From an optimization exercise on the open Yosys and OpenROAD flow, aimed at small area; shortcuts taken in it are not production practice. RTL that was checked went through simulation tests only; none was proved equivalent to the original. Some runs may be left out. An edit can pass the tests and still lose a function that they never use. The RTL of runs 4 to 6, 10 and 11 was laid out without a check of its function.

`design/flow/design.v`:
```
package AggrCDMAPkg;
    parameter int CDMA_CODE_WIDTH = 16;                      
    parameter int NUM_PORTS       = CDMA_CODE_WIDTH;         
    parameter int DATA_WIDTH      = 8;                       
    parameter int LOG_CODE_WIDTH  = $clog2(CDMA_CODE_WIDTH-1); 
    parameter int COUNTER_WIDTH   = $clog2(CDMA_CODE_WIDTH-1);   
    parameter logic [CDMA_CODE_WIDTH*CDMA_CODE_WIDTH-1:0] CDMA_CODES    
                   = { 16'd0,
                       16'd21845,
                       16'd13107,
                       16'd26214,
                       16'd3855,
                       16'd23130,
                       16'd15420,
                       16'd26985,
                       16'd255,
                       16'd21930,
                       16'd13260,
                       16'd26265,
                       16'd4080,
                       16'd23205,
                       16'd15555,
                       16'd27030};
    typedef   logic [DATA_WIDTH-1:0] dataWord;  
endpackage
module fa3 (
  input  logic a,
  input  logic b,
  input  logic c,
  output logic s,
  output logic co
);
  assign s  = a ^ b ^ c;
  assign co = (a & b) | (a & c) | (b & c);
endmodule
module ha2 (
  input  logic a,
  input  logic b,
  output logic s,
  output logic co
);
  assign s  = a ^ b;
  assign co = a & b;
endmodule
module acdma_top (
  input  logic         clk,
  input  logic         rst,
  input  logic [127:0] data_in,
  output logic [127:0] decoded_out
);
  logic [15:1] chip;
  wire  [15:0] chipx = {chip, 1'b0};
  wire  [3:0]  ph = ~{chip[8], chip[4], chip[2], chip[1]};
  wire  [3:0]  nn = ~(ph + 4'h1);
  always_ff @(posedge clk) begin
    if (rst) chip <= 15'd0;
    else begin
      chip[1] <= nn[0];
      chip[2] <= nn[1];
      chip[3] <= nn[0] ^ nn[1];
      chip[4] <= nn[2];
      chip[5] <= nn[0] ^ nn[2];
      chip[6] <= nn[1] ^ nn[2];
      chip[7] <= nn[0] ^ nn[1] ^ nn[2];
      chip[8] <= nn[3];
      chip[9] <= nn[0] ^ nn[3];
      chip[10] <= nn[1] ^ nn[3];
      chip[11] <= nn[0] ^ nn[1] ^ nn[3];
      chip[12] <= nn[2] ^ nn[3];
      chip[13] <= nn[0] ^ nn[2] ^ nn[3];
      chip[14] <= nn[1] ^ nn[2] ^ nn[3];
      chip[15] <= nn[0] ^ nn[1] ^ nn[2] ^ nn[3];
    end
  end
  logic [127:0] w;
  assign w[7:0] = {~(data_in[7] ^ chipx[0]), data_in[6:0] ^ {7{chipx[0]}}};
  assign w[15:8] = {~(data_in[15] ^ chipx[1]), data_in[14:8] ^ {7{chipx[1]}}};
  assign w[23:16] = {~(data_in[23] ^ chipx[2]), data_in[22:16] ^ {7{chipx[2]}}};
  assign w[31:24] = {~(data_in[31] ^ chipx[3]), data_in[30:24] ^ {7{chipx[3]}}};
  assign w[39:32] = {~(data_in[39] ^ chipx[4]), data_in[38:32] ^ {7{chipx[4]}}};
  assign w[47:40] = {~(data_in[47] ^ chipx[5]), data_in[46:40] ^ {7{chipx[5]}}};
  assign w[55:48] = {~(data_in[55] ^ chipx[6]), data_in[54:48] ^ {7{chipx[6]}}};
  assign w[63:56] = {~(data_in[63] ^ chipx[7]), data_in[62:56] ^ {7{chipx[7]}}};
  assign w[71:64] = {~(data_in[71] ^ chipx[8]), data_in[70:64] ^ {7{chipx[8]}}};
  assign w[79:72] = {~(data_in[79] ^ chipx[9]), data_in[78:72] ^ {7{chipx[9]}}};
  assign w[87:80] = {~(data_in[87] ^ chipx[10]), data_in[86:80] ^ {7{chipx[10]}}};
  assign w[95:88] = {~(data_in[95] ^ chipx[11]), data_in[94:88] ^ {7{chipx[11]}}};
  assign w[103:96] = {~(data_in[103] ^ chipx[12]), data_in[102:96] ^ {7{chipx[12]}}};
  assign w[111:104] = {~(data_in[111] ^ chipx[13]), data_in[110:104] ^ {7{chipx[13]}}};
  assign w[119:112] = {~(data_in[119] ^ chipx[14]), data_in[118:112] ^ {7{chipx[14]}}};
  assign w[127:120] = {~(data_in[127] ^ chipx[15]), data_in[126:120] ^ {7{chipx[15]}}};
  wire ts0, tc0;
  fa3 uts0 (.a(w[120]), .b(w[112]), .c(w[104]), .s(ts0), .co(tc0));
  wire ts1, tc1;
  ha2 uts1 (.a(w[96]), .b(w[88]), .s(ts1), .co(tc1));
  wire ts2, tc2;
  fa3 uts2 (.a(w[121]), .b(w[113]), .c(w[105]), .s(ts2), .co(tc2));
  wire ts3, tc3;
  fa3 uts3 (.a(w[97]), .b(w[89]), .c(w[81]), .s(ts3), .co(tc3));
  wire ts4, tc4;
  ha2 uts4 (.a(w[73]), .b(w[65]), .s(ts4), .co(tc4));
  wire ts5, tc5;
  fa3 uts5 (.a(w[122]), .b(w[114]), .c(w[106]), .s(ts5), .co(tc5));
  wire ts6, tc6;
  fa3 uts6 (.a(w[98]), .b(w[90]), .c(w[82]), .s(ts6), .co(tc6));
  wire ts7, tc7;
  fa3 uts7 (.a(w[74]), .b(w[66]), .c(w[58]), .s(ts7), .co(tc7));
  wire ts8, tc8;
  fa3 uts8 (.a(w[123]), .b(w[115]), .c(w[107]), .s(ts8), .co(tc8));
  wire ts9, tc9;
  fa3 uts9 (.a(w[99]), .b(w[91]), .c(w[83]), .s(ts9), .co(tc9));
  wire ts10, tc10;
  fa3 uts10 (.a(w[75]), .b(w[67]), .c(w[59]), .s(ts10), .co(tc10));
  wire ts11, tc11;
  fa3 uts11 (.a(w[124]), .b(w[116]), .c(w[108]), .s(ts11), .co(tc11));
  wire ts12, tc12;
  fa3 uts12 (.a(w[100]), .b(w[92]), .c(w[84]), .s(ts12), .co(tc12));
  wire ts13, tc13;
  fa3 uts13 (.a(w[76]), .b(w[68]), .c(w[60]), .s(ts13), .co(tc13));
  wire ts14, tc14;
  fa3 uts14 (.a(w[125]), .b(w[117]), .c(w[109]), .s(ts14), .co(tc14));
  wire ts15, tc15;
  fa3 uts15 (.a(w[101]), .b(w[93]), .c(w[85]), .s(ts15), .co(tc15));
  wire ts16, tc16;
  fa3 uts16 (.a(w[77]), .b(w[69]), .c(w[61]), .s(ts16), .co(tc16));
  wire ts17, tc17;
  fa3 uts17 (.a(w[126]), .b(w[118]), .c(w[110]), .s(ts17), .co(tc17));
  wire ts18, tc18;
  fa3 uts18 (.a(w[102]), .b(w[94]), .c(w[86]), .s(ts18), .co(tc18));
  wire ts19, tc19;
  fa3 uts19 (.a(w[78]), .b(w[70]), .c(w[62]), .s(ts19), .co(tc19));
  wire ts20, tc20;
  fa3 uts20 (.a(w[127]), .b(w[119]), .c(w[111]), .s(ts20), .co(tc20));
  wire ts21, tc21;
  fa3 uts21 (.a(w[103]), .b(w[95]), .c(w[87]), .s(ts21), .co(tc21));
  wire ts22, tc22;
  fa3 uts22 (.a(w[79]), .b(w[71]), .c(w[63]), .s(ts22), .co(tc22));
  wire ts23, tc23;
  fa3 uts23 (.a(w[80]), .b(w[72]), .c(w[64]), .s(ts23), .co(tc23));
  wire ts24, tc24;
  fa3 uts24 (.a(w[56]), .b(w[48]), .c(w[40]), .s(ts24), .co(tc24));
  wire ts25, tc25;
  fa3 uts25 (.a(tc1), .b(tc0), .c(w[57]), .s(ts25), .co(tc25));
  wire ts26, tc26;
  fa3 uts26 (.a(w[49]), .b(w[41]), .c(w[33]), .s(ts26), .co(tc26));
  wire ts27, tc27;
  fa3 uts27 (.a(w[25]), .b(w[17]), .c(w[9]), .s(ts27), .co(tc27));
  wire ts28, tc28;
  fa3 uts28 (.a(tc4), .b(tc3), .c(tc2), .s(ts28), .co(tc28));
  wire ts29, tc29;
  fa3 uts29 (.a(w[50]), .b(w[42]), .c(w[34]), .s(ts29), .co(tc29));
  wire ts30, tc30;
  fa3 uts30 (.a(w[26]), .b(w[18]), .c(w[10]), .s(ts30), .co(tc30));
  wire ts31, tc31;
  ha2 uts31 (.a(w[2]), .b(ts7), .s(ts31), .co(tc31));
  wire ts32, tc32;
  fa3 uts32 (.a(tc7), .b(tc6), .c(tc5), .s(ts32), .co(tc32));
  wire ts33, tc33;
  fa3 uts33 (.a(w[51]), .b(w[43]), .c(w[35]), .s(ts33), .co(tc33));
  wire ts34, tc34;
  fa3 uts34 (.a(w[27]), .b(w[19]), .c(w[11]), .s(ts34), .co(tc34));
  wire ts35, tc35;
  fa3 uts35 (.a(w[3]), .b(ts10), .c(ts9), .s(ts35), .co(tc35));
  wire ts36, tc36;
  fa3 uts36 (.a(tc10), .b(tc9), .c(tc8), .s(ts36), .co(tc36));
  wire ts37, tc37;
  fa3 uts37 (.a(w[52]), .b(w[44]), .c(w[36]), .s(ts37), .co(tc37));
  wire ts38, tc38;
  fa3 uts38 (.a(w[28]), .b(w[20]), .c(w[12]), .s(ts38), .co(tc38));
  wire ts39, tc39;
  fa3 uts39 (.a(w[4]), .b(ts13), .c(ts12), .s(ts39), .co(tc39));
  wire ts40, tc40;
  fa3 uts40 (.a(tc13), .b(tc12), .c(tc11), .s(ts40), .co(tc40));
  wire ts41, tc41;
  fa3 uts41 (.a(w[53]), .b(w[45]), .c(w[37]), .s(ts41), .co(tc41));
  wire ts42, tc42;
  fa3 uts42 (.a(w[29]), .b(w[21]), .c(w[13]), .s(ts42), .co(tc42));
  wire ts43, tc43;
  fa3 uts43 (.a(w[5]), .b(ts16), .c(ts15), .s(ts43), .co(tc43));
  wire ts44, tc44;
  fa3 uts44 (.a(tc16), .b(tc15), .c(tc14), .s(ts44), .co(tc44));
  wire ts45, tc45;
  fa3 uts45 (.a(w[54]), .b(w[46]), .c(w[38]), .s(ts45), .co(tc45));
  wire ts46, tc46;
  fa3 uts46 (.a(w[30]), .b(w[22]), .c(w[14]), .s(ts46), .co(tc46));
  wire ts47, tc47;
  fa3 uts47 (.a(w[6]), .b(ts19), .c(ts18), .s(ts47), .co(tc47));
  wire ts48, tc48;
  fa3 uts48 (.a(tc19), .b(tc18), .c(tc17), .s(ts48), .co(tc48));
  wire ts49, tc49;
  fa3 uts49 (.a(w[55]), .b(w[47]), .c(w[39]), .s(ts49), .co(tc49));
  wire ts50, tc50;
  fa3 uts50 (.a(w[31]), .b(w[23]), .c(w[15]), .s(ts50), .co(tc50));
  wire ts51, tc51;
  fa3 uts51 (.a(w[7]), .b(ts22), .c(ts21), .s(ts51), .co(tc51));
  wire ts52, tc52;
  fa3 uts52 (.a(w[32]), .b(w[24]), .c(w[16]), .s(ts52), .co(tc52));
  wire ts53, tc53;
  ha2 uts53 (.a(w[8]), .b(w[0]), .s(ts53), .co(tc53));
  wire ts54, tc54;
  fa3 uts54 (.a(tc24), .b(tc23), .c(w[1]), .s(ts54), .co(tc54));
  wire ts55, tc55;
  fa3 uts55 (.a(ts4), .b(ts3), .c(ts2), .s(ts55), .co(tc55));
  wire ts56, tc56;
  ha2 uts56 (.a(ts27), .b(ts26), .s(ts56), .co(tc56));
  wire ts57, tc57;
  fa3 uts57 (.a(tc27), .b(tc26), .c(tc25), .s(ts57), .co(tc57));
  wire ts58, tc58;
  fa3 uts58 (.a(ts6), .b(ts5), .c(ts31), .s(ts58), .co(tc58));
  wire ts59, tc59;
  fa3 uts59 (.a(ts30), .b(ts29), .c(ts28), .s(ts59), .co(tc59));
  wire ts60, tc60;
  fa3 uts60 (.a(tc31), .b(tc30), .c(tc29), .s(ts60), .co(tc60));
  wire ts61, tc61;
  fa3 uts61 (.a(tc28), .b(ts8), .c(ts35), .s(ts61), .co(tc61));
  wire ts62, tc62;
  fa3 uts62 (.a(ts34), .b(ts33), .c(ts32), .s(ts62), .co(tc62));
  wire ts63, tc63;
  fa3 uts63 (.a(tc35), .b(tc34), .c(tc33), .s(ts63), .co(tc63));
  wire ts64, tc64;
  fa3 uts64 (.a(tc32), .b(ts11), .c(ts39), .s(ts64), .co(tc64));
  wire ts65, tc65;
  fa3 uts65 (.a(ts38), .b(ts37), .c(ts36), .s(ts65), .co(tc65));
  wire ts66, tc66;
  fa3 uts66 (.a(tc39), .b(tc38), .c(tc37), .s(ts66), .co(tc66));
  wire ts67, tc67;
  fa3 uts67 (.a(tc36), .b(ts14), .c(ts43), .s(ts67), .co(tc67));
  wire ts68, tc68;
  fa3 uts68 (.a(ts42), .b(ts41), .c(ts40), .s(ts68), .co(tc68));
  wire ts69, tc69;
  fa3 uts69 (.a(tc43), .b(tc42), .c(tc41), .s(ts69), .co(tc69));
  wire ts70, tc70;
  fa3 uts70 (.a(tc40), .b(ts17), .c(ts47), .s(ts70), .co(tc70));
  wire ts71, tc71;
  fa3 uts71 (.a(ts46), .b(ts45), .c(ts44), .s(ts71), .co(tc71));
  wire ts72, tc72;
  fa3 uts72 (.a(tc47), .b(tc46), .c(tc45), .s(ts72), .co(tc72));
  wire ts73, tc73;
  fa3 uts73 (.a(tc44), .b(ts20), .c(ts51), .s(ts73), .co(tc73));
  wire ts74, tc74;
  fa3 uts74 (.a(ts50), .b(ts49), .c(ts48), .s(ts74), .co(tc74));
  wire ts75, tc75;
  fa3 uts75 (.a(tc51), .b(tc50), .c(tc49), .s(ts75), .co(tc75));
  wire ts76, tc76;
  fa3 uts76 (.a(tc48), .b(tc22), .c(tc21), .s(ts76), .co(tc76));
  wire ts77, tc77;
  fa3 uts77 (.a(ts1), .b(ts0), .c(ts24), .s(ts77), .co(tc77));
  wire ts78, tc78;
  fa3 uts78 (.a(tc53), .b(tc52), .c(ts25), .s(ts78), .co(tc78));
  wire ts79, tc79;
  ha2 uts79 (.a(ts56), .b(ts55), .s(ts79), .co(tc79));
  wire ts80, tc80;
  fa3 uts80 (.a(tc56), .b(tc55), .c(tc54), .s(ts80), .co(tc80));
  wire ts81, tc81;
  fa3 uts81 (.a(ts59), .b(ts58), .c(ts57), .s(ts81), .co(tc81));
  wire ts82, tc82;
  fa3 uts82 (.a(tc59), .b(tc58), .c(tc57), .s(ts82), .co(tc82));
  wire ts83, tc83;
  fa3 uts83 (.a(ts62), .b(ts61), .c(ts60), .s(ts83), .co(tc83));
  wire ts84, tc84;
  fa3 uts84 (.a(tc62), .b(tc61), .c(tc60), .s(ts84), .co(tc84));
  wire ts85, tc85;
  fa3 uts85 (.a(ts65), .b(ts64), .c(ts63), .s(ts85), .co(tc85));
  wire ts86, tc86;
  fa3 uts86 (.a(tc65), .b(tc64), .c(tc63), .s(ts86), .co(tc86));
  wire ts87, tc87;
  fa3 uts87 (.a(ts68), .b(ts67), .c(ts66), .s(ts87), .co(tc87));
  wire ts88, tc88;
  fa3 uts88 (.a(tc68), .b(tc67), .c(tc66), .s(ts88), .co(tc88));
  wire ts89, tc89;
  fa3 uts89 (.a(ts71), .b(ts70), .c(ts69), .s(ts89), .co(tc89));
  wire ts90, tc90;
  fa3 uts90 (.a(tc71), .b(tc70), .c(tc69), .s(ts90), .co(tc90));
  wire ts91, tc91;
  fa3 uts91 (.a(ts74), .b(ts73), .c(ts72), .s(ts91), .co(tc91));
  wire ts92, tc92;
  fa3 uts92 (.a(tc74), .b(tc73), .c(tc72), .s(ts92), .co(tc92));
  wire ts93, tc93;
  fa3 uts93 (.a(tc20), .b(ts76), .c(ts75), .s(ts93), .co(tc93));
  wire ts94, tc94;
  ha2 uts94 (.a(ts23), .b(ts53), .s(ts94), .co(tc94));
  wire ts95, tc95;
  fa3 uts95 (.a(tc77), .b(ts54), .c(ts79), .s(ts95), .co(tc95));
  wire ts96, tc96;
  fa3 uts96 (.a(tc79), .b(tc78), .c(ts81), .s(ts96), .co(tc96));
  wire ts97, tc97;
  fa3 uts97 (.a(tc81), .b(tc80), .c(ts83), .s(ts97), .co(tc97));
  wire ts98, tc98;
  fa3 uts98 (.a(tc83), .b(tc82), .c(ts85), .s(ts98), .co(tc98));
  wire ts99, tc99;
  fa3 uts99 (.a(tc85), .b(tc84), .c(ts87), .s(ts99), .co(tc99));
  wire ts100, tc100;
  fa3 uts100 (.a(tc87), .b(tc86), .c(ts89), .s(ts100), .co(tc100));
  wire ts101, tc101;
  fa3 uts101 (.a(tc89), .b(tc88), .c(ts91), .s(ts101), .co(tc101));
  wire ts102, tc102;
  fa3 uts102 (.a(tc91), .b(tc90), .c(ts93), .s(ts102), .co(tc102));
  wire ts103, tc103;
  fa3 uts103 (.a(tc93), .b(tc92), .c(tc76), .s(ts103), .co(tc103));
  wire [11:0] t0 = {1'b0, tc103, ts103, ts102, ts101, ts100, ts99, ts98, ts97, ts96, ts95, ts94};
  wire [11:0] t1 = {1'b0, 1'b0, tc75, ts92, ts90, ts88, ts86, ts84, ts82, ts80, ts78, ts77};
  wire [11:0] t2 = {1'b0, 1'b0, tc102, tc101, tc100, tc99, tc98, tc97, tc96, tc95, tc94, ts52};
  logic [11:0] a0, a1, a2;
  logic [11:0] r1, r2, x;
  logic [7:0] xd;
  wire sel = ~ph[0];   
  always_ff @(posedge clk) begin
    a0 <= t0;
    a1 <= t1;
    a2 <= t2;
    r1 <= a0 + a1 + a2;
    r2 <= r1;
    x  <= (sel ? {r2[10:0], 1'b0} : r2) + (sel ? ~x : r1);
    xd <= x[11:4];
  end
  logic [7:0] sl, sh;
  logic clr_lo, clr_hi;
  assign clr_lo = (ph == 4'd4) | (ph == 4'd5);
  always_comb begin
    case (ph)
      4'd0: sl = 8'haa;
      4'd1: sl = 8'h55;
      4'd2: sl = 8'h00;
      4'd3: sl = 8'h00;
      4'd4: sl = 8'h5a;
      4'd5: sl = 8'hb4;
      4'd6: sl = 8'he1;
      4'd7: sl = 8'hc3;
      4'd8: sl = 8'ha5;
      4'd9: sl = 8'h4b;
      4'd10: sl = 8'h1e;
      4'd11: sl = 8'h3c;
      4'd12: sl = 8'h99;
      4'd13: sl = 8'h33;
      4'd14: sl = 8'h66;
      4'd15: sl = 8'hcc;
      default: sl = 8'h00;
    endcase
  end
  always_ff @(posedge clk) begin
    sh <= sl;
    clr_hi <= clr_lo;
  end
  logic [3:0] klo [0:7];
  logic [7:0] khi [0:7];
  assign klo[0] = ph[0] ? 4'hc : 4'hc;
  assign khi[0] = ph[0] ? 8'hff : 8'hff;
  assign klo[1] = ph[0] ? 4'hc : 4'hc;
  assign khi[1] = ph[0] ? 8'hff : 8'hff;
  assign klo[2] = ph[0] ? 4'hc : 4'h8;
  assign khi[2] = ph[0] ? 8'h7 : 8'hff;
  assign klo[3] = ph[0] ? 4'h0 : 4'hc;
  assign khi[3] = ph[0] ? 8'hff : 8'h0;
  assign klo[4] = ph[0] ? 4'hc : 4'hc;
  assign khi[4] = ph[0] ? 8'hff : 8'hff;
  assign klo[5] = ph[0] ? 4'hc : 4'hc;
  assign khi[5] = ph[0] ? 8'hff : 8'hff;
  assign klo[6] = ph[0] ? 4'hc : 4'hc;
  assign khi[6] = ph[0] ? 8'hff : 8'hff;
  assign klo[7] = ph[0] ? 4'hc : 4'hc;
  assign khi[7] = ph[0] ? 8'hff : 8'hff;
  logic [11:0] ring [0:15];
  logic [7:0]  cy;
  wire [3:0] la0 = clr_lo ? klo[0] : ring[0][3:0];
  wire [3:0] lb0 = x[3:0] ^ {4{sl[0]}};
  wire [4:0] lc0;
  wire [3:0] ls0;
  assign lc0[0] = 1'b0;
  ha2 ul0_0 (.a(la0[0]), .b(lb0[0]), .s(ls0[0]), .co(lc0[1]));
  fa3 ul0_1 (.a(la0[1]), .b(lb0[1]), .c(lc0[1]), .s(ls0[1]), .co(lc0[2]));
  fa3 ul0_2 (.a(la0[2]), .b(lb0[2]), .c(lc0[2]), .s(ls0[2]), .co(lc0[3]));
  fa3 ul0_3 (.a(la0[3]), .b(lb0[3]), .c(lc0[3]), .s(ls0[3]), .co(lc0[4]));
  wire [7:0] ha0 = clr_hi ? khi[0] : ring[1][11:4];
  wire [7:0] hb0 = xd ^ {8{sh[0]}};
  wire [7:0] hc0;
  wire [7:0] hs0;
  assign hc0[0] = cy[0];
  fa3 uh0_0 (.a(ha0[0]), .b(hb0[0]), .c(hc0[0]), .s(hs0[0]), .co(hc0[1]));
  fa3 uh0_1 (.a(ha0[1]), .b(hb0[1]), .c(hc0[1]), .s(hs0[1]), .co(hc0[2]));
  fa3 uh0_2 (.a(ha0[2]), .b(hb0[2]), .c(hc0[2]), .s(hs0[2]), .co(hc0[3]));
  fa3 uh0_3 (.a(ha0[3]), .b(hb0[3]), .c(hc0[3]), .s(hs0[3]), .co(hc0[4]));
  fa3 uh0_4 (.a(ha0[4]), .b(hb0[4]), .c(hc0[4]), .s(hs0[4]), .co(hc0[5]));
  fa3 uh0_5 (.a(ha0[5]), .b(hb0[5]), .c(hc0[5]), .s(hs0[5]), .co(hc0[6]));
  fa3 uh0_6 (.a(ha0[6]), .b(hb0[6]), .c(hc0[6]), .s(hs0[6]), .co(hc0[7]));
  assign hs0[7] = ha0[7] ^ hb0[7] ^ hc0[7];
  wire [3:0] la1 = clr_lo ? klo[1] : ring[2][3:0];
  wire [3:0] lb1 = x[3:0] ^ {4{sl[1]}};
  wire [4:0] lc1;
  wire [3:0] ls1;
  assign lc1[0] = 1'b0;
  ha2 ul1_0 (.a(la1[0]), .b(lb1[0]), .s(ls1[0]), .co(lc1[1]));
  fa3 ul1_1 (.a(la1[1]), .b(lb1[1]), .c(lc1[1]), .s(ls1[1]), .co(lc1[2]));
  fa3 ul1_2 (.a(la1[2]), .b(lb1[2]), .c(lc1[2]), .s(ls1[2]), .co(lc1[3]));
  fa3 ul1_3 (.a(la1[3]), .b(lb1[3]), .c(lc1[3]), .s(ls1[3]), .co(lc1[4]));
  wire [7:0] ha1 = clr_hi ? khi[1] : ring[3][11:4];
  wire [7:0] hb1 = xd ^ {8{sh[1]}};
  wire [7:0] hc1;
  wire [7:0] hs1;
  assign hc1[0] = cy[1];
  fa3 uh1_0 (.a(ha1[0]), .b(hb1[0]), .c(hc1[0]), .s(hs1[0]), .co(hc1[1]));
  fa3 uh1_1 (.a(ha1[1]), .b(hb1[1]), .c(hc1[1]), .s(hs1[1]), .co(hc1[2]));
  fa3 uh1_2 (.a(ha1[2]), .b(hb1[2]), .c(hc1[2]), .s(hs1[2]), .co(hc1[3]));
  fa3 uh1_3 (.a(ha1[3]), .b(hb1[3]), .c(hc1[3]), .s(hs1[3]), .co(hc1[4]));
  fa3 uh1_4 (.a(ha1[4]), .b(hb1[4]), .c(hc1[4]), .s(hs1[4]), .co(hc1[5]));
  fa3 uh1_5 (.a(ha1[5]), .b(hb1[5]), .c(hc1[5]), .s(hs1[5]), .co(hc1[6]));
  fa3 uh1_6 (.a(ha1[6]), .b(hb1[6]), .c(hc1[6]), .s(hs1[6]), .co(hc1[7]));
  assign hs1[7] = ha1[7] ^ hb1[7] ^ hc1[7];
  wire [3:0] la2 = clr_lo ? klo[2] : ring[4][3:0];
  wire [3:0] lb2 = x[3:0] ^ {4{sl[2]}};
  wire [4:0] lc2;
  wire [3:0] ls2;
  assign lc2[0] = 1'b0;
  ha2 ul2_0 (.a(la2[0]), .b(lb2[0]), .s(ls2[0]), .co(lc2[1]));
  fa3 ul2_1 (.a(la2[1]), .b(lb2[1]), .c(lc2[1]), .s(ls2[1]), .co(lc2[2]));
  fa3 ul2_2 (.a(la2[2]), .b(lb2[2]), .c(lc2[2]), .s(ls2[2]), .co(lc2[3]));
  fa3 ul2_3 (.a(la2[3]), .b(lb2[3]), .c(lc2[3]), .s(ls2[3]), .co(lc2[4]));
  wire [7:0] ha2 = clr_hi ? khi[2] : ring[5][11:4];
  wire [7:0] hb2 = xd ^ {8{sh[2]}};
  wire [7:0] hc2;
  wire [7:0] hs2;
  assign hc2[0] = cy[2];
  fa3 uh2_0 (.a(ha2[0]), .b(hb2[0]), .c(hc2[0]), .s(hs2[0]), .co(hc2[1]));
  fa3 uh2_1 (.a(ha2[1]), .b(hb2[1]), .c(hc2[1]), .s(hs2[1]), .co(hc2[2]));
  fa3 uh2_2 (.a(ha2[2]), .b(hb2[2]), .c(hc2[2]), .s(hs2[2]), .co(hc2[3]));
  fa3 uh2_3 (.a(ha2[3]), .b(hb2[3]), .c(hc2[3]), .s(hs2[3]), .co(hc2[4]));
  fa3 uh2_4 (.a(ha2[4]), .b(hb2[4]), .c(hc2[4]), .s(hs2[4]), .co(hc2[5]));
  fa3 uh2_5 (.a(ha2[5]), .b(hb2[5]), .c(hc2[5]), .s(hs2[5]), .co(hc2[6]));
  fa3 uh2_6 (.a(ha2[6]), .b(hb2[6]), .c(hc2[6]), .s(hs2[6]), .co(hc2[7]));
  assign hs2[7] = ha2[7] ^ hb2[7] ^ hc2[7];
  wire [3:0] la3 = clr_lo ? klo[3] : ring[6][3:0];
  wire [3:0] lb3 = x[3:0] ^ {4{sl[3]}};
  wire [4:0] lc3;
  wire [3:0] ls3;
  assign lc3[0] = 1'b0;
  ha2 ul3_0 (.a(la3[0]), .b(lb3[0]), .s(ls3[0]), .co(lc3[1]));
  fa3 ul3_1 (.a(la3[1]), .b(lb3[1]), .c(lc3[1]), .s(ls3[1]), .co(lc3[2]));
  fa3 ul3_2 (.a(la3[2]), .b(lb3[2]), .c(lc3[2]), .s(ls3[2]), .co(lc3[3]));
  fa3 ul3_3 (.a(la3[3]), .b(lb3[3]), .c(lc3[3]), .s(ls3[3]), .co(lc3[4]));
  wire [7:0] ha3 = clr_hi ? khi[3] : ring[7][11:4];
  wire [7:0] hb3 = xd ^ {8{sh[3]}};
  wire [7:0] hc3;
  wire [7:0] hs3;
  assign hc3[0] = cy[3];
  fa3 uh3_0 (.a(ha3[0]), .b(hb3[0]), .c(hc3[0]), .s(hs3[0]), .co(hc3[1]));
  fa3 uh3_1 (.a(ha3[1]), .b(hb3[1]), .c(hc3[1]), .s(hs3[1]), .co(hc3[2]));
  fa3 uh3_2 (.a(ha3[2]), .b(hb3[2]), .c(hc3[2]), .s(hs3[2]), .co(hc3[3]));
  fa3 uh3_3 (.a(ha3[3]), .b(hb3[3]), .c(hc3[3]), .s(hs3[3]), .co(hc3[4]));
  fa3 uh3_4 (.a(ha3[4]), .b(hb3[4]), .c(hc3[4]), .s(hs3[4]), .co(hc3[5]));
  fa3 uh3_5 (.a(ha3[5]), .b(hb3[5]), .c(hc3[5]), .s(hs3[5]), .co(hc3[6]));
  fa3 uh3_6 (.a(ha3[6]), .b(hb3[6]), .c(hc3[6]), .s(hs3[6]), .co(hc3[7]));
  assign hs3[7] = ha3[7] ^ hb3[7] ^ hc3[7];
  wire [3:0] la4 = clr_lo ? klo[4] : ring[8][3:0];
  wire [3:0] lb4 = x[3:0] ^ {4{sl[4]}};
  wire [4:0] lc4;
  wire [3:0] ls4;
  assign lc4[0] = 1'b0;
  ha2 ul4_0 (.a(la4[0]), .b(lb4[0]), .s(ls4[0]), .co(lc4[1]));
  fa3 ul4_1 (.a(la4[1]), .b(lb4[1]), .c(lc4[1]), .s(ls4[1]), .co(lc4[2]));
  fa3 ul4_2 (.a(la4[2]), .b(lb4[2]), .c(lc4[2]), .s(ls4[2]), .co(lc4[3]));
  fa3 ul4_3 (.a(la4[3]), .b(lb4[3]), .c(lc4[3]), .s(ls4[3]), .co(lc4[4]));
  wire [7:0] ha4 = clr_hi ? khi[4] : ring[9][11:4];
  wire [7:0] hb4 = xd ^ {8{sh[4]}};
  wire [7:0] hc4;
  wire [7:0] hs4;
  assign hc4[0] = cy[4];
  fa3 uh4_0 (.a(ha4[0]), .b(hb4[0]), .c(hc4[0]), .s(hs4[0]), .co(hc4[1]));
  fa3 uh4_1 (.a(ha4[1]), .b(hb4[1]), .c(hc4[1]), .s(hs4[1]), .co(hc4[2]));
  fa3 uh4_2 (.a(ha4[2]), .b(hb4[2]), .c(hc4[2]), .s(hs4[2]), .co(hc4[3]));
  fa3 uh4_3 (.a(ha4[3]), .b(hb4[3]), .c(hc4[3]), .s(hs4[3]), .co(hc4[4]));
  fa3 uh4_4 (.a(ha4[4]), .b(hb4[4]), .c(hc4[4]), .s(hs4[4]), .co(hc4[5]));
  fa3 uh4_5 (.a(ha4[5]), .b(hb4[5]), .c(hc4[5]), .s(hs4[5]), .co(hc4[6]));
  fa3 uh4_6 (.a(ha4[6]), .b(hb4[6]), .c(hc4[6]), .s(hs4[6]), .co(hc4[7]));
  assign hs4[7] = ha4[7] ^ hb4[7] ^ hc4[7];
  wire [3:0] la5 = clr_lo ? klo[5] : ring[10][3:0];
  wire [3:0] lb5 = x[3:0] ^ {4{sl[5]}};
  wire [4:0] lc5;
  wire [3:0] ls5;
  assign lc5[0] = 1'b0;
  ha2 ul5_0 (.a(la5[0]), .b(lb5[0]), .s(ls5[0]), .co(lc5[1]));
  fa3 ul5_1 (.a(la5[1]), .b(lb5[1]), .c(lc5[1]), .s(ls5[1]), .co(lc5[2]));
  fa3 ul5_2 (.a(la5[2]), .b(lb5[2]), .c(lc5[2]), .s(ls5[2]), .co(lc5[3]));
  fa3 ul5_3 (.a(la5[3]), .b(lb5[3]), .c(lc5[3]), .s(ls5[3]), .co(lc5[4]));
  wire [7:0] ha5 = clr_hi ? khi[5] : ring[11][11:4];
  wire [7:0] hb5 = xd ^ {8{sh[5]}};
  wire [7:0] hc5;
  wire [7:0] hs5;
  assign hc5[0] = cy[5];
  fa3 uh5_0 (.a(ha5[0]), .b(hb5[0]), .c(hc5[0]), .s(hs5[0]), .co(hc5[1]));
  fa3 uh5_1 (.a(ha5[1]), .b(hb5[1]), .c(hc5[1]), .s(hs5[1]), .co(hc5[2]));
  fa3 uh5_2 (.a(ha5[2]), .b(hb5[2]), .c(hc5[2]), .s(hs5[2]), .co(hc5[3]));
  fa3 uh5_3 (.a(ha5[3]), .b(hb5[3]), .c(hc5[3]), .s(hs5[3]), .co(hc5[4]));
  fa3 uh5_4 (.a(ha5[4]), .b(hb5[4]), .c(hc5[4]), .s(hs5[4]), .co(hc5[5]));
  fa3 uh5_5 (.a(ha5[5]), .b(hb5[5]), .c(hc5[5]), .s(hs5[5]), .co(hc5[6]));
  fa3 uh5_6 (.a(ha5[6]), .b(hb5[6]), .c(hc5[6]), .s(hs5[6]), .co(hc5[7]));
  assign hs5[7] = ha5[7] ^ hb5[7] ^ hc5[7];
  wire [3:0] la6 = clr_lo ? klo[6] : ring[12][3:0];
  wire [3:0] lb6 = x[3:0] ^ {4{sl[6]}};
  wire [4:0] lc6;
  wire [3:0] ls6;
  assign lc6[0] = 1'b0;
  ha2 ul6_0 (.a(la6[0]), .b(lb6[0]), .s(ls6[0]), .co(lc6[1]));
  fa3 ul6_1 (.a(la6[1]), .b(lb6[1]), .c(lc6[1]), .s(ls6[1]), .co(lc6[2]));
  fa3 ul6_2 (.a(la6[2]), .b(lb6[2]), .c(lc6[2]), .s(ls6[2]), .co(lc6[3]));
  fa3 ul6_3 (.a(la6[3]), .b(lb6[3]), .c(lc6[3]), .s(ls6[3]), .co(lc6[4]));
  wire [7:0] ha6 = clr_hi ? khi[6] : ring[13][11:4];
  wire [7:0] hb6 = xd ^ {8{sh[6]}};
  wire [7:0] hc6;
  wire [7:0] hs6;
  assign hc6[0] = cy[6];
  fa3 uh6_0 (.a(ha6[0]), .b(hb6[0]), .c(hc6[0]), .s(hs6[0]), .co(hc6[1]));
  fa3 uh6_1 (.a(ha6[1]), .b(hb6[1]), .c(hc6[1]), .s(hs6[1]), .co(hc6[2]));
  fa3 uh6_2 (.a(ha6[2]), .b(hb6[2]), .c(hc6[2]), .s(hs6[2]), .co(hc6[3]));
  fa3 uh6_3 (.a(ha6[3]), .b(hb6[3]), .c(hc6[3]), .s(hs6[3]), .co(hc6[4]));
  fa3 uh6_4 (.a(ha6[4]), .b(hb6[4]), .c(hc6[4]), .s(hs6[4]), .co(hc6[5]));
  fa3 uh6_5 (.a(ha6[5]), .b(hb6[5]), .c(hc6[5]), .s(hs6[5]), .co(hc6[6]));
  fa3 uh6_6 (.a(ha6[6]), .b(hb6[6]), .c(hc6[6]), .s(hs6[6]), .co(hc6[7]));
  assign hs6[7] = ha6[7] ^ hb6[7] ^ hc6[7];
  wire [3:0] la7 = clr_lo ? klo[7] : ring[14][3:0];
  wire [3:0] lb7 = x[3:0] ^ {4{sl[7]}};
  wire [4:0] lc7;
  wire [3:0] ls7;
  assign lc7[0] = 1'b0;
  ha2 ul7_0 (.a(la7[0]), .b(lb7[0]), .s(ls7[0]), .co(lc7[1]));
  fa3 ul7_1 (.a(la7[1]), .b(lb7[1]), .c(lc7[1]), .s(ls7[1]), .co(lc7[2]));
  fa3 ul7_2 (.a(la7[2]), .b(lb7[2]), .c(lc7[2]), .s(ls7[2]), .co(lc7[3]));
  fa3 ul7_3 (.a(la7[3]), .b(lb7[3]), .c(lc7[3]), .s(ls7[3]), .co(lc7[4]));
  wire [7:0] ha7 = clr_hi ? khi[7] : ring[15][11:4];
  wire [7:0] hb7 = xd ^ {8{sh[7]}};
  wire [7:0] hc7;
  wire [7:0] hs7;
  assign hc7[0] = cy[7];
  fa3 uh7_0 (.a(ha7[0]), .b(hb7[0]), .c(hc7[0]), .s(hs7[0]), .co(hc7[1]));
  fa3 uh7_1 (.a(ha7[1]), .b(hb7[1]), .c(hc7[1]), .s(hs7[1]), .co(hc7[2]));
  fa3 uh7_2 (.a(ha7[2]), .b(hb7[2]), .c(hc7[2]), .s(hs7[2]), .co(hc7[3]));
  fa3 uh7_3 (.a(ha7[3]), .b(hb7[3]), .c(hc7[3]), .s(hs7[3]), .co(hc7[4]));
  fa3 uh7_4 (.a(ha7[4]), .b(hb7[4]), .c(hc7[4]), .s(hs7[4]), .co(hc7[5]));
  fa3 uh7_5 (.a(ha7[5]), .b(hb7[5]), .c(hc7[5]), .s(hs7[5]), .co(hc7[6]));
  fa3 uh7_6 (.a(ha7[6]), .b(hb7[6]), .c(hc7[6]), .s(hs7[6]), .co(hc7[7]));
  assign hs7[7] = ha7[7] ^ hb7[7] ^ hc7[7];
  always_ff @(posedge clk) begin
    ring[1] <= {ring[0][11:4], ls0};
    cy[0] <= lc0[4];
    ring[2] <= {hs0, ring[1][3:0]};
    ring[3] <= {ring[2][11:4], ls1};
    cy[1] <= lc1[4];
    ring[4] <= {hs1, ring[3][3:0]};
    ring[5] <= {ring[4][11:4], ls2};
    cy[2] <= lc2[4];
    ring[6] <= {hs2, ring[5][3:0]};
    ring[7] <= {ring[6][11:4], ls3};
    cy[3] <= lc3[4];
    ring[8] <= {hs3, ring[7][3:0]};
    ring[9] <= {ring[8][11:4], ls4};
    cy[4] <= lc4[4];
    ring[10] <= {hs4, ring[9][3:0]};
    ring[11] <= {ring[10][11:4], ls5};
    cy[5] <= lc5[4];
    ring[12] <= {hs5, ring[11][3:0]};
    ring[13] <= {ring[12][11:4], ls6};
    cy[6] <= lc6[4];
    ring[14] <= {hs6, ring[13][3:0]};
    ring[15] <= {ring[14][11:4], ls7};
    cy[7] <= lc7[4];
    ring[0] <= {hs7, ring[15][3:0]};
  end
  assign decoded_out[7:0] = ring[5][11:4];
  assign decoded_out[15:8] = ring[6][11:4];
  assign decoded_out[23:16] = ring[7][11:4];
  assign decoded_out[31:24] = ring[8][11:4];
  assign decoded_out[39:32] = ring[9][11:4];
  assign decoded_out[47:40] = ring[10][11:4];
  assign decoded_out[55:48] = ring[11][11:4];
  assign decoded_out[63:56] = ring[12][11:4];
  assign decoded_out[71:64] = ring[13][11:4];
  assign decoded_out[79:72] = ring[14][11:4];
  assign decoded_out[87:80] = ring[15][11:4];
  assign decoded_out[95:88] = ring[0][11:4];
  assign decoded_out[103:96] = ring[1][11:4];
  assign decoded_out[111:104] = ring[2][11:4];
  assign decoded_out[119:112] = ring[3][11:4];
  assign decoded_out[127:120] = ring[4][11:4];
endmodule
```
`design/flow/flow/run.sh`:
```
#!/bin/bash
# The standard layout, with the smallest buffer on every input and output port
# instead of the flow's default choice.  make's output goes to flow_make.log.
set -euo pipefail
export BUFFER_PORTS_ARGS="-buffer_cell sky130_fd_sc_hd__buf_1"
bash standard.sh > flow_make.log 2>&1
```
`design/flow/standard.sh`:
```
#!/bin/bash
# synth_recipe.tcl (not shown) runs the flow's synth.tcl, then flattens the netlist and writes it again
# the make line also repeats each setting of config.mk as NAME=value (left out here)
make -C /OpenROAD-flow-scripts/flow DESIGN_CONFIG=/design/flow/config.mk WORK_HOME=/design/flow/orfs CLKGATE_MAP_FILE= SYNTH_SCRIPT=/design/flow/synth_recipe.tcl "${@:-finish}"
```
`design/flow/config.mk`:
```
export PLATFORM = sky130hd
export DESIGN_NAME = acdma_top
export DESIGN_NICKNAME = acdma_top
export VERILOG_FILES = /design/flow/design.v
export SDC_FILE = /design/flow/constraint.sdc
export NUM_CORES = 4
export LEC_CHECK = 0
export CAP_MARGIN = 20
export CORE_MARGIN = 2
export CORE_UTILIZATION = 40
export PLACE_DENSITY = 0.6
export SLEW_MARGIN = 20
export SYNTH_HIERARCHICAL = 1
export SYNTH_MINIMUM_KEEP_SIZE = 0
```
`design/flow/constraint.sdc`:
```
create_clock -name core_clock -period 4.0 [get_ports {clk}]
set_input_delay 0.8000 -clock core_clock [delete_from_list [all_inputs] [get_ports {clk}]]
set_output_delay 0.8000 -clock core_clock [all_outputs]
set_load 0.01 [all_outputs]
```
==> run_1/pdn.png <==
The bar under the picture is 50 µm long. Pins as bars on the die edge. Tap cells in grey.
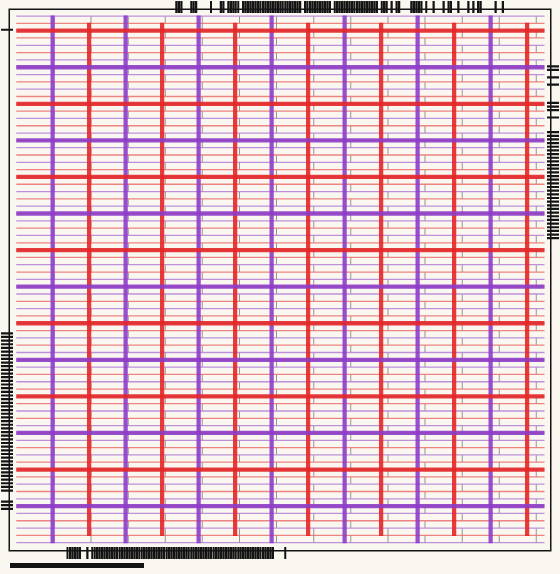
net	colour
VDD	red
VSS	purple
met5 straps	14
rows	72
area of the core: 38,500 µm²
Chip Height: 201 µm

==> run_1/cell_classes.png <==
The bar under the picture is 50 µm long.
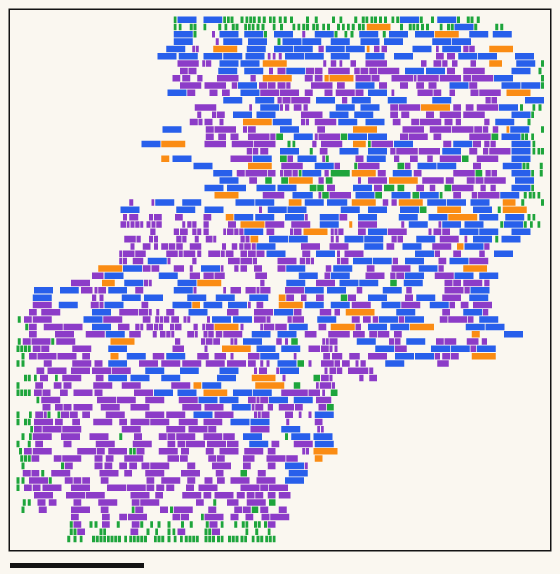
class	colour	cells	share of their area
other buffers and delay cells	green	288	7.2%
flip-flops	blue	299	36%
all other logic	purple	790	50%
clock drivers and dummy loads	orange	58	7.0%

==> run_1/clock_map.png <==
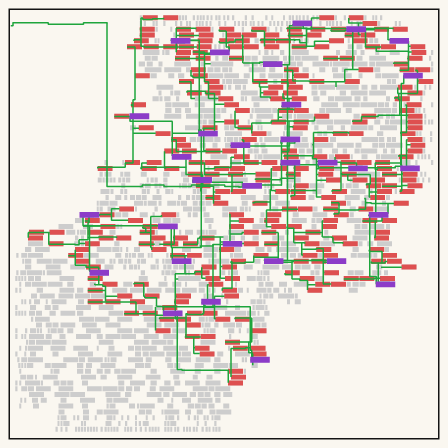
[cells driving clock nets] purple | count: 31
[clock wires] green | length: 3,550 µm
[flip-flops] red | count: 299
routed clock nets	32

==> run_1/metal_stack.png <==
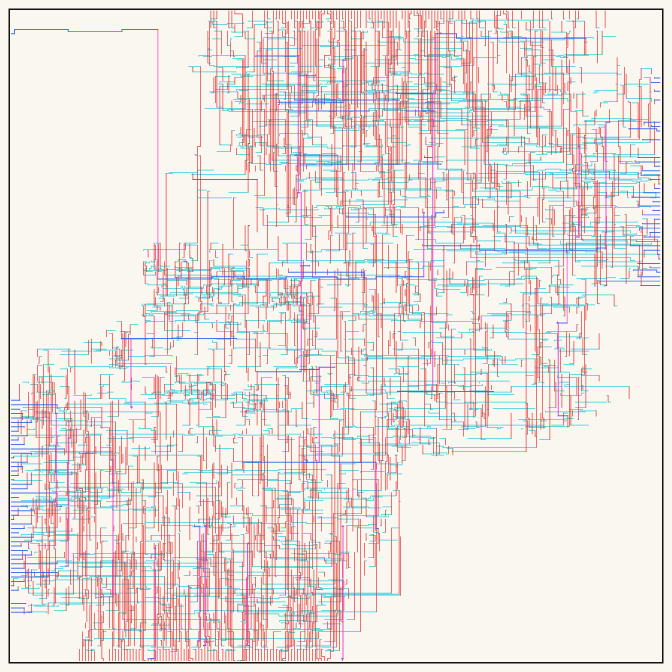
layer	colour	wire length
met1	cyan	12,500 µm
met2	red	16,400 µm
met3	blue	1,080 µm
met4	magenta	795 µm

==> impl_metrics.csv, run 1 <==
group,metric,value,unit
timing,setup_tns,0,ns
clock_network,cts_buffers,31,
yosys,synthSimpleGateAreaFrac,0.0583,
cells_and_area,seqAreaFraction,0.343,
detailed_routing,vias,8564,
worst_setup_path,cp_data_arrival_time,4.35,ns
cells_and_area,num-fill-cells,3590,
timing,timing.final.crit_share,0.978,
detailed_routing,dr_wl_met2,16.4,mm
cells_and_area,regArea,5990,µm²
timing,finalSetupViolCount,0,
cells_and_area,reg_top3,"ring (192), chip (15)",
detailed_routing,met3_length,1.08,mm
yosys,synth_top_cell_by_area,"dfxtp_1",
status,outcome,"complete, no violations",
timing,rsz0062_at_grt,"true",
yosys,syn_avg_cell_area,12.2,µm²
worst_setup_path,critPathTopFamily,"adder cells",
yosys,ys_async_sr_fraction,0,
cells_and_area,syn_to_final_growth,12.8,%
cells_and_area,multi_input_area,8290,µm²
cells_and_area,num-multi-input-gates,750,
worst_hold_path,hold_path.class,"register to register",
timing,finalMaxSlewViolations,0,
worst_setup_path,crit_path_end_kind,"register",
timing,tightest_slew,0.663,ns
cells_and_area,final_nets,1769,
floorplan,initial_core_util,0.403,
yosys,synth_top_family_by_area,"adder cells",
yosys,ys_seq_area_frac,0.386,
clock_network,cts_root_buf,"clkbuf_16",
cells_and_area,multi_input_area_share,0.474,
cells_and_area,largest_class,"multi-input combinational cells",
detailed_routing,final_antenna_net_count,0,
yosys,syn_inst,1275,
worst_setup_path,cp_slowest_cell,"fa_2",
detailed_routing,drc,0,
grt,track_usage,0.158,
clock_network,clock-sinks,299,
grt,grt_pass1_vias,9702,
worst_setup_path,r2r_cells,12,
worst_setup_path,setup.worst_path.start_class,"register",
worst_setup_path,path_cells,"buf_6 -> or2_2 -> fa_2 -> fa_2 -> fa_2 -> fa_2 -> fa_2 -> fa_2 -> fa_2 -> xnor2_1 -> xnor2_1 -> xnor2_1",
floorplan,dieArea,40300,µm²
timing,holdWs,0.317,ns
yosys,synthAdderAreaFrac,0.277,
detailed_routing,firstDrtPassIters,4,
yosys,synth-compound-area-share,0.0321,
yosys,yosys_warnings,10,
clock_network,cts_hold_buf,0,
timing,fmax,0.256,GHz
==> run_1/final_congestion.png <==
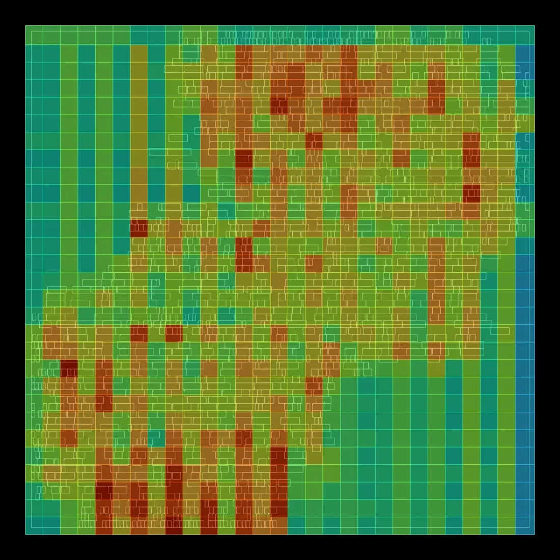

==> inputs of run 2 (changes only) <==
==> design/flow/run.sh (new file) <==
#!/bin/bash
# synth_recipe.tcl (not shown) runs the flow's synth.tcl, then flattens the netlist and writes it again
# the make line also repeats each setting of config.mk as NAME=value (left out here)
make -C /OpenROAD-flow-scripts/flow DESIGN_CONFIG=/design/flow/config.mk WORK_HOME=/design/flow/orfs CLKGATE_MAP_FILE= SYNTH_SCRIPT=/design/flow/synth_recipe.tcl finish
removed: design/flow/flow/run.sh
removed: design/flow/standard.sh
==> run_2/final_congestion.png <==
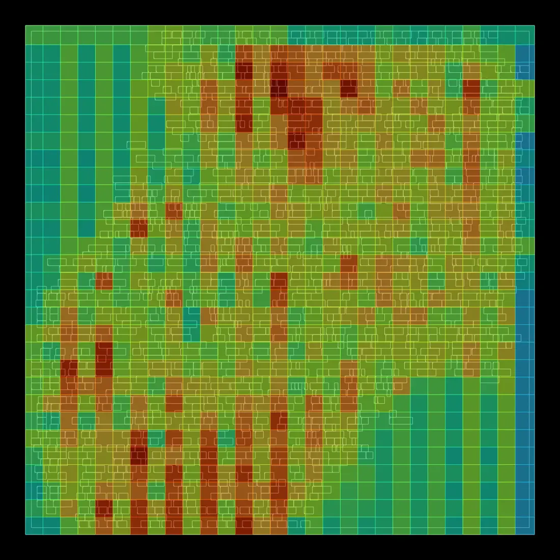
GR Util met2: 0.306
gr busiest metal: met2
GR Util met1: 0.195

==> run_2/metal_stack.png <==
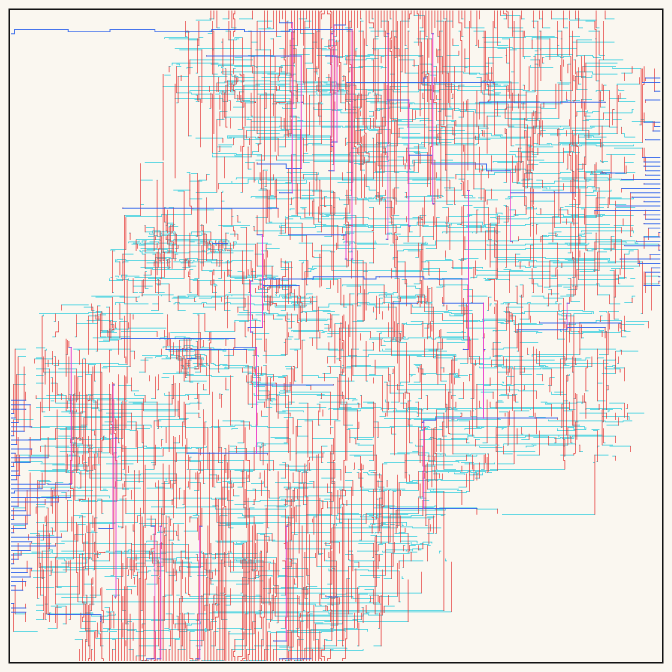
layer	colour	wire length
met2	red	17,000 µm
met1	cyan	13,400 µm
met4	magenta	936 µm
met3	blue	1,260 µm
Vias: 8,604
Routed WL: 32.6 mm

==> run_2/clock_map.png <==
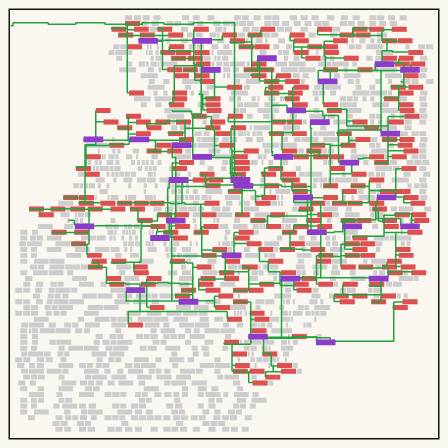
[clock wires] green | length: 3,740 µm
[cells driving clock nets] purple | count: 34
[flip-flops] red | count: 299
routed clock nets	35
clock skew: 0.0160 ns
worst-skew pair later-pin latency: 0.50 ns

==> run_2/cell_classes.png <==
The bar under the picture is 50 µm long.
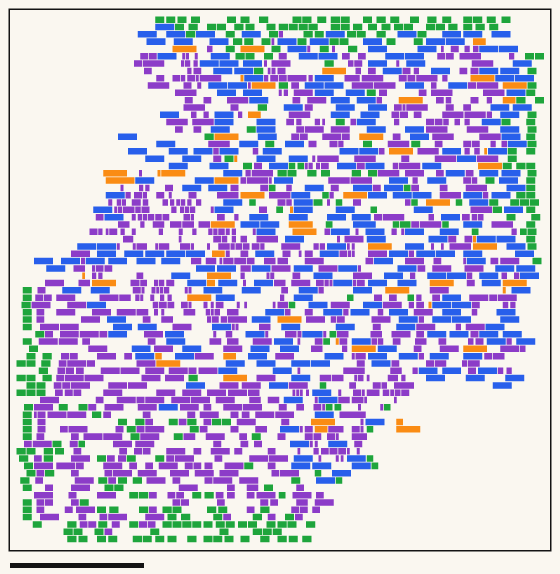
class	colour	cells	share of their area
other buffers and delay cells	green	290	15%
clock drivers and dummy loads	orange	55	5.7%
all other logic	purple	790	46%
flip-flops	blue	299	33%
Seq/total area: 0.316
fin util: 0.492
row cnt: 72
fin area: 18,900 µm²

==> run 2 against run 1 <==
  * Synthesized cell count unchanged
  * Critical path depth is 1 lower
  * Largest cell class unchanged
  * Register-to-register slack is essentially flat
  * Worst hold slack worse by 0.0043 ns
  * Synthesized area did not move
  * Cell area increased by 8.4%
  * Count of clock-buffer cells in the layout is 12 higher
  * Die area stayed put
  * First-iteration DRC count is 27% lower
==> impl_metrics.csv, run 2 <==
group,metric,value,unit
timing,timing.final.crit_share,0.977,
cells_and_area,num-fill-cells,3431,
clock_network,clock-sinks,299,
detailed_routing,wire_per_inst,16.7,µm
worst_setup_path,critPathTopFamily,"adder cells",
yosys,synth-compound-area-share,0.0321,
worst_setup_path,crit_end,"ring[2][11]",
detailed_routing,final_antenna_net_count,0,
yosys,ys_seq_area_frac,0.386,
status,outcome,"complete, no violations",
worst_setup_path,cp_num_cells,11,
grt,grt_pass1_vias,9804,
clock_network,ctsLongestPathBuffers,3,
detailed_routing,drc,0,
yosys,ys_async_sr_fraction,0,
cells_and_area,regArea,5990,µm²
cells_and_area,largest_class,"multi-input combinational cells",
floorplan,core-area,38500,µm²
clock_network,cts_hold_buf,0,
floorplan,die_h,201,µm
yosys,syn_inst,1275,
cells_and_area,multi_input_area,8280,µm²
floorplan,initial_core_util,0.403,
worst_setup_path,r2r_cells,11,
detailed_routing,firstDrtPassIters,6,
worst_setup_path,crit_path_end_kind,"register",
timing,tightest_slew,0.708,ns
yosys,syn-num-nets,1634,
timing,rsz0062_at_grt,"true",
detailed_routing,met3_length,1.26,mm
worst_setup_path,cp_slowest_cell,"fa_2",
clock_network,cts_buffers,34,
worst_setup_path,cp_data_arrival_time,4.30,ns
floorplan,dieArea,40300,µm²
clock_network,cts_root_buf,"clkbuf_16",
cells_and_area,final_nets,1774,
timing,fmax,0.256,GHz
cells_and_area,syn_to_final_growth,22.3,%
yosys,synthSimpleGateAreaFrac,0.0583,
timing,finalMaxSlewViolations,0,
yosys,synthAdderAreaFrac,0.277,
timing,setup_tns,0,ns
yosys,syn_avg_cell_area,12.2,µm²
worst_setup_path,path_cells,"or2_2 -> fa_2 -> fa_2 -> fa_2 -> fa_1 -> fa_1 -> fa_1 -> fa_2 -> xnor2_1 -> xnor2_1 -> xnor2_1",
timing,holdWs,0.312,ns
worst_setup_path,setup.worst_path.start_class,"register",
yosys,synthXorXnorAreaFrac,0.149,
yosys,yosys_warnings,10,
cells_and_area,multi_input_area_share,0.437,
cells_and_area,reg_top3,"ring (192), chip (15)",
worst_hold_path,hold_path.class,"register to register",
timing,finalSetupViolCount,0,
grt,grt_use_met3,0.0284,
detailed_routing,dr_wl_met2,17.0,mm
cells_and_area,num-multi-input-gates,750,
yosys,synth_top_family_by_area,"adder cells",
yosys,synth.area.mux_share,0.0103,
==> inputs of run 3 (changes only) <==
==> design/flow/flow/run.sh (new file) <==
#!/bin/bash
# The standard layout, with the smallest buffer on every input and output port
# instead of the flow's default choice, and clock tree synthesis without dummy
# loads and with smaller clock buffers.  make's output goes to flow_make.log.
set -euo pipefail
export BUFFER_PORTS_ARGS="-buffer_cell sky130_fd_sc_hd__buf_1"
export CTS_ARGS="-sink_clustering_enable -repair_clock_nets -dont_use_dummy_load -buf_list {sky130_fd_sc_hd__clkbuf_4 sky130_fd_sc_hd__clkbuf_8}"
bash standard.sh > flow_make.log 2>&1
==> design/flow/standard.sh (new file) <==
#!/bin/bash
# synth_recipe.tcl (not shown) runs the flow's synth.tcl, then flattens the netlist and writes it again
# the make line also repeats each setting of config.mk as NAME=value (left out here)
make -C /OpenROAD-flow-scripts/flow DESIGN_CONFIG=/design/flow/config.mk WORK_HOME=/design/flow/orfs CLKGATE_MAP_FILE= SYNTH_SCRIPT=/design/flow/synth_recipe.tcl "${@:-finish}"
removed: design/flow/run.sh
==> run_3/cell_classes.png <==
The bar under the picture is 50 µm long.
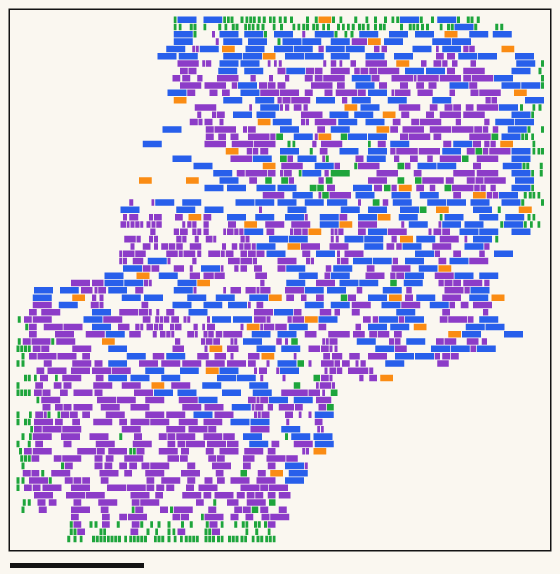
class	colour	cells	share of their area
flip-flops	blue	299	37%
cells driving clock nets	orange	49	4.1%
all other logic	purple	790	52%
other buffers and delay cells	green	288	7.4%

==> run_3/final_congestion.png <==
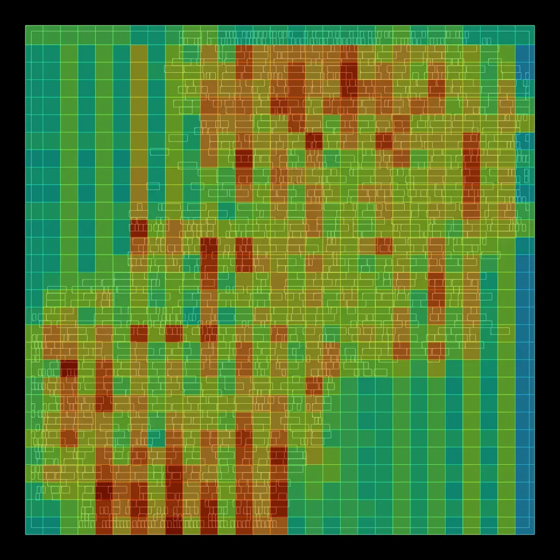
fin util: 0.441
GR Util met2: 0.299
total track usage: 0.160
grt met3 use: 0.0295
routed len/inst: 15.8 µm

==> run_3/metal_stack.png <==
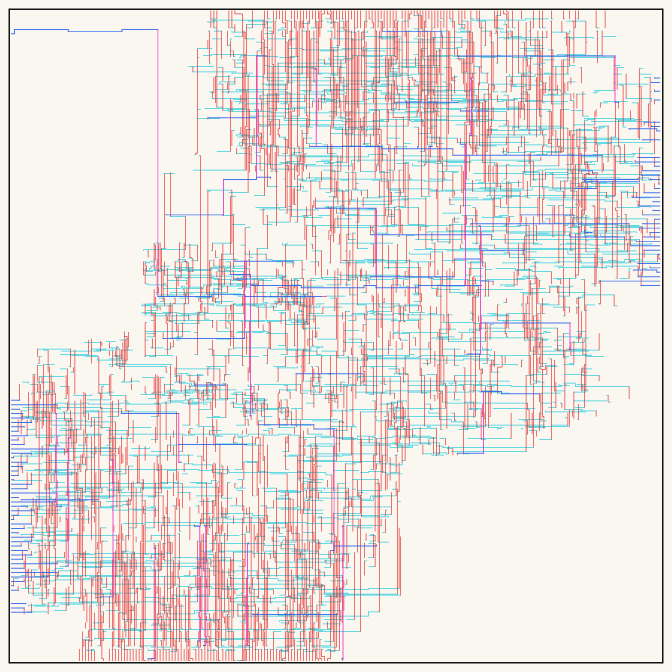
layer	colour	wire length
met4	magenta	724 µm
met2	red	16,400 µm
met3	blue	1,370 µm
met1	cyan	12,300 µm

==> run_3/clock_map.png <==
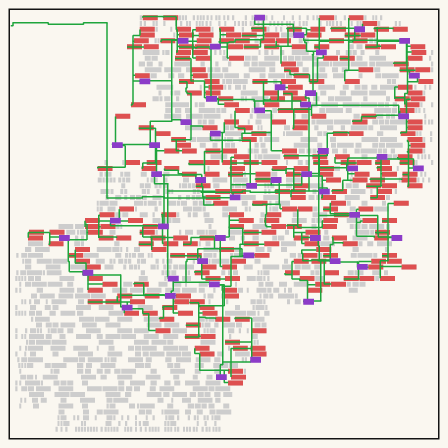
[clock wires] green | length: 3,640 µm
[flip-flops] red | count: 299
[cells driving clock nets] purple | count: 49
routed clock nets	50
worst-skew pair later-pin latency: 0.58 ns
clock skew: 0.0930 ns

==> run 3 against run 2 <==
  * Cell area decreased by 10%
  * Critical path type unchanged
  * Critical endpoint is now ring[10][11]
  * Critical path depth increased by 1
  * Still clean
  * Highest routed layer unchanged
==> impl_metrics.csv, run 3 <==
group,metric,value,unit
worst_hold_path,worstHoldPathCells,0,
worst_setup_path,path_cells,"buf_4 -> or2_2 -> fa_2 -> fa_2 -> fa_2 -> fa_2 -> fa_2 -> fa_2 -> fa_2 -> xnor2_2 -> xnor2_1 -> xnor2_1",
grt,overflow,0,
worst_hold_path,holdPathEnd,"ring[4][3]",
timing,fin_ws,0.0941,ns
worst_setup_path,rrSetupSlack,0.09,ns
yosys,synthXorXnorAreaFrac,0.149,
place,gp_congestion,0.857,
detailed_routing,vias,8645,
yosys,synthAdderAreaFrac,0.277,
cells_and_area,num-multi-input-gates,750,
floorplan,tap_cells,518,
timing,timing.final.crit_share,0.976,
status,outcome,"complete, no violations",
timing,period_needed,3.91,ns
detailed_routing,final_antenna_net_count,0,
cells_and_area,layout_commonest_cell,"dfxtp_1",
timing,setup_tns,0,ns
grt,grt_max_degree,51,
clock_network,clk_pin_slew,0.06,ns
worst_setup_path,critPathTopFamily,"adder cells",
yosys,synth_most_common_cell,"dfxtp_1",
yosys,synth_edf_count,0,
worst_setup_path,setup.worst_path.start,"clr_hi",
worst_setup_path,cp_data_arrival_time,4.40,ns
cells_and_area,seqAreaFraction,0.353,
cells_and_area,regArea,5990,µm²
detailed_routing,drt-initial-drc-count,246,
place,dpl_worst_slack,-0.0306,ns
cells_and_area,largest_register,"ring",
timing,finalMaxSlewViolations,0,
yosys,ys_async_sr_fraction,0,
detailed_routing,drc,0,
worst_setup_path,cp_num_cells,12,
grt,grt_pass1_vias,9830,
clock_network,cts_tree,"done",
floorplan,die_h,201,µm
yosys,yosys_warnings,10,
yosys,synth-compound-area-share,0.0321,
cells_and_area,final_cell_mix,"297 x dfxtp_1, 257 x buf_1, 170 x xor2_1",
grt,antenna_found_initial,0,
cells_and_area,final_layout_size_suffix_gt1_frac,0.145,
floorplan,dieArea,40300,µm²
yosys,synth_flop_cell,"dfxtp_1",
worst_setup_path,crit_top_cell,"fa_2",
yosys,syn-num-nets,1634,
cells_and_area,multi_input_area_share,0.489,
floorplan,core-area,38500,µm²
grt,grt-busiest-layer,"met2",
yosys,yosysUniqueCellTypes,51,
detailed_routing,top_layer,"met4",
yosys,synth.area.mux_share,0.0103,
detailed_routing,firstDrtPassIters,4,
timing,finalSetupViolCount,0,
worst_setup_path,setup.worst_path.start_class,"register",
worst_hold_path,hold_path.class,"register to register",
cells_and_area,multi_input_area,8300,µm²
worst_setup_path,cp_slowest_cell,"fa_2",
cells_and_area,reg_top3,"ring (192), chip (15)",
cells_and_area,num-fill-cells,3646,
run,max-cap-violations,0,
timing,tightest_slew,0.724,ns
yosys,synth.cell_area,15500,µm²
worst_setup_path,crit_fanout,11,
yosys,synth_top_family_by_area,"adder cells",
cells_and_area,antennaDiodeCount,0,
yosys,synthSimpleGateAreaFrac,0.0583,
clock_network,clock-sinks,299,
yosys,ys_seq_area_frac,0.386,
floorplan,placementRows,72,
timing,holdWs,0.241,ns
worst_hold_path,hold_start,"ring[3][3]",
clock_network,cts_resized,17,
timing,rsz0062_at_grt,"true",
yosys,syn_avg_cell_area,12.2,µm²
floorplan,initial_core_util,0.403,
cells_and_area,stdcell_area,17000,µm²
place,place_inst,1895,
worst_setup_path,r2r_cells,12,
place,dpl_cell_area,16200,µm²
clock_network,cts_setup_buffers,0,
yosys,syn_inst,1275,
yosys,synth_top_cell_by_area,"dfxtp_1",
cells_and_area,syn_to_final_growth,9.53,%
floorplan,ios,258,
cells_and_area,inverters_excl_clock,40,
yosys,synth_top_area_frac,0.386,
grt,met1_usage,0.183,
clock_network,ctsLongestPathBuffers,3,
cells_and_area,final_nets,1787,
yosys,synth_area_leaders,"dfxtp_1 39%, fa_1 24%, xor2_1 9.6%",
detailed_routing,met3_length,1.37,mm
clock_network,cts_hold_buf,0,
detailed_routing,wl,30.8,mm
worst_setup_path,crit_path_end_kind,"register",
cells_and_area,largest_class,"multi-input combinational cells",
cells_and_area,clk_share,0.0397,
clock_network,cts_buffers,49,
timing,fmax,0.256,GHz
worst_setup_path,crit_end,"ring[10][11]",
detailed_routing,dr_wl_met2,16.4,mm
clock_network,cts_root_buf,"clkbuf_8",
==> inputs of run 4 (changes only) <==
--- a/design/flow/design.v
+++ b/design/flow/design.v
@@ -303,5 +303,29 @@
   logic [11:0] a0, a1, a2;
-  logic [11:0] r1, r2, x;
+  logic [11:0] r1, r2;
+  logic [11:3] r3;
+  logic [3:0] xl;
   logic [7:0] xd;
-  wire sel = ~ph[0];   
+  logic cx;
+  wire sel = ~ph[0];
+  wire [3:0] xa = sel ? {r2[2:0], 1'b0} : r2[3:0];
+  wire [3:0] xb = sel ? ~xl : r1[3:0];
+  wire [4:0] xc;
+  wire [3:0] xs;
+  ha2 uxl0 (.a(xa[0]), .b(xb[0]), .s(xs[0]), .co(xc[1]));
+  fa3 uxl1 (.a(xa[1]), .b(xb[1]), .c(xc[1]), .s(xs[1]), .co(xc[2]));
+  fa3 uxl2 (.a(xa[2]), .b(xb[2]), .c(xc[2]), .s(xs[2]), .co(xc[3]));
+  fa3 uxl3 (.a(xa[3]), .b(xb[3]), .c(xc[3]), .s(xs[3]), .co(xc[4]));
+  wire [7:0] ya = sel ? r3[11:4] : r3[10:3];
+  wire [7:0] yb = sel ? r2[11:4] : ~xd;
+  wire [8:0] yc;
+  wire [7:0] ys;
+  assign yc[0] = cx;
+  fa3 uxh0 (.a(ya[0]), .b(yb[0]), .c(yc[0]), .s(ys[0]), .co(yc[1]));
+  fa3 uxh1 (.a(ya[1]), .b(yb[1]), .c(yc[1]), .s(ys[1]), .co(yc[2]));
+  fa3 uxh2 (.a(ya[2]), .b(yb[2]), .c(yc[2]), .s(ys[2]), .co(yc[3]));
+  fa3 uxh3 (.a(ya[3]), .b(yb[3]), .c(yc[3]), .s(ys[3]), .co(yc[4]));
+  fa3 uxh4 (.a(ya[4]), .b(yb[4]), .c(yc[4]), .s(ys[4]), .co(yc[5]));
+  fa3 uxh5 (.a(ya[5]), .b(yb[5]), .c(yc[5]), .s(ys[5]), .co(yc[6]));
+  fa3 uxh6 (.a(ya[6]), .b(yb[6]), .c(yc[6]), .s(ys[6]), .co(yc[7]));
+  assign ys[7] = ya[7] ^ yb[7] ^ yc[7];
   always_ff @(posedge clk) begin
@@ -312,5 +336,8 @@
     r2 <= r1;
-    x  <= (sel ? {r2[10:0], 1'b0} : r2) + (sel ? ~x : r1);
-    xd <= x[11:4];
+    r3 <= r2[11:3];
+    xl <= xs;
+    cx <= xc[4];
+    xd <= ys;
   end
+  wire [3:0] xlo = xl;
   logic [7:0] sl, sh;
@@ -364,3 +391,3 @@
   wire [3:0] la0 = clr_lo ? klo[0] : ring[0][3:0];
-  wire [3:0] lb0 = x[3:0] ^ {4{sl[0]}};
+  wire [3:0] lb0 = xlo ^ {4{sl[0]}};
   wire [4:0] lc0;
@@ -386,3 +413,3 @@
   wire [3:0] la1 = clr_lo ? klo[1] : ring[2][3:0];
-  wire [3:0] lb1 = x[3:0] ^ {4{sl[1]}};
+  wire [3:0] lb1 = xlo ^ {4{sl[1]}};
   wire [4:0] lc1;
@@ -408,3 +435,3 @@
   wire [3:0] la2 = clr_lo ? klo[2] : ring[4][3:0];
-  wire [3:0] lb2 = x[3:0] ^ {4{sl[2]}};
+  wire [3:0] lb2 = xlo ^ {4{sl[2]}};
   wire [4:0] lc2;
@@ -430,3 +457,3 @@
   wire [3:0] la3 = clr_lo ? klo[3] : ring[6][3:0];
-  wire [3:0] lb3 = x[3:0] ^ {4{sl[3]}};
+  wire [3:0] lb3 = xlo ^ {4{sl[3]}};
   wire [4:0] lc3;
@@ -452,3 +479,3 @@
   wire [3:0] la4 = clr_lo ? klo[4] : ring[8][3:0];
-  wire [3:0] lb4 = x[3:0] ^ {4{sl[4]}};
+  wire [3:0] lb4 = xlo ^ {4{sl[4]}};
   wire [4:0] lc4;
@@ -474,3 +501,3 @@
   wire [3:0] la5 = clr_lo ? klo[5] : ring[10][3:0];
-  wire [3:0] lb5 = x[3:0] ^ {4{sl[5]}};
+  wire [3:0] lb5 = xlo ^ {4{sl[5]}};
   wire [4:0] lc5;
@@ -496,3 +523,3 @@
   wire [3:0] la6 = clr_lo ? klo[6] : ring[12][3:0];
-  wire [3:0] lb6 = x[3:0] ^ {4{sl[6]}};
+  wire [3:0] lb6 = xlo ^ {4{sl[6]}};
   wire [4:0] lc6;
@@ -518,3 +545,3 @@
   wire [3:0] la7 = clr_lo ? klo[7] : ring[14][3:0];
-  wire [3:0] lb7 = x[3:0] ^ {4{sl[7]}};
+  wire [3:0] lb7 = xlo ^ {4{sl[7]}};
   wire [4:0] lc7;
==> run_4/pdn.png <==
The bar under the picture is 50 µm long. Pins as bars on the die edge. Tap cells in grey.
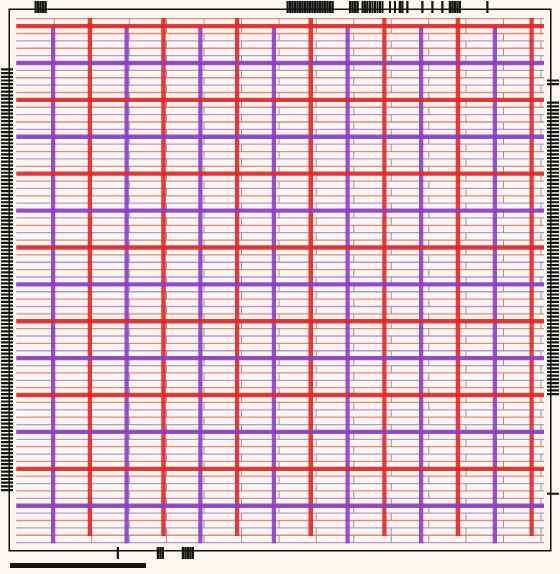
net	colour
VSS	purple
VDD	red
tap cells	511
rows	71
met4 straps	14
met5 straps	14
signal pins	258

==> run_4/clock_map.png <==
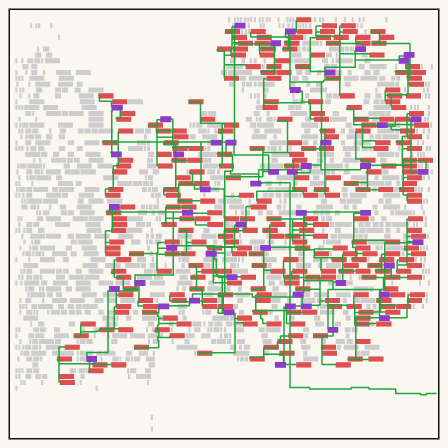
[clock wires] green | length: 3,690 µm
[cells driving clock nets] purple | count: 49
[flip-flops] red | count: 301
flops lie	all over the die
routed clock nets	50

==> run 4 against run 3 <==
  * Cell count down 3.4%
  * Critical path depth down 1
  * Sequential share of layout area up 0.85 points
==> impl_metrics.csv, run 4 <==
group,metric,value,unit
clock_network,cts_buffers,49,
floorplan,ios,258,
yosys,synth_edf_count,0,
cells_and_area,multi_input_area,7990,µm²
timing,finalMaxSlewViolations,0,
timing,fin_ws,0.115,ns
run,max-cap-violations,0,
yosys,synth_area_leaders,"dfxtp_1 40%, fa_1 26%, xor2_1 9.6%",
detailed_routing,top_layer,"met4",
clock_network,cts_root_buf,"clkbuf_8",
yosys,ys_async_sr_fraction,0,
status,outcome,"complete, no violations",
cells_and_area,regArea,6030,µm²
yosys,synth_most_common_cell,"dfxtp_1",
yosys,synth_top_area_frac,0.396,
detailed_routing,met3_length,1.99,mm
timing,setup_tns,0,ns
place,dpl_cell_area,15900,µm²
floorplan,die_h,199,µm
yosys,yosys_warnings,10,
cells_and_area,multi_input_area_share,0.479,
grt,overflow,0,
grt,met1_usage,0.209,
yosys,synth-compound-area-share,0.0220,
yosys,syn_avg_cell_area,12.6,µm²
worst_setup_path,cp_num_cells,11,
timing,period_needed,3.88,ns
clock_network,clock-sinks,301,
grt,grt_use_met3,0.0339,
clock_network,cts_tree,"done",
cells_and_area,final_nets,1727,
detailed_routing,drc,0,
worst_setup_path,path_cells,"or2_2 -> fa_1 -> fa_2 -> fa_2 -> fa_2 -> fa_1 -> fa_2 -> fa_1 -> xnor2_1 -> xnor2_1 -> xnor2_1",
cells_and_area,final_cell_mix,"298 x dfxtp_1, 257 x buf_1, 166 x xor2_1",
timing,timing.final.crit_share,0.971,
cells_and_area,largest_register,"ring",
detailed_routing,dr_wl_met2,15.1,mm
floorplan,dieArea,39600,µm²
yosys,syn_inst,1212,
cells_and_area,inverters_excl_clock,38,
worst_setup_path,rrSetupSlack,0.12,ns
cells_and_area,num-multi-input-gates,689,
grt,grt_max_degree,27,
worst_hold_path,holdPathEnd,"ring[8][1]",
worst_setup_path,crit_end,"ring[2][11]",
floorplan,tap_cells,511,
yosys,synth_flop_cell,"dfxtp_1",
timing,tightest_slew,0.707,ns
cells_and_area,clk_share,0.0404,
cells_and_area,largest_class,"multi-input combinational cells",
floorplan,initial_core_util,0.405,
worst_hold_path,hold_path.class,"register to register",
grt,grt-busiest-layer,"met2",
place,gp_congestion,0.888,
clock_network,clk_pin_slew,0.06,ns
clock_network,cts_setup_buffers,0,
cells_and_area,reg_top3,"ring (192), chip (15)",
detailed_routing,final_antenna_net_count,0,
yosys,synth_top_family_by_area,"adder cells",
worst_setup_path,cp_slowest_cell,"fa_1",
yosys,synth_top_cell_by_area,"dfxtp_1",
yosys,ys_seq_area_frac,0.396,
grt,grt_pass1_vias,9241,
worst_setup_path,setup.worst_path.start,"clr_hi",
yosys,synth.cell_area,15200,µm²
yosys,yosysUniqueCellTypes,46,
clock_network,ctsLongestPathBuffers,3,
cells_and_area,syn_to_final_growth,9.63,%
timing,rsz0062_at_grt,"true",
worst_setup_path,cp_data_arrival_time,4.37,ns
cells_and_area,final_layout_size_suffix_gt1_frac,0.151,
cells_and_area,antennaDiodeCount,0,
place,place_inst,1829,
worst_setup_path,crit_top_cell,"fa_2",
worst_setup_path,crit_path_end_kind,"register",
worst_setup_path,critPathTopFamily,"adder cells",
grt,met2_usage,0.282,
place,dpl_worst_slack,-0.0534,ns
timing,holdWs,0.312,ns
timing,finalSetupViolCount,0,
timing,finClkSkew,0.0473,ns
worst_setup_path,crit_fanout,4,
==> run_4/metal_stack.png <==
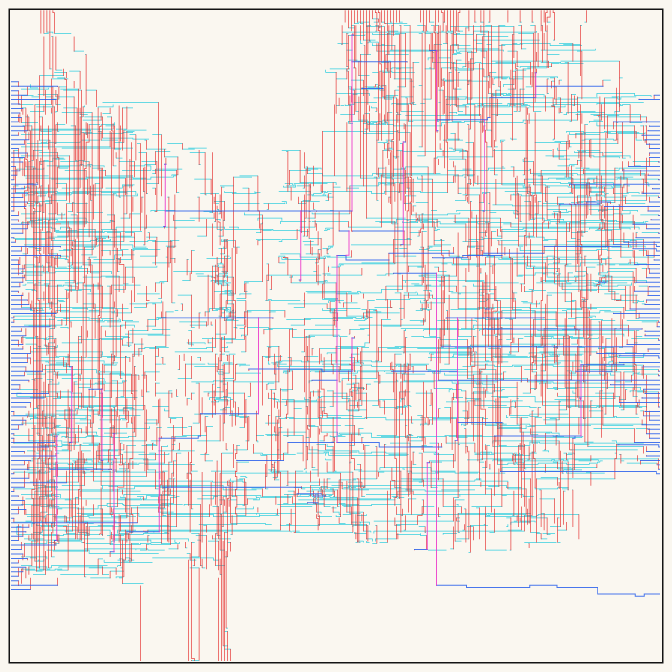
layer	colour	wire length
met2	red	15,100 µm
met3	blue	1,990 µm
met4	magenta	612 µm
met1	cyan	13,800 µm
Routed WL: 31.5 mm
total track usage: 0.164
routed len/inst: 16.8 µm
Vias: 8,153

==> run_4/cell_classes.png <==
The bar under the picture is 50 µm long.
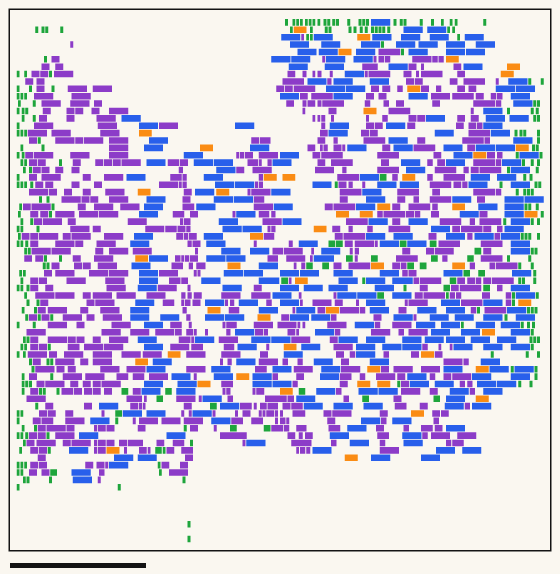
class	colour	cells	share of their area
all other logic	purple	727	51%
other buffers and delay cells	green	290	7.6%
flip-flops	blue	301	38%
cells driving clock nets	orange	49	4.2%
area of the core: 37,600 µm²
fin area: 16,700 µm²
fin util: 0.444
row cnt: 71
Seq/total area: 0.361

==> inputs of run 5 (changes only) <==
--- a/design/flow/flow/run.sh
+++ b/design/flow/flow/run.sh
@@ -6,3 +6,3 @@
 export BUFFER_PORTS_ARGS="-buffer_cell sky130_fd_sc_hd__buf_1"
-export CTS_ARGS="-sink_clustering_enable -repair_clock_nets -dont_use_dummy_load -buf_list {sky130_fd_sc_hd__clkbuf_4 sky130_fd_sc_hd__clkbuf_8}"
+export CTS_ARGS="-sink_clustering_enable -repair_clock_nets -dont_use_dummy_load -buf_list {sky130_fd_sc_hd__clkbuf_2 sky130_fd_sc_hd__clkbuf_4 sky130_fd_sc_hd__clkbuf_8}"
 bash standard.sh > flow_make.log 2>&1
==> run_5/final_congestion.png <==
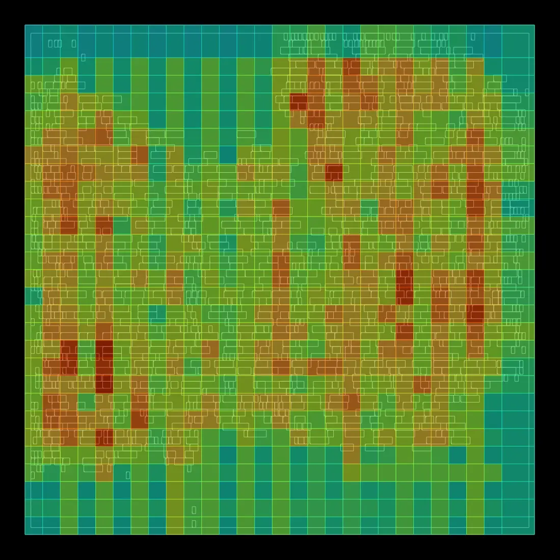
GR Util met2: 0.282
grt met3 use: 0.0339

==> run 5 against run 4 <==
  * Non-clock buffer count is the same
  * Fmax is the same
  * Cell count stayed put
  * Utilization unchanged
  * Cell area did not move
  * Sequential share of layout area unchanged
  * Critical path depth unchanged
  * Synthesized cell count stayed put
==> impl_metrics.csv, run 5 <==
group,metric,value,unit
status,outcome,"complete, no violations",
clock_network,clock-sinks,301,
worst_setup_path,crit_end,"ring[2][11]",
floorplan,core-area,37600,µm²
yosys,syn_inst,1212,
detailed_routing,wl,31.5,mm
yosys,synth_top_cell_by_area,"dfxtp_1",
floorplan,dieArea,39600,µm²
worst_setup_path,cp_num_cells,11,
grt,grt_max_degree,27,
detailed_routing,top_layer,"met4",
yosys,synth_edf_count,0,
cells_and_area,reg_top3,"ring (192), chip (15)",
yosys,syn_avg_cell_area,12.6,µm²
grt,overflow,0,
yosys,synth_area_leaders,"dfxtp_1 40%, fa_1 26%, xor2_1 9.6%",
grt,met1_usage,0.209,
worst_setup_path,cp_data_arrival_time,4.37,ns
detailed_routing,vias,8153,
grt,grt-busiest-layer,"met2",
cells_and_area,clk_share,0.0404,
worst_setup_path,crit_fanout,4,
floorplan,initial_core_util,0.405,
cells_and_area,stdcell_area,16700,µm²
cells_and_area,largest_register,"ring",
clock_network,cts_buffers,49,
cells_and_area,multi_input_area,7990,µm²
yosys,synth_flop_cell,"dfxtp_1",
cells_and_area,seqAreaFraction,0.361,
cells_and_area,final_nets,1727,
worst_setup_path,cp_slowest_cell,"fa_1",
cells_and_area,final_cell_mix,"298 x dfxtp_1, 257 x buf_1, 166 x xor2_1",
clock_network,cts_tree,"done",
place,dpl_worst_slack,-0.0534,ns
detailed_routing,dr_wl_met2,15.1,mm
grt,grt_pass1_vias,9241,
yosys,synth_most_common_cell,"dfxtp_1",
worst_hold_path,holdPathEnd,"ring[8][1]",
place,dpl_cell_area,15900,µm²
yosys,ys_seq_area_frac,0.396,
cells_and_area,multi_input_area_share,0.479,
clock_network,clk_pin_slew,0.06,ns
timing,tightest_slew,0.707,ns
yosys,synth.cell_area,15200,µm²
cells_and_area,num-multi-input-gates,689,
timing,period_needed,3.88,ns
yosys,synth_top_family_by_area,"adder cells",
detailed_routing,met3_length,1.99,mm
cells_and_area,utilization,0.444,
timing,setup_tns,0,ns
clock_network,cts_setup_buffers,0,
worst_hold_path,hold_path.class,"register to register",
cells_and_area,inverters_excl_clock,38,
timing,fin_ws,0.115,ns
cells_and_area,largest_class,"multi-input combinational cells",
worst_setup_path,critPathTopFamily,"adder cells",
clock_network,cts_root_buf,"clkbuf_8",
grt,track_usage,0.164,
worst_setup_path,crit_top_cell,"fa_2",
==> inputs of run 6 (changes only) <==
--- a/design/flow/flow/run.sh
+++ b/design/flow/flow/run.sh
@@ -6,3 +6,3 @@
 export BUFFER_PORTS_ARGS="-buffer_cell sky130_fd_sc_hd__buf_1"
-export CTS_ARGS="-sink_clustering_enable -repair_clock_nets -dont_use_dummy_load -buf_list {sky130_fd_sc_hd__clkbuf_2 sky130_fd_sc_hd__clkbuf_4 sky130_fd_sc_hd__clkbuf_8}"
+export CTS_ARGS="-sink_clustering_enable -repair_clock_nets -dont_use_dummy_load -buf_list {sky130_fd_sc_hd__clkbuf_8 sky130_fd_sc_hd__clkbuf_16} -sink_clustering_size 30 -sink_clustering_max_diameter 100"
 bash standard.sh > flow_make.log 2>&1
==> run_6/final_congestion.png <==
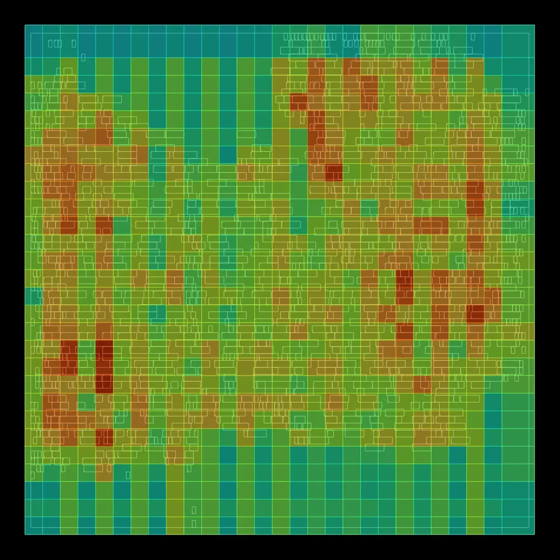
fin util: 0.435
GR Util met2: 0.281
GR Util met1: 0.211
total track usage: 0.160

==> run_6/clock_map.png <==
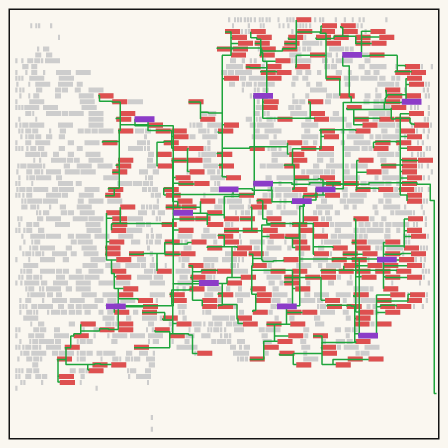
[flip-flops] red | count: 301
[clock wires] green | length: 3,090 µm
[cells driving clock nets] purple | count: 14
routed clock nets	15

==> run_6/metal_stack.png <==
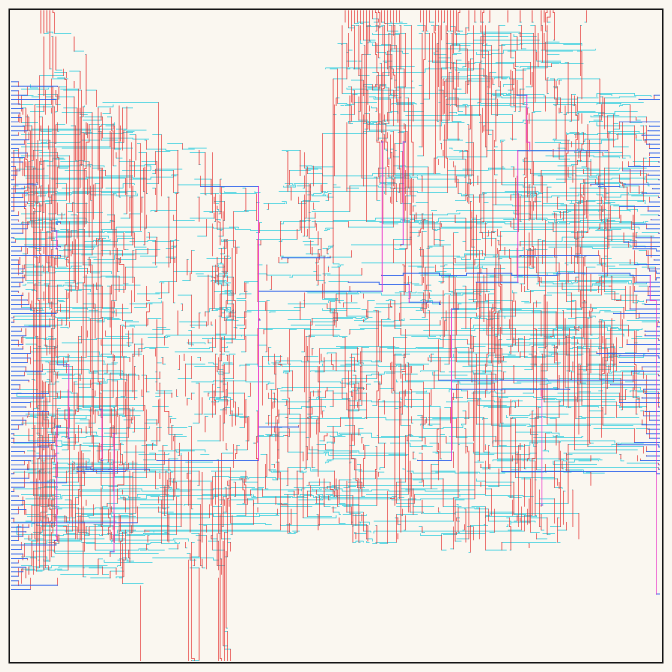
layer	colour	wire length
met1	cyan	13,900 µm
met3	blue	1,530 µm
met4	magenta	519 µm
met2	red	15,000 µm
Vias: 7,952
Routed WL: 30.9 mm
routed len/inst: 16.8 µm

==> run_6/cell_classes.png <==
The bar under the picture is 50 µm long.
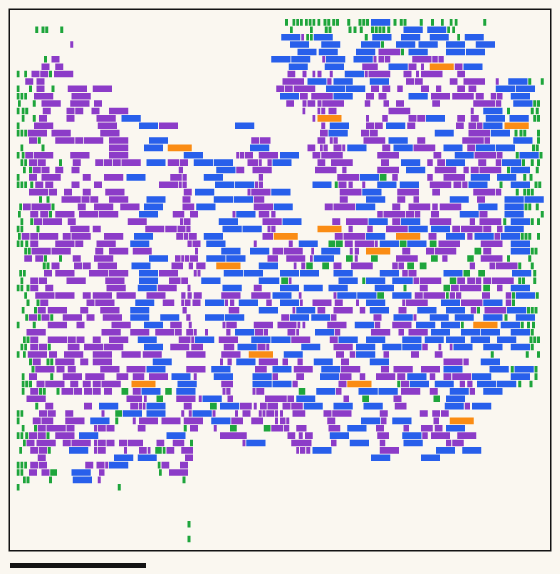
class	colour	cells	share of their area
other buffers and delay cells	green	290	7.7%
all other logic	purple	727	52%
flip-flops	blue	301	38%
cells driving clock nets	orange	14	2.2%
fin area: 16,400 µm²
Seq/total area: 0.368

==> run 6 against run 5 <==
  * Clock skew decreased by 0.011 ns
  * Cell count decreased by 1.9%
  * Critical endpoint is now ring[12][11]
  * Global-route usage decreased by 0.40 points
  * Synthesized area unchanged
  * Die area unchanged
  * Still clean
==> impl_metrics.csv, run 6 <==
group,metric,value,unit
status,outcome,"complete, no violations",
worst_setup_path,crit_buf_inv,1,
worst_setup_path,crit_end,"ring[12][11]",
clock_network,cts_tree,"done",
cells_and_area,final_nets,1692,
worst_setup_path,r2r_end,"ring[12][11]",
grt,grt-busiest-layer,"met2",
clock_network,cts_hold_buf,0,
worst_hold_path,worstHoldPathCells,0,
detailed_routing,met3_length,1.53,mm
clock_network,cts_root_buf,"clkbuf_16",
detailed_routing,top_layer,"met4",
floorplan,placementRows,71,
cells_and_area,num-multi-input-gates,689,
floorplan,dieArea,39600,µm²
yosys,synth.area.mux_share,0.0104,
clock_network,insertion_delay,0.48,ns
clock_network,clock-sinks,301,
timing,fin_ws,0.0973,ns
timing,finalMaxSlewViolations,0,
clock_network,cts_setup_buffers,0,
timing,period_needed,3.90,ns
place,place_inst,1829,
cells_and_area,nonClkBufAreaFrac,0.0741,
worst_setup_path,crit_path_end_kind,"register",
timing,hold_violations,0,
worst_setup_path,crit_top_cell,"fa_2",
clock_network,clk_pin_slew,0.11,ns
clock_network,ctsLongestPathBuffers,3,
yosys,yosysUniqueCellTypes,46,
cells_and_area,num-fill-cells,3562,
detailed_routing,dr_wl_met2,15.0,mm
cells_and_area,final_cell_mix,"298 x dfxtp_1, 257 x buf_1, 166 x xor2_1",
worst_setup_path,cp_num_cells,12,
yosys,synth_area_leaders,"dfxtp_1 40%, fa_1 26%, xor2_1 9.6%",
yosys,synth-compound-area-share,0.0220,
yosys,syn_avg_cell_area,12.6,µm²
cells_and_area,largest_class,"multi-input combinational cells",
worst_setup_path,rrSetupSlack,0.1,ns
yosys,synth_top_cell_by_area,"dfxtp_1",
yosys,synth_flop_cell,"dfxtp_1",
cells_and_area,multi_input_area_share,0.488,
worst_setup_path,cp_slowest_cell,"fa_2",
yosys,synth_most_common_cell,"dfxtp_1",
detailed_routing,drt-initial-drc-count,255,
timing,setup_tns,0,ns
cells_and_area,largest_register,"ring",
place,port_buffers,257,
grt,grt_pass1_vias,8934,
worst_setup_path,critPathTopFamily,"adder cells",
cells_and_area,antennaDiodeCount,0,
cells_and_area,reg_top3,"ring (192), chip (15)",
grt,overflow,0,
timing,timing.final.crit_share,0.976,
place,dpl_worst_slack,-0.0534,ns
worst_setup_path,cp_data_arrival_time,4.34,ns
floorplan,core-area,37600,µm²
clock_network,cts_buffers,14,
timing,fmax,0.256,GHz
cells_and_area,seq_cell_count,301,
yosys,synth_edf_count,0,
cells_and_area,multi_input_area,7990,µm²
cells_and_area,syn_to_final_growth,7.53,%
cells_and_area,inverters_excl_clock,38,
yosys,yosys_warnings,10,
grt,grt_max_degree,31,
place,dpl_cell_area,15900,µm²
detailed_routing,drc,0,
detailed_routing,final_antenna_net_count,0,
worst_hold_path,hold_path.class,"register to register",
worst_setup_path,crit_fanout,7,
detailed_routing,drt-met1-wl,13.9,mm
floorplan,ios,258,
yosys,syn_inst,1212,
grt,grt_use_met3,0.0223,
worst_setup_path,r2r-start,"clr_hi",
timing,finalSetupViolCount,0,
yosys,synth_top_family_by_area,"adder cells",
yosys,syn-num-nets,1570,
yosys,yosys-top-cells-count,"301 x dfxtp_1, 198 x fa_1, 166 x xor2_1",
timing,holdWs,0.299,ns
worst_setup_path,critPathKind,"register to register",
worst_hold_path,holdPathEnd,"r2[8]",
worst_setup_path,max_stage_delay,0.42,ns
floorplan,tap_cells,511,
cells_and_area,clk_share,0.0214,
timing,tightest_slew,0.691,ns
detailed_routing,vias_per_cell,4.31,
yosys,ys_seq_area_frac,0.396,
floorplan,die_w,199,µm
clock_network,cts_resized,16,
grt,antenna_found_initial,0,
yosys,synthXorXnorAreaFrac,0.148,
yosys,synth.cell_area,15200,µm²
floorplan,initial_core_util,0.405,
==> inputs of run 7 (changes only) <==
--- a/design/flow/design.v
+++ b/design/flow/design.v
@@ -55,3 +55,3 @@
   always_ff @(posedge clk) begin
-    if (rst) chip <= 15'd0;
+    if (rst) {chip[12], chip[8], chip[4], chip[3], chip[2], chip[1]} <= 6'd0;
     else begin
@@ -61,15 +61,15 @@
       chip[4] <= nn[2];
-      chip[5] <= nn[0] ^ nn[2];
-      chip[6] <= nn[1] ^ nn[2];
-      chip[7] <= nn[0] ^ nn[1] ^ nn[2];
       chip[8] <= nn[3];
-      chip[9] <= nn[0] ^ nn[3];
-      chip[10] <= nn[1] ^ nn[3];
-      chip[11] <= nn[0] ^ nn[1] ^ nn[3];
       chip[12] <= nn[2] ^ nn[3];
-      chip[13] <= nn[0] ^ nn[2] ^ nn[3];
-      chip[14] <= nn[1] ^ nn[2] ^ nn[3];
-      chip[15] <= nn[0] ^ nn[1] ^ nn[2] ^ nn[3];
     end
   end
+  assign chip[5] = chip[1] ^ chip[4];
+  assign chip[6] = chip[2] ^ chip[4];
+  assign chip[7] = chip[3] ^ chip[4];
+  assign chip[9] = chip[1] ^ chip[8];
+  assign chip[10] = chip[2] ^ chip[8];
+  assign chip[11] = chip[3] ^ chip[8];
+  assign chip[13] = chip[1] ^ chip[12];
+  assign chip[14] = chip[2] ^ chip[12];
+  assign chip[15] = chip[3] ^ chip[12];
   logic [127:0] w;
==> run_7/cell_classes.png <==
The bar under the picture is 50 µm long.
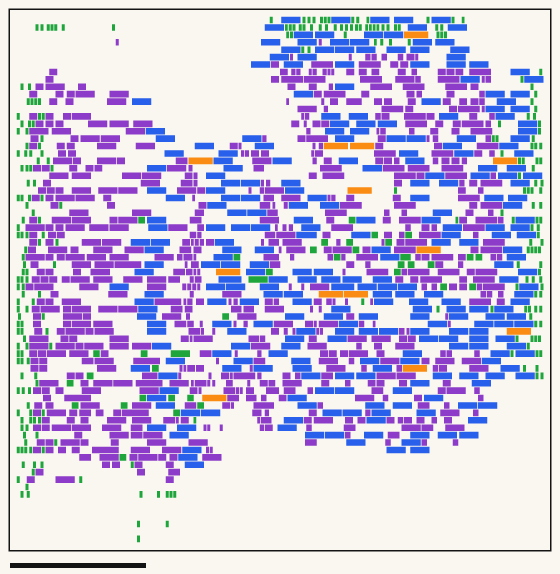
class	colour	cells	share of their area
cells driving clock nets	orange	13	2.1%
other buffers and delay cells	green	294	8.1%
all other logic	purple	716	52%
flip-flops	blue	292	37%
area of the core: 37,400 µm²
Seq/total area: 0.359

==> run_7/final_congestion.png <==
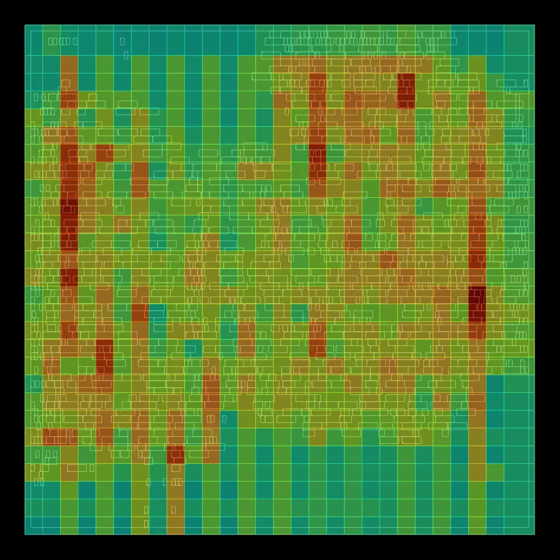
total track usage: 0.160
grt met3 use: 0.0182
fin util: 0.436
routed len/inst: 16.9 µm

==> run 7 against run 6 <==
  * Die area decreased by 0.89%
  * Routed wire length decreased by 0.11%
  * Global-route usage about the same
  * Clock skew increased by 0.0020 ns
  * Cell count decreased by 0.92%
  * Critical endpoint is now ring[4][11]
==> impl_metrics.csv, run 7 <==
group,metric,value,unit
worst_setup_path,max_stage_delay,0.40,ns
place,place_inst,1813,
worst_setup_path,cp_data_arrival_time,4.32,ns
worst_setup_path,crit_top_cell,"fa_2",
yosys,ys_seq_area_frac,0.388,
cells_and_area,final_nets,1675,
yosys,synth_flop_cell,"dfxtp_1",
worst_setup_path,crit_path_end_kind,"register",
timing,fin_ws,0.0845,ns
yosys,synth_most_common_cell,"dfxtp_1",
cells_and_area,multi_input_area,8050,µm²
clock_network,cts_resized,19,
yosys,synth-compound-area-share,0.0220,
timing,period_needed,3.92,ns
place,dpl_cell_area,15900,µm²
cells_and_area,inverters_excl_clock,38,
worst_setup_path,cp_slowest_cell,"fa_2",
yosys,syn-num-nets,1541,
clock_network,cts_root_buf,"clkbuf_16",
place,port_buffers,257,
status,outcome,"complete, no violations",
grt,met2_usage,0.272,
detailed_routing,drc,0,
yosys,synth.area.mux_share,0.0105,
cells_and_area,syn_to_final_growth,8.06,%
yosys,syn_avg_cell_area,12.7,µm²
worst_setup_path,r2r_end,"ring[4][11]",
cells_and_area,antennaDiodeCount,0,
detailed_routing,wl,30.9,mm
detailed_routing,top_layer,"met4",
clock_network,cts_setup_buffers,0,
yosys,yosys-top-cells-count,"292 x dfxtp_1, 198 x fa_1, 133 x buf_4",
timing,holdWs,0.322,ns
timing,timing.final.crit_share,0.979,
detailed_routing,vias,7839,
cells_and_area,reg_top3,"ring (192), r1 (12), r2 (12)",
cells_and_area,final_cell_mix,"289 x dfxtp_1, 257 x buf_1, 145 x fa_1",
grt,antenna_found_initial,0,
timing,setup_tns,0,ns
place,dpl_worst_slack,-0.0825,ns
cells_and_area,seq_cell_count,292,
cells_and_area,multi_input_area_share,0.494,
cells_and_area,stdcell_area,16300,µm²
grt,met1_usage,0.220,
detailed_routing,final_antenna_net_count,0,
clock_network,insertion_delay,0.49,ns
worst_setup_path,cp_num_cells,12,
clock_network,cts_buffers,13,
cells_and_area,clk_share,0.0200,
grt,grt_pass1_vias,8665,
floorplan,initial_core_util,0.403,
worst_setup_path,crit_fanout,11,
detailed_routing,vias_per_cell,4.29,
timing,tightest_slew,0.810,ns
yosys,synth_area_leaders,"dfxtp_1 39%, fa_1 26%, xnor2_1 7.5%",
worst_hold_path,worstHoldPathCells,0,
cells_and_area,largest_class,"multi-input combinational cells",
yosys,yosys_warnings,19,
yosys,syn_inst,1183,
cells_and_area,largest_register,"ring",
detailed_routing,drt-initial-drc-count,224,
yosys,synth.cell_area,15100,µm²
timing,fmax,0.255,GHz
detailed_routing,met3_length,1.53,mm
timing,finalMaxSlewViolations,0,
worst_setup_path,crit_end,"ring[4][11]",
yosys,synthXorXnorAreaFrac,0.156,
floorplan,tap_cells,511,
grt,overflow,0,
worst_setup_path,critPathKind,"register to register",
clock_network,ctsLongestPathBuffers,3,
floorplan,ios,258,
yosys,synth_edf_count,0,
detailed_routing,dr_wl_met2,14.6,mm
floorplan,placementRows,71,
==> run_7/clock_map.png <==
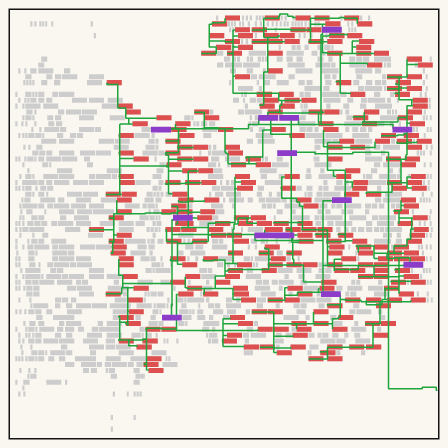
[flip-flops] red | count: 292
[cells driving clock nets] purple | count: 13
[clock wires] green | length: 2,970 µm
flops lie	all over the die

==> run_7/pdn.png <==
The bar under the picture is 50 µm long. Pins as bars on the die edge. Tap cells in grey.
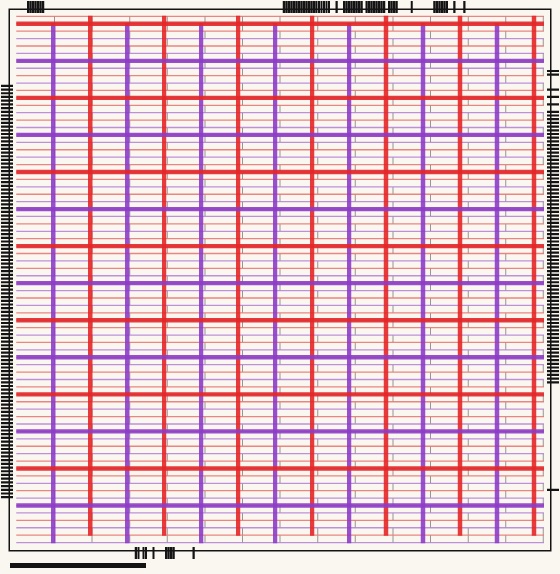
net	colour
VDD	red
VSS	purple
met4 straps	14
signal pins	258
Chip Height: 198 µm
chip width: 198 µm

==> run_7/metal_stack.png <==
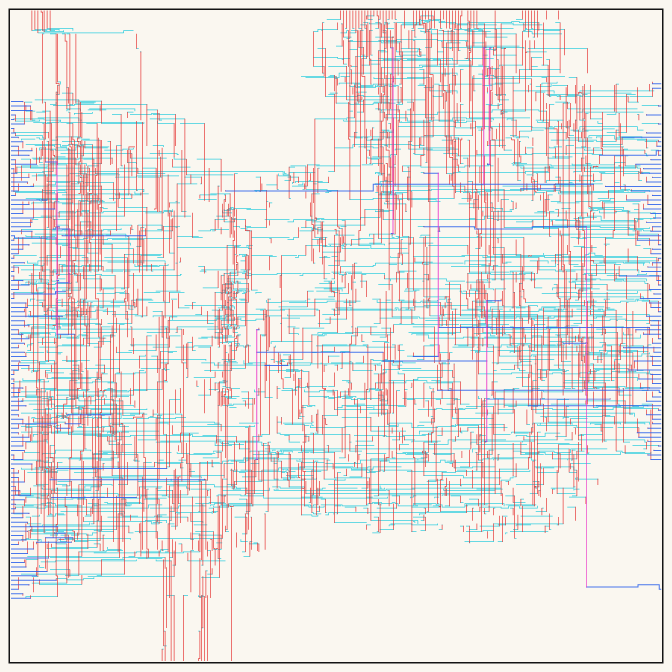

==> inputs of run 8 (changes only) <==
--- a/design/flow/config.mk
+++ b/design/flow/config.mk
@@ -10,2 +10,3 @@
 export CORE_UTILIZATION = 40
+export GPL_TIMING_DRIVEN = 0
 export PLACE_DENSITY = 0.6
==> run_8/metal_stack.png <==
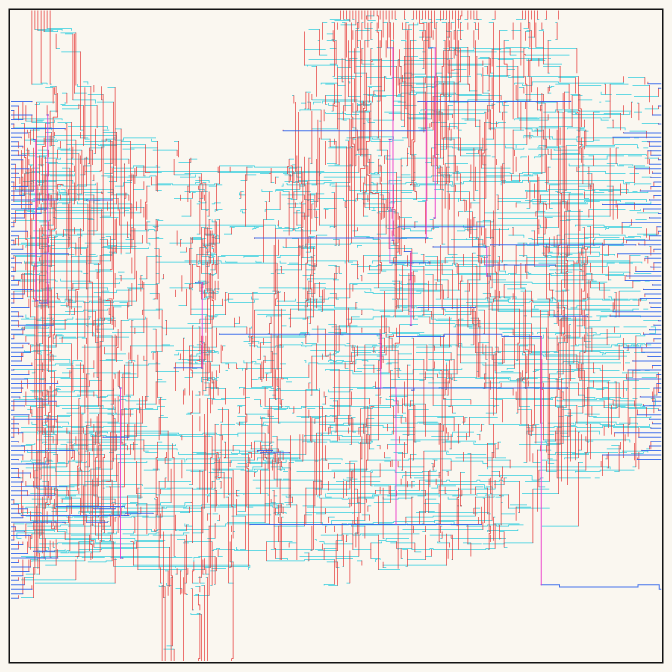
layer	colour	wire length
met2	red	15,500 µm
met1	cyan	13,900 µm
met4	magenta	537 µm
met3	blue	1,620 µm
routed len/inst: 16.1 µm
Vias: 8,295
total track usage: 0.167
Routed WL: 31.6 mm

==> run_8/clock_map.png <==
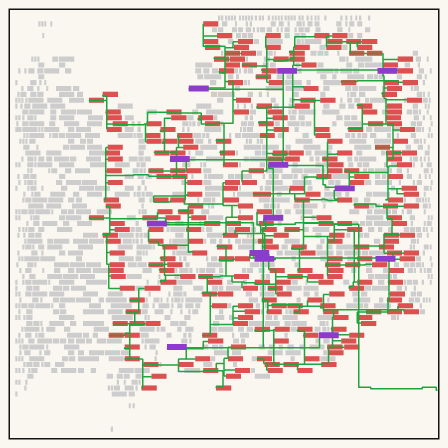
[flip-flops] red | count: 292
[cells driving clock nets] purple | count: 13
[clock wires] green | length: 2,980 µm
routed clock nets	14
worst-skew pair later-pin latency: 0.49 ns

==> run 8 against run 7 <==
  * The layout now fails its checks (negative setup slack)
  * Worst setup slack got worse by 0.10 ns
  * Via count rose by 5.8%
  * Fmax down 2.5%
  * Global-route usage up 0.68 points
  * Critical path type unchanged
==> impl_metrics.csv, run 8 <==
group,metric,value,unit
floorplan,placementRows,71,
floorplan,die_h,198,µm
cells_and_area,antennaDiodeCount,0,
detailed_routing,met3_length,1.62,mm
floorplan,die_w,198,µm
grt,overflow,0,
status,violations,"negative setup slack",
timing,setup_tns,-0.0237,ns
detailed_routing,drt-initial-drc-count,321,
worst_setup_path,cp_data_arrival_time,4.42,ns
cells_and_area,clk_share,0.0187,
cells_and_area,syn_to_final_growth,15.3,%
yosys,synth.area.mux_share,0.0105,
worst_setup_path,crit_path_end_kind,"register",
timing,tightest_slew,0.812,ns
worst_setup_path,crit_fanout,5,
yosys,ys_seq_area_frac,0.388,
cells_and_area,multi_input_area,8110,µm²
cells_and_area,final_cell_mix,"286 x dfxtp_1, 261 x buf_1, 139 x buf_4",
yosys,syn_inst,1183,
detailed_routing,drc,0,
timing,finalMaxSlewViolations,0,
timing,timing.final.crit_share,1.00,
yosys,synth_flop_cell,"dfxtp_1",
cells_and_area,stdcell_area,17400,µm²
yosys,synthXorXnorAreaFrac,0.156,
cells_and_area,multi_input_area_share,0.466,
cells_and_area,seq_cell_count,292,
clock_network,cts_setup_buffers,5,
cells_and_area,reg_top3,"ring (192), r1 (12), r2 (12)",
floorplan,tap_cells,511,
detailed_routing,top_layer,"met4",
detailed_routing,dr_wl_met2,15.5,mm
floorplan,core-area,37400,µm²
worst_setup_path,crit_top_cell,"fa_2",
yosys,synth.cell_area,15100,µm²
worst_setup_path,cp_slowest_cell,"fa_2",
yosys,synth_area_leaders,"dfxtp_1 39%, fa_1 26%, xnor2_1 7.5%",
detailed_routing,vias_per_cell,4.23,
cells_and_area,largest_class,"multi-input combinational cells",
timing,fin_ws,-0.0158,ns
timing,holdWs,0.334,ns
cells_and_area,seqAreaFraction,0.337,
floorplan,initial_core_util,0.403,
yosys,synth_edf_count,0,
timing,finalSetupViolCount,2,
status,outcome,"complete, but fails checks",
worst_hold_path,worstHoldPathCells,0,
yosys,synth_most_common_cell,"dfxtp_1",
place,place_inst,1951,
timing,fmax,0.249,GHz
place,dpl_worst_slack,-0.448,ns
yosys,synth-compound-area-share,0.0220,
clock_network,cts_root_buf,"clkbuf_16",
yosys,yosys-top-cells-count,"292 x dfxtp_1, 198 x fa_1, 133 x buf_4",
==> run_8/final_congestion.png <==
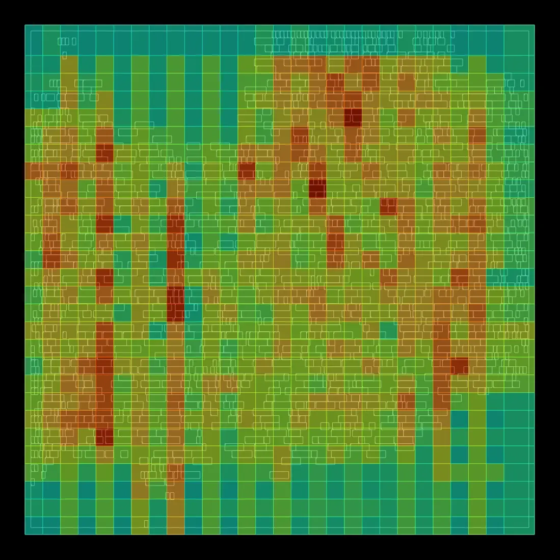
GR Util met1: 0.214
fin util: 0.465
grt met3 use: 0.0204
GR Util met2: 0.301

==> run_8/cell_classes.png <==
The bar under the picture is 50 µm long.
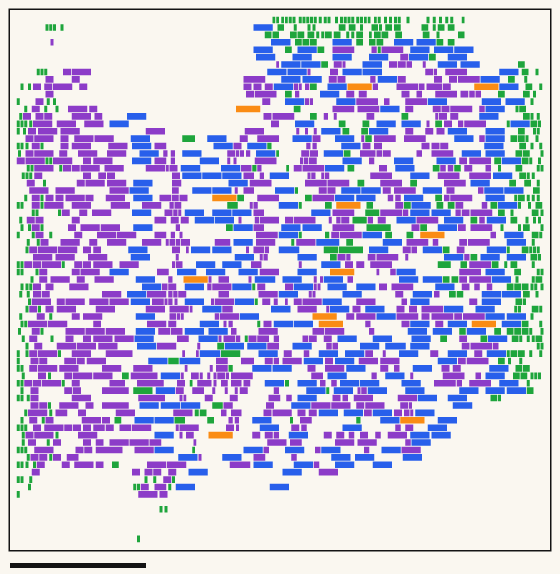
class	colour	cells	share of their area
flip-flops	blue	292	35%
other buffers and delay cells	green	430	14%
all other logic	purple	716	49%
cells driving clock nets	orange	13	1.9%

==> inputs of run 9 (changes only) <==
--- a/design/flow/config.mk
+++ b/design/flow/config.mk
@@ -7,8 +7,7 @@
 export LEC_CHECK = 0
-export CAP_MARGIN = 20
+export CAP_MARGIN = 0
 export CORE_MARGIN = 2
 export CORE_UTILIZATION = 40
-export GPL_TIMING_DRIVEN = 0
 export PLACE_DENSITY = 0.6
-export SLEW_MARGIN = 20
+export SLEW_MARGIN = 0
 export SYNTH_HIERARCHICAL = 1
==> run 9 against run 8 <==
  * The run now finishes clean
  * Critical path depth is 1 lower
  * Sequential cell count stayed put
  * First-iteration DRC count is 30% lower
  * Register-to-register slack better by 0.10 ns
  * Worst setup slack better by 0.10 ns
  * Global-route usage is 0.68 points lower
  * Synthesized area stayed put
  * Largest cell class unchanged
  * Highest routed layer unchanged
==> impl_metrics.csv, run 9 <==
group,metric,value,unit
cells_and_area,regArea,5850,µm²
grt,overflow,0,
yosys,yosys-top-cells-count,"292 x dfxtp_1, 198 x fa_1, 133 x buf_4",
floorplan,initial_core_util,0.403,
detailed_routing,met3_length,1.53,mm
grt,track_usage,0.160,
timing,rsz0062_at_grt,"true",
floorplan,die_h,198,µm
yosys,synth-compound-area-share,0.0220,
yosys,synthXorXnorAreaFrac,0.156,
yosys,synth_most_common_cell,"dfxtp_1",
timing,holdWs,0.322,ns
worst_hold_path,worstHoldPathCells,0,
worst_setup_path,cp_slowest_cell,"fa_2",
clock_network,cts_setup_buffers,0,
cells_and_area,antennaDiodeCount,0,
cells_and_area,clk_share,0.0200,
detailed_routing,wire_per_inst,16.9,µm
detailed_routing,dr_wl_met2,14.6,mm
detailed_routing,wl,30.9,mm
timing,timing.final.crit_share,0.979,
worst_setup_path,crit_fanout,11,
timing,fmax,0.255,GHz
place,dpl_worst_slack,-0.0825,ns
worst_hold_path,hold_path.class,"register to register",
clock_network,insertion_delay,0.49,ns
floorplan,placementRows,71,
detailed_routing,top_layer,"met4",
clock_network,cts_root_buf,"clkbuf_16",
cells_and_area,seq_cell_count,292,
yosys,ys_seq_area_frac,0.388,
cells_and_area,reg_top3,"ring (192), r1 (12), r2 (12)",
cells_and_area,stdcell_area,16300,µm²
place,place_inst,1813,
grt,grt_use_met3,0.0182,
yosys,synth.cell_area,15100,µm²
clock_network,clk_pin_slew,0.11,ns
detailed_routing,drt-initial-drc-count,224,
floorplan,die_w,198,µm
cells_and_area,multi_input_area_share,0.494,
grt,met2_usage,0.272,
timing,setup_tns,0,ns
timing,tightest_slew,0.810,ns
worst_setup_path,crit_path_end_kind,"register",
run,max-cap-violations,0,
timing,slew_headroom,0.457,
detailed_routing,vias,7839,
yosys,synth_area_leaders,"dfxtp_1 39%, fa_1 26%, xnor2_1 7.5%",
floorplan,tap_cells,511,
cells_and_area,utilization,0.436,
floorplan,dieArea,39300,µm²
worst_setup_path,crit_end,"ring[4][11]",
worst_setup_path,cp_data_arrival_time,4.32,ns
status,outcome,"complete, no violations",
cells_and_area,largest_register,"ring",
grt,grt_max_degree,35,
worst_setup_path,crit_top_cell,"fa_2",
yosys,synth.area.mux_share,0.0105,
floorplan,core-area,37400,µm²
cells_and_area,final_layout_size_suffix_gt1_frac,0.140,
timing,fin_ws,0.0845,ns
yosys,syn_inst,1183,
cells_and_area,seqAreaFraction,0.359,
worst_setup_path,critPathKind,"register to register",
timing,finalSetupViolCount,0,
cells_and_area,final_cell_mix,"289 x dfxtp_1, 257 x buf_1, 145 x fa_1",
detailed_routing,vias_per_cell,4.29,
timing,finalMaxSlewViolations,0,
cells_and_area,syn_to_final_growth,8.06,%
yosys,synth_edf_count,0,
detailed_routing,drc,0,
==> inputs of run 10 (changes only) <==
--- a/design/flow/design.v
+++ b/design/flow/design.v
@@ -299,6 +299,25 @@
   fa3 uts103 (.a(tc93), .b(tc92), .c(tc76), .s(ts103), .co(tc103));
-  wire [11:0] t0 = {1'b0, tc103, ts103, ts102, ts101, ts100, ts99, ts98, ts97, ts96, ts95, ts94};
-  wire [11:0] t1 = {1'b0, 1'b0, tc75, ts92, ts90, ts88, ts86, ts84, ts82, ts80, ts78, ts77};
-  wire [11:0] t2 = {1'b0, 1'b0, tc102, tc101, tc100, tc99, tc98, tc97, tc96, tc95, tc94, ts52};
-  logic [11:0] a0, a1, a2;
+  wire ts104, tc104;
+  ha2 uts104 (.a(ts52), .b(ts77), .s(ts104), .co(tc104));
+  wire ts105, tc105;
+  fa3 uts105 (.a(tc94), .b(ts78), .c(ts95), .s(ts105), .co(tc105));
+  wire ts106, tc106;
+  fa3 uts106 (.a(tc95), .b(ts80), .c(ts96), .s(ts106), .co(tc106));
+  wire ts107, tc107;
+  fa3 uts107 (.a(tc96), .b(ts82), .c(ts97), .s(ts107), .co(tc107));
+  wire ts108, tc108;
+  fa3 uts108 (.a(tc97), .b(ts84), .c(ts98), .s(ts108), .co(tc108));
+  wire ts109, tc109;
+  fa3 uts109 (.a(tc98), .b(ts86), .c(ts99), .s(ts109), .co(tc109));
+  wire ts110, tc110;
+  fa3 uts110 (.a(tc99), .b(ts88), .c(ts100), .s(ts110), .co(tc110));
+  wire ts111, tc111;
+  fa3 uts111 (.a(tc100), .b(ts90), .c(ts101), .s(ts111), .co(tc111));
+  wire ts112, tc112;
+  fa3 uts112 (.a(tc101), .b(ts92), .c(ts102), .s(ts112), .co(tc112));
+  wire ts113, tc113;
+  fa3 uts113 (.a(tc102), .b(tc75), .c(ts103), .s(ts113), .co(tc113));
+  wire [11:0] t0 = {1'b0, tc103, ts113, ts112, ts111, ts110, ts109, ts108, ts107, ts106, ts105, ts104};
+  wire [11:0] t1 = {1'b0, tc113, tc112, tc111, tc110, tc109, tc108, tc107, tc106, tc105, tc104, ts94};
+  logic [11:0] a0, a1;
   logic [11:0] r1, r2;
@@ -333,4 +352,3 @@
     a1 <= t1;
-    a2 <= t2;
-    r1 <= a0 + a1 + a2;
+    r1 <= a0 + a1;
     r2 <= r1;
--- a/design/flow/config.mk
+++ b/design/flow/config.mk
@@ -7,3 +7,3 @@
 export LEC_CHECK = 0
-export CAP_MARGIN = 0
+export CAP_MARGIN = 20
 export CORE_MARGIN = 2
@@ -11,3 +11,3 @@
 export PLACE_DENSITY = 0.6
-export SLEW_MARGIN = 0
+export SLEW_MARGIN = 20
 export SYNTH_HIERARCHICAL = 1
==> run_10/metal_stack.png <==
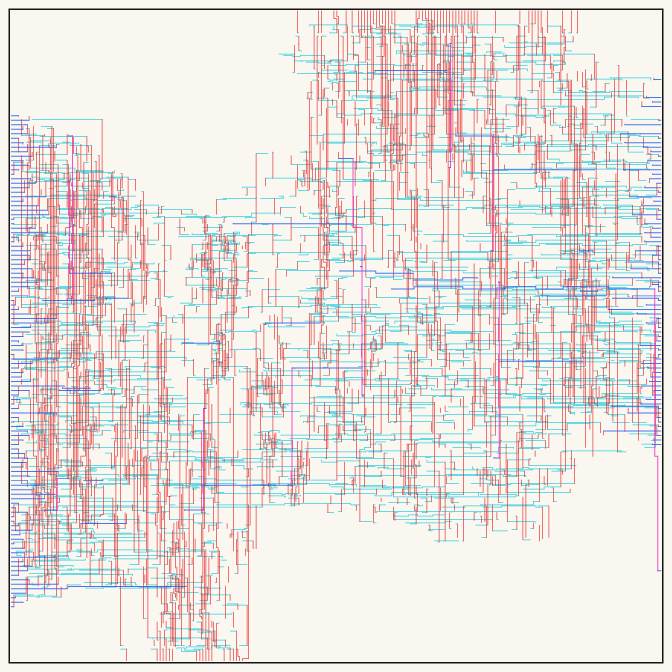
layer	colour	wire length
met3	blue	1,400 µm
met4	magenta	438 µm
met2	red	15,100 µm
met1	cyan	13,400 µm
routed len/inst: 16.8 µm
total track usage: 0.161
Vias: 8,049
Routed WL: 30.4 mm

==> run_10/cell_classes.png <==
The bar under the picture is 50 µm long.
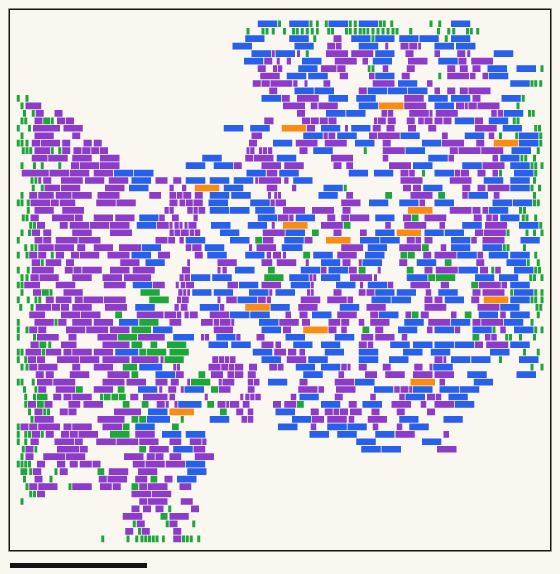
class	colour	cells	share of their area
cells driving clock nets	orange	13	2.0%
other buffers and delay cells	green	323	10%
all other logic	purple	718	53%
flip-flops	blue	283	35%

==> run_10/clock_map.png <==
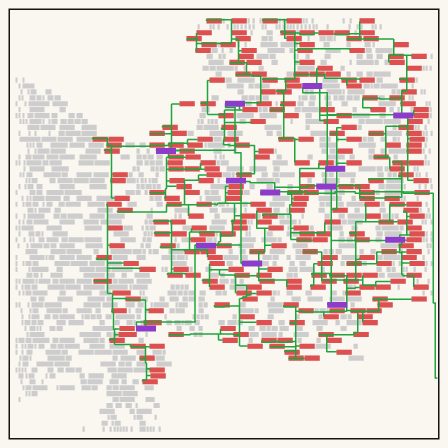
[cells driving clock nets] purple | count: 13
[clock wires] green | length: 2,830 µm
[flip-flops] red | count: 283
routed clock nets	14
worst-skew pair later-pin latency: 0.48 ns

==> run_10/pdn.png <==
The bar under the picture is 50 µm long. Pins as bars on the die edge. Tap cells in grey.
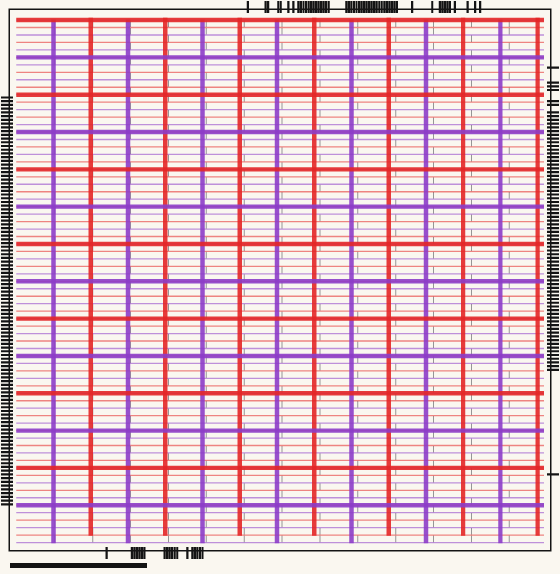
net	colour
VSS	purple
VDD	red
tap cells	468
met5 straps	14
signal pins	258

==> run 10 against run 9 <==
  * Now fails the layout checks on negative setup slack
  * Sequential share of layout area shrank 1.9 points
  * Sequential cell count shrank 9
  * Global-route usage grew 0.063 points
  * Critical path depth shrank 2
  * Worst hold slack gained 0.0080 ns
  * Largest cell class unchanged
==> impl_metrics.csv, run 10 <==
group,metric,value,unit
yosys,synth_most_common_cell,"dfxtp_1",
cells_and_area,utilization,0.457,
place,dpl_worst_slack,-0.204,ns
grt,antenna_found_initial,0,
timing,tightest_slew,0.714,ns
yosys,synth-compound-area-share,0.0254,
yosys,yosys-top-cells-count,"283 x dfxtp_1, 197 x fa_1, 130 x buf_4, 130 x xnor2_1, 116 x xor2_1",
yosys,synth_area_leaders,"dfxtp_1 38%, fa_1 27%, xnor2_1 7.7%",
worst_setup_path,path_cells,"buf_12 -> xnor2_4 -> buf_12 -> xnor2_2 -> fa_2 -> fa_1 -> fa_1 -> fa_2 -> fa_2 -> fa_2",
clock_network,clk_pin_slew,0.11,ns
floorplan,die_w,197,µm
cells_and_area,seq_cell_count,283,
cells_and_area,final_layout_size_suffix_gt1_frac,0.191,
yosys,synth_edf_count,0,
timing,holdWs,0.330,ns
floorplan,dieArea,38700,µm²
detailed_routing,drt-initial-drc-count,274,
timing,rsz0062_at_grt,"true",
yosys,ys_ff_latch,283,
cells_and_area,seqAreaFraction,0.340,
worst_setup_path,crit_path_end_kind,"register",
yosys,synthXorXnorAreaFrac,0.154,
grt,overflow,0,
cells_and_area,largest_register,"ring",
cells_and_area,reg_top3,"ring (192), r1 (12), r2 (12)",
run,max-cap-violations,0,
floorplan,core-area,36600,µm²
timing,finalSetupViolCount,3,
worst_setup_path,crit_top_cell,"fa_2",
detailed_routing,dr_wl_met2,15.1,mm
timing,finClkSkew,0.0212,ns
floorplan,placementRows,70,
worst_setup_path,r2r_end,"a0[5]",
worst_setup_path,cp_slowest_cell,"fa_2",
timing,finalMaxSlewViolations,0,
detailed_routing,met3_length,1.40,mm
cells_and_area,multi_input_area_share,0.503,
status,outcome,"complete, but fails checks",
worst_setup_path,critPathKind,"register to register",
timing,timing.final.crit_share,1.01,
cells_and_area,antennaDiodeCount,0,
worst_hold_path,hold_path.class,"register to register",
worst_hold_path,holdPathEnd,"ring[4][3]",
yosys,ys_async_sr_fraction,0,
grt,grt_use_met3,0.0204,
timing,fin_ws,-0.0463,ns
timing,setup_tns,-0.102,ns
clock_network,cts_setup_buffers,3,
yosys,yosysUniqueCellTypes,43,
cells_and_area,buffers,323,
clock_network,cts_root_buf,"clkbuf_16",
worst_setup_path,crit_end,"a0[5]",
place,place_inst,1784,
cells_and_area,clk_share,0.0195,
worst_setup_path,required,4.35,ns
grt,grt_max_degree,40,
floorplan,die_h,197,µm
yosys,syn_inst,1177,
cells_and_area,syn_to_final_growth,12.5,%
clock_network,cts_tree,"done",
detailed_routing,top_layer,"met4",
cells_and_area,final_cell_mix,"276 x dfxtp_1, 257 x buf_1, 122 x fa_1",
detailed_routing,vias_per_cell,4.46,
yosys,syn-num-nets,1538,
worst_setup_path,cp_data_arrival_time,4.39,ns
timing,fmax,0.247,GHz
cells_and_area,num-multi-input-gates,695,
cells_and_area,num-fill-cells,3401,
detailed_routing,drc,0,
yosys,synth.area.mux_share,0.00892,
yosys,synth.cell_area,14900,µm²
yosys,synth_top_area_frac,0.381,
timing,slew_headroom,0.523,
floorplan,tap_cells,468,
clock_network,h-tree-depth,1,
status,violations,"negative setup slack",
worst_hold_path,worstHoldPathCells,0,
worst_setup_path,rrSetupSlack,-0.05,ns
cells_and_area,regArea,5680,µm²
floorplan,initial_core_util,0.406,
worst_setup_path,crit_fanout,6,
cells_and_area,stdcell_area,16700,µm²
cells_and_area,largest_reg_flops,192,
yosys,ys_seq_area_frac,0.381,
grt,met2_usage,0.286,
==> run_10/final_congestion.png <==
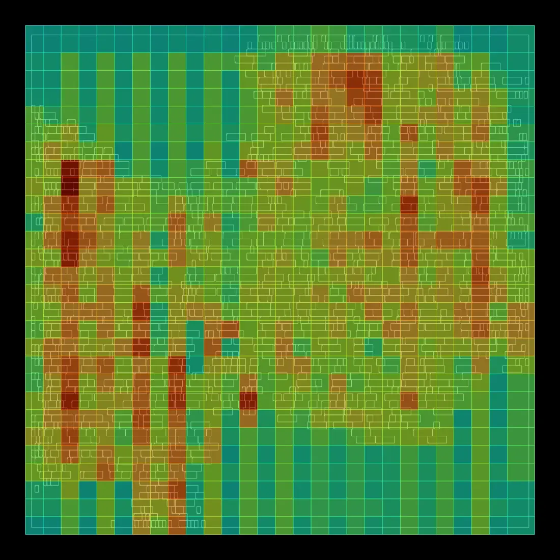

==> inputs of run 11 (changes only) <==
--- a/design/flow/design.v
+++ b/design/flow/design.v
@@ -55,3 +55,3 @@
   always_ff @(posedge clk) begin
-    if (rst) {chip[12], chip[8], chip[4], chip[3], chip[2], chip[1]} <= 6'd0;
+    if (rst) chip <= 15'd0;
     else begin
@@ -61,15 +61,15 @@
       chip[4] <= nn[2];
+      chip[5] <= nn[0] ^ nn[2];
+      chip[6] <= nn[1] ^ nn[2];
+      chip[7] <= nn[0] ^ nn[1] ^ nn[2];
       chip[8] <= nn[3];
+      chip[9] <= nn[0] ^ nn[3];
+      chip[10] <= nn[1] ^ nn[3];
+      chip[11] <= nn[0] ^ nn[1] ^ nn[3];
       chip[12] <= nn[2] ^ nn[3];
+      chip[13] <= nn[0] ^ nn[2] ^ nn[3];
+      chip[14] <= nn[1] ^ nn[2] ^ nn[3];
+      chip[15] <= nn[0] ^ nn[1] ^ nn[2] ^ nn[3];
     end
   end
-  assign chip[5] = chip[1] ^ chip[4];
-  assign chip[6] = chip[2] ^ chip[4];
-  assign chip[7] = chip[3] ^ chip[4];
-  assign chip[9] = chip[1] ^ chip[8];
-  assign chip[10] = chip[2] ^ chip[8];
-  assign chip[11] = chip[3] ^ chip[8];
-  assign chip[13] = chip[1] ^ chip[12];
-  assign chip[14] = chip[2] ^ chip[12];
-  assign chip[15] = chip[3] ^ chip[12];
   logic [127:0] w;
==> design/flow/flow/run.sh (replaced) <==
#!/bin/bash
# The standard layout, with the smallest buffer on every input and output port
# instead of the flow's default choice, and clock tree synthesis without dummy
# loads and with smaller clock buffers.  make's output goes to flow_make.log.
set -euo pipefail
export BUFFER_PORTS_ARGS="-buffer_cell sky130_fd_sc_hd__buf_1"
export CTS_ARGS="-sink_clustering_enable -repair_clock_nets -dont_use_dummy_load -buf_list {sky130_fd_sc_hd__clkbuf_4 sky130_fd_sc_hd__clkbuf_8}"
bash standard.sh > flow_make.log 2>&1
==> run_11/final_congestion.png <==
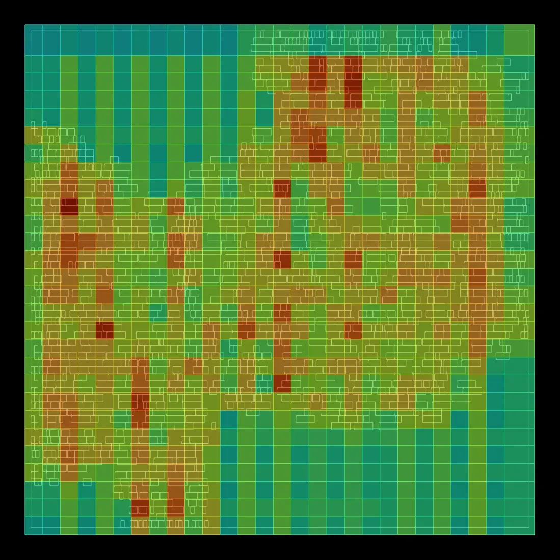
GR Util met2: 0.280
routed len/inst: 16.3 µm
total track usage: 0.162
GR Util met1: 0.207

==> run_11/cell_classes.png <==
The bar under the picture is 50 µm long.
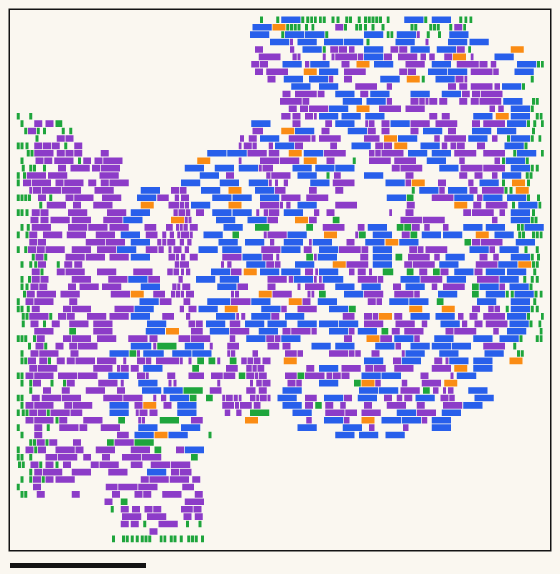
class	colour	cells	share of their area
other buffers and delay cells	green	302	8.6%
flip-flops	blue	292	36%
cells driving clock nets	orange	47	4.0%
all other logic	purple	733	51%

==> run_11/clock_map.png <==
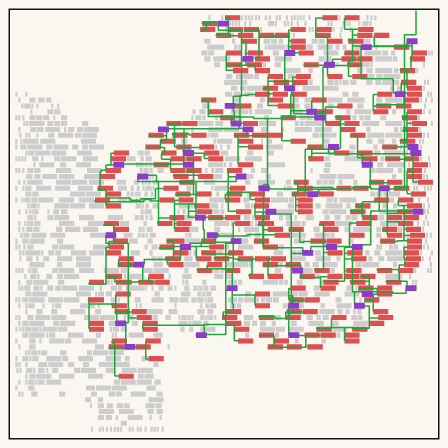
[cells driving clock nets] purple | count: 47
[flip-flops] red | count: 292
[clock wires] green | length: 3,390 µm
routed clock nets	48
clock skew: 0.0717 ns

==> run_11/pdn.png <==
The bar under the picture is 50 µm long. Pins as bars on the die edge. Tap cells in grey.
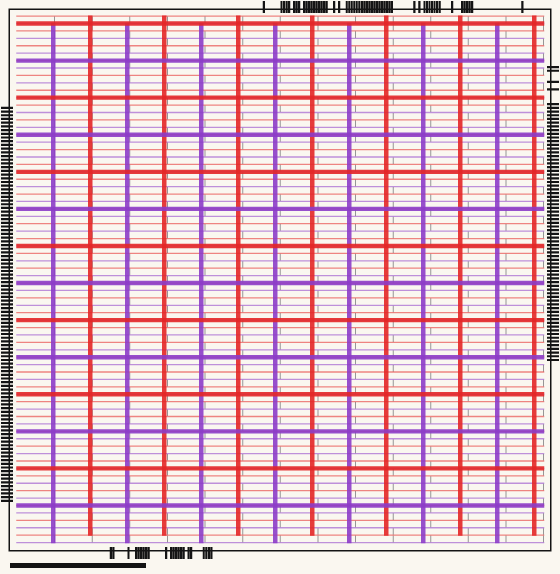
net	colour
VDD	red
VSS	purple
rows	71
met4 straps	14
met5 straps	14
signal pins	258
met1 rails	72
chip width: 198 µm
Chip Height: 198 µm

==> run 11 against run 10 <==
  * Die area grew 1.3%
  * Cell count rose by 4.4%
  * Critical path depth down 1
  * Count of clock-buffer cells in the layout rose by 34
  * Critical endpoint is now xd[7]
  * Now clean on timing, DRC and antenna
  * Via count grew 3.0%
  * Worst setup slack improved by 0.15 ns
  * Sequential share of layout area is 1.1 points higher
  * Clock skew is 0.051 ns higher
  * Non-clock buffer count fell by 21
==> impl_metrics.csv, run 11 <==
group,metric,value,unit
status,outcome,"complete, no violations",
clock_network,cts_tree,"done",
clock_network,clk_pin_slew,0.05,ns
yosys,synth_top_cell_by_area,"dfxtp_1",
cells_and_area,largest_reg_flops,192,
yosys,synth-compound-area-share,0.0272,
detailed_routing,top_layer,"met4",
detailed_routing,drc,0,
worst_setup_path,r2r-start,"chip[1]",
worst_setup_path,critPathKind,"register to register",
cells_and_area,multi_input_area,8090,µm²
grt,overflow,0,
grt,grt_use_met3,0.0273,
yosys,synth.area.mux_share,0.00880,
floorplan,tap_cells,511,
worst_setup_path,crit_top_cell,"fa_1",
yosys,synth_most_common_cell,"dfxtp_1",
cells_and_area,clk_share,0.0387,
worst_hold_path,worstHoldPathCells,0,
detailed_routing,drt-initial-drc-count,284,
yosys,yosysUniqueCellTypes,41,
cells_and_area,num-multi-input-gates,709,
floorplan,core-area,37400,µm²
cells_and_area,reg_top3,"ring (192), chip (15)",
cells_and_area,antennaDiodeCount,0,
worst_setup_path,setup.worst_path.start,"chip[1]",
yosys,synth_top_family_by_area,"adder cells",
clock_network,insertion_delay,0.55,ns
cells_and_area,syn_to_final_growth,10.9,%
detailed_routing,dr_wl_met2,15.0,mm
yosys,ys_async_sr_fraction,0,
yosys,synth_top_area_frac,0.388,
detailed_routing,met3_length,1.48,mm
yosys,synthXorXnorAreaFrac,0.150,
cells_and_area,utilization,0.447,
clock_network,cts_setup_buffers,0,
worst_setup_path,required,4.38,ns
cells_and_area,regArea,5850,µm²
cells_and_area,final_cell_mix,"287 x dfxtp_1, 257 x buf_1, 165 x xor2_1",
clock_network,cts_resized,17,
cells_and_area,num-fill-cells,3534,
clock_network,h-tree-depth,2,
detailed_routing,vias_per_cell,4.40,
cells_and_area,largest_register,"ring",
timing,hold_violations,0,
worst_setup_path,path_cells,"mux2_2 -> fa_1 -> fa_1 -> fa_1 -> fa_1 -> fa_1 -> fa_1 -> fa_1 -> xnor2_1",
floorplan,placementRows,71,
worst_hold_path,holdPathEnd,"ring[9][7]",
cells_and_area,seqAreaFraction,0.351,
worst_setup_path,cp_slowest_cell,"fa_1",
worst_setup_path,crit_fanout,6,
yosys,synth.cell_area,15100,µm²
yosys,yosys-top-cells-count,"292 x dfxtp_1, 197 x fa_1, 165 x xor2_1",
timing,tightest_slew,0.685,ns
yosys,syn_inst,1208,
clock_network,cts_hold_buf,0,
timing,timing.final.crit_share,0.974,
detailed_routing,vias,8290,
worst_setup_path,crit_end,"xd[7]",
yosys,synth_area_leaders,"dfxtp_1 39%, fa_1 26%, xor2_1 9.6%",
cells_and_area,final_nets,1737,
worst_setup_path,r2r_cells,9,
run,max-cap-violations,0,
cells_and_area,layout_commonest_cell,"dfxtp_1",
timing,slew_headroom,0.543,
yosys,synthSimpleGateAreaFrac,0.0522,
worst_setup_path,crit_buf_inv,0,
place,place_inst,1838,
worst_setup_path,crit_path_end_kind,"register",
timing,setup_tns,0,ns
timing,rsz0062_at_grt,"true",
detailed_routing,final_antenna_net_count,0,
cells_and_area,largest_class,"multi-input combinational cells",
yosys,ys_seq_area_frac,0.388,
cells_and_area,seq_cell_count,292,
cells_and_area,buffers,302,
floorplan,dieArea,39200,µm²
worst_hold_path,hold_path.class,"register to register",
timing,holdWs,0.286,ns
place,dp_hpwl,24.7,mm
clock_network,cts_root_buf,"clkbuf_8",
cells_and_area,final_layout_size_suffix_gt1_frac,0.154,
timing,fin_ws,0.105,ns
yosys,synth_edf_count,0,
timing,finalSetupViolCount,0,
timing,finalMaxSlewViolations,0,
timing,fmax,0.257,GHz
floorplan,initial_core_util,0.403,
cells_and_area,inverters_excl_clock,24,
cells_and_area,clkbuf_count,47,
worst_setup_path,cp_data_arrival_time,4.27,ns
place,dpl_worst_slack,-0.252,ns
cells_and_area,multi_input_area_share,0.485,
worst_setup_path,rrSetupSlack,0.10,ns
clock_network,ctsLongestPathBuffers,3,
yosys,ys_ff_latch,292,
grt,antenna_found_initial,0,
yosys,synthAdderAreaFrac,0.290,
worst_setup_path,r2r_end,"xd[7]",
yosys,syn-num-nets,1569,
cells_and_area,stdcell_area,16700,µm²
detailed_routing,wl,30.7,mm
grt,grt_max_degree,49,
yosys,yosys_warnings,10,
==> run_11/metal_stack.png <==
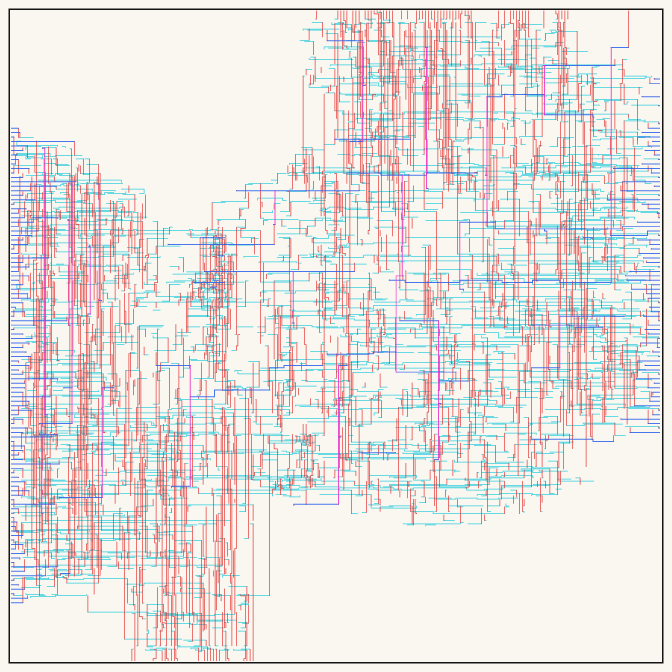

==> run 12: a larger rewrite; changed files in full <==
==> design/flow/design.v <==
package AggrCDMAPkg;
    parameter int CDMA_CODE_WIDTH = 16;                      
    parameter int NUM_PORTS       = CDMA_CODE_WIDTH;         
    parameter int DATA_WIDTH      = 8;                       
    parameter int LOG_CODE_WIDTH  = $clog2(CDMA_CODE_WIDTH-1); 
    parameter int COUNTER_WIDTH   = $clog2(CDMA_CODE_WIDTH-1);   
    parameter logic [CDMA_CODE_WIDTH*CDMA_CODE_WIDTH-1:0] CDMA_CODES    
                   = { 16'd0,
                       16'd21845,
                       16'd13107,
                       16'd26214,
                       16'd3855,
                       16'd23130,
                       16'd15420,
                       16'd26985,
                       16'd255,
                       16'd21930,
                       16'd13260,
                       16'd26265,
                       16'd4080,
                       16'd23205,
                       16'd15555,
                       16'd27030};
    typedef   logic [DATA_WIDTH-1:0] dataWord;  
endpackage
module fa3 (
  input  logic a,
  input  logic b,
  input  logic c,
  output logic s,
  output logic co
);
  assign s  = a ^ b ^ c;
  assign co = (a & b) | (a & c) | (b & c);
endmodule
module ha2 (
  input  logic a,
  input  logic b,
  output logic s,
  output logic co
);
  assign s  = a ^ b;
  assign co = a & b;
endmodule
module acdma_top (
  input  logic         clk,
  input  logic         rst,
  input  logic [127:0] data_in,
  output logic [127:0] decoded_out
);
  logic [15:1] chip;
  wire  [15:0] chipx = {chip, 1'b0};
  wire  [3:0]  ph = ~{chip[8], chip[4], chip[2], chip[1]};
  wire  [3:0]  nn = ~(ph + 4'h1);
  always_ff @(posedge clk) begin
    if (rst) {chip[12], chip[8], chip[4], chip[3], chip[2], chip[1]} <= 6'd0;
    else begin
      chip[1] <= nn[0];
      chip[2] <= nn[1];
      chip[3] <= nn[0] ^ nn[1];
      chip[4] <= nn[2];
      chip[8] <= nn[3];
      chip[12] <= nn[2] ^ nn[3];
    end
  end
  assign chip[5] = chip[1] ^ chip[4];
  assign chip[6] = chip[2] ^ chip[4];
  assign chip[7] = chip[3] ^ chip[4];
  assign chip[9] = chip[1] ^ chip[8];
  assign chip[10] = chip[2] ^ chip[8];
  assign chip[11] = chip[3] ^ chip[8];
  assign chip[13] = chip[1] ^ chip[12];
  assign chip[14] = chip[2] ^ chip[12];
  assign chip[15] = chip[3] ^ chip[12];
  logic [127:0] w;
  assign w[7:0] = {~(data_in[7] ^ chipx[0]), data_in[6:0] ^ {7{chipx[0]}}};
  assign w[15:8] = {~(data_in[15] ^ chipx[1]), data_in[14:8] ^ {7{chipx[1]}}};
  assign w[23:16] = {~(data_in[23] ^ chipx[2]), data_in[22:16] ^ {7{chipx[2]}}};
  assign w[31:24] = {~(data_in[31] ^ chipx[3]), data_in[30:24] ^ {7{chipx[3]}}};
  assign w[39:32] = {~(data_in[39] ^ chipx[4]), data_in[38:32] ^ {7{chipx[4]}}};
  assign w[47:40] = {~(data_in[47] ^ chipx[5]), data_in[46:40] ^ {7{chipx[5]}}};
  assign w[55:48] = {~(data_in[55] ^ chipx[6]), data_in[54:48] ^ {7{chipx[6]}}};
  assign w[63:56] = {~(data_in[63] ^ chipx[7]), data_in[62:56] ^ {7{chipx[7]}}};
  assign w[71:64] = {~(data_in[71] ^ chipx[8]), data_in[70:64] ^ {7{chipx[8]}}};
  assign w[79:72] = {~(data_in[79] ^ chipx[9]), data_in[78:72] ^ {7{chipx[9]}}};
  assign w[87:80] = {~(data_in[87] ^ chipx[10]), data_in[86:80] ^ {7{chipx[10]}}};
  assign w[95:88] = {~(data_in[95] ^ chipx[11]), data_in[94:88] ^ {7{chipx[11]}}};
  assign w[103:96] = {~(data_in[103] ^ chipx[12]), data_in[102:96] ^ {7{chipx[12]}}};
  assign w[111:104] = {~(data_in[111] ^ chipx[13]), data_in[110:104] ^ {7{chipx[13]}}};
  assign w[119:112] = {~(data_in[119] ^ chipx[14]), data_in[118:112] ^ {7{chipx[14]}}};
  assign w[127:120] = {~(data_in[127] ^ chipx[15]), data_in[126:120] ^ {7{chipx[15]}}};
  wire ts0, tc0;
  fa3 uts0 (.a(w[120]), .b(w[112]), .c(w[104]), .s(ts0), .co(tc0));
  wire ts1, tc1;
  ha2 uts1 (.a(w[96]), .b(w[88]), .s(ts1), .co(tc1));
  wire ts2, tc2;
  fa3 uts2 (.a(w[121]), .b(w[113]), .c(w[105]), .s(ts2), .co(tc2));
  wire ts3, tc3;
  fa3 uts3 (.a(w[97]), .b(w[89]), .c(w[81]), .s(ts3), .co(tc3));
  wire ts4, tc4;
  ha2 uts4 (.a(w[73]), .b(w[65]), .s(ts4), .co(tc4));
  wire ts5, tc5;
  fa3 uts5 (.a(w[122]), .b(w[114]), .c(w[106]), .s(ts5), .co(tc5));
  wire ts6, tc6;
  fa3 uts6 (.a(w[98]), .b(w[90]), .c(w[82]), .s(ts6), .co(tc6));
  wire ts7, tc7;
  fa3 uts7 (.a(w[74]), .b(w[66]), .c(w[58]), .s(ts7), .co(tc7));
  wire ts8, tc8;
  fa3 uts8 (.a(w[123]), .b(w[115]), .c(w[107]), .s(ts8), .co(tc8));
  wire ts9, tc9;
  fa3 uts9 (.a(w[99]), .b(w[91]), .c(w[83]), .s(ts9), .co(tc9));
  wire ts10, tc10;
  fa3 uts10 (.a(w[75]), .b(w[67]), .c(w[59]), .s(ts10), .co(tc10));
  wire ts11, tc11;
  fa3 uts11 (.a(w[124]), .b(w[116]), .c(w[108]), .s(ts11), .co(tc11));
  wire ts12, tc12;
  fa3 uts12 (.a(w[100]), .b(w[92]), .c(w[84]), .s(ts12), .co(tc12));
  wire ts13, tc13;
  fa3 uts13 (.a(w[76]), .b(w[68]), .c(w[60]), .s(ts13), .co(tc13));
  wire ts14, tc14;
  fa3 uts14 (.a(w[125]), .b(w[117]), .c(w[109]), .s(ts14), .co(tc14));
  wire ts15, tc15;
  fa3 uts15 (.a(w[101]), .b(w[93]), .c(w[85]), .s(ts15), .co(tc15));
  wire ts16, tc16;
  fa3 uts16 (.a(w[77]), .b(w[69]), .c(w[61]), .s(ts16), .co(tc16));
  wire ts17, tc17;
  fa3 uts17 (.a(w[126]), .b(w[118]), .c(w[110]), .s(ts17), .co(tc17));
  wire ts18, tc18;
  fa3 uts18 (.a(w[102]), .b(w[94]), .c(w[86]), .s(ts18), .co(tc18));
  wire ts19, tc19;
  fa3 uts19 (.a(w[78]), .b(w[70]), .c(w[62]), .s(ts19), .co(tc19));
  wire ts20, tc20;
  fa3 uts20 (.a(w[127]), .b(w[119]), .c(w[111]), .s(ts20), .co(tc20));
  wire ts21, tc21;
  fa3 uts21 (.a(w[103]), .b(w[95]), .c(w[87]), .s(ts21), .co(tc21));
  wire ts22, tc22;
  fa3 uts22 (.a(w[79]), .b(w[71]), .c(w[63]), .s(ts22), .co(tc22));
  wire ts23, tc23;
  fa3 uts23 (.a(w[80]), .b(w[72]), .c(w[64]), .s(ts23), .co(tc23));
  wire ts24, tc24;
  fa3 uts24 (.a(w[56]), .b(w[48]), .c(w[40]), .s(ts24), .co(tc24));
  wire ts25, tc25;
  fa3 uts25 (.a(tc1), .b(tc0), .c(w[57]), .s(ts25), .co(tc25));
  wire ts26, tc26;
  fa3 uts26 (.a(w[49]), .b(w[41]), .c(w[33]), .s(ts26), .co(tc26));
  wire ts27, tc27;
  fa3 uts27 (.a(w[25]), .b(w[17]), .c(w[9]), .s(ts27), .co(tc27));
  wire ts28, tc28;
  fa3 uts28 (.a(tc4), .b(tc3), .c(tc2), .s(ts28), .co(tc28));
  wire ts29, tc29;
  fa3 uts29 (.a(w[50]), .b(w[42]), .c(w[34]), .s(ts29), .co(tc29));
  wire ts30, tc30;
  fa3 uts30 (.a(w[26]), .b(w[18]), .c(w[10]), .s(ts30), .co(tc30));
  wire ts31, tc31;
  ha2 uts31 (.a(w[2]), .b(ts7), .s(ts31), .co(tc31));
  wire ts32, tc32;
  fa3 uts32 (.a(tc7), .b(tc6), .c(tc5), .s(ts32), .co(tc32));
  wire ts33, tc33;
  fa3 uts33 (.a(w[51]), .b(w[43]), .c(w[35]), .s(ts33), .co(tc33));
  wire ts34, tc34;
  fa3 uts34 (.a(w[27]), .b(w[19]), .c(w[11]), .s(ts34), .co(tc34));
  wire ts35, tc35;
  fa3 uts35 (.a(w[3]), .b(ts10), .c(ts9), .s(ts35), .co(tc35));
  wire ts36, tc36;
  fa3 uts36 (.a(tc10), .b(tc9), .c(tc8), .s(ts36), .co(tc36));
  wire ts37, tc37;
  fa3 uts37 (.a(w[52]), .b(w[44]), .c(w[36]), .s(ts37), .co(tc37));
  wire ts38, tc38;
  fa3 uts38 (.a(w[28]), .b(w[20]), .c(w[12]), .s(ts38), .co(tc38));
  wire ts39, tc39;
  fa3 uts39 (.a(w[4]), .b(ts13), .c(ts12), .s(ts39), .co(tc39));
  wire ts40, tc40;
  fa3 uts40 (.a(tc13), .b(tc12), .c(tc11), .s(ts40), .co(tc40));
  wire ts41, tc41;
  fa3 uts41 (.a(w[53]), .b(w[45]), .c(w[37]), .s(ts41), .co(tc41));
  wire ts42, tc42;
  fa3 uts42 (.a(w[29]), .b(w[21]), .c(w[13]), .s(ts42), .co(tc42));
  wire ts43, tc43;
  fa3 uts43 (.a(w[5]), .b(ts16), .c(ts15), .s(ts43), .co(tc43));
  wire ts44, tc44;
  fa3 uts44 (.a(tc16), .b(tc15), .c(tc14), .s(ts44), .co(tc44));
  wire ts45, tc45;
  fa3 uts45 (.a(w[54]), .b(w[46]), .c(w[38]), .s(ts45), .co(tc45));
  wire ts46, tc46;
  fa3 uts46 (.a(w[30]), .b(w[22]), .c(w[14]), .s(ts46), .co(tc46));
  wire ts47, tc47;
  fa3 uts47 (.a(w[6]), .b(ts19), .c(ts18), .s(ts47), .co(tc47));
  wire ts48, tc48;
  fa3 uts48 (.a(tc19), .b(tc18), .c(tc17), .s(ts48), .co(tc48));
  wire ts49, tc49;
  fa3 uts49 (.a(w[55]), .b(w[47]), .c(w[39]), .s(ts49), .co(tc49));
  wire ts50, tc50;
  fa3 uts50 (.a(w[31]), .b(w[23]), .c(w[15]), .s(ts50), .co(tc50));
  wire ts51, tc51;
  fa3 uts51 (.a(w[7]), .b(ts22), .c(ts21), .s(ts51), .co(tc51));
  wire ts52, tc52;
  fa3 uts52 (.a(w[32]), .b(w[24]), .c(w[16]), .s(ts52), .co(tc52));
  wire ts53, tc53;
  ha2 uts53 (.a(w[8]), .b(w[0]), .s(ts53), .co(tc53));
  wire ts54, tc54;
  fa3 uts54 (.a(tc24), .b(tc23), .c(w[1]), .s(ts54), .co(tc54));
  wire ts55, tc55;
  fa3 uts55 (.a(ts4), .b(ts3), .c(ts2), .s(ts55), .co(tc55));
  wire ts56, tc56;
  ha2 uts56 (.a(ts27), .b(ts26), .s(ts56), .co(tc56));
  wire ts57, tc57;
  fa3 uts57 (.a(tc27), .b(tc26), .c(tc25), .s(ts57), .co(tc57));
  wire ts58, tc58;
  fa3 uts58 (.a(ts6), .b(ts5), .c(ts31), .s(ts58), .co(tc58));
  wire ts59, tc59;
  fa3 uts59 (.a(ts30), .b(ts29), .c(ts28), .s(ts59), .co(tc59));
  wire ts60, tc60;
  fa3 uts60 (.a(tc31), .b(tc30), .c(tc29), .s(ts60), .co(tc60));
  wire ts61, tc61;
  fa3 uts61 (.a(tc28), .b(ts8), .c(ts35), .s(ts61), .co(tc61));
  wire ts62, tc62;
  fa3 uts62 (.a(ts34), .b(ts33), .c(ts32), .s(ts62), .co(tc62));
  wire ts63, tc63;
  fa3 uts63 (.a(tc35), .b(tc34), .c(tc33), .s(ts63), .co(tc63));
  wire ts64, tc64;
  fa3 uts64 (.a(tc32), .b(ts11), .c(ts39), .s(ts64), .co(tc64));
  wire ts65, tc65;
  fa3 uts65 (.a(ts38), .b(ts37), .c(ts36), .s(ts65), .co(tc65));
  wire ts66, tc66;
  fa3 uts66 (.a(tc39), .b(tc38), .c(tc37), .s(ts66), .co(tc66));
  wire ts67, tc67;
  fa3 uts67 (.a(tc36), .b(ts14), .c(ts43), .s(ts67), .co(tc67));
  wire ts68, tc68;
  fa3 uts68 (.a(ts42), .b(ts41), .c(ts40), .s(ts68), .co(tc68));
  wire ts69, tc69;
  fa3 uts69 (.a(tc43), .b(tc42), .c(tc41), .s(ts69), .co(tc69));
  wire ts70, tc70;
  fa3 uts70 (.a(tc40), .b(ts17), .c(ts47), .s(ts70), .co(tc70));
  wire ts71, tc71;
  fa3 uts71 (.a(ts46), .b(ts45), .c(ts44), .s(ts71), .co(tc71));
  wire ts72, tc72;
  fa3 uts72 (.a(tc47), .b(tc46), .c(tc45), .s(ts72), .co(tc72));
  wire ts73, tc73;
  fa3 uts73 (.a(tc44), .b(ts20), .c(ts51), .s(ts73), .co(tc73));
  wire ts74, tc74;
  fa3 uts74 (.a(ts50), .b(ts49), .c(ts48), .s(ts74), .co(tc74));
  wire ts75, tc75;
  fa3 uts75 (.a(tc51), .b(tc50), .c(tc49), .s(ts75), .co(tc75));
  wire ts76, tc76;
  fa3 uts76 (.a(tc48), .b(tc22), .c(tc21), .s(ts76), .co(tc76));
  wire ts77, tc77;
  fa3 uts77 (.a(ts1), .b(ts0), .c(ts24), .s(ts77), .co(tc77));
  wire ts78, tc78;
  fa3 uts78 (.a(tc53), .b(tc52), .c(ts25), .s(ts78), .co(tc78));
  wire ts79, tc79;
  ha2 uts79 (.a(ts56), .b(ts55), .s(ts79), .co(tc79));
  wire ts80, tc80;
  fa3 uts80 (.a(tc56), .b(tc55), .c(tc54), .s(ts80), .co(tc80));
  wire ts81, tc81;
  fa3 uts81 (.a(ts59), .b(ts58), .c(ts57), .s(ts81), .co(tc81));
  wire ts82, tc82;
  fa3 uts82 (.a(tc59), .b(tc58), .c(tc57), .s(ts82), .co(tc82));
  wire ts83, tc83;
  fa3 uts83 (.a(ts62), .b(ts61), .c(ts60), .s(ts83), .co(tc83));
  wire ts84, tc84;
  fa3 uts84 (.a(tc62), .b(tc61), .c(tc60), .s(ts84), .co(tc84));
  wire ts85, tc85;
  fa3 uts85 (.a(ts65), .b(ts64), .c(ts63), .s(ts85), .co(tc85));
  wire ts86, tc86;
  fa3 uts86 (.a(tc65), .b(tc64), .c(tc63), .s(ts86), .co(tc86));
  wire ts87, tc87;
  fa3 uts87 (.a(ts68), .b(ts67), .c(ts66), .s(ts87), .co(tc87));
  wire ts88, tc88;
  fa3 uts88 (.a(tc68), .b(tc67), .c(tc66), .s(ts88), .co(tc88));
  wire ts89, tc89;
  fa3 uts89 (.a(ts71), .b(ts70), .c(ts69), .s(ts89), .co(tc89));
  wire ts90, tc90;
  fa3 uts90 (.a(tc71), .b(tc70), .c(tc69), .s(ts90), .co(tc90));
  wire ts91, tc91;
  fa3 uts91 (.a(ts74), .b(ts73), .c(ts72), .s(ts91), .co(tc91));
  wire ts92, tc92;
  fa3 uts92 (.a(tc74), .b(tc73), .c(tc72), .s(ts92), .co(tc92));
  wire ts93, tc93;
  fa3 uts93 (.a(tc20), .b(ts76), .c(ts75), .s(ts93), .co(tc93));
  wire ts94, tc94;
  ha2 uts94 (.a(ts23), .b(ts53), .s(ts94), .co(tc94));
  wire ts95, tc95;
  fa3 uts95 (.a(tc77), .b(ts54), .c(ts79), .s(ts95), .co(tc95));
  wire ts96, tc96;
  fa3 uts96 (.a(tc79), .b(tc78), .c(ts81), .s(ts96), .co(tc96));
  wire ts97, tc97;
  fa3 uts97 (.a(tc81), .b(tc80), .c(ts83), .s(ts97), .co(tc97));
  wire ts98, tc98;
  fa3 uts98 (.a(tc83), .b(tc82), .c(ts85), .s(ts98), .co(tc98));
  wire ts99, tc99;
  fa3 uts99 (.a(tc85), .b(tc84), .c(ts87), .s(ts99), .co(tc99));
  wire ts100, tc100;
  fa3 uts100 (.a(tc87), .b(tc86), .c(ts89), .s(ts100), .co(tc100));
  wire ts101, tc101;
  fa3 uts101 (.a(tc89), .b(tc88), .c(ts91), .s(ts101), .co(tc101));
  wire ts102, tc102;
  fa3 uts102 (.a(tc91), .b(tc90), .c(ts93), .s(ts102), .co(tc102));
  wire ts103, tc103;
  fa3 uts103 (.a(tc93), .b(tc92), .c(tc76), .s(ts103), .co(tc103));
  wire [11:0] t0 = {1'b0, tc103, ts103, ts102, ts101, ts100, ts99, ts98, ts97, ts96, ts95, ts94};
  wire [11:0] t1 = {1'b0, 1'b0, tc75, ts92, ts90, ts88, ts86, ts84, ts82, ts80, ts78, ts77};
  wire [11:0] t2 = {1'b0, 1'b0, tc102, tc101, tc100, tc99, tc98, tc97, tc96, tc95, tc94, ts52};
  logic [11:0] a0, a1, a2;
  logic [11:0] r1, r2;
  logic [11:4] r3;
  logic [4:0] xl;
  logic [6:0] xd;
  logic cx;
  wire sel = ~ph[0];
  wire [4:0] xa = sel ? {r2[3:0], 1'b0} : r2[4:0];
  wire [4:0] xb = sel ? ~xl : r1[4:0];
  wire [5:0] xc;
  wire [4:0] xs;
  ha2 uxl0 (.a(xa[0]), .b(xb[0]), .s(xs[0]), .co(xc[1]));
  fa3 uxl1 (.a(xa[1]), .b(xb[1]), .c(xc[1]), .s(xs[1]), .co(xc[2]));
  fa3 uxl2 (.a(xa[2]), .b(xb[2]), .c(xc[2]), .s(xs[2]), .co(xc[3]));
  fa3 uxl3 (.a(xa[3]), .b(xb[3]), .c(xc[3]), .s(xs[3]), .co(xc[4]));
  fa3 uxl4 (.a(xa[4]), .b(xb[4]), .c(xc[4]), .s(xs[4]), .co(xc[5]));
  wire [6:0] ya = sel ? r3[11:5] : r3[10:4];
  wire [6:0] yb = sel ? r2[11:5] : ~xd;
  wire [7:0] yc;
  wire [6:0] ys;
  assign yc[0] = cx;
  fa3 uxh0 (.a(ya[0]), .b(yb[0]), .c(yc[0]), .s(ys[0]), .co(yc[1]));
  fa3 uxh1 (.a(ya[1]), .b(yb[1]), .c(yc[1]), .s(ys[1]), .co(yc[2]));
  fa3 uxh2 (.a(ya[2]), .b(yb[2]), .c(yc[2]), .s(ys[2]), .co(yc[3]));
  fa3 uxh3 (.a(ya[3]), .b(yb[3]), .c(yc[3]), .s(ys[3]), .co(yc[4]));
  fa3 uxh4 (.a(ya[4]), .b(yb[4]), .c(yc[4]), .s(ys[4]), .co(yc[5]));
  fa3 uxh5 (.a(ya[5]), .b(yb[5]), .c(yc[5]), .s(ys[5]), .co(yc[6]));
  assign ys[6] = ya[6] ^ yb[6] ^ yc[6];
  always_ff @(posedge clk) begin
    a0 <= t0;
    a1 <= t1;
    a2 <= t2;
    r1 <= a0 + a1 + a2;
    r2 <= r1;
    r3 <= r2[11:4];
    xl <= xs;
    cx <= xc[5];
    xd <= ys;
  end
  wire [4:0] xlo = xl;
  logic [7:0] sl, sh;
  logic clr_lo, clr_hi;
  assign clr_lo = (ph == 4'd4) | (ph == 4'd5);
  always_comb begin
    case (ph)
      4'd0: sl = 8'haa;
      4'd1: sl = 8'h55;
      4'd2: sl = 8'h00;
      4'd3: sl = 8'h00;
      4'd4: sl = 8'h5a;
      4'd5: sl = 8'hb4;
      4'd6: sl = 8'he1;
      4'd7: sl = 8'hc3;
      4'd8: sl = 8'ha5;
      4'd9: sl = 8'h4b;
      4'd10: sl = 8'h1e;
      4'd11: sl = 8'h3c;
      4'd12: sl = 8'h99;
      4'd13: sl = 8'h33;
      4'd14: sl = 8'h66;
      4'd15: sl = 8'hcc;
      default: sl = 8'h00;
    endcase
  end
  always_ff @(posedge clk) begin
    sh <= sl;
    clr_hi <= clr_lo;
  end
  logic [4:0] klo [0:7];
  logic [6:0] khi [0:7];
  assign klo[0] = ph[0] ? 5'h1c : 5'h1c;
  assign khi[0] = ph[0] ? 7'h7f : 7'h7f;
  assign klo[1] = ph[0] ? 5'h1c : 5'h1c;
  assign khi[1] = ph[0] ? 7'h7f : 7'h7f;
  assign klo[2] = ph[0] ? 5'h1c : 5'h18;
  assign khi[2] = ph[0] ? 7'h3 : 7'h7f;
  assign klo[3] = ph[0] ? 5'h0 : 5'h1c;
  assign khi[3] = ph[0] ? 7'h7f : 7'h0;
  assign klo[4] = ph[0] ? 5'h1c : 5'h1c;
  assign khi[4] = ph[0] ? 7'h7f : 7'h7f;
  assign klo[5] = ph[0] ? 5'h1c : 5'h1c;
  assign khi[5] = ph[0] ? 7'h7f : 7'h7f;
  assign klo[6] = ph[0] ? 5'h1c : 5'h1c;
  assign khi[6] = ph[0] ? 7'h7f : 7'h7f;
  assign klo[7] = ph[0] ? 5'h1c : 5'h1c;
  assign khi[7] = ph[0] ? 7'h7f : 7'h7f;
  logic [11:0] ring [0:15];
  logic [7:0]  cy;
  wire [4:0] la0 = clr_lo ? klo[0] : ring[0][4:0];
  wire [4:0] lb0 = xlo ^ {5{sl[0]}};
  wire [5:0] lc0;
  wire [4:0] ls0;
  assign lc0[0] = 1'b0;
  ha2 ul0_0 (.a(la0[0]), .b(lb0[0]), .s(ls0[0]), .co(lc0[1]));
  fa3 ul0_1 (.a(la0[1]), .b(lb0[1]), .c(lc0[1]), .s(ls0[1]), .co(lc0[2]));
  fa3 ul0_2 (.a(la0[2]), .b(lb0[2]), .c(lc0[2]), .s(ls0[2]), .co(lc0[3]));
  fa3 ul0_3 (.a(la0[3]), .b(lb0[3]), .c(lc0[3]), .s(ls0[3]), .co(lc0[4]));
  fa3 ul0_4 (.a(la0[4]), .b(lb0[4]), .c(lc0[4]), .s(ls0[4]), .co(lc0[5]));
  wire [6:0] ha0 = clr_hi ? khi[0] : ring[1][11:5];
  wire [6:0] hb0 = xd ^ {7{sh[0]}};
  wire [6:0] hc0;
  wire [6:0] hs0;
  assign hc0[0] = cy[0];
  fa3 uh0_0 (.a(ha0[0]), .b(hb0[0]), .c(hc0[0]), .s(hs0[0]), .co(hc0[1]));
  fa3 uh0_1 (.a(ha0[1]), .b(hb0[1]), .c(hc0[1]), .s(hs0[1]), .co(hc0[2]));
  fa3 uh0_2 (.a(ha0[2]), .b(hb0[2]), .c(hc0[2]), .s(hs0[2]), .co(hc0[3]));
  fa3 uh0_3 (.a(ha0[3]), .b(hb0[3]), .c(hc0[3]), .s(hs0[3]), .co(hc0[4]));
  fa3 uh0_4 (.a(ha0[4]), .b(hb0[4]), .c(hc0[4]), .s(hs0[4]), .co(hc0[5]));
  fa3 uh0_5 (.a(ha0[5]), .b(hb0[5]), .c(hc0[5]), .s(hs0[5]), .co(hc0[6]));
  assign hs0[6] = ha0[6] ^ hb0[6] ^ hc0[6];
  wire [4:0] la1 = clr_lo ? klo[1] : ring[2][4:0];
  wire [4:0] lb1 = xlo ^ {5{sl[1]}};
  wire [5:0] lc1;
  wire [4:0] ls1;
  assign lc1[0] = 1'b0;
  ha2 ul1_0 (.a(la1[0]), .b(lb1[0]), .s(ls1[0]), .co(lc1[1]));
  fa3 ul1_1 (.a(la1[1]), .b(lb1[1]), .c(lc1[1]), .s(ls1[1]), .co(lc1[2]));
  fa3 ul1_2 (.a(la1[2]), .b(lb1[2]), .c(lc1[2]), .s(ls1[2]), .co(lc1[3]));
  fa3 ul1_3 (.a(la1[3]), .b(lb1[3]), .c(lc1[3]), .s(ls1[3]), .co(lc1[4]));
  fa3 ul1_4 (.a(la1[4]), .b(lb1[4]), .c(lc1[4]), .s(ls1[4]), .co(lc1[5]));
  wire [6:0] ha1 = clr_hi ? khi[1] : ring[3][11:5];
  wire [6:0] hb1 = xd ^ {7{sh[1]}};
  wire [6:0] hc1;
  wire [6:0] hs1;
  assign hc1[0] = cy[1];
  fa3 uh1_0 (.a(ha1[0]), .b(hb1[0]), .c(hc1[0]), .s(hs1[0]), .co(hc1[1]));
  fa3 uh1_1 (.a(ha1[1]), .b(hb1[1]), .c(hc1[1]), .s(hs1[1]), .co(hc1[2]));
  fa3 uh1_2 (.a(ha1[2]), .b(hb1[2]), .c(hc1[2]), .s(hs1[2]), .co(hc1[3]));
  fa3 uh1_3 (.a(ha1[3]), .b(hb1[3]), .c(hc1[3]), .s(hs1[3]), .co(hc1[4]));
  fa3 uh1_4 (.a(ha1[4]), .b(hb1[4]), .c(hc1[4]), .s(hs1[4]), .co(hc1[5]));
  fa3 uh1_5 (.a(ha1[5]), .b(hb1[5]), .c(hc1[5]), .s(hs1[5]), .co(hc1[6]));
  assign hs1[6] = ha1[6] ^ hb1[6] ^ hc1[6];
  wire [4:0] la2 = clr_lo ? klo[2] : ring[4][4:0];
  wire [4:0] lb2 = xlo ^ {5{sl[2]}};
  wire [5:0] lc2;
  wire [4:0] ls2;
  assign lc2[0] = 1'b0;
  ha2 ul2_0 (.a(la2[0]), .b(lb2[0]), .s(ls2[0]), .co(lc2[1]));
  fa3 ul2_1 (.a(la2[1]), .b(lb2[1]), .c(lc2[1]), .s(ls2[1]), .co(lc2[2]));
  fa3 ul2_2 (.a(la2[2]), .b(lb2[2]), .c(lc2[2]), .s(ls2[2]), .co(lc2[3]));
  fa3 ul2_3 (.a(la2[3]), .b(lb2[3]), .c(lc2[3]), .s(ls2[3]), .co(lc2[4]));
  fa3 ul2_4 (.a(la2[4]), .b(lb2[4]), .c(lc2[4]), .s(ls2[4]), .co(lc2[5]));
  wire [6:0] ha2 = clr_hi ? khi[2] : ring[5][11:5];
  wire [6:0] hb2 = xd ^ {7{sh[2]}};
  wire [6:0] hc2;
  wire [6:0] hs2;
  assign hc2[0] = cy[2];
  fa3 uh2_0 (.a(ha2[0]), .b(hb2[0]), .c(hc2[0]), .s(hs2[0]), .co(hc2[1]));
  fa3 uh2_1 (.a(ha2[1]), .b(hb2[1]), .c(hc2[1]), .s(hs2[1]), .co(hc2[2]));
  fa3 uh2_2 (.a(ha2[2]), .b(hb2[2]), .c(hc2[2]), .s(hs2[2]), .co(hc2[3]));
  fa3 uh2_3 (.a(ha2[3]), .b(hb2[3]), .c(hc2[3]), .s(hs2[3]), .co(hc2[4]));
  fa3 uh2_4 (.a(ha2[4]), .b(hb2[4]), .c(hc2[4]), .s(hs2[4]), .co(hc2[5]));
  fa3 uh2_5 (.a(ha2[5]), .b(hb2[5]), .c(hc2[5]), .s(hs2[5]), .co(hc2[6]));
  assign hs2[6] = ha2[6] ^ hb2[6] ^ hc2[6];
  wire [4:0] la3 = clr_lo ? klo[3] : ring[6][4:0];
  wire [4:0] lb3 = xlo ^ {5{sl[3]}};
  wire [5:0] lc3;
  wire [4:0] ls3;
  assign lc3[0] = 1'b0;
  ha2 ul3_0 (.a(la3[0]), .b(lb3[0]), .s(ls3[0]), .co(lc3[1]));
  fa3 ul3_1 (.a(la3[1]), .b(lb3[1]), .c(lc3[1]), .s(ls3[1]), .co(lc3[2]));
  fa3 ul3_2 (.a(la3[2]), .b(lb3[2]), .c(lc3[2]), .s(ls3[2]), .co(lc3[3]));
  fa3 ul3_3 (.a(la3[3]), .b(lb3[3]), .c(lc3[3]), .s(ls3[3]), .co(lc3[4]));
  fa3 ul3_4 (.a(la3[4]), .b(lb3[4]), .c(lc3[4]), .s(ls3[4]), .co(lc3[5]));
  wire [6:0] ha3 = clr_hi ? khi[3] : ring[7][11:5];
  wire [6:0] hb3 = xd ^ {7{sh[3]}};
  wire [6:0] hc3;
  wire [6:0] hs3;
  assign hc3[0] = cy[3];
  fa3 uh3_0 (.a(ha3[0]), .b(hb3[0]), .c(hc3[0]), .s(hs3[0]), .co(hc3[1]));
  fa3 uh3_1 (.a(ha3[1]), .b(hb3[1]), .c(hc3[1]), .s(hs3[1]), .co(hc3[2]));
  fa3 uh3_2 (.a(ha3[2]), .b(hb3[2]), .c(hc3[2]), .s(hs3[2]), .co(hc3[3]));
  fa3 uh3_3 (.a(ha3[3]), .b(hb3[3]), .c(hc3[3]), .s(hs3[3]), .co(hc3[4]));
  fa3 uh3_4 (.a(ha3[4]), .b(hb3[4]), .c(hc3[4]), .s(hs3[4]), .co(hc3[5]));
  fa3 uh3_5 (.a(ha3[5]), .b(hb3[5]), .c(hc3[5]), .s(hs3[5]), .co(hc3[6]));
  assign hs3[6] = ha3[6] ^ hb3[6] ^ hc3[6];
  wire [4:0] la4 = clr_lo ? klo[4] : ring[8][4:0];
  wire [4:0] lb4 = xlo ^ {5{sl[4]}};
  wire [5:0] lc4;
  wire [4:0] ls4;
  assign lc4[0] = 1'b0;
  ha2 ul4_0 (.a(la4[0]), .b(lb4[0]), .s(ls4[0]), .co(lc4[1]));
  fa3 ul4_1 (.a(la4[1]), .b(lb4[1]), .c(lc4[1]), .s(ls4[1]), .co(lc4[2]));
  fa3 ul4_2 (.a(la4[2]), .b(lb4[2]), .c(lc4[2]), .s(ls4[2]), .co(lc4[3]));
  fa3 ul4_3 (.a(la4[3]), .b(lb4[3]), .c(lc4[3]), .s(ls4[3]), .co(lc4[4]));
  fa3 ul4_4 (.a(la4[4]), .b(lb4[4]), .c(lc4[4]), .s(ls4[4]), .co(lc4[5]));
  wire [6:0] ha4 = clr_hi ? khi[4] : ring[9][11:5];
  wire [6:0] hb4 = xd ^ {7{sh[4]}};
  wire [6:0] hc4;
  wire [6:0] hs4;
  assign hc4[0] = cy[4];
  fa3 uh4_0 (.a(ha4[0]), .b(hb4[0]), .c(hc4[0]), .s(hs4[0]), .co(hc4[1]));
  fa3 uh4_1 (.a(ha4[1]), .b(hb4[1]), .c(hc4[1]), .s(hs4[1]), .co(hc4[2]));
  fa3 uh4_2 (.a(ha4[2]), .b(hb4[2]), .c(hc4[2]), .s(hs4[2]), .co(hc4[3]));
  fa3 uh4_3 (.a(ha4[3]), .b(hb4[3]), .c(hc4[3]), .s(hs4[3]), .co(hc4[4]));
  fa3 uh4_4 (.a(ha4[4]), .b(hb4[4]), .c(hc4[4]), .s(hs4[4]), .co(hc4[5]));
  fa3 uh4_5 (.a(ha4[5]), .b(hb4[5]), .c(hc4[5]), .s(hs4[5]), .co(hc4[6]));
  assign hs4[6] = ha4[6] ^ hb4[6] ^ hc4[6];
  wire [4:0] la5 = clr_lo ? klo[5] : ring[10][4:0];
  wire [4:0] lb5 = xlo ^ {5{sl[5]}};
  wire [5:0] lc5;
  wire [4:0] ls5;
  assign lc5[0] = 1'b0;
  ha2 ul5_0 (.a(la5[0]), .b(lb5[0]), .s(ls5[0]), .co(lc5[1]));
  fa3 ul5_1 (.a(la5[1]), .b(lb5[1]), .c(lc5[1]), .s(ls5[1]), .co(lc5[2]));
  fa3 ul5_2 (.a(la5[2]), .b(lb5[2]), .c(lc5[2]), .s(ls5[2]), .co(lc5[3]));
  fa3 ul5_3 (.a(la5[3]), .b(lb5[3]), .c(lc5[3]), .s(ls5[3]), .co(lc5[4]));
  fa3 ul5_4 (.a(la5[4]), .b(lb5[4]), .c(lc5[4]), .s(ls5[4]), .co(lc5[5]));
  wire [6:0] ha5 = clr_hi ? khi[5] : ring[11][11:5];
  wire [6:0] hb5 = xd ^ {7{sh[5]}};
  wire [6:0] hc5;
  wire [6:0] hs5;
  assign hc5[0] = cy[5];
  fa3 uh5_0 (.a(ha5[0]), .b(hb5[0]), .c(hc5[0]), .s(hs5[0]), .co(hc5[1]));
  fa3 uh5_1 (.a(ha5[1]), .b(hb5[1]), .c(hc5[1]), .s(hs5[1]), .co(hc5[2]));
  fa3 uh5_2 (.a(ha5[2]), .b(hb5[2]), .c(hc5[2]), .s(hs5[2]), .co(hc5[3]));
  fa3 uh5_3 (.a(ha5[3]), .b(hb5[3]), .c(hc5[3]), .s(hs5[3]), .co(hc5[4]));
  fa3 uh5_4 (.a(ha5[4]), .b(hb5[4]), .c(hc5[4]), .s(hs5[4]), .co(hc5[5]));
  fa3 uh5_5 (.a(ha5[5]), .b(hb5[5]), .c(hc5[5]), .s(hs5[5]), .co(hc5[6]));
  assign hs5[6] = ha5[6] ^ hb5[6] ^ hc5[6];
  wire [4:0] la6 = clr_lo ? klo[6] : ring[12][4:0];
  wire [4:0] lb6 = xlo ^ {5{sl[6]}};
  wire [5:0] lc6;
  wire [4:0] ls6;
  assign lc6[0] = 1'b0;
  ha2 ul6_0 (.a(la6[0]), .b(lb6[0]), .s(ls6[0]), .co(lc6[1]));
  fa3 ul6_1 (.a(la6[1]), .b(lb6[1]), .c(lc6[1]), .s(ls6[1]), .co(lc6[2]));
  fa3 ul6_2 (.a(la6[2]), .b(lb6[2]), .c(lc6[2]), .s(ls6[2]), .co(lc6[3]));
  fa3 ul6_3 (.a(la6[3]), .b(lb6[3]), .c(lc6[3]), .s(ls6[3]), .co(lc6[4]));
  fa3 ul6_4 (.a(la6[4]), .b(lb6[4]), .c(lc6[4]), .s(ls6[4]), .co(lc6[5]));
  wire [6:0] ha6 = clr_hi ? khi[6] : ring[13][11:5];
  wire [6:0] hb6 = xd ^ {7{sh[6]}};
  wire [6:0] hc6;
  wire [6:0] hs6;
  assign hc6[0] = cy[6];
  fa3 uh6_0 (.a(ha6[0]), .b(hb6[0]), .c(hc6[0]), .s(hs6[0]), .co(hc6[1]));
  fa3 uh6_1 (.a(ha6[1]), .b(hb6[1]), .c(hc6[1]), .s(hs6[1]), .co(hc6[2]));
  fa3 uh6_2 (.a(ha6[2]), .b(hb6[2]), .c(hc6[2]), .s(hs6[2]), .co(hc6[3]));
  fa3 uh6_3 (.a(ha6[3]), .b(hb6[3]), .c(hc6[3]), .s(hs6[3]), .co(hc6[4]));
  fa3 uh6_4 (.a(ha6[4]), .b(hb6[4]), .c(hc6[4]), .s(hs6[4]), .co(hc6[5]));
  fa3 uh6_5 (.a(ha6[5]), .b(hb6[5]), .c(hc6[5]), .s(hs6[5]), .co(hc6[6]));
  assign hs6[6] = ha6[6] ^ hb6[6] ^ hc6[6];
  wire [4:0] la7 = clr_lo ? klo[7] : ring[14][4:0];
  wire [4:0] lb7 = xlo ^ {5{sl[7]}};
  wire [5:0] lc7;
  wire [4:0] ls7;
  assign lc7[0] = 1'b0;
  ha2 ul7_0 (.a(la7[0]), .b(lb7[0]), .s(ls7[0]), .co(lc7[1]));
  fa3 ul7_1 (.a(la7[1]), .b(lb7[1]), .c(lc7[1]), .s(ls7[1]), .co(lc7[2]));
  fa3 ul7_2 (.a(la7[2]), .b(lb7[2]), .c(lc7[2]), .s(ls7[2]), .co(lc7[3]));
  fa3 ul7_3 (.a(la7[3]), .b(lb7[3]), .c(lc7[3]), .s(ls7[3]), .co(lc7[4]));
  fa3 ul7_4 (.a(la7[4]), .b(lb7[4]), .c(lc7[4]), .s(ls7[4]), .co(lc7[5]));
  wire [6:0] ha7 = clr_hi ? khi[7] : ring[15][11:5];
  wire [6:0] hb7 = xd ^ {7{sh[7]}};
  wire [6:0] hc7;
  wire [6:0] hs7;
  assign hc7[0] = cy[7];
  fa3 uh7_0 (.a(ha7[0]), .b(hb7[0]), .c(hc7[0]), .s(hs7[0]), .co(hc7[1]));
  fa3 uh7_1 (.a(ha7[1]), .b(hb7[1]), .c(hc7[1]), .s(hs7[1]), .co(hc7[2]));
  fa3 uh7_2 (.a(ha7[2]), .b(hb7[2]), .c(hc7[2]), .s(hs7[2]), .co(hc7[3]));
  fa3 uh7_3 (.a(ha7[3]), .b(hb7[3]), .c(hc7[3]), .s(hs7[3]), .co(hc7[4]));
  fa3 uh7_4 (.a(ha7[4]), .b(hb7[4]), .c(hc7[4]), .s(hs7[4]), .co(hc7[5]));
  fa3 uh7_5 (.a(ha7[5]), .b(hb7[5]), .c(hc7[5]), .s(hs7[5]), .co(hc7[6]));
  assign hs7[6] = ha7[6] ^ hb7[6] ^ hc7[6];
  always_ff @(posedge clk) begin
    ring[1] <= {ring[0][11:5], ls0};
    cy[0] <= lc0[5];
    ring[2] <= {hs0, ring[1][4:0]};
    ring[3] <= {ring[2][11:5], ls1};
    cy[1] <= lc1[5];
    ring[4] <= {hs1, ring[3][4:0]};
    ring[5] <= {ring[4][11:5], ls2};
    cy[2] <= lc2[5];
    ring[6] <= {hs2, ring[5][4:0]};
    ring[7] <= {ring[6][11:5], ls3};
    cy[3] <= lc3[5];
    ring[8] <= {hs3, ring[7][4:0]};
    ring[9] <= {ring[8][11:5], ls4};
    cy[4] <= lc4[5];
    ring[10] <= {hs4, ring[9][4:0]};
    ring[11] <= {ring[10][11:5], ls5};
    cy[5] <= lc5[5];
    ring[12] <= {hs5, ring[11][4:0]};
    ring[13] <= {ring[12][11:5], ls6};
    cy[6] <= lc6[5];
    ring[14] <= {hs6, ring[13][4:0]};
    ring[15] <= {ring[14][11:5], ls7};
    cy[7] <= lc7[5];
    ring[0] <= {hs7, ring[15][4:0]};
  end
  logic [0:0] cap [0:7];
  always_ff @(posedge clk) begin
    cap[0] <= ring[4][4:4];
    cap[1] <= ring[6][4:4];
    cap[2] <= ring[8][4:4];
    cap[3] <= ring[10][4:4];
    cap[4] <= ring[12][4:4];
    cap[5] <= ring[14][4:4];
    cap[6] <= ring[0][4:4];
    cap[7] <= ring[2][4:4];
  end
  assign decoded_out[7:0] = {ring[5][11:5], cap[0]};
  assign decoded_out[15:8] = ring[6][11:4];
  assign decoded_out[23:16] = {ring[7][11:5], cap[1]};
  assign decoded_out[31:24] = ring[8][11:4];
  assign decoded_out[39:32] = {ring[9][11:5], cap[2]};
  assign decoded_out[47:40] = ring[10][11:4];
  assign decoded_out[55:48] = {ring[11][11:5], cap[3]};
  assign decoded_out[63:56] = ring[12][11:4];
  assign decoded_out[71:64] = {ring[13][11:5], cap[4]};
  assign decoded_out[79:72] = ring[14][11:4];
  assign decoded_out[87:80] = {ring[15][11:5], cap[5]};
  assign decoded_out[95:88] = ring[0][11:4];
  assign decoded_out[103:96] = {ring[1][11:5], cap[6]};
  assign decoded_out[111:104] = ring[2][11:4];
  assign decoded_out[119:112] = {ring[3][11:5], cap[7]};
  assign decoded_out[127:120] = ring[4][11:4];
endmodule
==> design/flow/flow/run.sh <==
#!/bin/bash
# The standard layout, with the smallest buffer on every input and output port
# instead of the flow's default choice, and clock tree synthesis without dummy
# loads and with smaller clock buffers.  make's output goes to flow_make.log.
set -euo pipefail
export BUFFER_PORTS_ARGS="-buffer_cell sky130_fd_sc_hd__buf_1"
export CTS_ARGS="-sink_clustering_enable -repair_clock_nets -dont_use_dummy_load -buf_list {sky130_fd_sc_hd__clkbuf_8 sky130_fd_sc_hd__clkbuf_16} -sink_clustering_size 30 -sink_clustering_max_diameter 100"
bash standard.sh > flow_make.log 2>&1
==> run_12/metal_stack.png <==
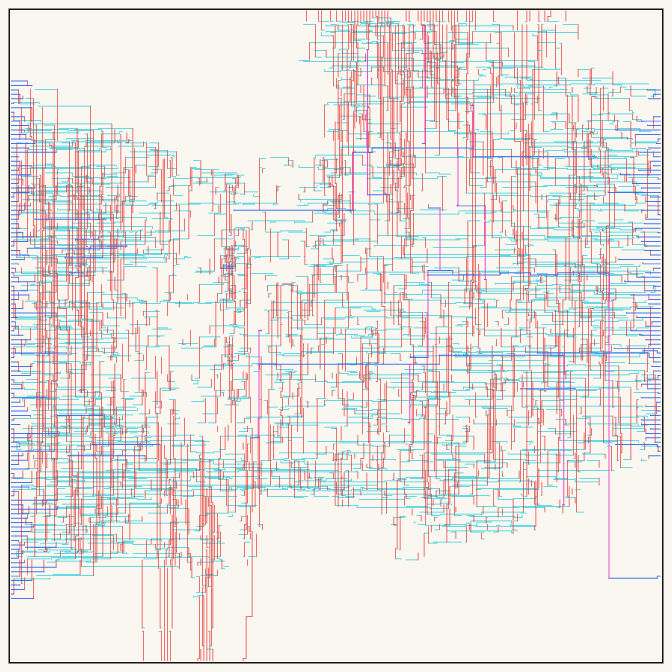
layer	colour	wire length
met2	red	14,200 µm
met4	magenta	388 µm
met1	cyan	13,700 µm
met3	blue	1,420 µm
total track usage: 0.156
routed len/inst: 16.2 µm

==> run_12/clock_map.png <==
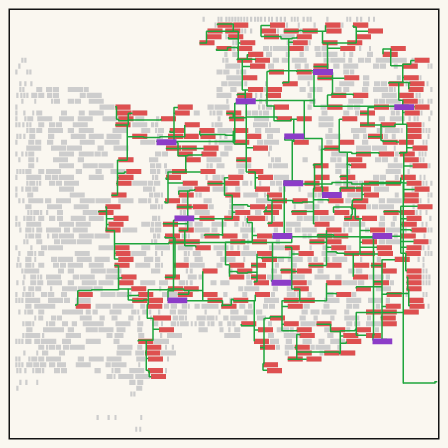
[clock wires] green | length: 2,910 µm
[flip-flops] red | count: 299
[cells driving clock nets] purple | count: 13
routed clock nets	14

==> run 12 against run 11 <==
  * Global-route usage shrank 0.62 points
  * Synthesized area up 0.73%
  * Synthesized cell count fell by 1.4%
  * Cell count decreased by 2.7%
  * Non-clock buffer count shrank 7
==> impl_metrics.csv, run 12 <==
group,metric,value,unit
status,outcome,"complete, no violations",
grt,met1_usage,0.212,
floorplan,tap_cells,511,
yosys,synthAdderAreaFrac,0.286,
worst_hold_path,holdPathEnd,"r2[5]",
yosys,yosys_warnings,20,
yosys,synth_top_family_by_area,"adder cells",
floorplan,initial_core_util,0.405,
cells_and_area,largest_register,"ring",
grt,overflow,0,
yosys,synth_area_leaders,"dfxtp_1 39%, fa_1 26%, xnor2_1 7.9%",
worst_hold_path,worstHoldPathCells,0,
timing,fmax,0.262,GHz
clock_network,cts_resized,0,
worst_setup_path,crit_path_end_kind,"register",
cells_and_area,num-fill-cells,3572,
yosys,ys_seq_area_frac,0.394,
clock_network,clk_pin_slew,0.11,ns
yosys,synth-compound-area-share,0.0214,
timing,finalSetupViolCount,0,
timing,finalMaxSlewViolations,0,
yosys,synth_top_cell_by_area,"dfxtp_1",
yosys,synth_top_area_frac,0.394,
timing,rsz0062_at_grt,"false",
cells_and_area,inverters_excl_clock,37,
place,dp_hpwl,24.8,mm
detailed_routing,wl,29.7,mm
clock_network,ctsLongestPathBuffers,3,
cells_and_area,buffers,295,
cells_and_area,reg_top3,"ring (192), r1 (12), r2 (12)",
clock_network,cts_hold_buf,0,
timing,timing.final.crit_share,0.954,
grt,grt_max_degree,31,
worst_setup_path,cp_data_arrival_time,4.22,ns
worst_setup_path,path_cells,"or2_2 -> fa_1 -> fa_1 -> fa_1 -> fa_1 -> fa_1 -> fa_1 -> xnor2_1 -> xnor2_1 -> xnor2_1",
timing,setup_tns,0,ns
worst_setup_path,crit_fanout,21,
clock_network,cts_setup_buffers,0,
clock_network,cts_root_buf,"clkbuf_16",
worst_setup_path,crit_end,"ring[4][11]",
clock_network,h-tree-depth,1,
detailed_routing,met3_length,1.42,mm
timing,tightest_slew,0.828,ns
timing,finClkSkew,0.0107,ns
worst_setup_path,setup.worst_path.start_class,"register",
worst_setup_path,r2r-start,"clr_hi",
cells_and_area,multi_input_area_share,0.485,
yosys,ys_ff_latch,299,
cells_and_area,regArea,5990,µm²
cells_and_area,largest_reg_flops,192,
floorplan,dieArea,39500,µm²
worst_hold_path,hold_path.class,"register to register",
yosys,synth.area.mux_share,0.0110,
detailed_routing,top_layer,"met4",
timing,holdWs,0.330,ns
detailed_routing,drt-initial-drc-count,252,
cells_and_area,largest_class,"multi-input combinational cells",
cells_and_area,final_cell_mix,"297 x dfxtp_1, 257 x buf_1, 198 x fa_1",
place,dpl_worst_slack,0.0474,ns
timing,slew_headroom,0.445,
cells_and_area,seq_cell_count,299,
cells_and_area,syn_to_final_growth,7.13,%
floorplan,core-area,37500,µm²
cells_and_area,multi_input_area,7880,µm²
worst_setup_path,rrSetupSlack,0.19,ns
worst_setup_path,r2r_cells,10,
floorplan,die_w,199,µm
cells_and_area,seqAreaFraction,0.369,
worst_setup_path,setup.worst_path.start,"clr_hi",
cells_and_area,final_layout_size_suffix_gt1_frac,0.0907,
cells_and_area,antennaDiodeCount,0,
yosys,synthSimpleGateAreaFrac,0.0474,
yosys,synthXorXnorAreaFrac,0.153,
yosys,ys_async_sr_fraction,0,
run,max-cap-violations,0,
yosys,syn_inst,1191,
yosys,syn-num-nets,1549,
yosys,yosysUniqueCellTypes,42,
place,place_inst,1815,
grt,antenna_found_initial,0,
yosys,synth_edf_count,0,
worst_setup_path,required,4.41,ns
timing,hold_violations,0,
detailed_routing,vias_per_cell,4.33,
cells_and_area,num-multi-input-gates,679,
timing,fin_ws,0.186,ns
worst_setup_path,critPathKind,"register to register",
detailed_routing,final_antenna_net_count,0,
floorplan,placementRows,71,
detailed_routing,drc,0,
worst_setup_path,crit_top_cell,"fa_1",
yosys,yosys-top-cells-count,"299 x dfxtp_1, 198 x fa_1, 137 x xnor2_1",
clock_network,insertion_delay,0.48,ns
worst_setup_path,cp_slowest_cell,"fa_1",
worst_setup_path,r2r_end,"ring[4][11]",
worst_setup_path,crit_buf_inv,0,
cells_and_area,clkbuf_count,13,
clock_network,cts_tree,"done",
grt,met2_usage,0.271,
==> run_12/pdn.png <==
The bar under the picture is 50 µm long. Pins as bars on the die edge. Tap cells in grey.
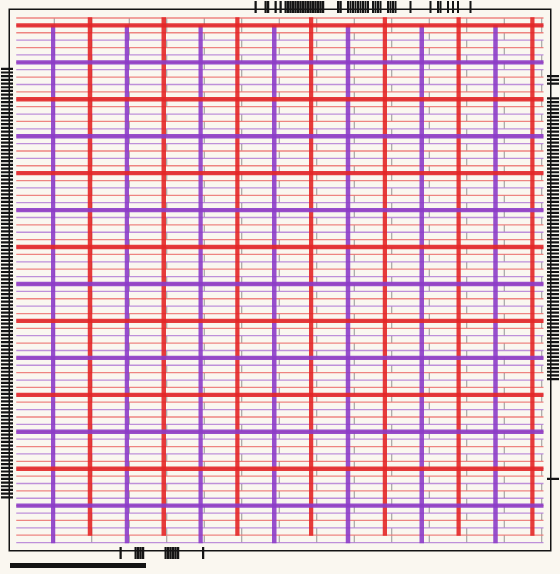
net	colour
VSS	purple
VDD	red
rows	71
met1 rails	72
met5 straps	14

==> run_12/cell_classes.png <==
The bar under the picture is 50 µm long.
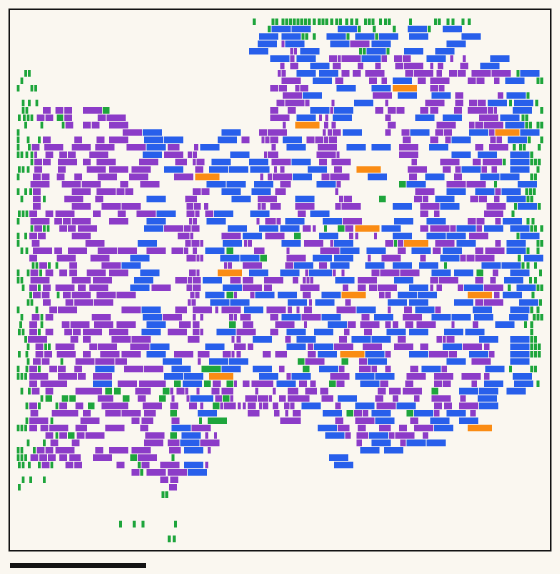
class	colour	cells	share of their area
cells driving clock nets	orange	13	2.1%
other buffers and delay cells	green	295	8.2%
flip-flops	blue	299	38%
all other logic	purple	716	51%
fin area: 16,300 µm²
fin util: 0.434

==> run_12/final_congestion.png <==
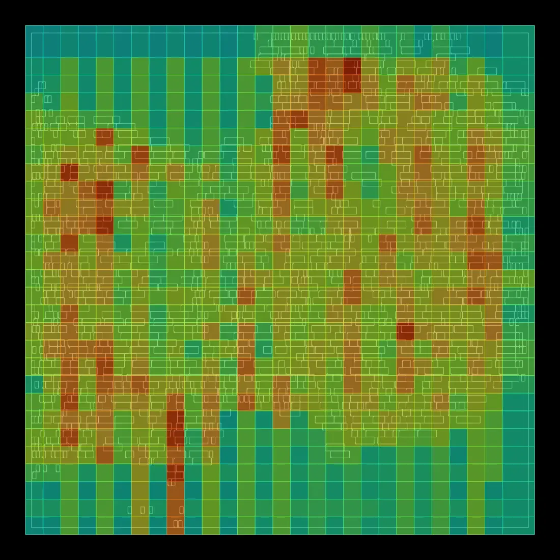

==> inputs of run 13 (changes only) <==
--- a/design/flow/config.mk
+++ b/design/flow/config.mk
@@ -9,4 +9,4 @@
 export CORE_MARGIN = 2
-export CORE_UTILIZATION = 40
-export PLACE_DENSITY = 0.6
+export CORE_UTILIZATION = 55
+export PLACE_DENSITY = 0.7
 export SLEW_MARGIN = 20
==> run_13/final_congestion.png <==
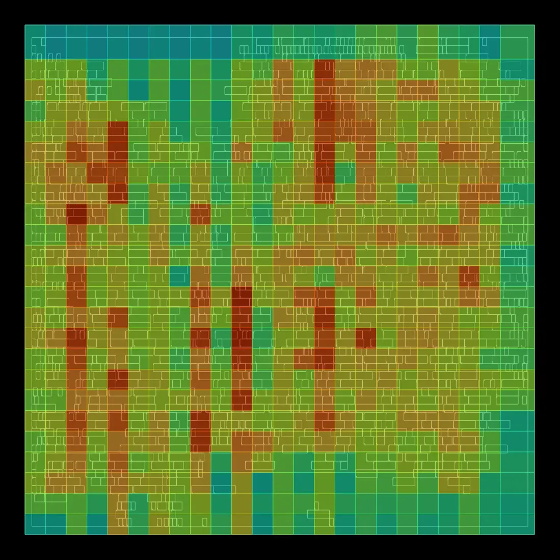
grt met3 use: 0.0272
GR Util met1: 0.267
total track usage: 0.206
fin util: 0.589
routed len/inst: 17.4 µm

==> run_13/metal_stack.png <==
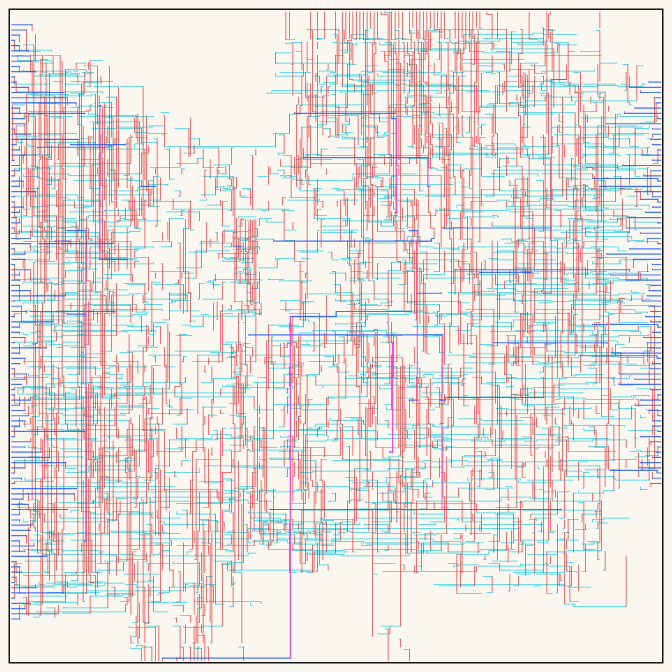
layer	colour	wire length
met3	blue	1,480 µm
met4	magenta	410 µm
met2	red	14,500 µm
met1	cyan	12,300 µm

==> run_13/clock_map.png <==
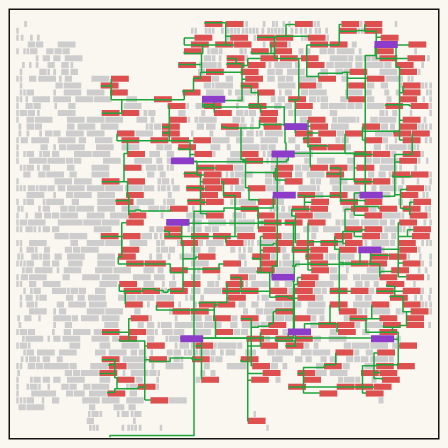
[clock wires] green | length: 2,860 µm
[cells driving clock nets] purple | count: 13
[flip-flops] red | count: 299
flops lie	all over the die
routed clock nets	14
clock skew: 0.0136 ns

==> run_13/pdn.png <==
The bar under the picture is 50 µm long. Pins as bars on the die edge. Tap cells in grey.
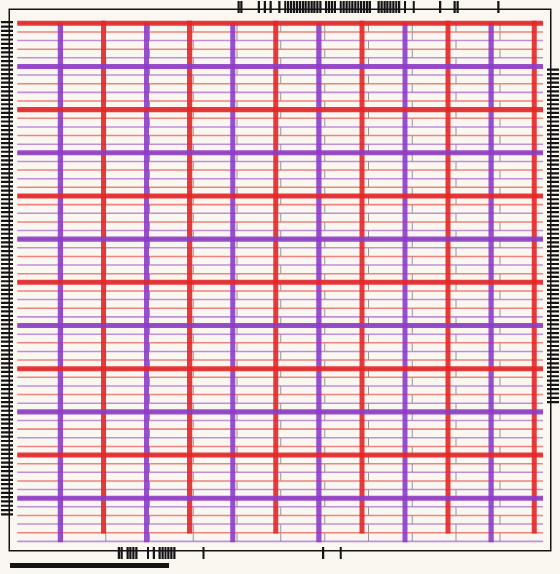
net	colour
VDD	red
VSS	purple
rows	60
tap cells	341
signal pins	258
met5 straps	12
met4 straps	12
Chip Height: 170 µm

==> run 13 against run 12 <==
  * Highest routed layer unchanged
  * Synthesized cell count is the same
  * Largest cell class unchanged
  * Critical path depth shrank 2
  * Worst hold slack gained 0.0059 ns
  * Synthesized area is the same
  * First-iteration DRC count grew 14%
  * Clock skew grew 0.0029 ns
  * Still clean
==> impl_metrics.csv, run 13 <==
group,metric,value,unit
yosys,synth-compound-area-share,0.0214,
floorplan,die_w,170,µm
cells_and_area,regArea,5990,µm²
status,outcome,"complete, no violations",
detailed_routing,drt-initial-drc-count,288,
timing,holdWs,0.336,ns
timing,slew_headroom,0.475,
place,place_inst,1636,
timing,finalSetupViolCount,0,
grt,grt_first_pass_wirelength,45.3,mm
timing,fin_ws,0.131,ns
worst_setup_path,crit_buf_inv,1,
cells_and_area,inverters_excl_clock,37,
yosys,synth_edf_count,0,
timing,fmax,0.258,GHz
run,max-cap-violations,0,
floorplan,dieArea,28900,µm²
cells_and_area,antennaDiodeCount,0,
timing,rsz0062_at_grt,"true",
yosys,yosys-top-cells-count,"299 x dfxtp_1, 198 x fa_1, 137 x xnor2_1",
worst_setup_path,crit_fanout,9,
worst_setup_path,crit_top_cell,"fa_1",
grt,met2_usage,0.371,
detailed_routing,top_layer,"met4",
clock_network,cts_hold_buf,0,
clock_network,clock-sinks,299,
yosys,synth_most_common_cell,"dfxtp_1",
detailed_routing,wl,28.7,mm
cells_and_area,num-multi-input-gates,679,
yosys,synth_area_leaders,"dfxtp_1 39%, fa_1 26%, xnor2_1 7.9%",
detailed_routing,drc,0,
worst_setup_path,r2r_end,"a0[3]",
yosys,synth.area.mux_share,0.0110,
place,gp_congestion,0.875,
cells_and_area,largest_register,"ring",
timing,tightest_slew,0.783,ns
yosys,yosys_warnings,20,
worst_setup_path,crit_path_end_kind,"register",
worst_setup_path,setup.worst_path.start_class,"register",
cells_and_area,largest_class,"multi-input combinational cells",
worst_setup_path,rrSetupSlack,0.13,ns
grt,overflow,0,
cells_and_area,multi_input_area_share,0.494,
detailed_routing,met3_length,1.48,mm
detailed_routing,vias_per_cell,4.74,
cells_and_area,final_cell_mix,"296 x dfxtp_1, 257 x buf_1, 198 x fa_1",
worst_setup_path,r2r-start,"chip[8]",
timing,finalMaxSlewViolations,0,
cells_and_area,fin_cells,1649,
worst_hold_path,worstHoldPathCells,0,
worst_hold_path,hold_path.class,"register to register",
cells_and_area,seq_cell_count,299,
yosys,synthXorXnorAreaFrac,0.153,
clock_network,insertion_delay,0.48,ns
yosys,synth_top_area_frac,0.394,
worst_setup_path,r2r_cells,8,
worst_setup_path,critPathKind,"register to register",
worst_setup_path,setup.worst_path.start,"chip[8]",
yosys,ys_seq_area_frac,0.394,
cells_and_area,seqAreaFraction,0.376,
yosys,syn-num-nets,1549,
worst_setup_path,path_cells,"buf_12 -> xnor2_2 -> xnor2_1 -> fa_1 -> fa_1 -> fa_1 -> fa_1 -> fa_1",
floorplan,placementRows,60,
cells_and_area,num-fill-cells,2217,
detailed_routing,final_antenna_net_count,0,
cells_and_area,clkbuf_count,13,
worst_setup_path,crit_end,"a0[3]",
cells_and_area,stdcell_area,15900,µm²
clock_network,clk_pin_slew,0.11,ns
worst_setup_path,cp_slowest_cell,"xnor2_2",
cells_and_area,layout_commonest_cell,"dfxtp_1",
clock_network,cts_tree,"done",
cells_and_area,syn_to_final_growth,4.96,%
yosys,syn_inst,1191,
cells_and_area,buffers,280,
clock_network,ctsLongestPathBuffers,3,
timing,timing.final.crit_share,0.967,
floorplan,initial_core_util,0.562,
cells_and_area,multi_input_area,7870,µm²
clock_network,cts_resized,0,
cells_and_area,final_layout_size_suffix_gt1_frac,0.0803,
floorplan,tap_cells,341,
timing,hold_violations,0,
grt,grt_max_degree,31,
cells_and_area,largest_reg_flops,192,
worst_hold_path,holdPathEnd,"r2[7]",
yosys,ys_async_sr_fraction,0,
cells_and_area,reg_top3,"ring (192), r1 (12), r2 (12)",
yosys,synthAdderAreaFrac,0.286,
yosys,yosysUniqueCellTypes,42,
clock_network,h-tree-depth,1,
yosys,synth_top_cell_by_area,"dfxtp_1",
grt,antenna_found_initial,0,
worst_setup_path,cp_data_arrival_time,4.24,ns
timing,setup_tns,0,ns
floorplan,core-area,27000,µm²
worst_setup_path,required,4.37,ns
clock_network,cts_root_buf,"clkbuf_16",
yosys,synthSimpleGateAreaFrac,0.0474,
clock_network,cts_setup_buffers,0,
place,dpl_worst_slack,0.111,ns
==> run_13/cell_classes.png <==
The bar under the picture is 50 µm long.
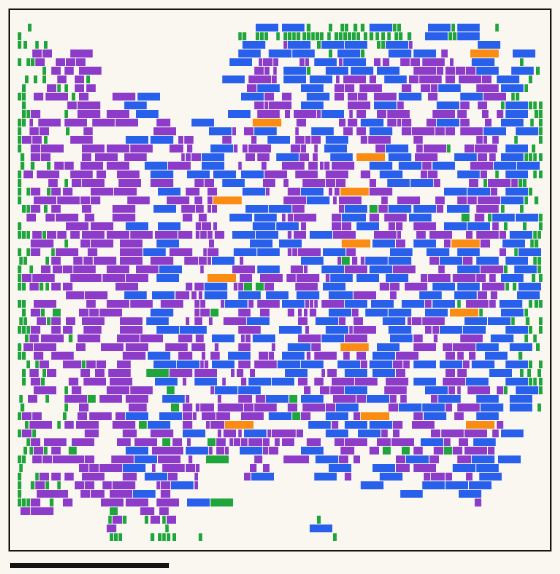

==> inputs of run 14 (changes only) <==
--- a/design/flow/config.mk
+++ b/design/flow/config.mk
@@ -9,4 +9,4 @@
 export CORE_MARGIN = 2
-export CORE_UTILIZATION = 55
-export PLACE_DENSITY = 0.7
+export CORE_UTILIZATION = 30
+export PLACE_DENSITY = 0.5
 export SLEW_MARGIN = 20
==> run_14/cell_classes.png <==
The bar under the picture is 50 µm long.
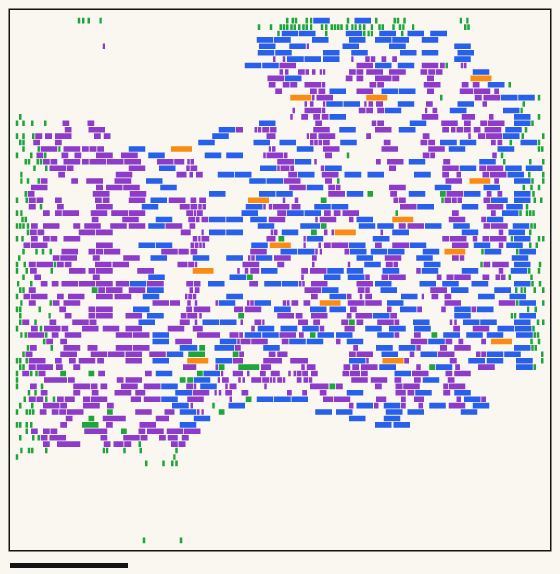
class	colour	cells	share of their area
all other logic	purple	716	51%
other buffers and delay cells	green	287	7.9%
flip-flops	blue	299	38%
cells driving clock nets	orange	15	2.4%
row cnt: 82
fin util: 0.329
fin area: 16,500 µm²

==> run_14/clock_map.png <==
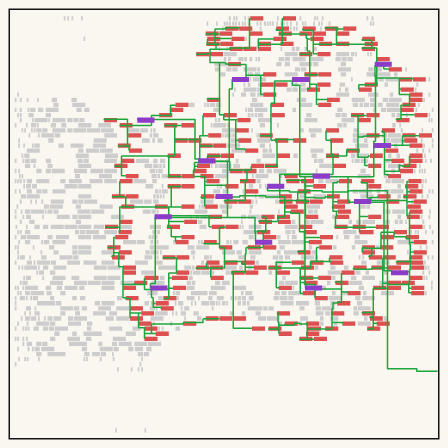
[clock wires] green | length: 3,290 µm
[cells driving clock nets] purple | count: 15
[flip-flops] red | count: 299
routed clock nets	16

==> run_14/final_congestion.png <==
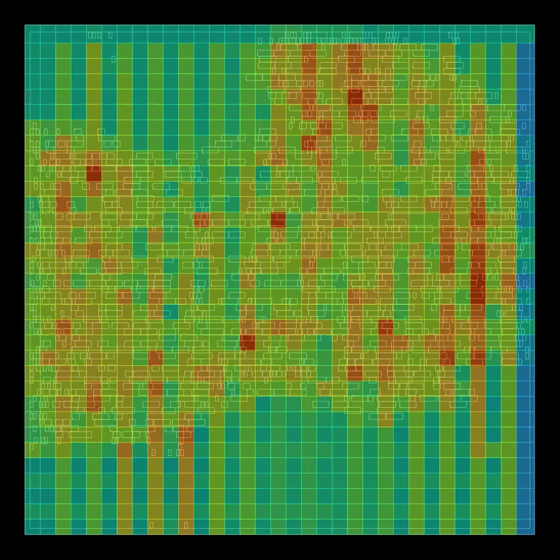
GR Util met1: 0.174
grt met3 use: 0.0166
GR Util met2: 0.215
total track usage: 0.126

==> run_14/metal_stack.png <==
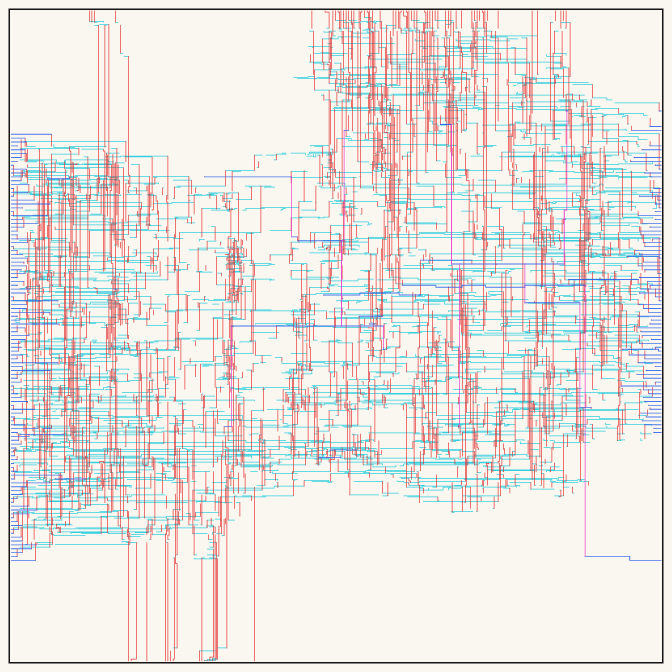
layer	colour	wire length
met1	cyan	15,700 µm
met4	magenta	440 µm
met3	blue	1,350 µm
met2	red	15,400 µm
routed len/inst: 16.5 µm
Vias: 7,774
Routed WL: 32.9 mm

==> run 14 against run 13 <==
  * Cell count increased by 21%
  * Count of clock-buffer cells in the layout increased by 2
  * Clock skew increased by 0.038 ns
  * Largest cell class unchanged
  * Cell area increased by 3.5%
  * Critical path type unchanged
  * Critical path depth increased by 4
==> impl_metrics.csv, run 14 <==
group,metric,value,unit
worst_setup_path,r2r_cells,12,
yosys,ys_async_sr_fraction,0,
yosys,synth_most_common_cell,"dfxtp_1",
yosys,synth_top_area_frac,0.394,
yosys,syn-num-nets,1549,
cells_and_area,final_layout_size_suffix_gt1_frac,0.0896,
cells_and_area,regArea,6000,µm²
yosys,syn_inst,1191,
clock_network,clk_pin_slew,0.11,ns
detailed_routing,drc,0,
worst_setup_path,required,4.38,ns
clock_network,insertion_delay,0.49,ns
worst_setup_path,r2r_end,"ring[8][11]",
yosys,synthSimpleGateAreaFrac,0.0474,
detailed_routing,top_layer,"met4",
floorplan,tap_cells,672,
cells_and_area,seqAreaFraction,0.364,
worst_setup_path,cp_slowest_cell,"fa_1",
worst_setup_path,setup.worst_path.start,"chip[1]",
floorplan,die_w,229,µm
cells_and_area,antennaDiodeCount,0,
yosys,yosysUniqueCellTypes,42,
floorplan,dieArea,52400,µm²
worst_setup_path,setup.worst_path.start_class,"register",
timing,holdWs,0.292,ns
yosys,synth.area.mux_share,0.0110,
worst_hold_path,worstHoldPathCells,0,
worst_setup_path,critPathKind,"register to register",
timing,slew_headroom,0.467,
yosys,synthAdderAreaFrac,0.286,
yosys,synth_edf_count,0,
cells_and_area,buffers,287,
status,outcome,"complete, no violations",
detailed_routing,met3_length,1.35,mm
clock_network,cts_setup_buffers,0,
run,max-cap-violations,0,
cells_and_area,final_cell_mix,"295 x dfxtp_1, 257 x buf_1, 198 x fa_1",
floorplan,core-area,50100,µm²
cells_and_area,inverters_excl_clock,37,
timing,rsz0062_at_grt,"false",
timing,finalMaxSlewViolations,0,
cells_and_area,clkbuf_count,15,
clock_network,cts_tree,"done",
place,place_inst,1971,
grt,grt_max_degree,31,
timing,hold_violations,0,
clock_network,cts_hold_buf,0,
yosys,yosys_warnings,20,
timing,finClkSkew,0.0514,ns
cells_and_area,largest_class,"multi-input combinational cells",
detailed_routing,final_antenna_net_count,0,
cells_and_area,syn_to_final_growth,8.62,%
worst_setup_path,r2r-start,"chip[1]",
worst_setup_path,crit_end,"ring[8][11]",
grt,grt_first_pass_wirelength,51.2,mm
grt,antenna_found_initial,0,
yosys,ys_seq_area_frac,0.394,
cells_and_area,multi_input_area_share,0.479,
place,gp_congestion,0.813,
detailed_routing,vias_per_cell,3.91,
timing,finalSetupViolCount,0,
clock_network,cts_root_buf,"clkbuf_16",
worst_setup_path,path_cells,"clkinvlp_4 -> nand2_1 -> o21ai_0 -> fa_1 -> fa_1 -> fa_1 -> fa_1 -> fa_1 -> fa_1 -> xor2_1 -> xnor2_1 -> xnor2_1",
grt,overflow,0,
yosys,synth-compound-area-share,0.0214,
cells_and_area,fin_cells,1989,
detailed_routing,drt-initial-drc-count,255,
clock_network,h-tree-depth,1,
worst_hold_path,holdPathEnd,"ring[6][2]",
cells_and_area,num-fill-cells,5081,
yosys,synth_area_leaders,"dfxtp_1 39%, fa_1 26%, xnor2_1 7.9%",
yosys,synthXorXnorAreaFrac,0.153,
timing,fmax,0.260,GHz
worst_hold_path,hold_path.class,"register to register",
timing,fin_ws,0.159,ns
worst_setup_path,crit_path_end_kind,"register",
place,dpl_worst_slack,0.0599,ns
yosys,yosys-top-cells-count,"299 x dfxtp_1, 198 x fa_1, 137 x xnor2_1",
==> run_14/pdn.png <==
The bar under the picture is 50 µm long. Pins as bars on the die edge. Tap cells in grey.
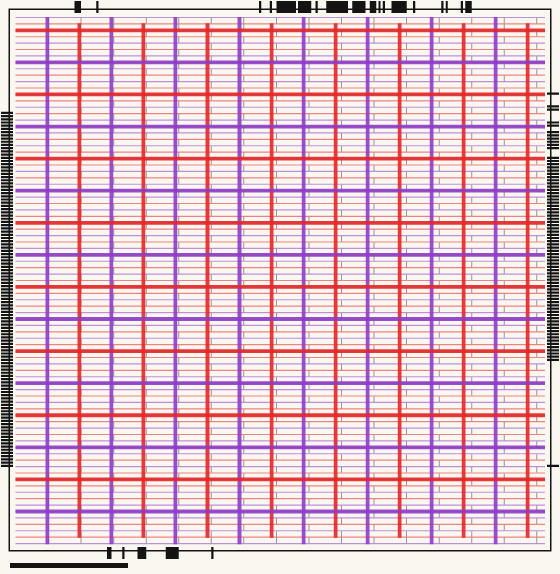

==> inputs of run 15 (changes only) <==
--- a/design/flow/config.mk
+++ b/design/flow/config.mk
@@ -9,4 +9,4 @@
 export CORE_MARGIN = 2
-export CORE_UTILIZATION = 30
-export PLACE_DENSITY = 0.5
+export CORE_UTILIZATION = 60
+export PLACE_DENSITY = 0.9
 export SLEW_MARGIN = 20
==> run_15/pdn.png <==
The bar under the picture is 50 µm long. Pins as bars on the die edge. Tap cells in grey.
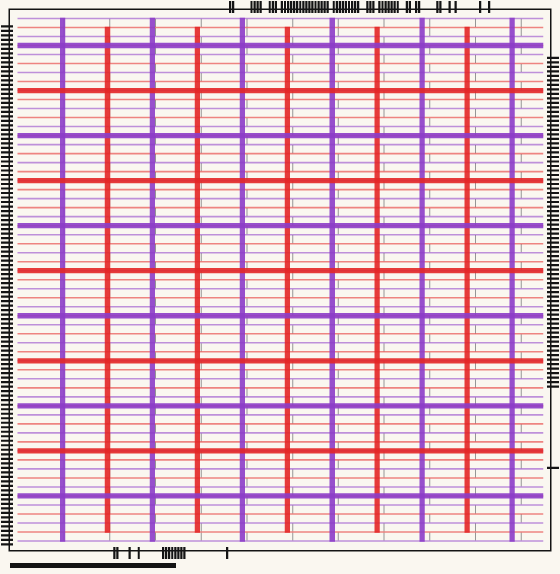
net	colour
VSS	purple
VDD	red
met5 straps	11
tap cells	330
chip width: 163 µm
area of the core: 25,000 µm²

==> run_15/final_congestion.png <==
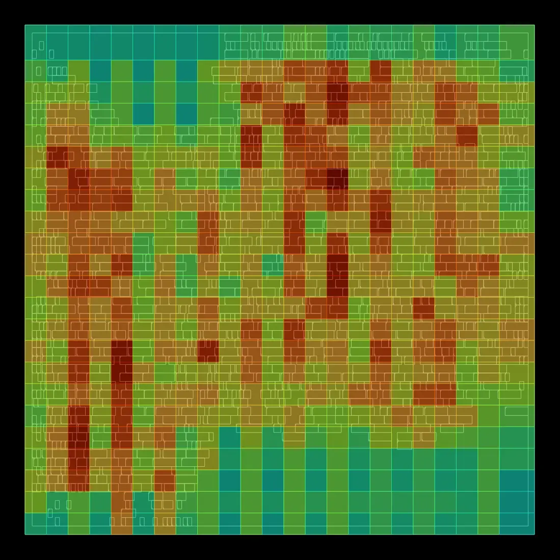
total track usage: 0.239
routed len/inst: 19.0 µm
fin util: 0.638
GR Util met2: 0.446

==> run 15 against run 14 <==
  * Highest routed layer unchanged
  * Worst setup slack got worse by 0.025 ns
  * Still clean on timing, DRC and antenna
  * Via count rose by 6.0%
  * Fmax fell by 0.65%
  * Critical endpoint is now ring[4][11]
  * Cell area fell by 3.1%
  * Critical path depth fell by 1
  * Synthesized cell count did not move
==> impl_metrics.csv, run 15 <==
group,metric,value,unit
status,outcome,"complete, no violations",
yosys,synth.area.mux_share,0.0110,
worst_hold_path,worstHoldPathCells,0,
worst_setup_path,r2r-start,"clr_hi",
timing,rsz0062_at_grt,"false",
cells_and_area,multi_input_area,7880,µm²
yosys,syn_avg_cell_area,12.7,µm²
worst_setup_path,required,4.42,ns
grt,met1_usage,0.284,
run,max-cap-violations,0,
timing,finClkSkew,0.0165,ns
timing,hold_violations,0,
worst_setup_path,r2r_cells,11,
clock_network,cts_hold_buf,0,
cells_and_area,reg_top3,"ring (192), r1 (12), r2 (12)",
detailed_routing,drt-initial-drc-count,393,
clock_network,cts_tree,"done",
clock_network,clk_pin_slew,0.11,ns
clock_network,h-tree-depth,1,
place,dpl_worst_slack,0.0385,ns
cells_and_area,fin_cells,1641,
yosys,syn-num-nets,1549,
cells_and_area,multi_input_area_share,0.493,
yosys,yosys-top-cells-count,"299 x dfxtp_1, 198 x fa_1, 137 x xnor2_1",
yosys,syn_inst,1191,
timing,holdWs,0.336,ns
timing,fmax,0.259,GHz
cells_and_area,final_layout_size_suffix_gt1_frac,0.0839,
timing,fin_ws,0.134,ns
worst_setup_path,setup.worst_path.start,"clr_hi",
detailed_routing,top_layer,"met4",
yosys,synthSimpleGateAreaFrac,0.0474,
place,place_inst,1628,
grt,grt_max_degree,47,
cells_and_area,buffers,283,
yosys,synthXorXnorAreaFrac,0.153,
worst_setup_path,cp_slowest_cell,"fa_1",
worst_setup_path,crit_path_end_kind,"register",
timing,finalMaxSlewViolations,0,
worst_setup_path,critPathKind,"register to register",
floorplan,tap_cells,330,
yosys,ys_async_sr_fraction,0,
timing,finalSetupViolCount,0,
cells_and_area,clkbuf_count,13,
worst_setup_path,crit_end,"ring[4][11]",
yosys,yosys_warnings,20,
yosys,ys_seq_area_frac,0.394,
place,gp_congestion,0.932,
worst_setup_path,setup.worst_path.start_class,"register",
detailed_routing,met3_length,1.73,mm
grt,grt_use_met3,0.0381,
cells_and_area,regArea,5990,µm²
worst_setup_path,path_cells,"buf_12 -> or2_2 -> fa_1 -> fa_1 -> fa_1 -> fa_1 -> fa_1 -> fa_1 -> xnor2_1 -> xnor2_1 -> xnor2_1",
yosys,yosysUniqueCellTypes,42,
cells_and_area,antennaDiodeCount,0,
grt,grt_first_pass_wirelength,48.1,mm
yosys,synth_top_area_frac,0.394,
grt,antenna_found_initial,0,
clock_network,cts_root_buf,"clkbuf_16",
cells_and_area,final_nets,1671,
clock_network,cts_setup_buffers,0,
yosys,synth_area_leaders,"dfxtp_1 39%, fa_1 26%, xnor2_1 7.9%",
yosys,synth-compound-area-share,0.0214,
clock_network,insertion_delay,0.49,ns
yosys,synth_edf_count,0,
worst_hold_path,hold_path.class,"register to register",
floorplan,initial_core_util,0.606,
detailed_routing,drc,0,
cells_and_area,inverters_excl_clock,37,
grt,overflow,0,
floorplan,dieArea,26600,µm²
cells_and_area,syn_to_final_growth,5.24,%
detailed_routing,final_antenna_net_count,0,
worst_hold_path,holdPathEnd,"r2[11]",
yosys,synthAdderAreaFrac,0.286,
timing,slew_headroom,0.493,
cells_and_area,largest_class,"multi-input combinational cells",
cells_and_area,final_cell_mix,"298 x dfxtp_1, 257 x buf_1, 195 x fa_1",
detailed_routing,vias_per_cell,5.02,
==> run_15/cell_classes.png <==
The bar under the picture is 50 µm long.
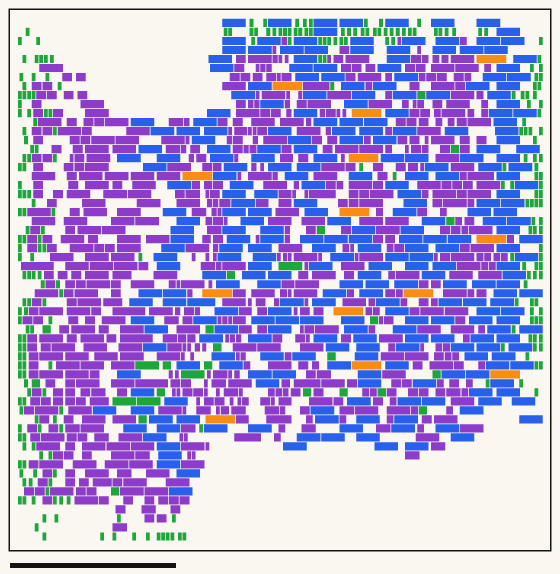
class	colour	cells	share of their area
other buffers and delay cells	green	283	7.9%
cells driving clock nets	orange	13	2.1%
all other logic	purple	716	52%
flip-flops	blue	299	38%
row cnt: 58
Seq/total area: 0.375
fin area: 16,000 µm²

==> run_15/metal_stack.png <==
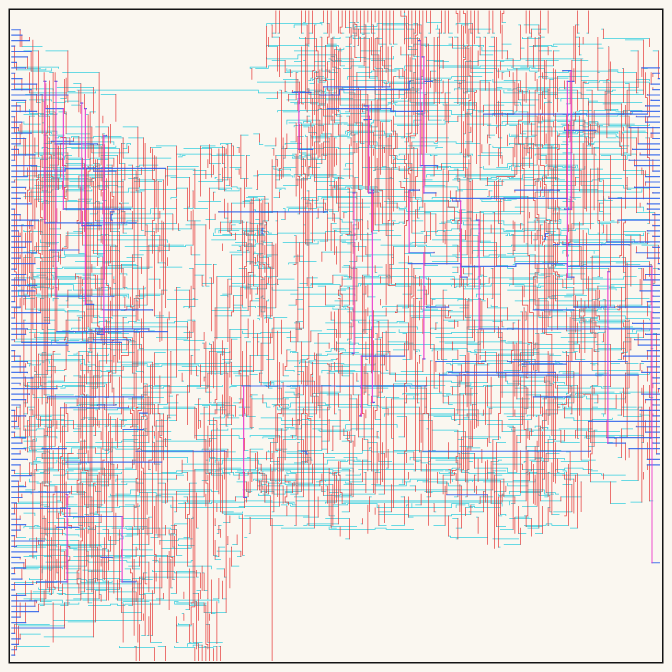
layer	colour	wire length
met3	blue	1,730 µm
met4	magenta	808 µm
met1	cyan	12,300 µm
met2	red	16,300 µm
Routed WL: 31.2 mm
Vias: 8,239

==> run_15/clock_map.png <==
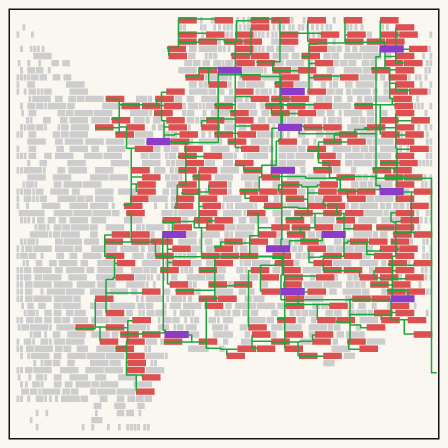

==> inputs of run 16 (changes only) <==
--- a/design/flow/config.mk
+++ b/design/flow/config.mk
@@ -9,4 +9,4 @@
 export CORE_MARGIN = 2
-export CORE_UTILIZATION = 60
-export PLACE_DENSITY = 0.9
+export CORE_UTILIZATION = 70
+export PLACE_DENSITY = 0.8
 export SLEW_MARGIN = 20
==> run_16/clock_map.png <==
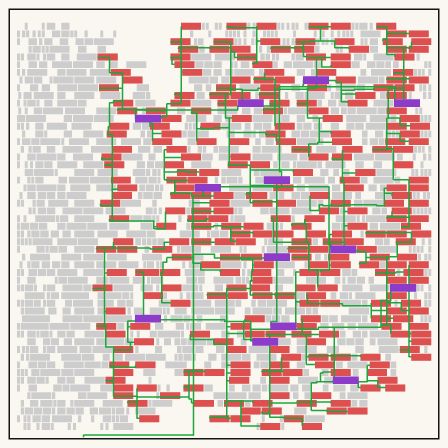
[flip-flops] red | count: 299
[clock wires] green | length: 2,610 µm
[cells driving clock nets] purple | count: 13
flops lie	all over the die

==> run_16/cell_classes.png <==
The bar under the picture is 50 µm long.
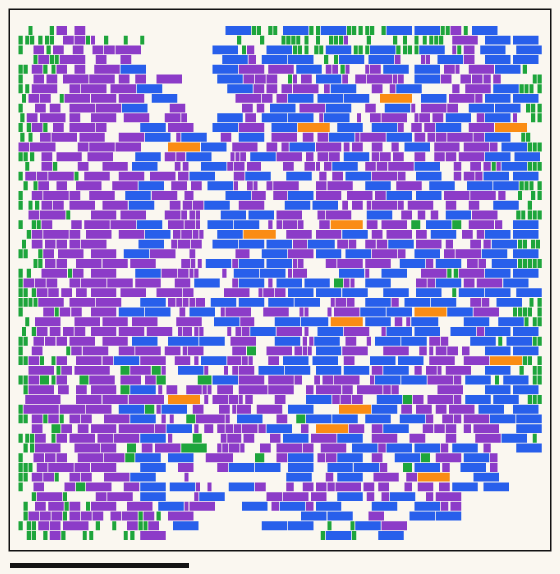
class	colour	cells	share of their area
flip-flops	blue	299	39%
all other logic	purple	716	52%
other buffers and delay cells	green	281	7.5%
cells driving clock nets	orange	13	2.1%

==> run_16/final_congestion.png <==
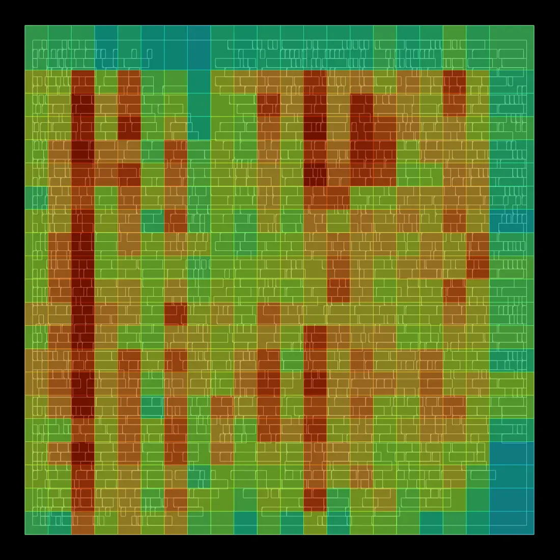
routed len/inst: 17.7 µm
GR Util met2: 0.473
GR Util met1: 0.317
total track usage: 0.257
grt met3 use: 0.0343

==> run_16/pdn.png <==
The bar under the picture is 50 µm long. Pins as bars on the die edge. Tap cells in grey.
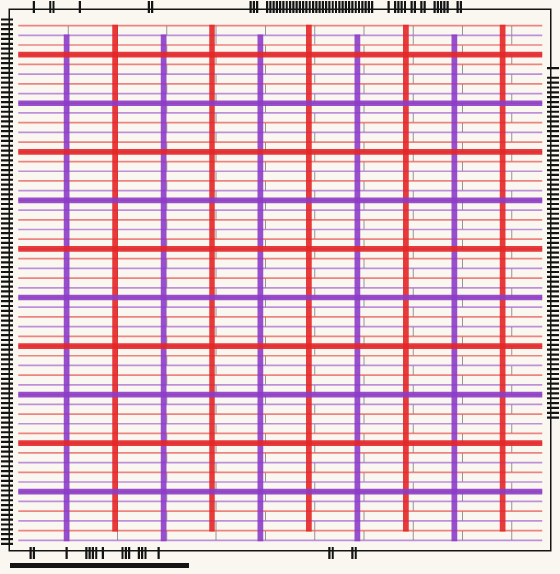
net	colour
VSS	purple
VDD	red
met1 rails	54
met5 straps	10
rows	53

==> run 16 against run 15 <==
  * Count of clock-buffer cells in the layout stayed put
  * Utilization is 11 points higher
  * Synthesized area stayed put
  * Still clean
==> impl_metrics.csv, run 16 <==
group,metric,value,unit
worst_setup_path,cp_slowest_cell,"xnor2_2",
run,max-cap-violations,0,
cells_and_area,regArea,5990,µm²
timing,hold_violations,0,
cells_and_area,final_layout_size_suffix_gt1_frac,0.0817,
worst_setup_path,r2r-start,"chip[2]",
yosys,synth_edf_count,0,
timing,slew_headroom,0.456,
worst_setup_path,required,4.35,ns
clock_network,clk_pin_slew,0.10,ns
cells_and_area,inverters_excl_clock,37,
floorplan,tap_cells,275,
worst_setup_path,critPathKind,"register to register",
cells_and_area,syn_to_final_growth,4.41,%
clock_network,h-tree-depth,1,
cells_and_area,largest_class,"multi-input combinational cells",
place,gp_congestion,0.872,
detailed_routing,final_antenna_net_count,0,
detailed_routing,drc,0,
cells_and_area,clkbuf_count,13,
worst_hold_path,holdPathEnd,"ring[4][3]",
detailed_routing,drt-initial-drc-count,314,
yosys,syn_inst,1191,
yosys,synth-compound-area-share,0.0214,
worst_setup_path,r2r_cells,7,
detailed_routing,wl,28.0,mm
grt,grt_max_degree,32,
clock_network,insertion_delay,0.49,ns
clock_network,cts_root_buf,"clkbuf_16",
yosys,synth.area.mux_share,0.0110,
yosys,ys_seq_area_frac,0.394,
cells_and_area,stdcell_area,15800,µm²
worst_setup_path,setup.worst_path.start,"chip[2]",
yosys,synth_top_area_frac,0.394,
cells_and_area,multi_input_area_share,0.497,
floorplan,die_w,151,µm
worst_hold_path,hold_path.class,"register to register",
grt,antenna_found_initial,0,
cells_and_area,antennaDiodeCount,0,
detailed_routing,top_layer,"met4",
cells_and_area,seqAreaFraction,0.378,
timing,finalMaxSlewViolations,0,
clock_network,cts_setup_buffers,0,
cells_and_area,utilization,0.749,
cells_and_area,final_cell_mix,"295 x dfxtp_1, 257 x buf_1, 198 x fa_1",
yosys,yosysUniqueCellTypes,42,
status,outcome,"complete, no violations",
grt,grt_first_pass_wirelength,44.7,mm
timing,finClkSkew,0.0405,ns
yosys,synthXorXnorAreaFrac,0.153,
cells_and_area,fin_cells,1584,
floorplan,initial_core_util,0.717,
yosys,yosys-top-cells-count,"299 x dfxtp_1, 198 x fa_1, 137 x xnor2_1",
worst_hold_path,worstHoldPathCells,0,
yosys,synthAdderAreaFrac,0.286,
worst_setup_path,setup.worst_path.start_class,"register",
timing,holdWs,0.309,ns
timing,rsz0062_at_grt,"false",
detailed_routing,vias_per_cell,5.02,
worst_setup_path,crit_end,"a0[3]",
detailed_routing,vias,7950,
timing,finalSetupViolCount,0,
yosys,synthSimpleGateAreaFrac,0.0474,
cells_and_area,multi_input_area,7880,µm²
floorplan,core-area,21200,µm²
==> run_16/metal_stack.png <==
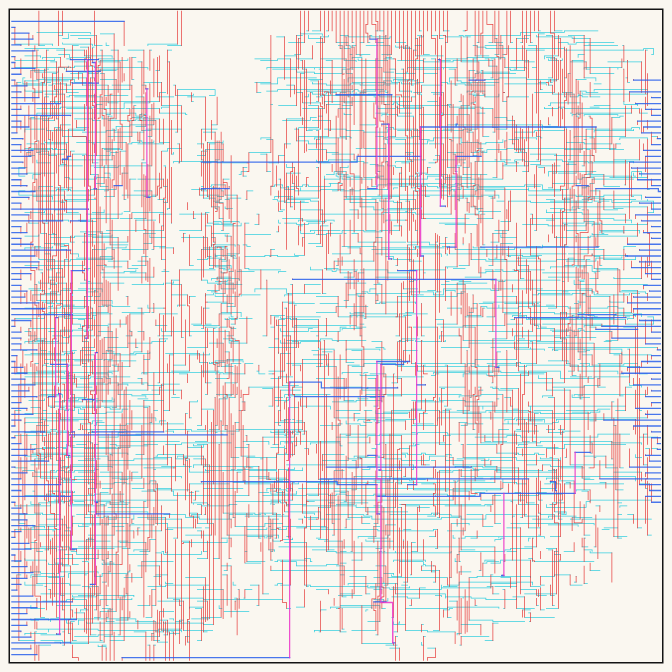

==> inputs of run 17 (changes only) <==
==> design/flow/flow/run.sh (replaced) <==
#!/bin/bash
# The standard layout, with the smallest buffer on every input and output port
# instead of the flow's default choice, and clock tree synthesis without dummy
# loads and with smaller clock buffers.  make's output goes to flow_make.log.
set -euo pipefail
export BUFFER_PORTS_ARGS="-buffer_cell sky130_fd_sc_hd__buf_1"
export CTS_ARGS="-sink_clustering_enable -repair_clock_nets -dont_use_dummy_load -buf_list {sky130_fd_sc_hd__clkbuf_8} -sink_clustering_size 20 -sink_clustering_max_diameter 60"
bash standard.sh > flow_make.log 2>&1
==> run_17/metal_stack.png <==
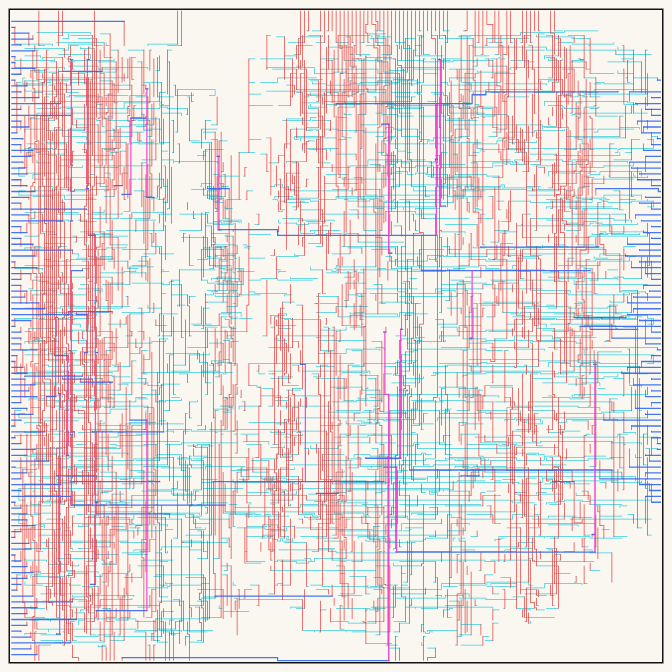
layer	colour	wire length
met1	cyan	11,400 µm
met3	blue	1,490 µm
met4	magenta	720 µm
met2	red	14,500 µm
total track usage: 0.257
Vias: 8,004
routed len/inst: 17.7 µm

==> run_17/final_congestion.png <==
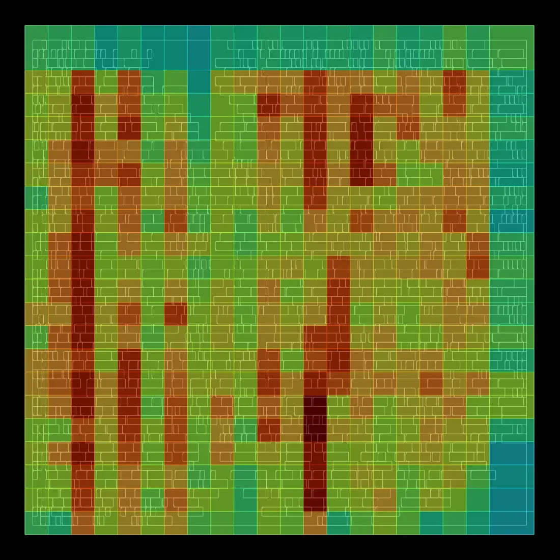
fin util: 0.747
grt met3 use: 0.0401

==> run 17 against run 16 <==
  * Routed wire length increased by 0.43%
  * Critical endpoint unchanged
  * Highest routed layer unchanged
  * Count of clock-buffer cells in the layout grew 6
  * Critical path depth is the same
==> impl_metrics.csv, run 17 <==
group,metric,value,unit
status,outcome,"complete, no violations",
cells_and_area,multi_input_area,7880,µm²
clock_network,cts_root_buf,"clkbuf_8",
floorplan,tap_cells,275,
grt,met2_usage,0.472,
worst_setup_path,critPathTopFamily,"adder cells",
detailed_routing,final_antenna_net_count,0,
grt,met1_usage,0.314,
yosys,synth.area.mux_share,0.0110,
floorplan,die_w,151,µm
detailed_routing,vias_per_cell,5.03,
yosys,synth_top_area_frac,0.394,
worst_setup_path,setup.worst_path.start_class,"register",
yosys,yosys-top-cells-count,"299 x dfxtp_1, 198 x fa_1, 137 x xnor2_1",
worst_setup_path,cp_slowest_cell,"xnor2_2",
yosys,synthAdderAreaFrac,0.286,
yosys,ys_seq_area_frac,0.394,
cells_and_area,clkbuf_count,19,
cells_and_area,antennaDiodeCount,0,
detailed_routing,drc,0,
yosys,synth_edf_count,0,
detailed_routing,top_layer,"met4",
cells_and_area,reg_top3,"ring (192), r1 (12), r2 (12)",
floorplan,initial_core_util,0.717,
worst_setup_path,r2r_cells,7,
worst_setup_path,required,4.41,ns
timing,hold_violations,0,
grt,antenna_found_initial,0,
worst_setup_path,critPathKind,"register to register",
yosys,synthSimpleGateAreaFrac,0.0474,
grt,grt_first_pass_wirelength,44.7,mm
yosys,yosysUniqueCellTypes,42,
worst_hold_path,worstHoldPathCells,0,
worst_setup_path,cp_num_cells,7,
clock_network,h-tree-depth,1,
place,gp_congestion,0.872,
clock_network,cts_setup_buffers,0,
yosys,synthXorXnorAreaFrac,0.153,
worst_hold_path,holdPathEnd,"ring[12][0]",
cells_and_area,seqAreaFraction,0.379,
cells_and_area,multi_input_area_share,0.499,
grt,grt_max_degree,32,
timing,slew_headroom,0.458,
worst_hold_path,hold_path.class,"register to register",
worst_setup_path,r2r-start,"chip[2]",
yosys,synth-compound-area-share,0.0214,
cells_and_area,fin_cells,1592,
cells_and_area,syn_to_final_growth,4.09,%
cells_and_area,inverters_excl_clock,37,
cells_and_area,final_layout_size_suffix_gt1_frac,0.0873,
cells_and_area,largest_class,"multi-input combinational cells",
clock_network,clk_pin_slew,0.11,ns
timing,rsz0062_at_grt,"false",
detailed_routing,drt-initial-drc-count,280,
timing,holdWs,0.319,ns
cells_and_area,final_cell_mix,"295 x dfxtp_1, 257 x buf_1, 198 x fa_1",
yosys,synth_top_cell_by_area,"dfxtp_1",
worst_setup_path,setup.worst_path.start,"chip[2]",
cells_and_area,stdcell_area,15800,µm²
run,max-cap-violations,0,
cells_and_area,regArea,5990,µm²
cells_and_area,seq_cell_count,299,
worst_setup_path,crit_end,"a0[3]",
timing,finalSetupViolCount,0,
==> run_17/cell_classes.png <==
The bar under the picture is 50 µm long.
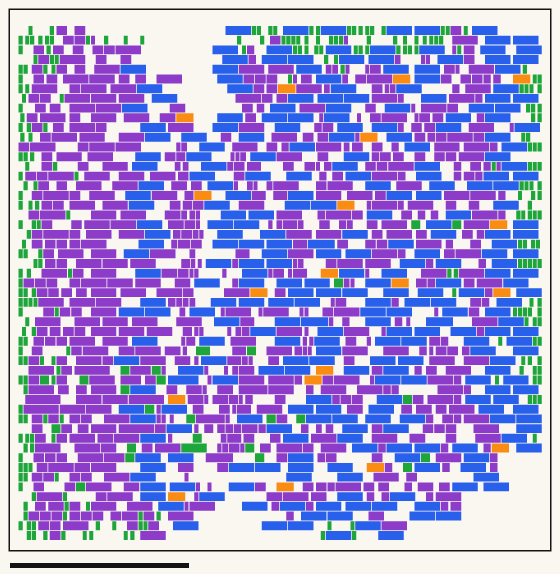
class	colour	cells	share of their area
flip-flops	blue	299	39%
other buffers and delay cells	green	283	7.6%
cells driving clock nets	orange	19	1.7%
all other logic	purple	716	52%
area of the core: 21,200 µm²
row cnt: 53

==> run_17/clock_map.png <==
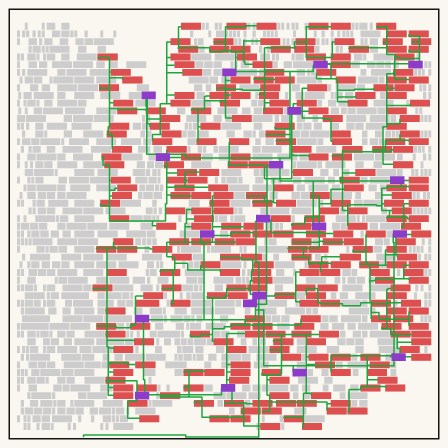
[flip-flops] red | count: 299
[cells driving clock nets] purple | count: 19
[clock wires] green | length: 2,840 µm
routed clock nets	20
clock skew: 0.0579 ns
worst-skew pair later-pin latency: 0.53 ns

==> inputs of run 18 (changes only) <==
--- a/design/flow/config.mk
+++ b/design/flow/config.mk
@@ -10,3 +10,3 @@
 export CORE_UTILIZATION = 70
-export PLACE_DENSITY = 0.8
+export PLACE_DENSITY = 0.7
 export SLEW_MARGIN = 20
==> run_18/final_congestion.png <==
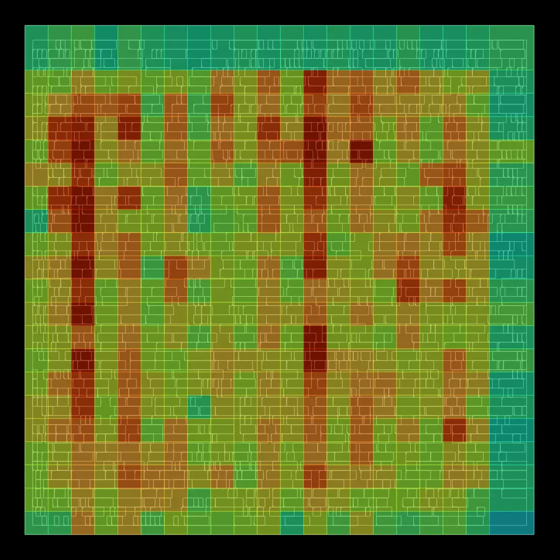
GR Util met2: 0.453
GR Util met1: 0.320

==> run_18/cell_classes.png <==
The bar under the picture is 50 µm long.
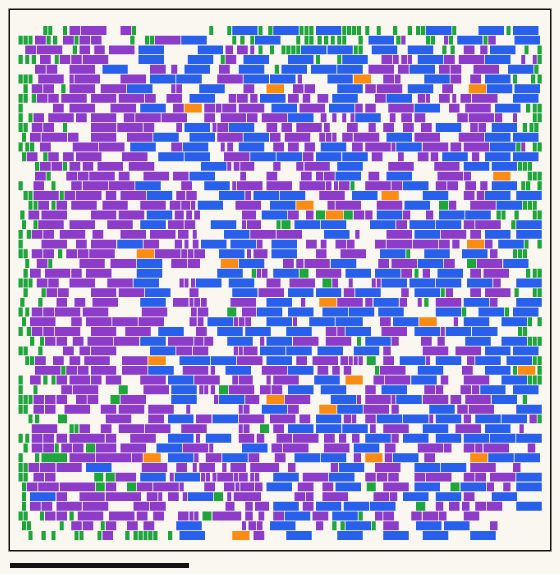
class	colour	cells	share of their area
other buffers and delay cells	green	282	7.5%
flip-flops	blue	299	39%
all other logic	purple	716	52%
cells driving clock nets	orange	22	2.0%

==> run 18 against run 17 <==
  * Fmax is 0.21% higher
  * Still clean
  * Sequential share of layout area is 0.055 points lower
  * Non-clock buffer count is 1 lower
  * Global-route usage is 0.52 points lower
  * Cell count is 0.13% higher
==> impl_metrics.csv, run 18 <==
group,metric,value,unit
worst_setup_path,setup.worst_path.start_class,"register",
yosys,yosysUniqueCellTypes,42,
worst_setup_path,critPathTopFamily,"adder cells",
timing,timing.final.crit_share,0.962,
place,place_inst,1572,
yosys,ys_seq_area_frac,0.394,
worst_setup_path,setup.worst_path.start,"chip[1]",
cells_and_area,largest_class,"multi-input combinational cells",
worst_hold_path,worstHoldPathCells,0,
cells_and_area,antennaDiodeCount,0,
cells_and_area,clkbuf_count,22,
grt,grt_max_degree,32,
timing,finClkSkew,0.0505,ns
timing,rsz0062_at_grt,"false",
cells_and_area,final_cell_mix,"297 x dfxtp_1, 257 x buf_1, 198 x fa_1",
detailed_routing,vias_per_cell,4.98,
floorplan,dieArea,22900,µm²
place,gp_congestion,0.890,
grt,grt_use_met3,0.0358,
yosys,synth.area.mux_share,0.0110,
yosys,synthXorXnorAreaFrac,0.153,
status,outcome,"complete, no violations",
detailed_routing,drt-initial-drc-count,297,
cells_and_area,multi_input_area,7870,µm²
worst_setup_path,cp_slowest_cell,"xnor2_2",
worst_setup_path,cp_num_cells,8,
detailed_routing,met3_length,1.53,mm
worst_setup_path,path_cells,"buf_4 -> xnor2_2 -> xnor2_1 -> fa_1 -> fa_1 -> fa_1 -> fa_1 -> fa_1",
yosys,synth_top_cell_by_area,"dfxtp_1",
timing,holdWs,0.279,ns
timing,fmax,0.260,GHz
clock_network,cts_buffers,22,
worst_hold_path,hold_path.class,"register to register",
cells_and_area,regArea,5990,µm²
cells_and_area,seqAreaFraction,0.379,
yosys,synth-compound-area-share,0.0214,
floorplan,die_w,151,µm
floorplan,tap_cells,275,
worst_setup_path,critPathKind,"register to register",
detailed_routing,final_antenna_net_count,0,
grt,grt_pass1_vias,8604,
cells_and_area,buffers,282,
run,max-cap-violations,0,
yosys,synth_edf_count,0,
cells_and_area,inverters_excl_clock,37,
clock_network,cts_tree,"done",
cells_and_area,fin_cells,1594,
clock_network,h-tree-depth,1,
detailed_routing,wire_per_inst,17.3,µm
worst_hold_path,hold_start,"ring[5][0]",
cells_and_area,num-multi-input-gates,679,
yosys,synthSimpleGateAreaFrac,0.0474,
grt,antenna_found_initial,0,
timing,tightest_slew,0.838,ns
cells_and_area,final_nets,1679,
floorplan,placementRows,53,
worst_setup_path,cp_data_arrival_time,4.24,ns
worst_hold_path,holdPathEnd,"ring[6][0]",
detailed_routing,top_layer,"met4",
cells_and_area,clk_share,0.0191,
floorplan,die_h,151,µm
floorplan,initial_core_util,0.717,
clock_network,cts_setup_buffers,0,
timing,period_needed,3.85,ns
worst_setup_path,crit_end,"a0[6]",
clock_network,clk_pin_slew,0.11,ns
cells_and_area,utilization,0.748,
yosys,synth_most_common_cell,"dfxtp_1",
yosys,synth.cell_area,15200,µm²
clock_network,insertion_delay,0.54,ns
worst_setup_path,required,4.39,ns
cells_and_area,syn_to_final_growth,4.20,%
clock_network,cts_root_buf,"clkbuf_8",
yosys,yosys-top-cells-count,"299 x dfxtp_1, 198 x fa_1, 137 x xnor2_1",
grt,grt-busiest-layer,"met2",
cells_and_area,multi_input_area_share,0.498,
cells_and_area,seq_cell_count,299,
grt,overflow,0,
cells_and_area,stdcell_area,15800,µm²
worst_setup_path,r2r-start,"chip[1]",
worst_setup_path,r2r_cells,8,
detailed_routing,drc,0,
cells_and_area,final_layout_size_suffix_gt1_frac,0.0872,
yosys,synthAdderAreaFrac,0.286,
yosys,synth_top_area_frac,0.394,
grt,grt_first_pass_wirelength,43.6,mm
timing,finalSetupViolCount,0,
timing,slew_headroom,0.439,
grt,track_usage,0.252,
floorplan,core-area,21200,µm²
worst_setup_path,r2r_end,"a0[6]",
cells_and_area,reg_top3,"ring (192), r1 (12), r2 (12)",
detailed_routing,vias,7946,
timing,hold_violations,0,
==> run_18/pdn.png <==
The bar under the picture is 50 µm long. Pins as bars on the die edge. Tap cells in grey.
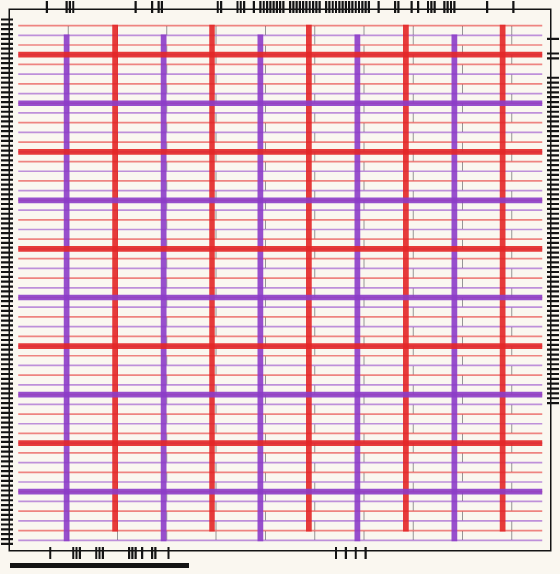
net	colour
VDD	red
VSS	purple
met4 straps	10
tap cells	275

==> run_18/metal_stack.png <==
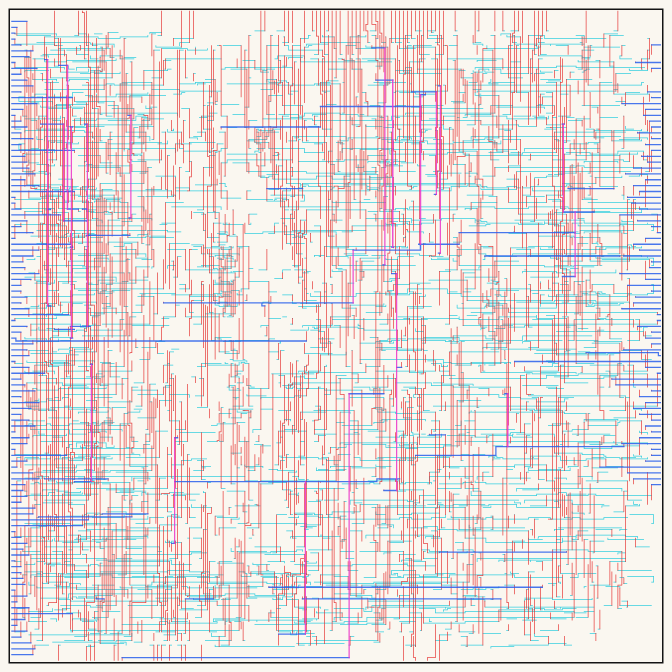
layer	colour	wire length
met3	blue	1,530 µm
met1	cyan	11,400 µm
met4	magenta	677 µm
met2	red	14,000 µm

==> run_18/clock_map.png <==
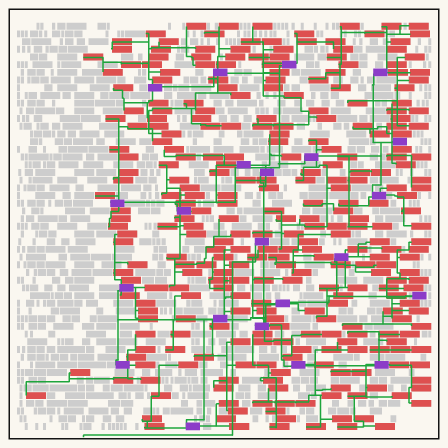

==> inputs of run 19 (changes only) <==
--- a/design/flow/config.mk
+++ b/design/flow/config.mk
@@ -10,3 +10,3 @@
 export CORE_UTILIZATION = 70
-export PLACE_DENSITY = 0.7
+export PLACE_DENSITY = 0.9
 export SLEW_MARGIN = 20
==> run_19/clock_map.png <==
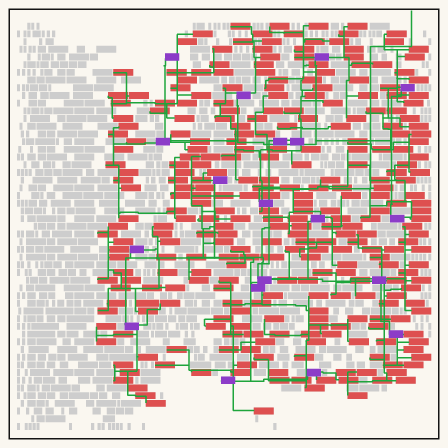
[clock wires] green | length: 2,700 µm
[cells driving clock nets] purple | count: 19
[flip-flops] red | count: 299
routed clock nets	20
clock skew: 0.0474 ns
worst-skew pair later-pin latency: 0.55 ns

==> run_19/metal_stack.png <==
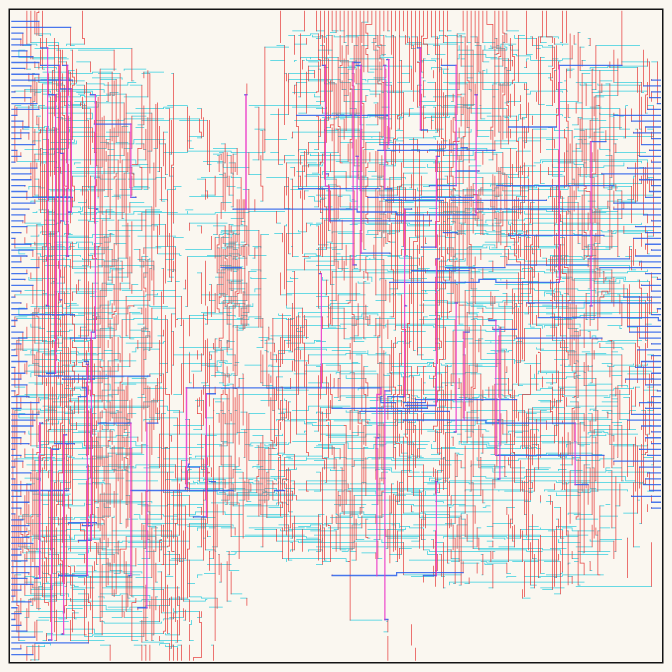
layer	colour	wire length
met4	magenta	1,450 µm
met1	cyan	11,200 µm
met2	red	16,100 µm
met3	blue	1,680 µm

==> run_19/final_congestion.png <==
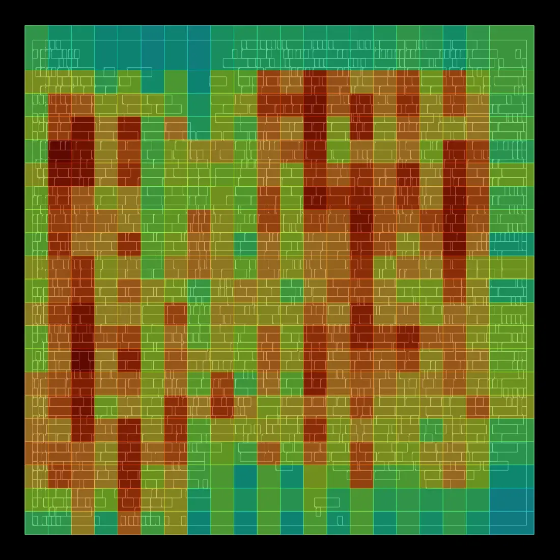
GR Util met1: 0.315
grt met3 use: 0.0337
routed len/inst: 19.1 µm
GR Util met2: 0.500

==> run_19/pdn.png <==
The bar under the picture is 50 µm long. Pins as bars on the die edge. Tap cells in grey.
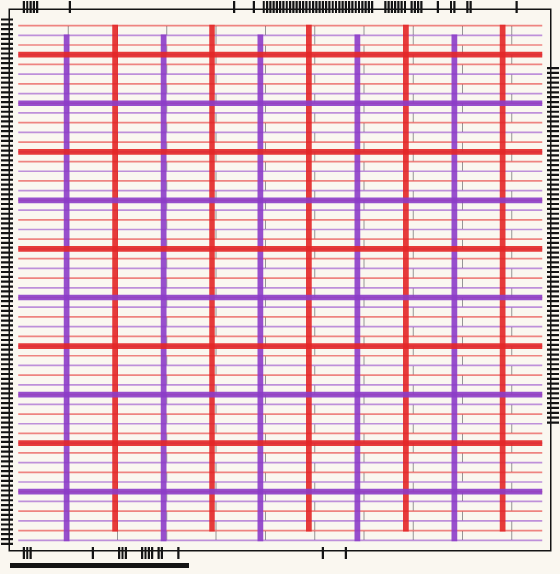
net	colour
VSS	purple
VDD	red
tap cells	275
met1 rails	54
Chip Height: 151 µm
chip width: 151 µm

==> run 19 against run 18 <==
  * Die area did not move
  * Clock skew fell by 0.0031 ns
  * Still clean on timing, DRC and antenna
  * Critical path type unchanged
  * Routed wire length rose by 10%
  * Worst hold slack improved by 0.015 ns
  * Worst setup slack got worse by 0.073 ns
==> impl_metrics.csv, run 19 <==
group,metric,value,unit
cells_and_area,multi_input_area_share,0.500,
yosys,synth.cell_area,15200,µm²
cells_and_area,final_cell_mix,"296 x dfxtp_1, 257 x buf_1, 196 x fa_1",
yosys,synth.area.mux_share,0.0110,
timing,hold_violations,0,
grt,grt-busiest-layer,"met2",
cells_and_area,num-multi-input-gates,679,
detailed_routing,met3_length,1.68,mm
detailed_routing,top_layer,"met4",
worst_setup_path,critPathKind,"register to register",
cells_and_area,stdcell_area,15800,µm²
worst_setup_path,crit_end,"a0[5]",
cells_and_area,inverters_excl_clock,37,
worst_setup_path,cp_slowest_cell,"xnor2_2",
timing,period_needed,3.92,ns
timing,slew_headroom,0.457,
timing,tightest_slew,0.811,ns
worst_setup_path,r2r_cells,7,
timing,fmax,0.255,GHz
cells_and_area,clkbuf_count,19,
clock_network,clk_pin_slew,0.11,ns
grt,grt_max_degree,35,
worst_hold_path,hold_path.class,"register to register",
cells_and_area,largest_class,"multi-input combinational cells",
detailed_routing,vias,8238,
cells_and_area,largest_reg_flops,192,
cells_and_area,regArea,5990,µm²
cells_and_area,utilization,0.748,
timing,holdWs,0.295,ns
yosys,yosysUniqueCellTypes,42,
cells_and_area,final_nets,1676,
detailed_routing,final_antenna_net_count,0,
clock_network,cts_tree,"done",
status,outcome,"complete, no violations",
place,place_inst,1568,
yosys,synth_top_cell_by_area,"dfxtp_1",
yosys,synth_most_common_cell,"dfxtp_1",
worst_hold_path,holdPathEnd,"ring[12][1]",
worst_hold_path,worstHoldPathCells,0,
worst_setup_path,setup.worst_path.start,"chip[8]",
cells_and_area,seqAreaFraction,0.379,
clock_network,cts_root_buf,"clkbuf_8",
floorplan,tap_cells,275,
cells_and_area,final_layout_size_suffix_gt1_frac,0.0889,
yosys,yosys-top-cells-count,"299 x dfxtp_1, 198 x fa_1, 137 x xnor2_1",
floorplan,dieArea,22900,µm²
worst_setup_path,cp_num_cells,7,
cells_and_area,syn_to_final_growth,4.20,%
worst_setup_path,required,4.46,ns
run,max-cap-violations,0,
yosys,synth_top_area_frac,0.394,
yosys,ys_seq_area_frac,0.394,
clock_network,cts_setup_buffers,0,
worst_setup_path,r2r_end,"a0[5]",
timing,finalSetupViolCount,0,
grt,track_usage,0.272,
cells_and_area,seq_cell_count,299,
clock_network,h-tree-depth,1,
yosys,synth-compound-area-share,0.0214,
cells_and_area,multi_input_area,7910,µm²
worst_setup_path,path_cells,"xnor2_2 -> xnor2_1 -> fa_1 -> fa_1 -> fa_1 -> fa_1 -> fa_1",
yosys,synth_edf_count,0,
grt,grt_pass1_vias,9192,
yosys,synthXorXnorAreaFrac,0.153,
place,gp_congestion,0.940,
worst_hold_path,hold_start,"ring[11][1]",
worst_setup_path,r2r-start,"chip[8]",
worst_setup_path,cp_data_arrival_time,4.38,ns
floorplan,placementRows,53,
grt,antenna_found_initial,0,
cells_and_area,buffers,282,
cells_and_area,fin_cells,1591,
detailed_routing,drt-initial-drc-count,395,
==> run_19/cell_classes.png <==
The bar under the picture is 50 µm long.
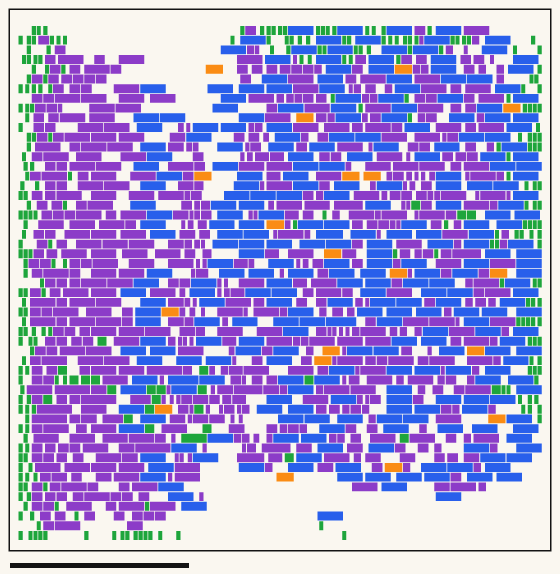

==> run 20: too many edits to list; what changed since run 19 <==
design/flow/design.v: 620 -> 612 lines; modules unchanged: 2
  acdma_top: edited, 576 -> 568 lines
--- a/design/flow/config.mk
+++ b/design/flow/config.mk
@@ -9,5 +9,5 @@
 export CORE_MARGIN = 2
 export CORE_UTILIZATION = 70
-export PLACE_DENSITY = 0.9
+export PLACE_DENSITY = 0.8
 export SLEW_MARGIN = 20
 export SYNTH_HIERARCHICAL = 1
==> run_20/cell_classes.png <==
The bar under the picture is 50 µm long.
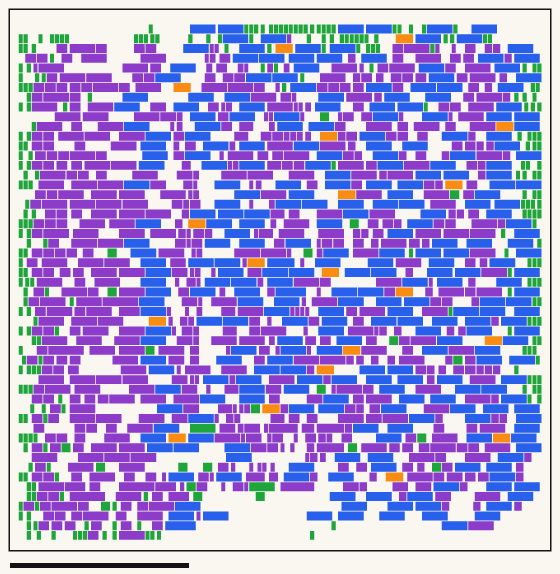
class	colour	cells	share of their area
other buffers and delay cells	green	281	7.6%
all other logic	purple	712	52%
cells driving clock nets	orange	19	1.7%
flip-flops	blue	296	39%

==> run_20/final_congestion.png <==
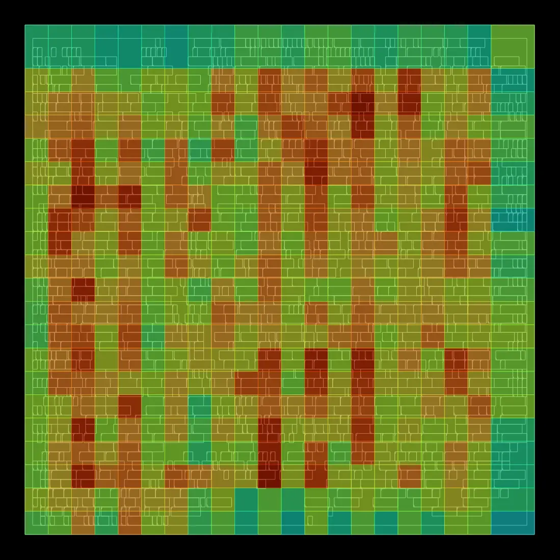
fin util: 0.744
grt met3 use: 0.0316
routed len/inst: 17.8 µm

==> run 20 against run 19 <==
  * Worst setup slack improved by 0.14 ns
  * Cell count down 0.50%
  * Worst hold slack got worse by 0.0088 ns
  * Critical path type unchanged
  * Critical endpoint is now a2[4]
  * Routed wire length down 7.5%
==> impl_metrics.csv, run 20 <==
group,metric,value,unit
status,outcome,"complete, no violations",
cells_and_area,largest_class,"multi-input combinational cells",
cells_and_area,multi_input_area_share,0.501,
detailed_routing,vias,8091,
worst_setup_path,cp_slowest_cell,"fa_1",
worst_setup_path,cp_num_cells,9,
detailed_routing,drt-initial-drc-count,315,
worst_hold_path,worstHoldPathCells,0,
worst_setup_path,critPathKind,"register to register",
cells_and_area,fin_cells,1583,
cells_and_area,num-multi-input-gates,679,
cells_and_area,syn_to_final_growth,3.94,%
clock_network,cts_tree,"done",
floorplan,tap_cells,275,
floorplan,dieArea,22800,µm²
run,max-cap-violations,0,
cells_and_area,buffers,281,
yosys,synth_most_common_cell,"dfxtp_1",
worst_setup_path,setup.worst_path.start,"chip[4]",
grt,met1_usage,0.328,
clock_network,clk_pin_slew,0.11,ns
timing,finClkSkew,0.0520,ns
timing,tightest_slew,0.822,ns
floorplan,placementRows,53,
cells_and_area,inverters_excl_clock,33,
yosys,synthXorXnorAreaFrac,0.154,
timing,period_needed,3.78,ns
cells_and_area,final_cell_mix,"293 x dfxtp_1, 257 x buf_1, 198 x fa_1",
cells_and_area,final_layout_size_suffix_gt1_frac,0.0872,
timing,hold_violations,0,
grt,grt_max_degree,36,
cells_and_area,seq_cell_count,296,
floorplan,die_h,151,µm
detailed_routing,met3_length,1.45,mm
clock_network,h-tree-depth,1,
worst_setup_path,path_cells,"inv_1 -> ha_2 -> buf_4 -> xor2_1 -> fa_1 -> fa_1 -> fa_1 -> fa_1 -> fa_1",
cells_and_area,largest_reg_flops,192,
grt,met2_usage,0.471,
worst_setup_path,r2r-start,"chip[4]",
clock_network,cts_setup_buffers,0,
clock_network,cts_root_buf,"clkbuf_8",
cells_and_area,multi_input_area,7860,µm²
cells_and_area,stdcell_area,15700,µm²
detailed_routing,top_layer,"met4",
cells_and_area,final_nets,1664,
floorplan,die_w,151,µm
cells_and_area,seqAreaFraction,0.378,
place,place_inst,1564,
==> run_20/clock_map.png <==
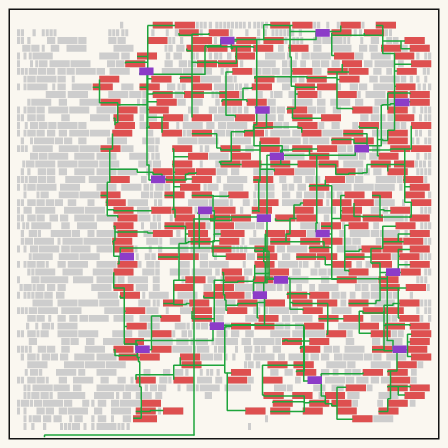
[cells driving clock nets] purple | count: 19
[clock wires] green | length: 2,850 µm
[flip-flops] red | count: 296
flops lie	all over the die
routed clock nets	20

==> run_20/metal_stack.png <==
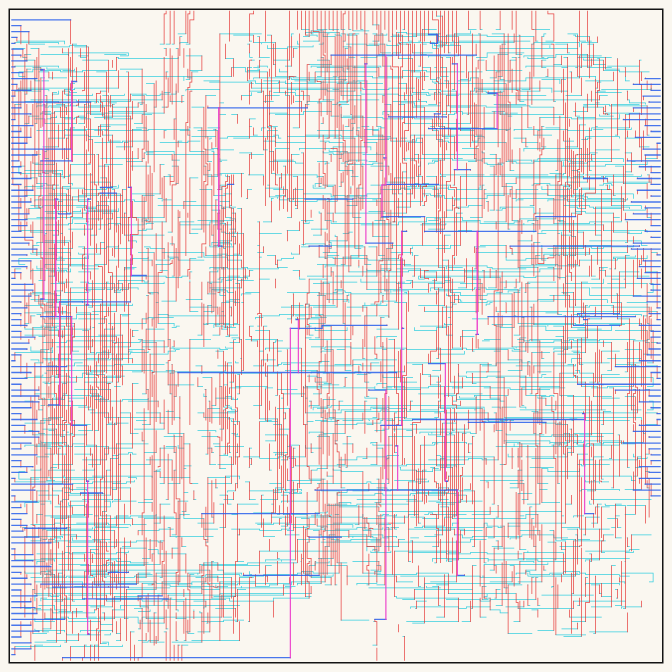
layer	colour	wire length
met2	red	14,600 µm
met3	blue	1,450 µm
met4	magenta	663 µm
met1	cyan	11,400 µm

separate check: timing with driven ports:
In the flow no input, the clock included, has a driving cell. The finished layouts below were timed again as built, in two steps.
Step 1: set_driving_cell puts a clkbuf_16 on clk and a buf_2 on each other input, an assumption about the parent block.
Step 2 also shifts input and output timing later by t, the mid clock arrival at the registers, as if the neighbouring blocks saw the same clock.
Three values: ideal ports, drivers, drivers and shift; two values: the first two.
| run | shift t [ns] | setup WS [ns] | hold WS [ns] | worst setup path after step 2 | slew at the worst register clock pin (ns) |
|---|---|---|---|---|---|
| run 1 | 0.603 | 0.089 / 0.089 / 0.089 | 0.317 / 0.317 / 0.317 | register to register | 0.07 / 0.07 |
| run 2 | 0.544 | 0.093 / 0.093 / -0.057 | 0.312 / 0.312 / 0.312 | input to register | 0.06 / 0.06 |
| run 3 | 0.586 | 0.094 / 0.094 / 0.094 | 0.241 / 0.241 / 0.241 | register to register | 0.06 / 0.06 |
| run 4 | 0.573 | 0.115 / 0.115 / 0.115 | 0.312 / 0.312 / 0.312 | register to register | 0.06 / 0.06 |
| run 5 | 0.573 | 0.115 / 0.115 / 0.115 | 0.312 / 0.312 / 0.312 | register to register | 0.06 / 0.06 |
| run 6 | 0.522 | 0.097 / 0.097 / 0.097 | 0.299 / 0.299 / 0.299 | register to register | 0.11 / 0.11 |
| run 7 | 0.523 | 0.085 / 0.085 / 0.085 | 0.322 / 0.322 / 0.322 | register to register | 0.11 / 0.11 |
| run 8 | 0.524 | -0.016 / -0.016 / -0.016 | 0.334 / 0.334 / 0.334 | register to register | 0.11 / 0.11 |
| run 9 | 0.523 | 0.085 / 0.085 / 0.085 | 0.322 / 0.322 / 0.322 | register to register | 0.11 / 0.11 |
| run 10 | 0.518 | -0.046 / -0.046 / -0.254 | 0.330 / 0.330 / 0.330 | input to register | 0.11 / 0.11 |
| run 11 | 0.564 | 0.105 / 0.105 / -0.240 | 0.286 / 0.286 / 0.286 | input to register | 0.06 / 0.06 |
| run 12 | 0.525 | 0.186 / 0.186 / 0.186 | 0.330 / 0.330 / 0.330 | register to register | 0.11 / 0.11 |
| run 13 | 0.525 | 0.131 / 0.131 / 0.131 | 0.336 / 0.336 / 0.336 | register to register | 0.11 / 0.11 |
| run 14 | 0.525 | 0.159 / 0.159 / 0.159 | 0.292 / 0.292 / 0.292 | register to register | 0.11 / 0.11 |
| run 15 | 0.525 | 0.134 / 0.134 / 0.134 | 0.336 / 0.336 / 0.336 | register to register | 0.11 / 0.11 |
| run 16 | 0.516 | 0.169 / 0.169 / 0.169 | 0.309 / 0.309 / 0.309 | register to register | 0.11 / 0.11 |
| run 17 | 0.538 | 0.143 / 0.143 / 0.143 | 0.319 / 0.319 / 0.319 | register to register | 0.12 / 0.12 |
| run 18 | 0.554 | 0.151 / 0.151 / 0.151 | 0.279 / 0.279 / 0.279 | register to register | 0.12 / 0.12 |
| run 19 | 0.566 | 0.078 / 0.078 / 0.078 | 0.295 / 0.295 / 0.295 | register to register | 0.12 / 0.12 |
| run 20 | 0.545 | 0.219 / 0.219 / 0.205 | 0.286 / 0.286 / 0.286 | input to register | 0.12 / 0.12 |
With both steps, setup timing fails in run 2 and run 11, where it was met with ideal ports. The setup slack of run 11, which loses most, moves by 0.000 ns with the drivers and by -0.345 ns with both steps.
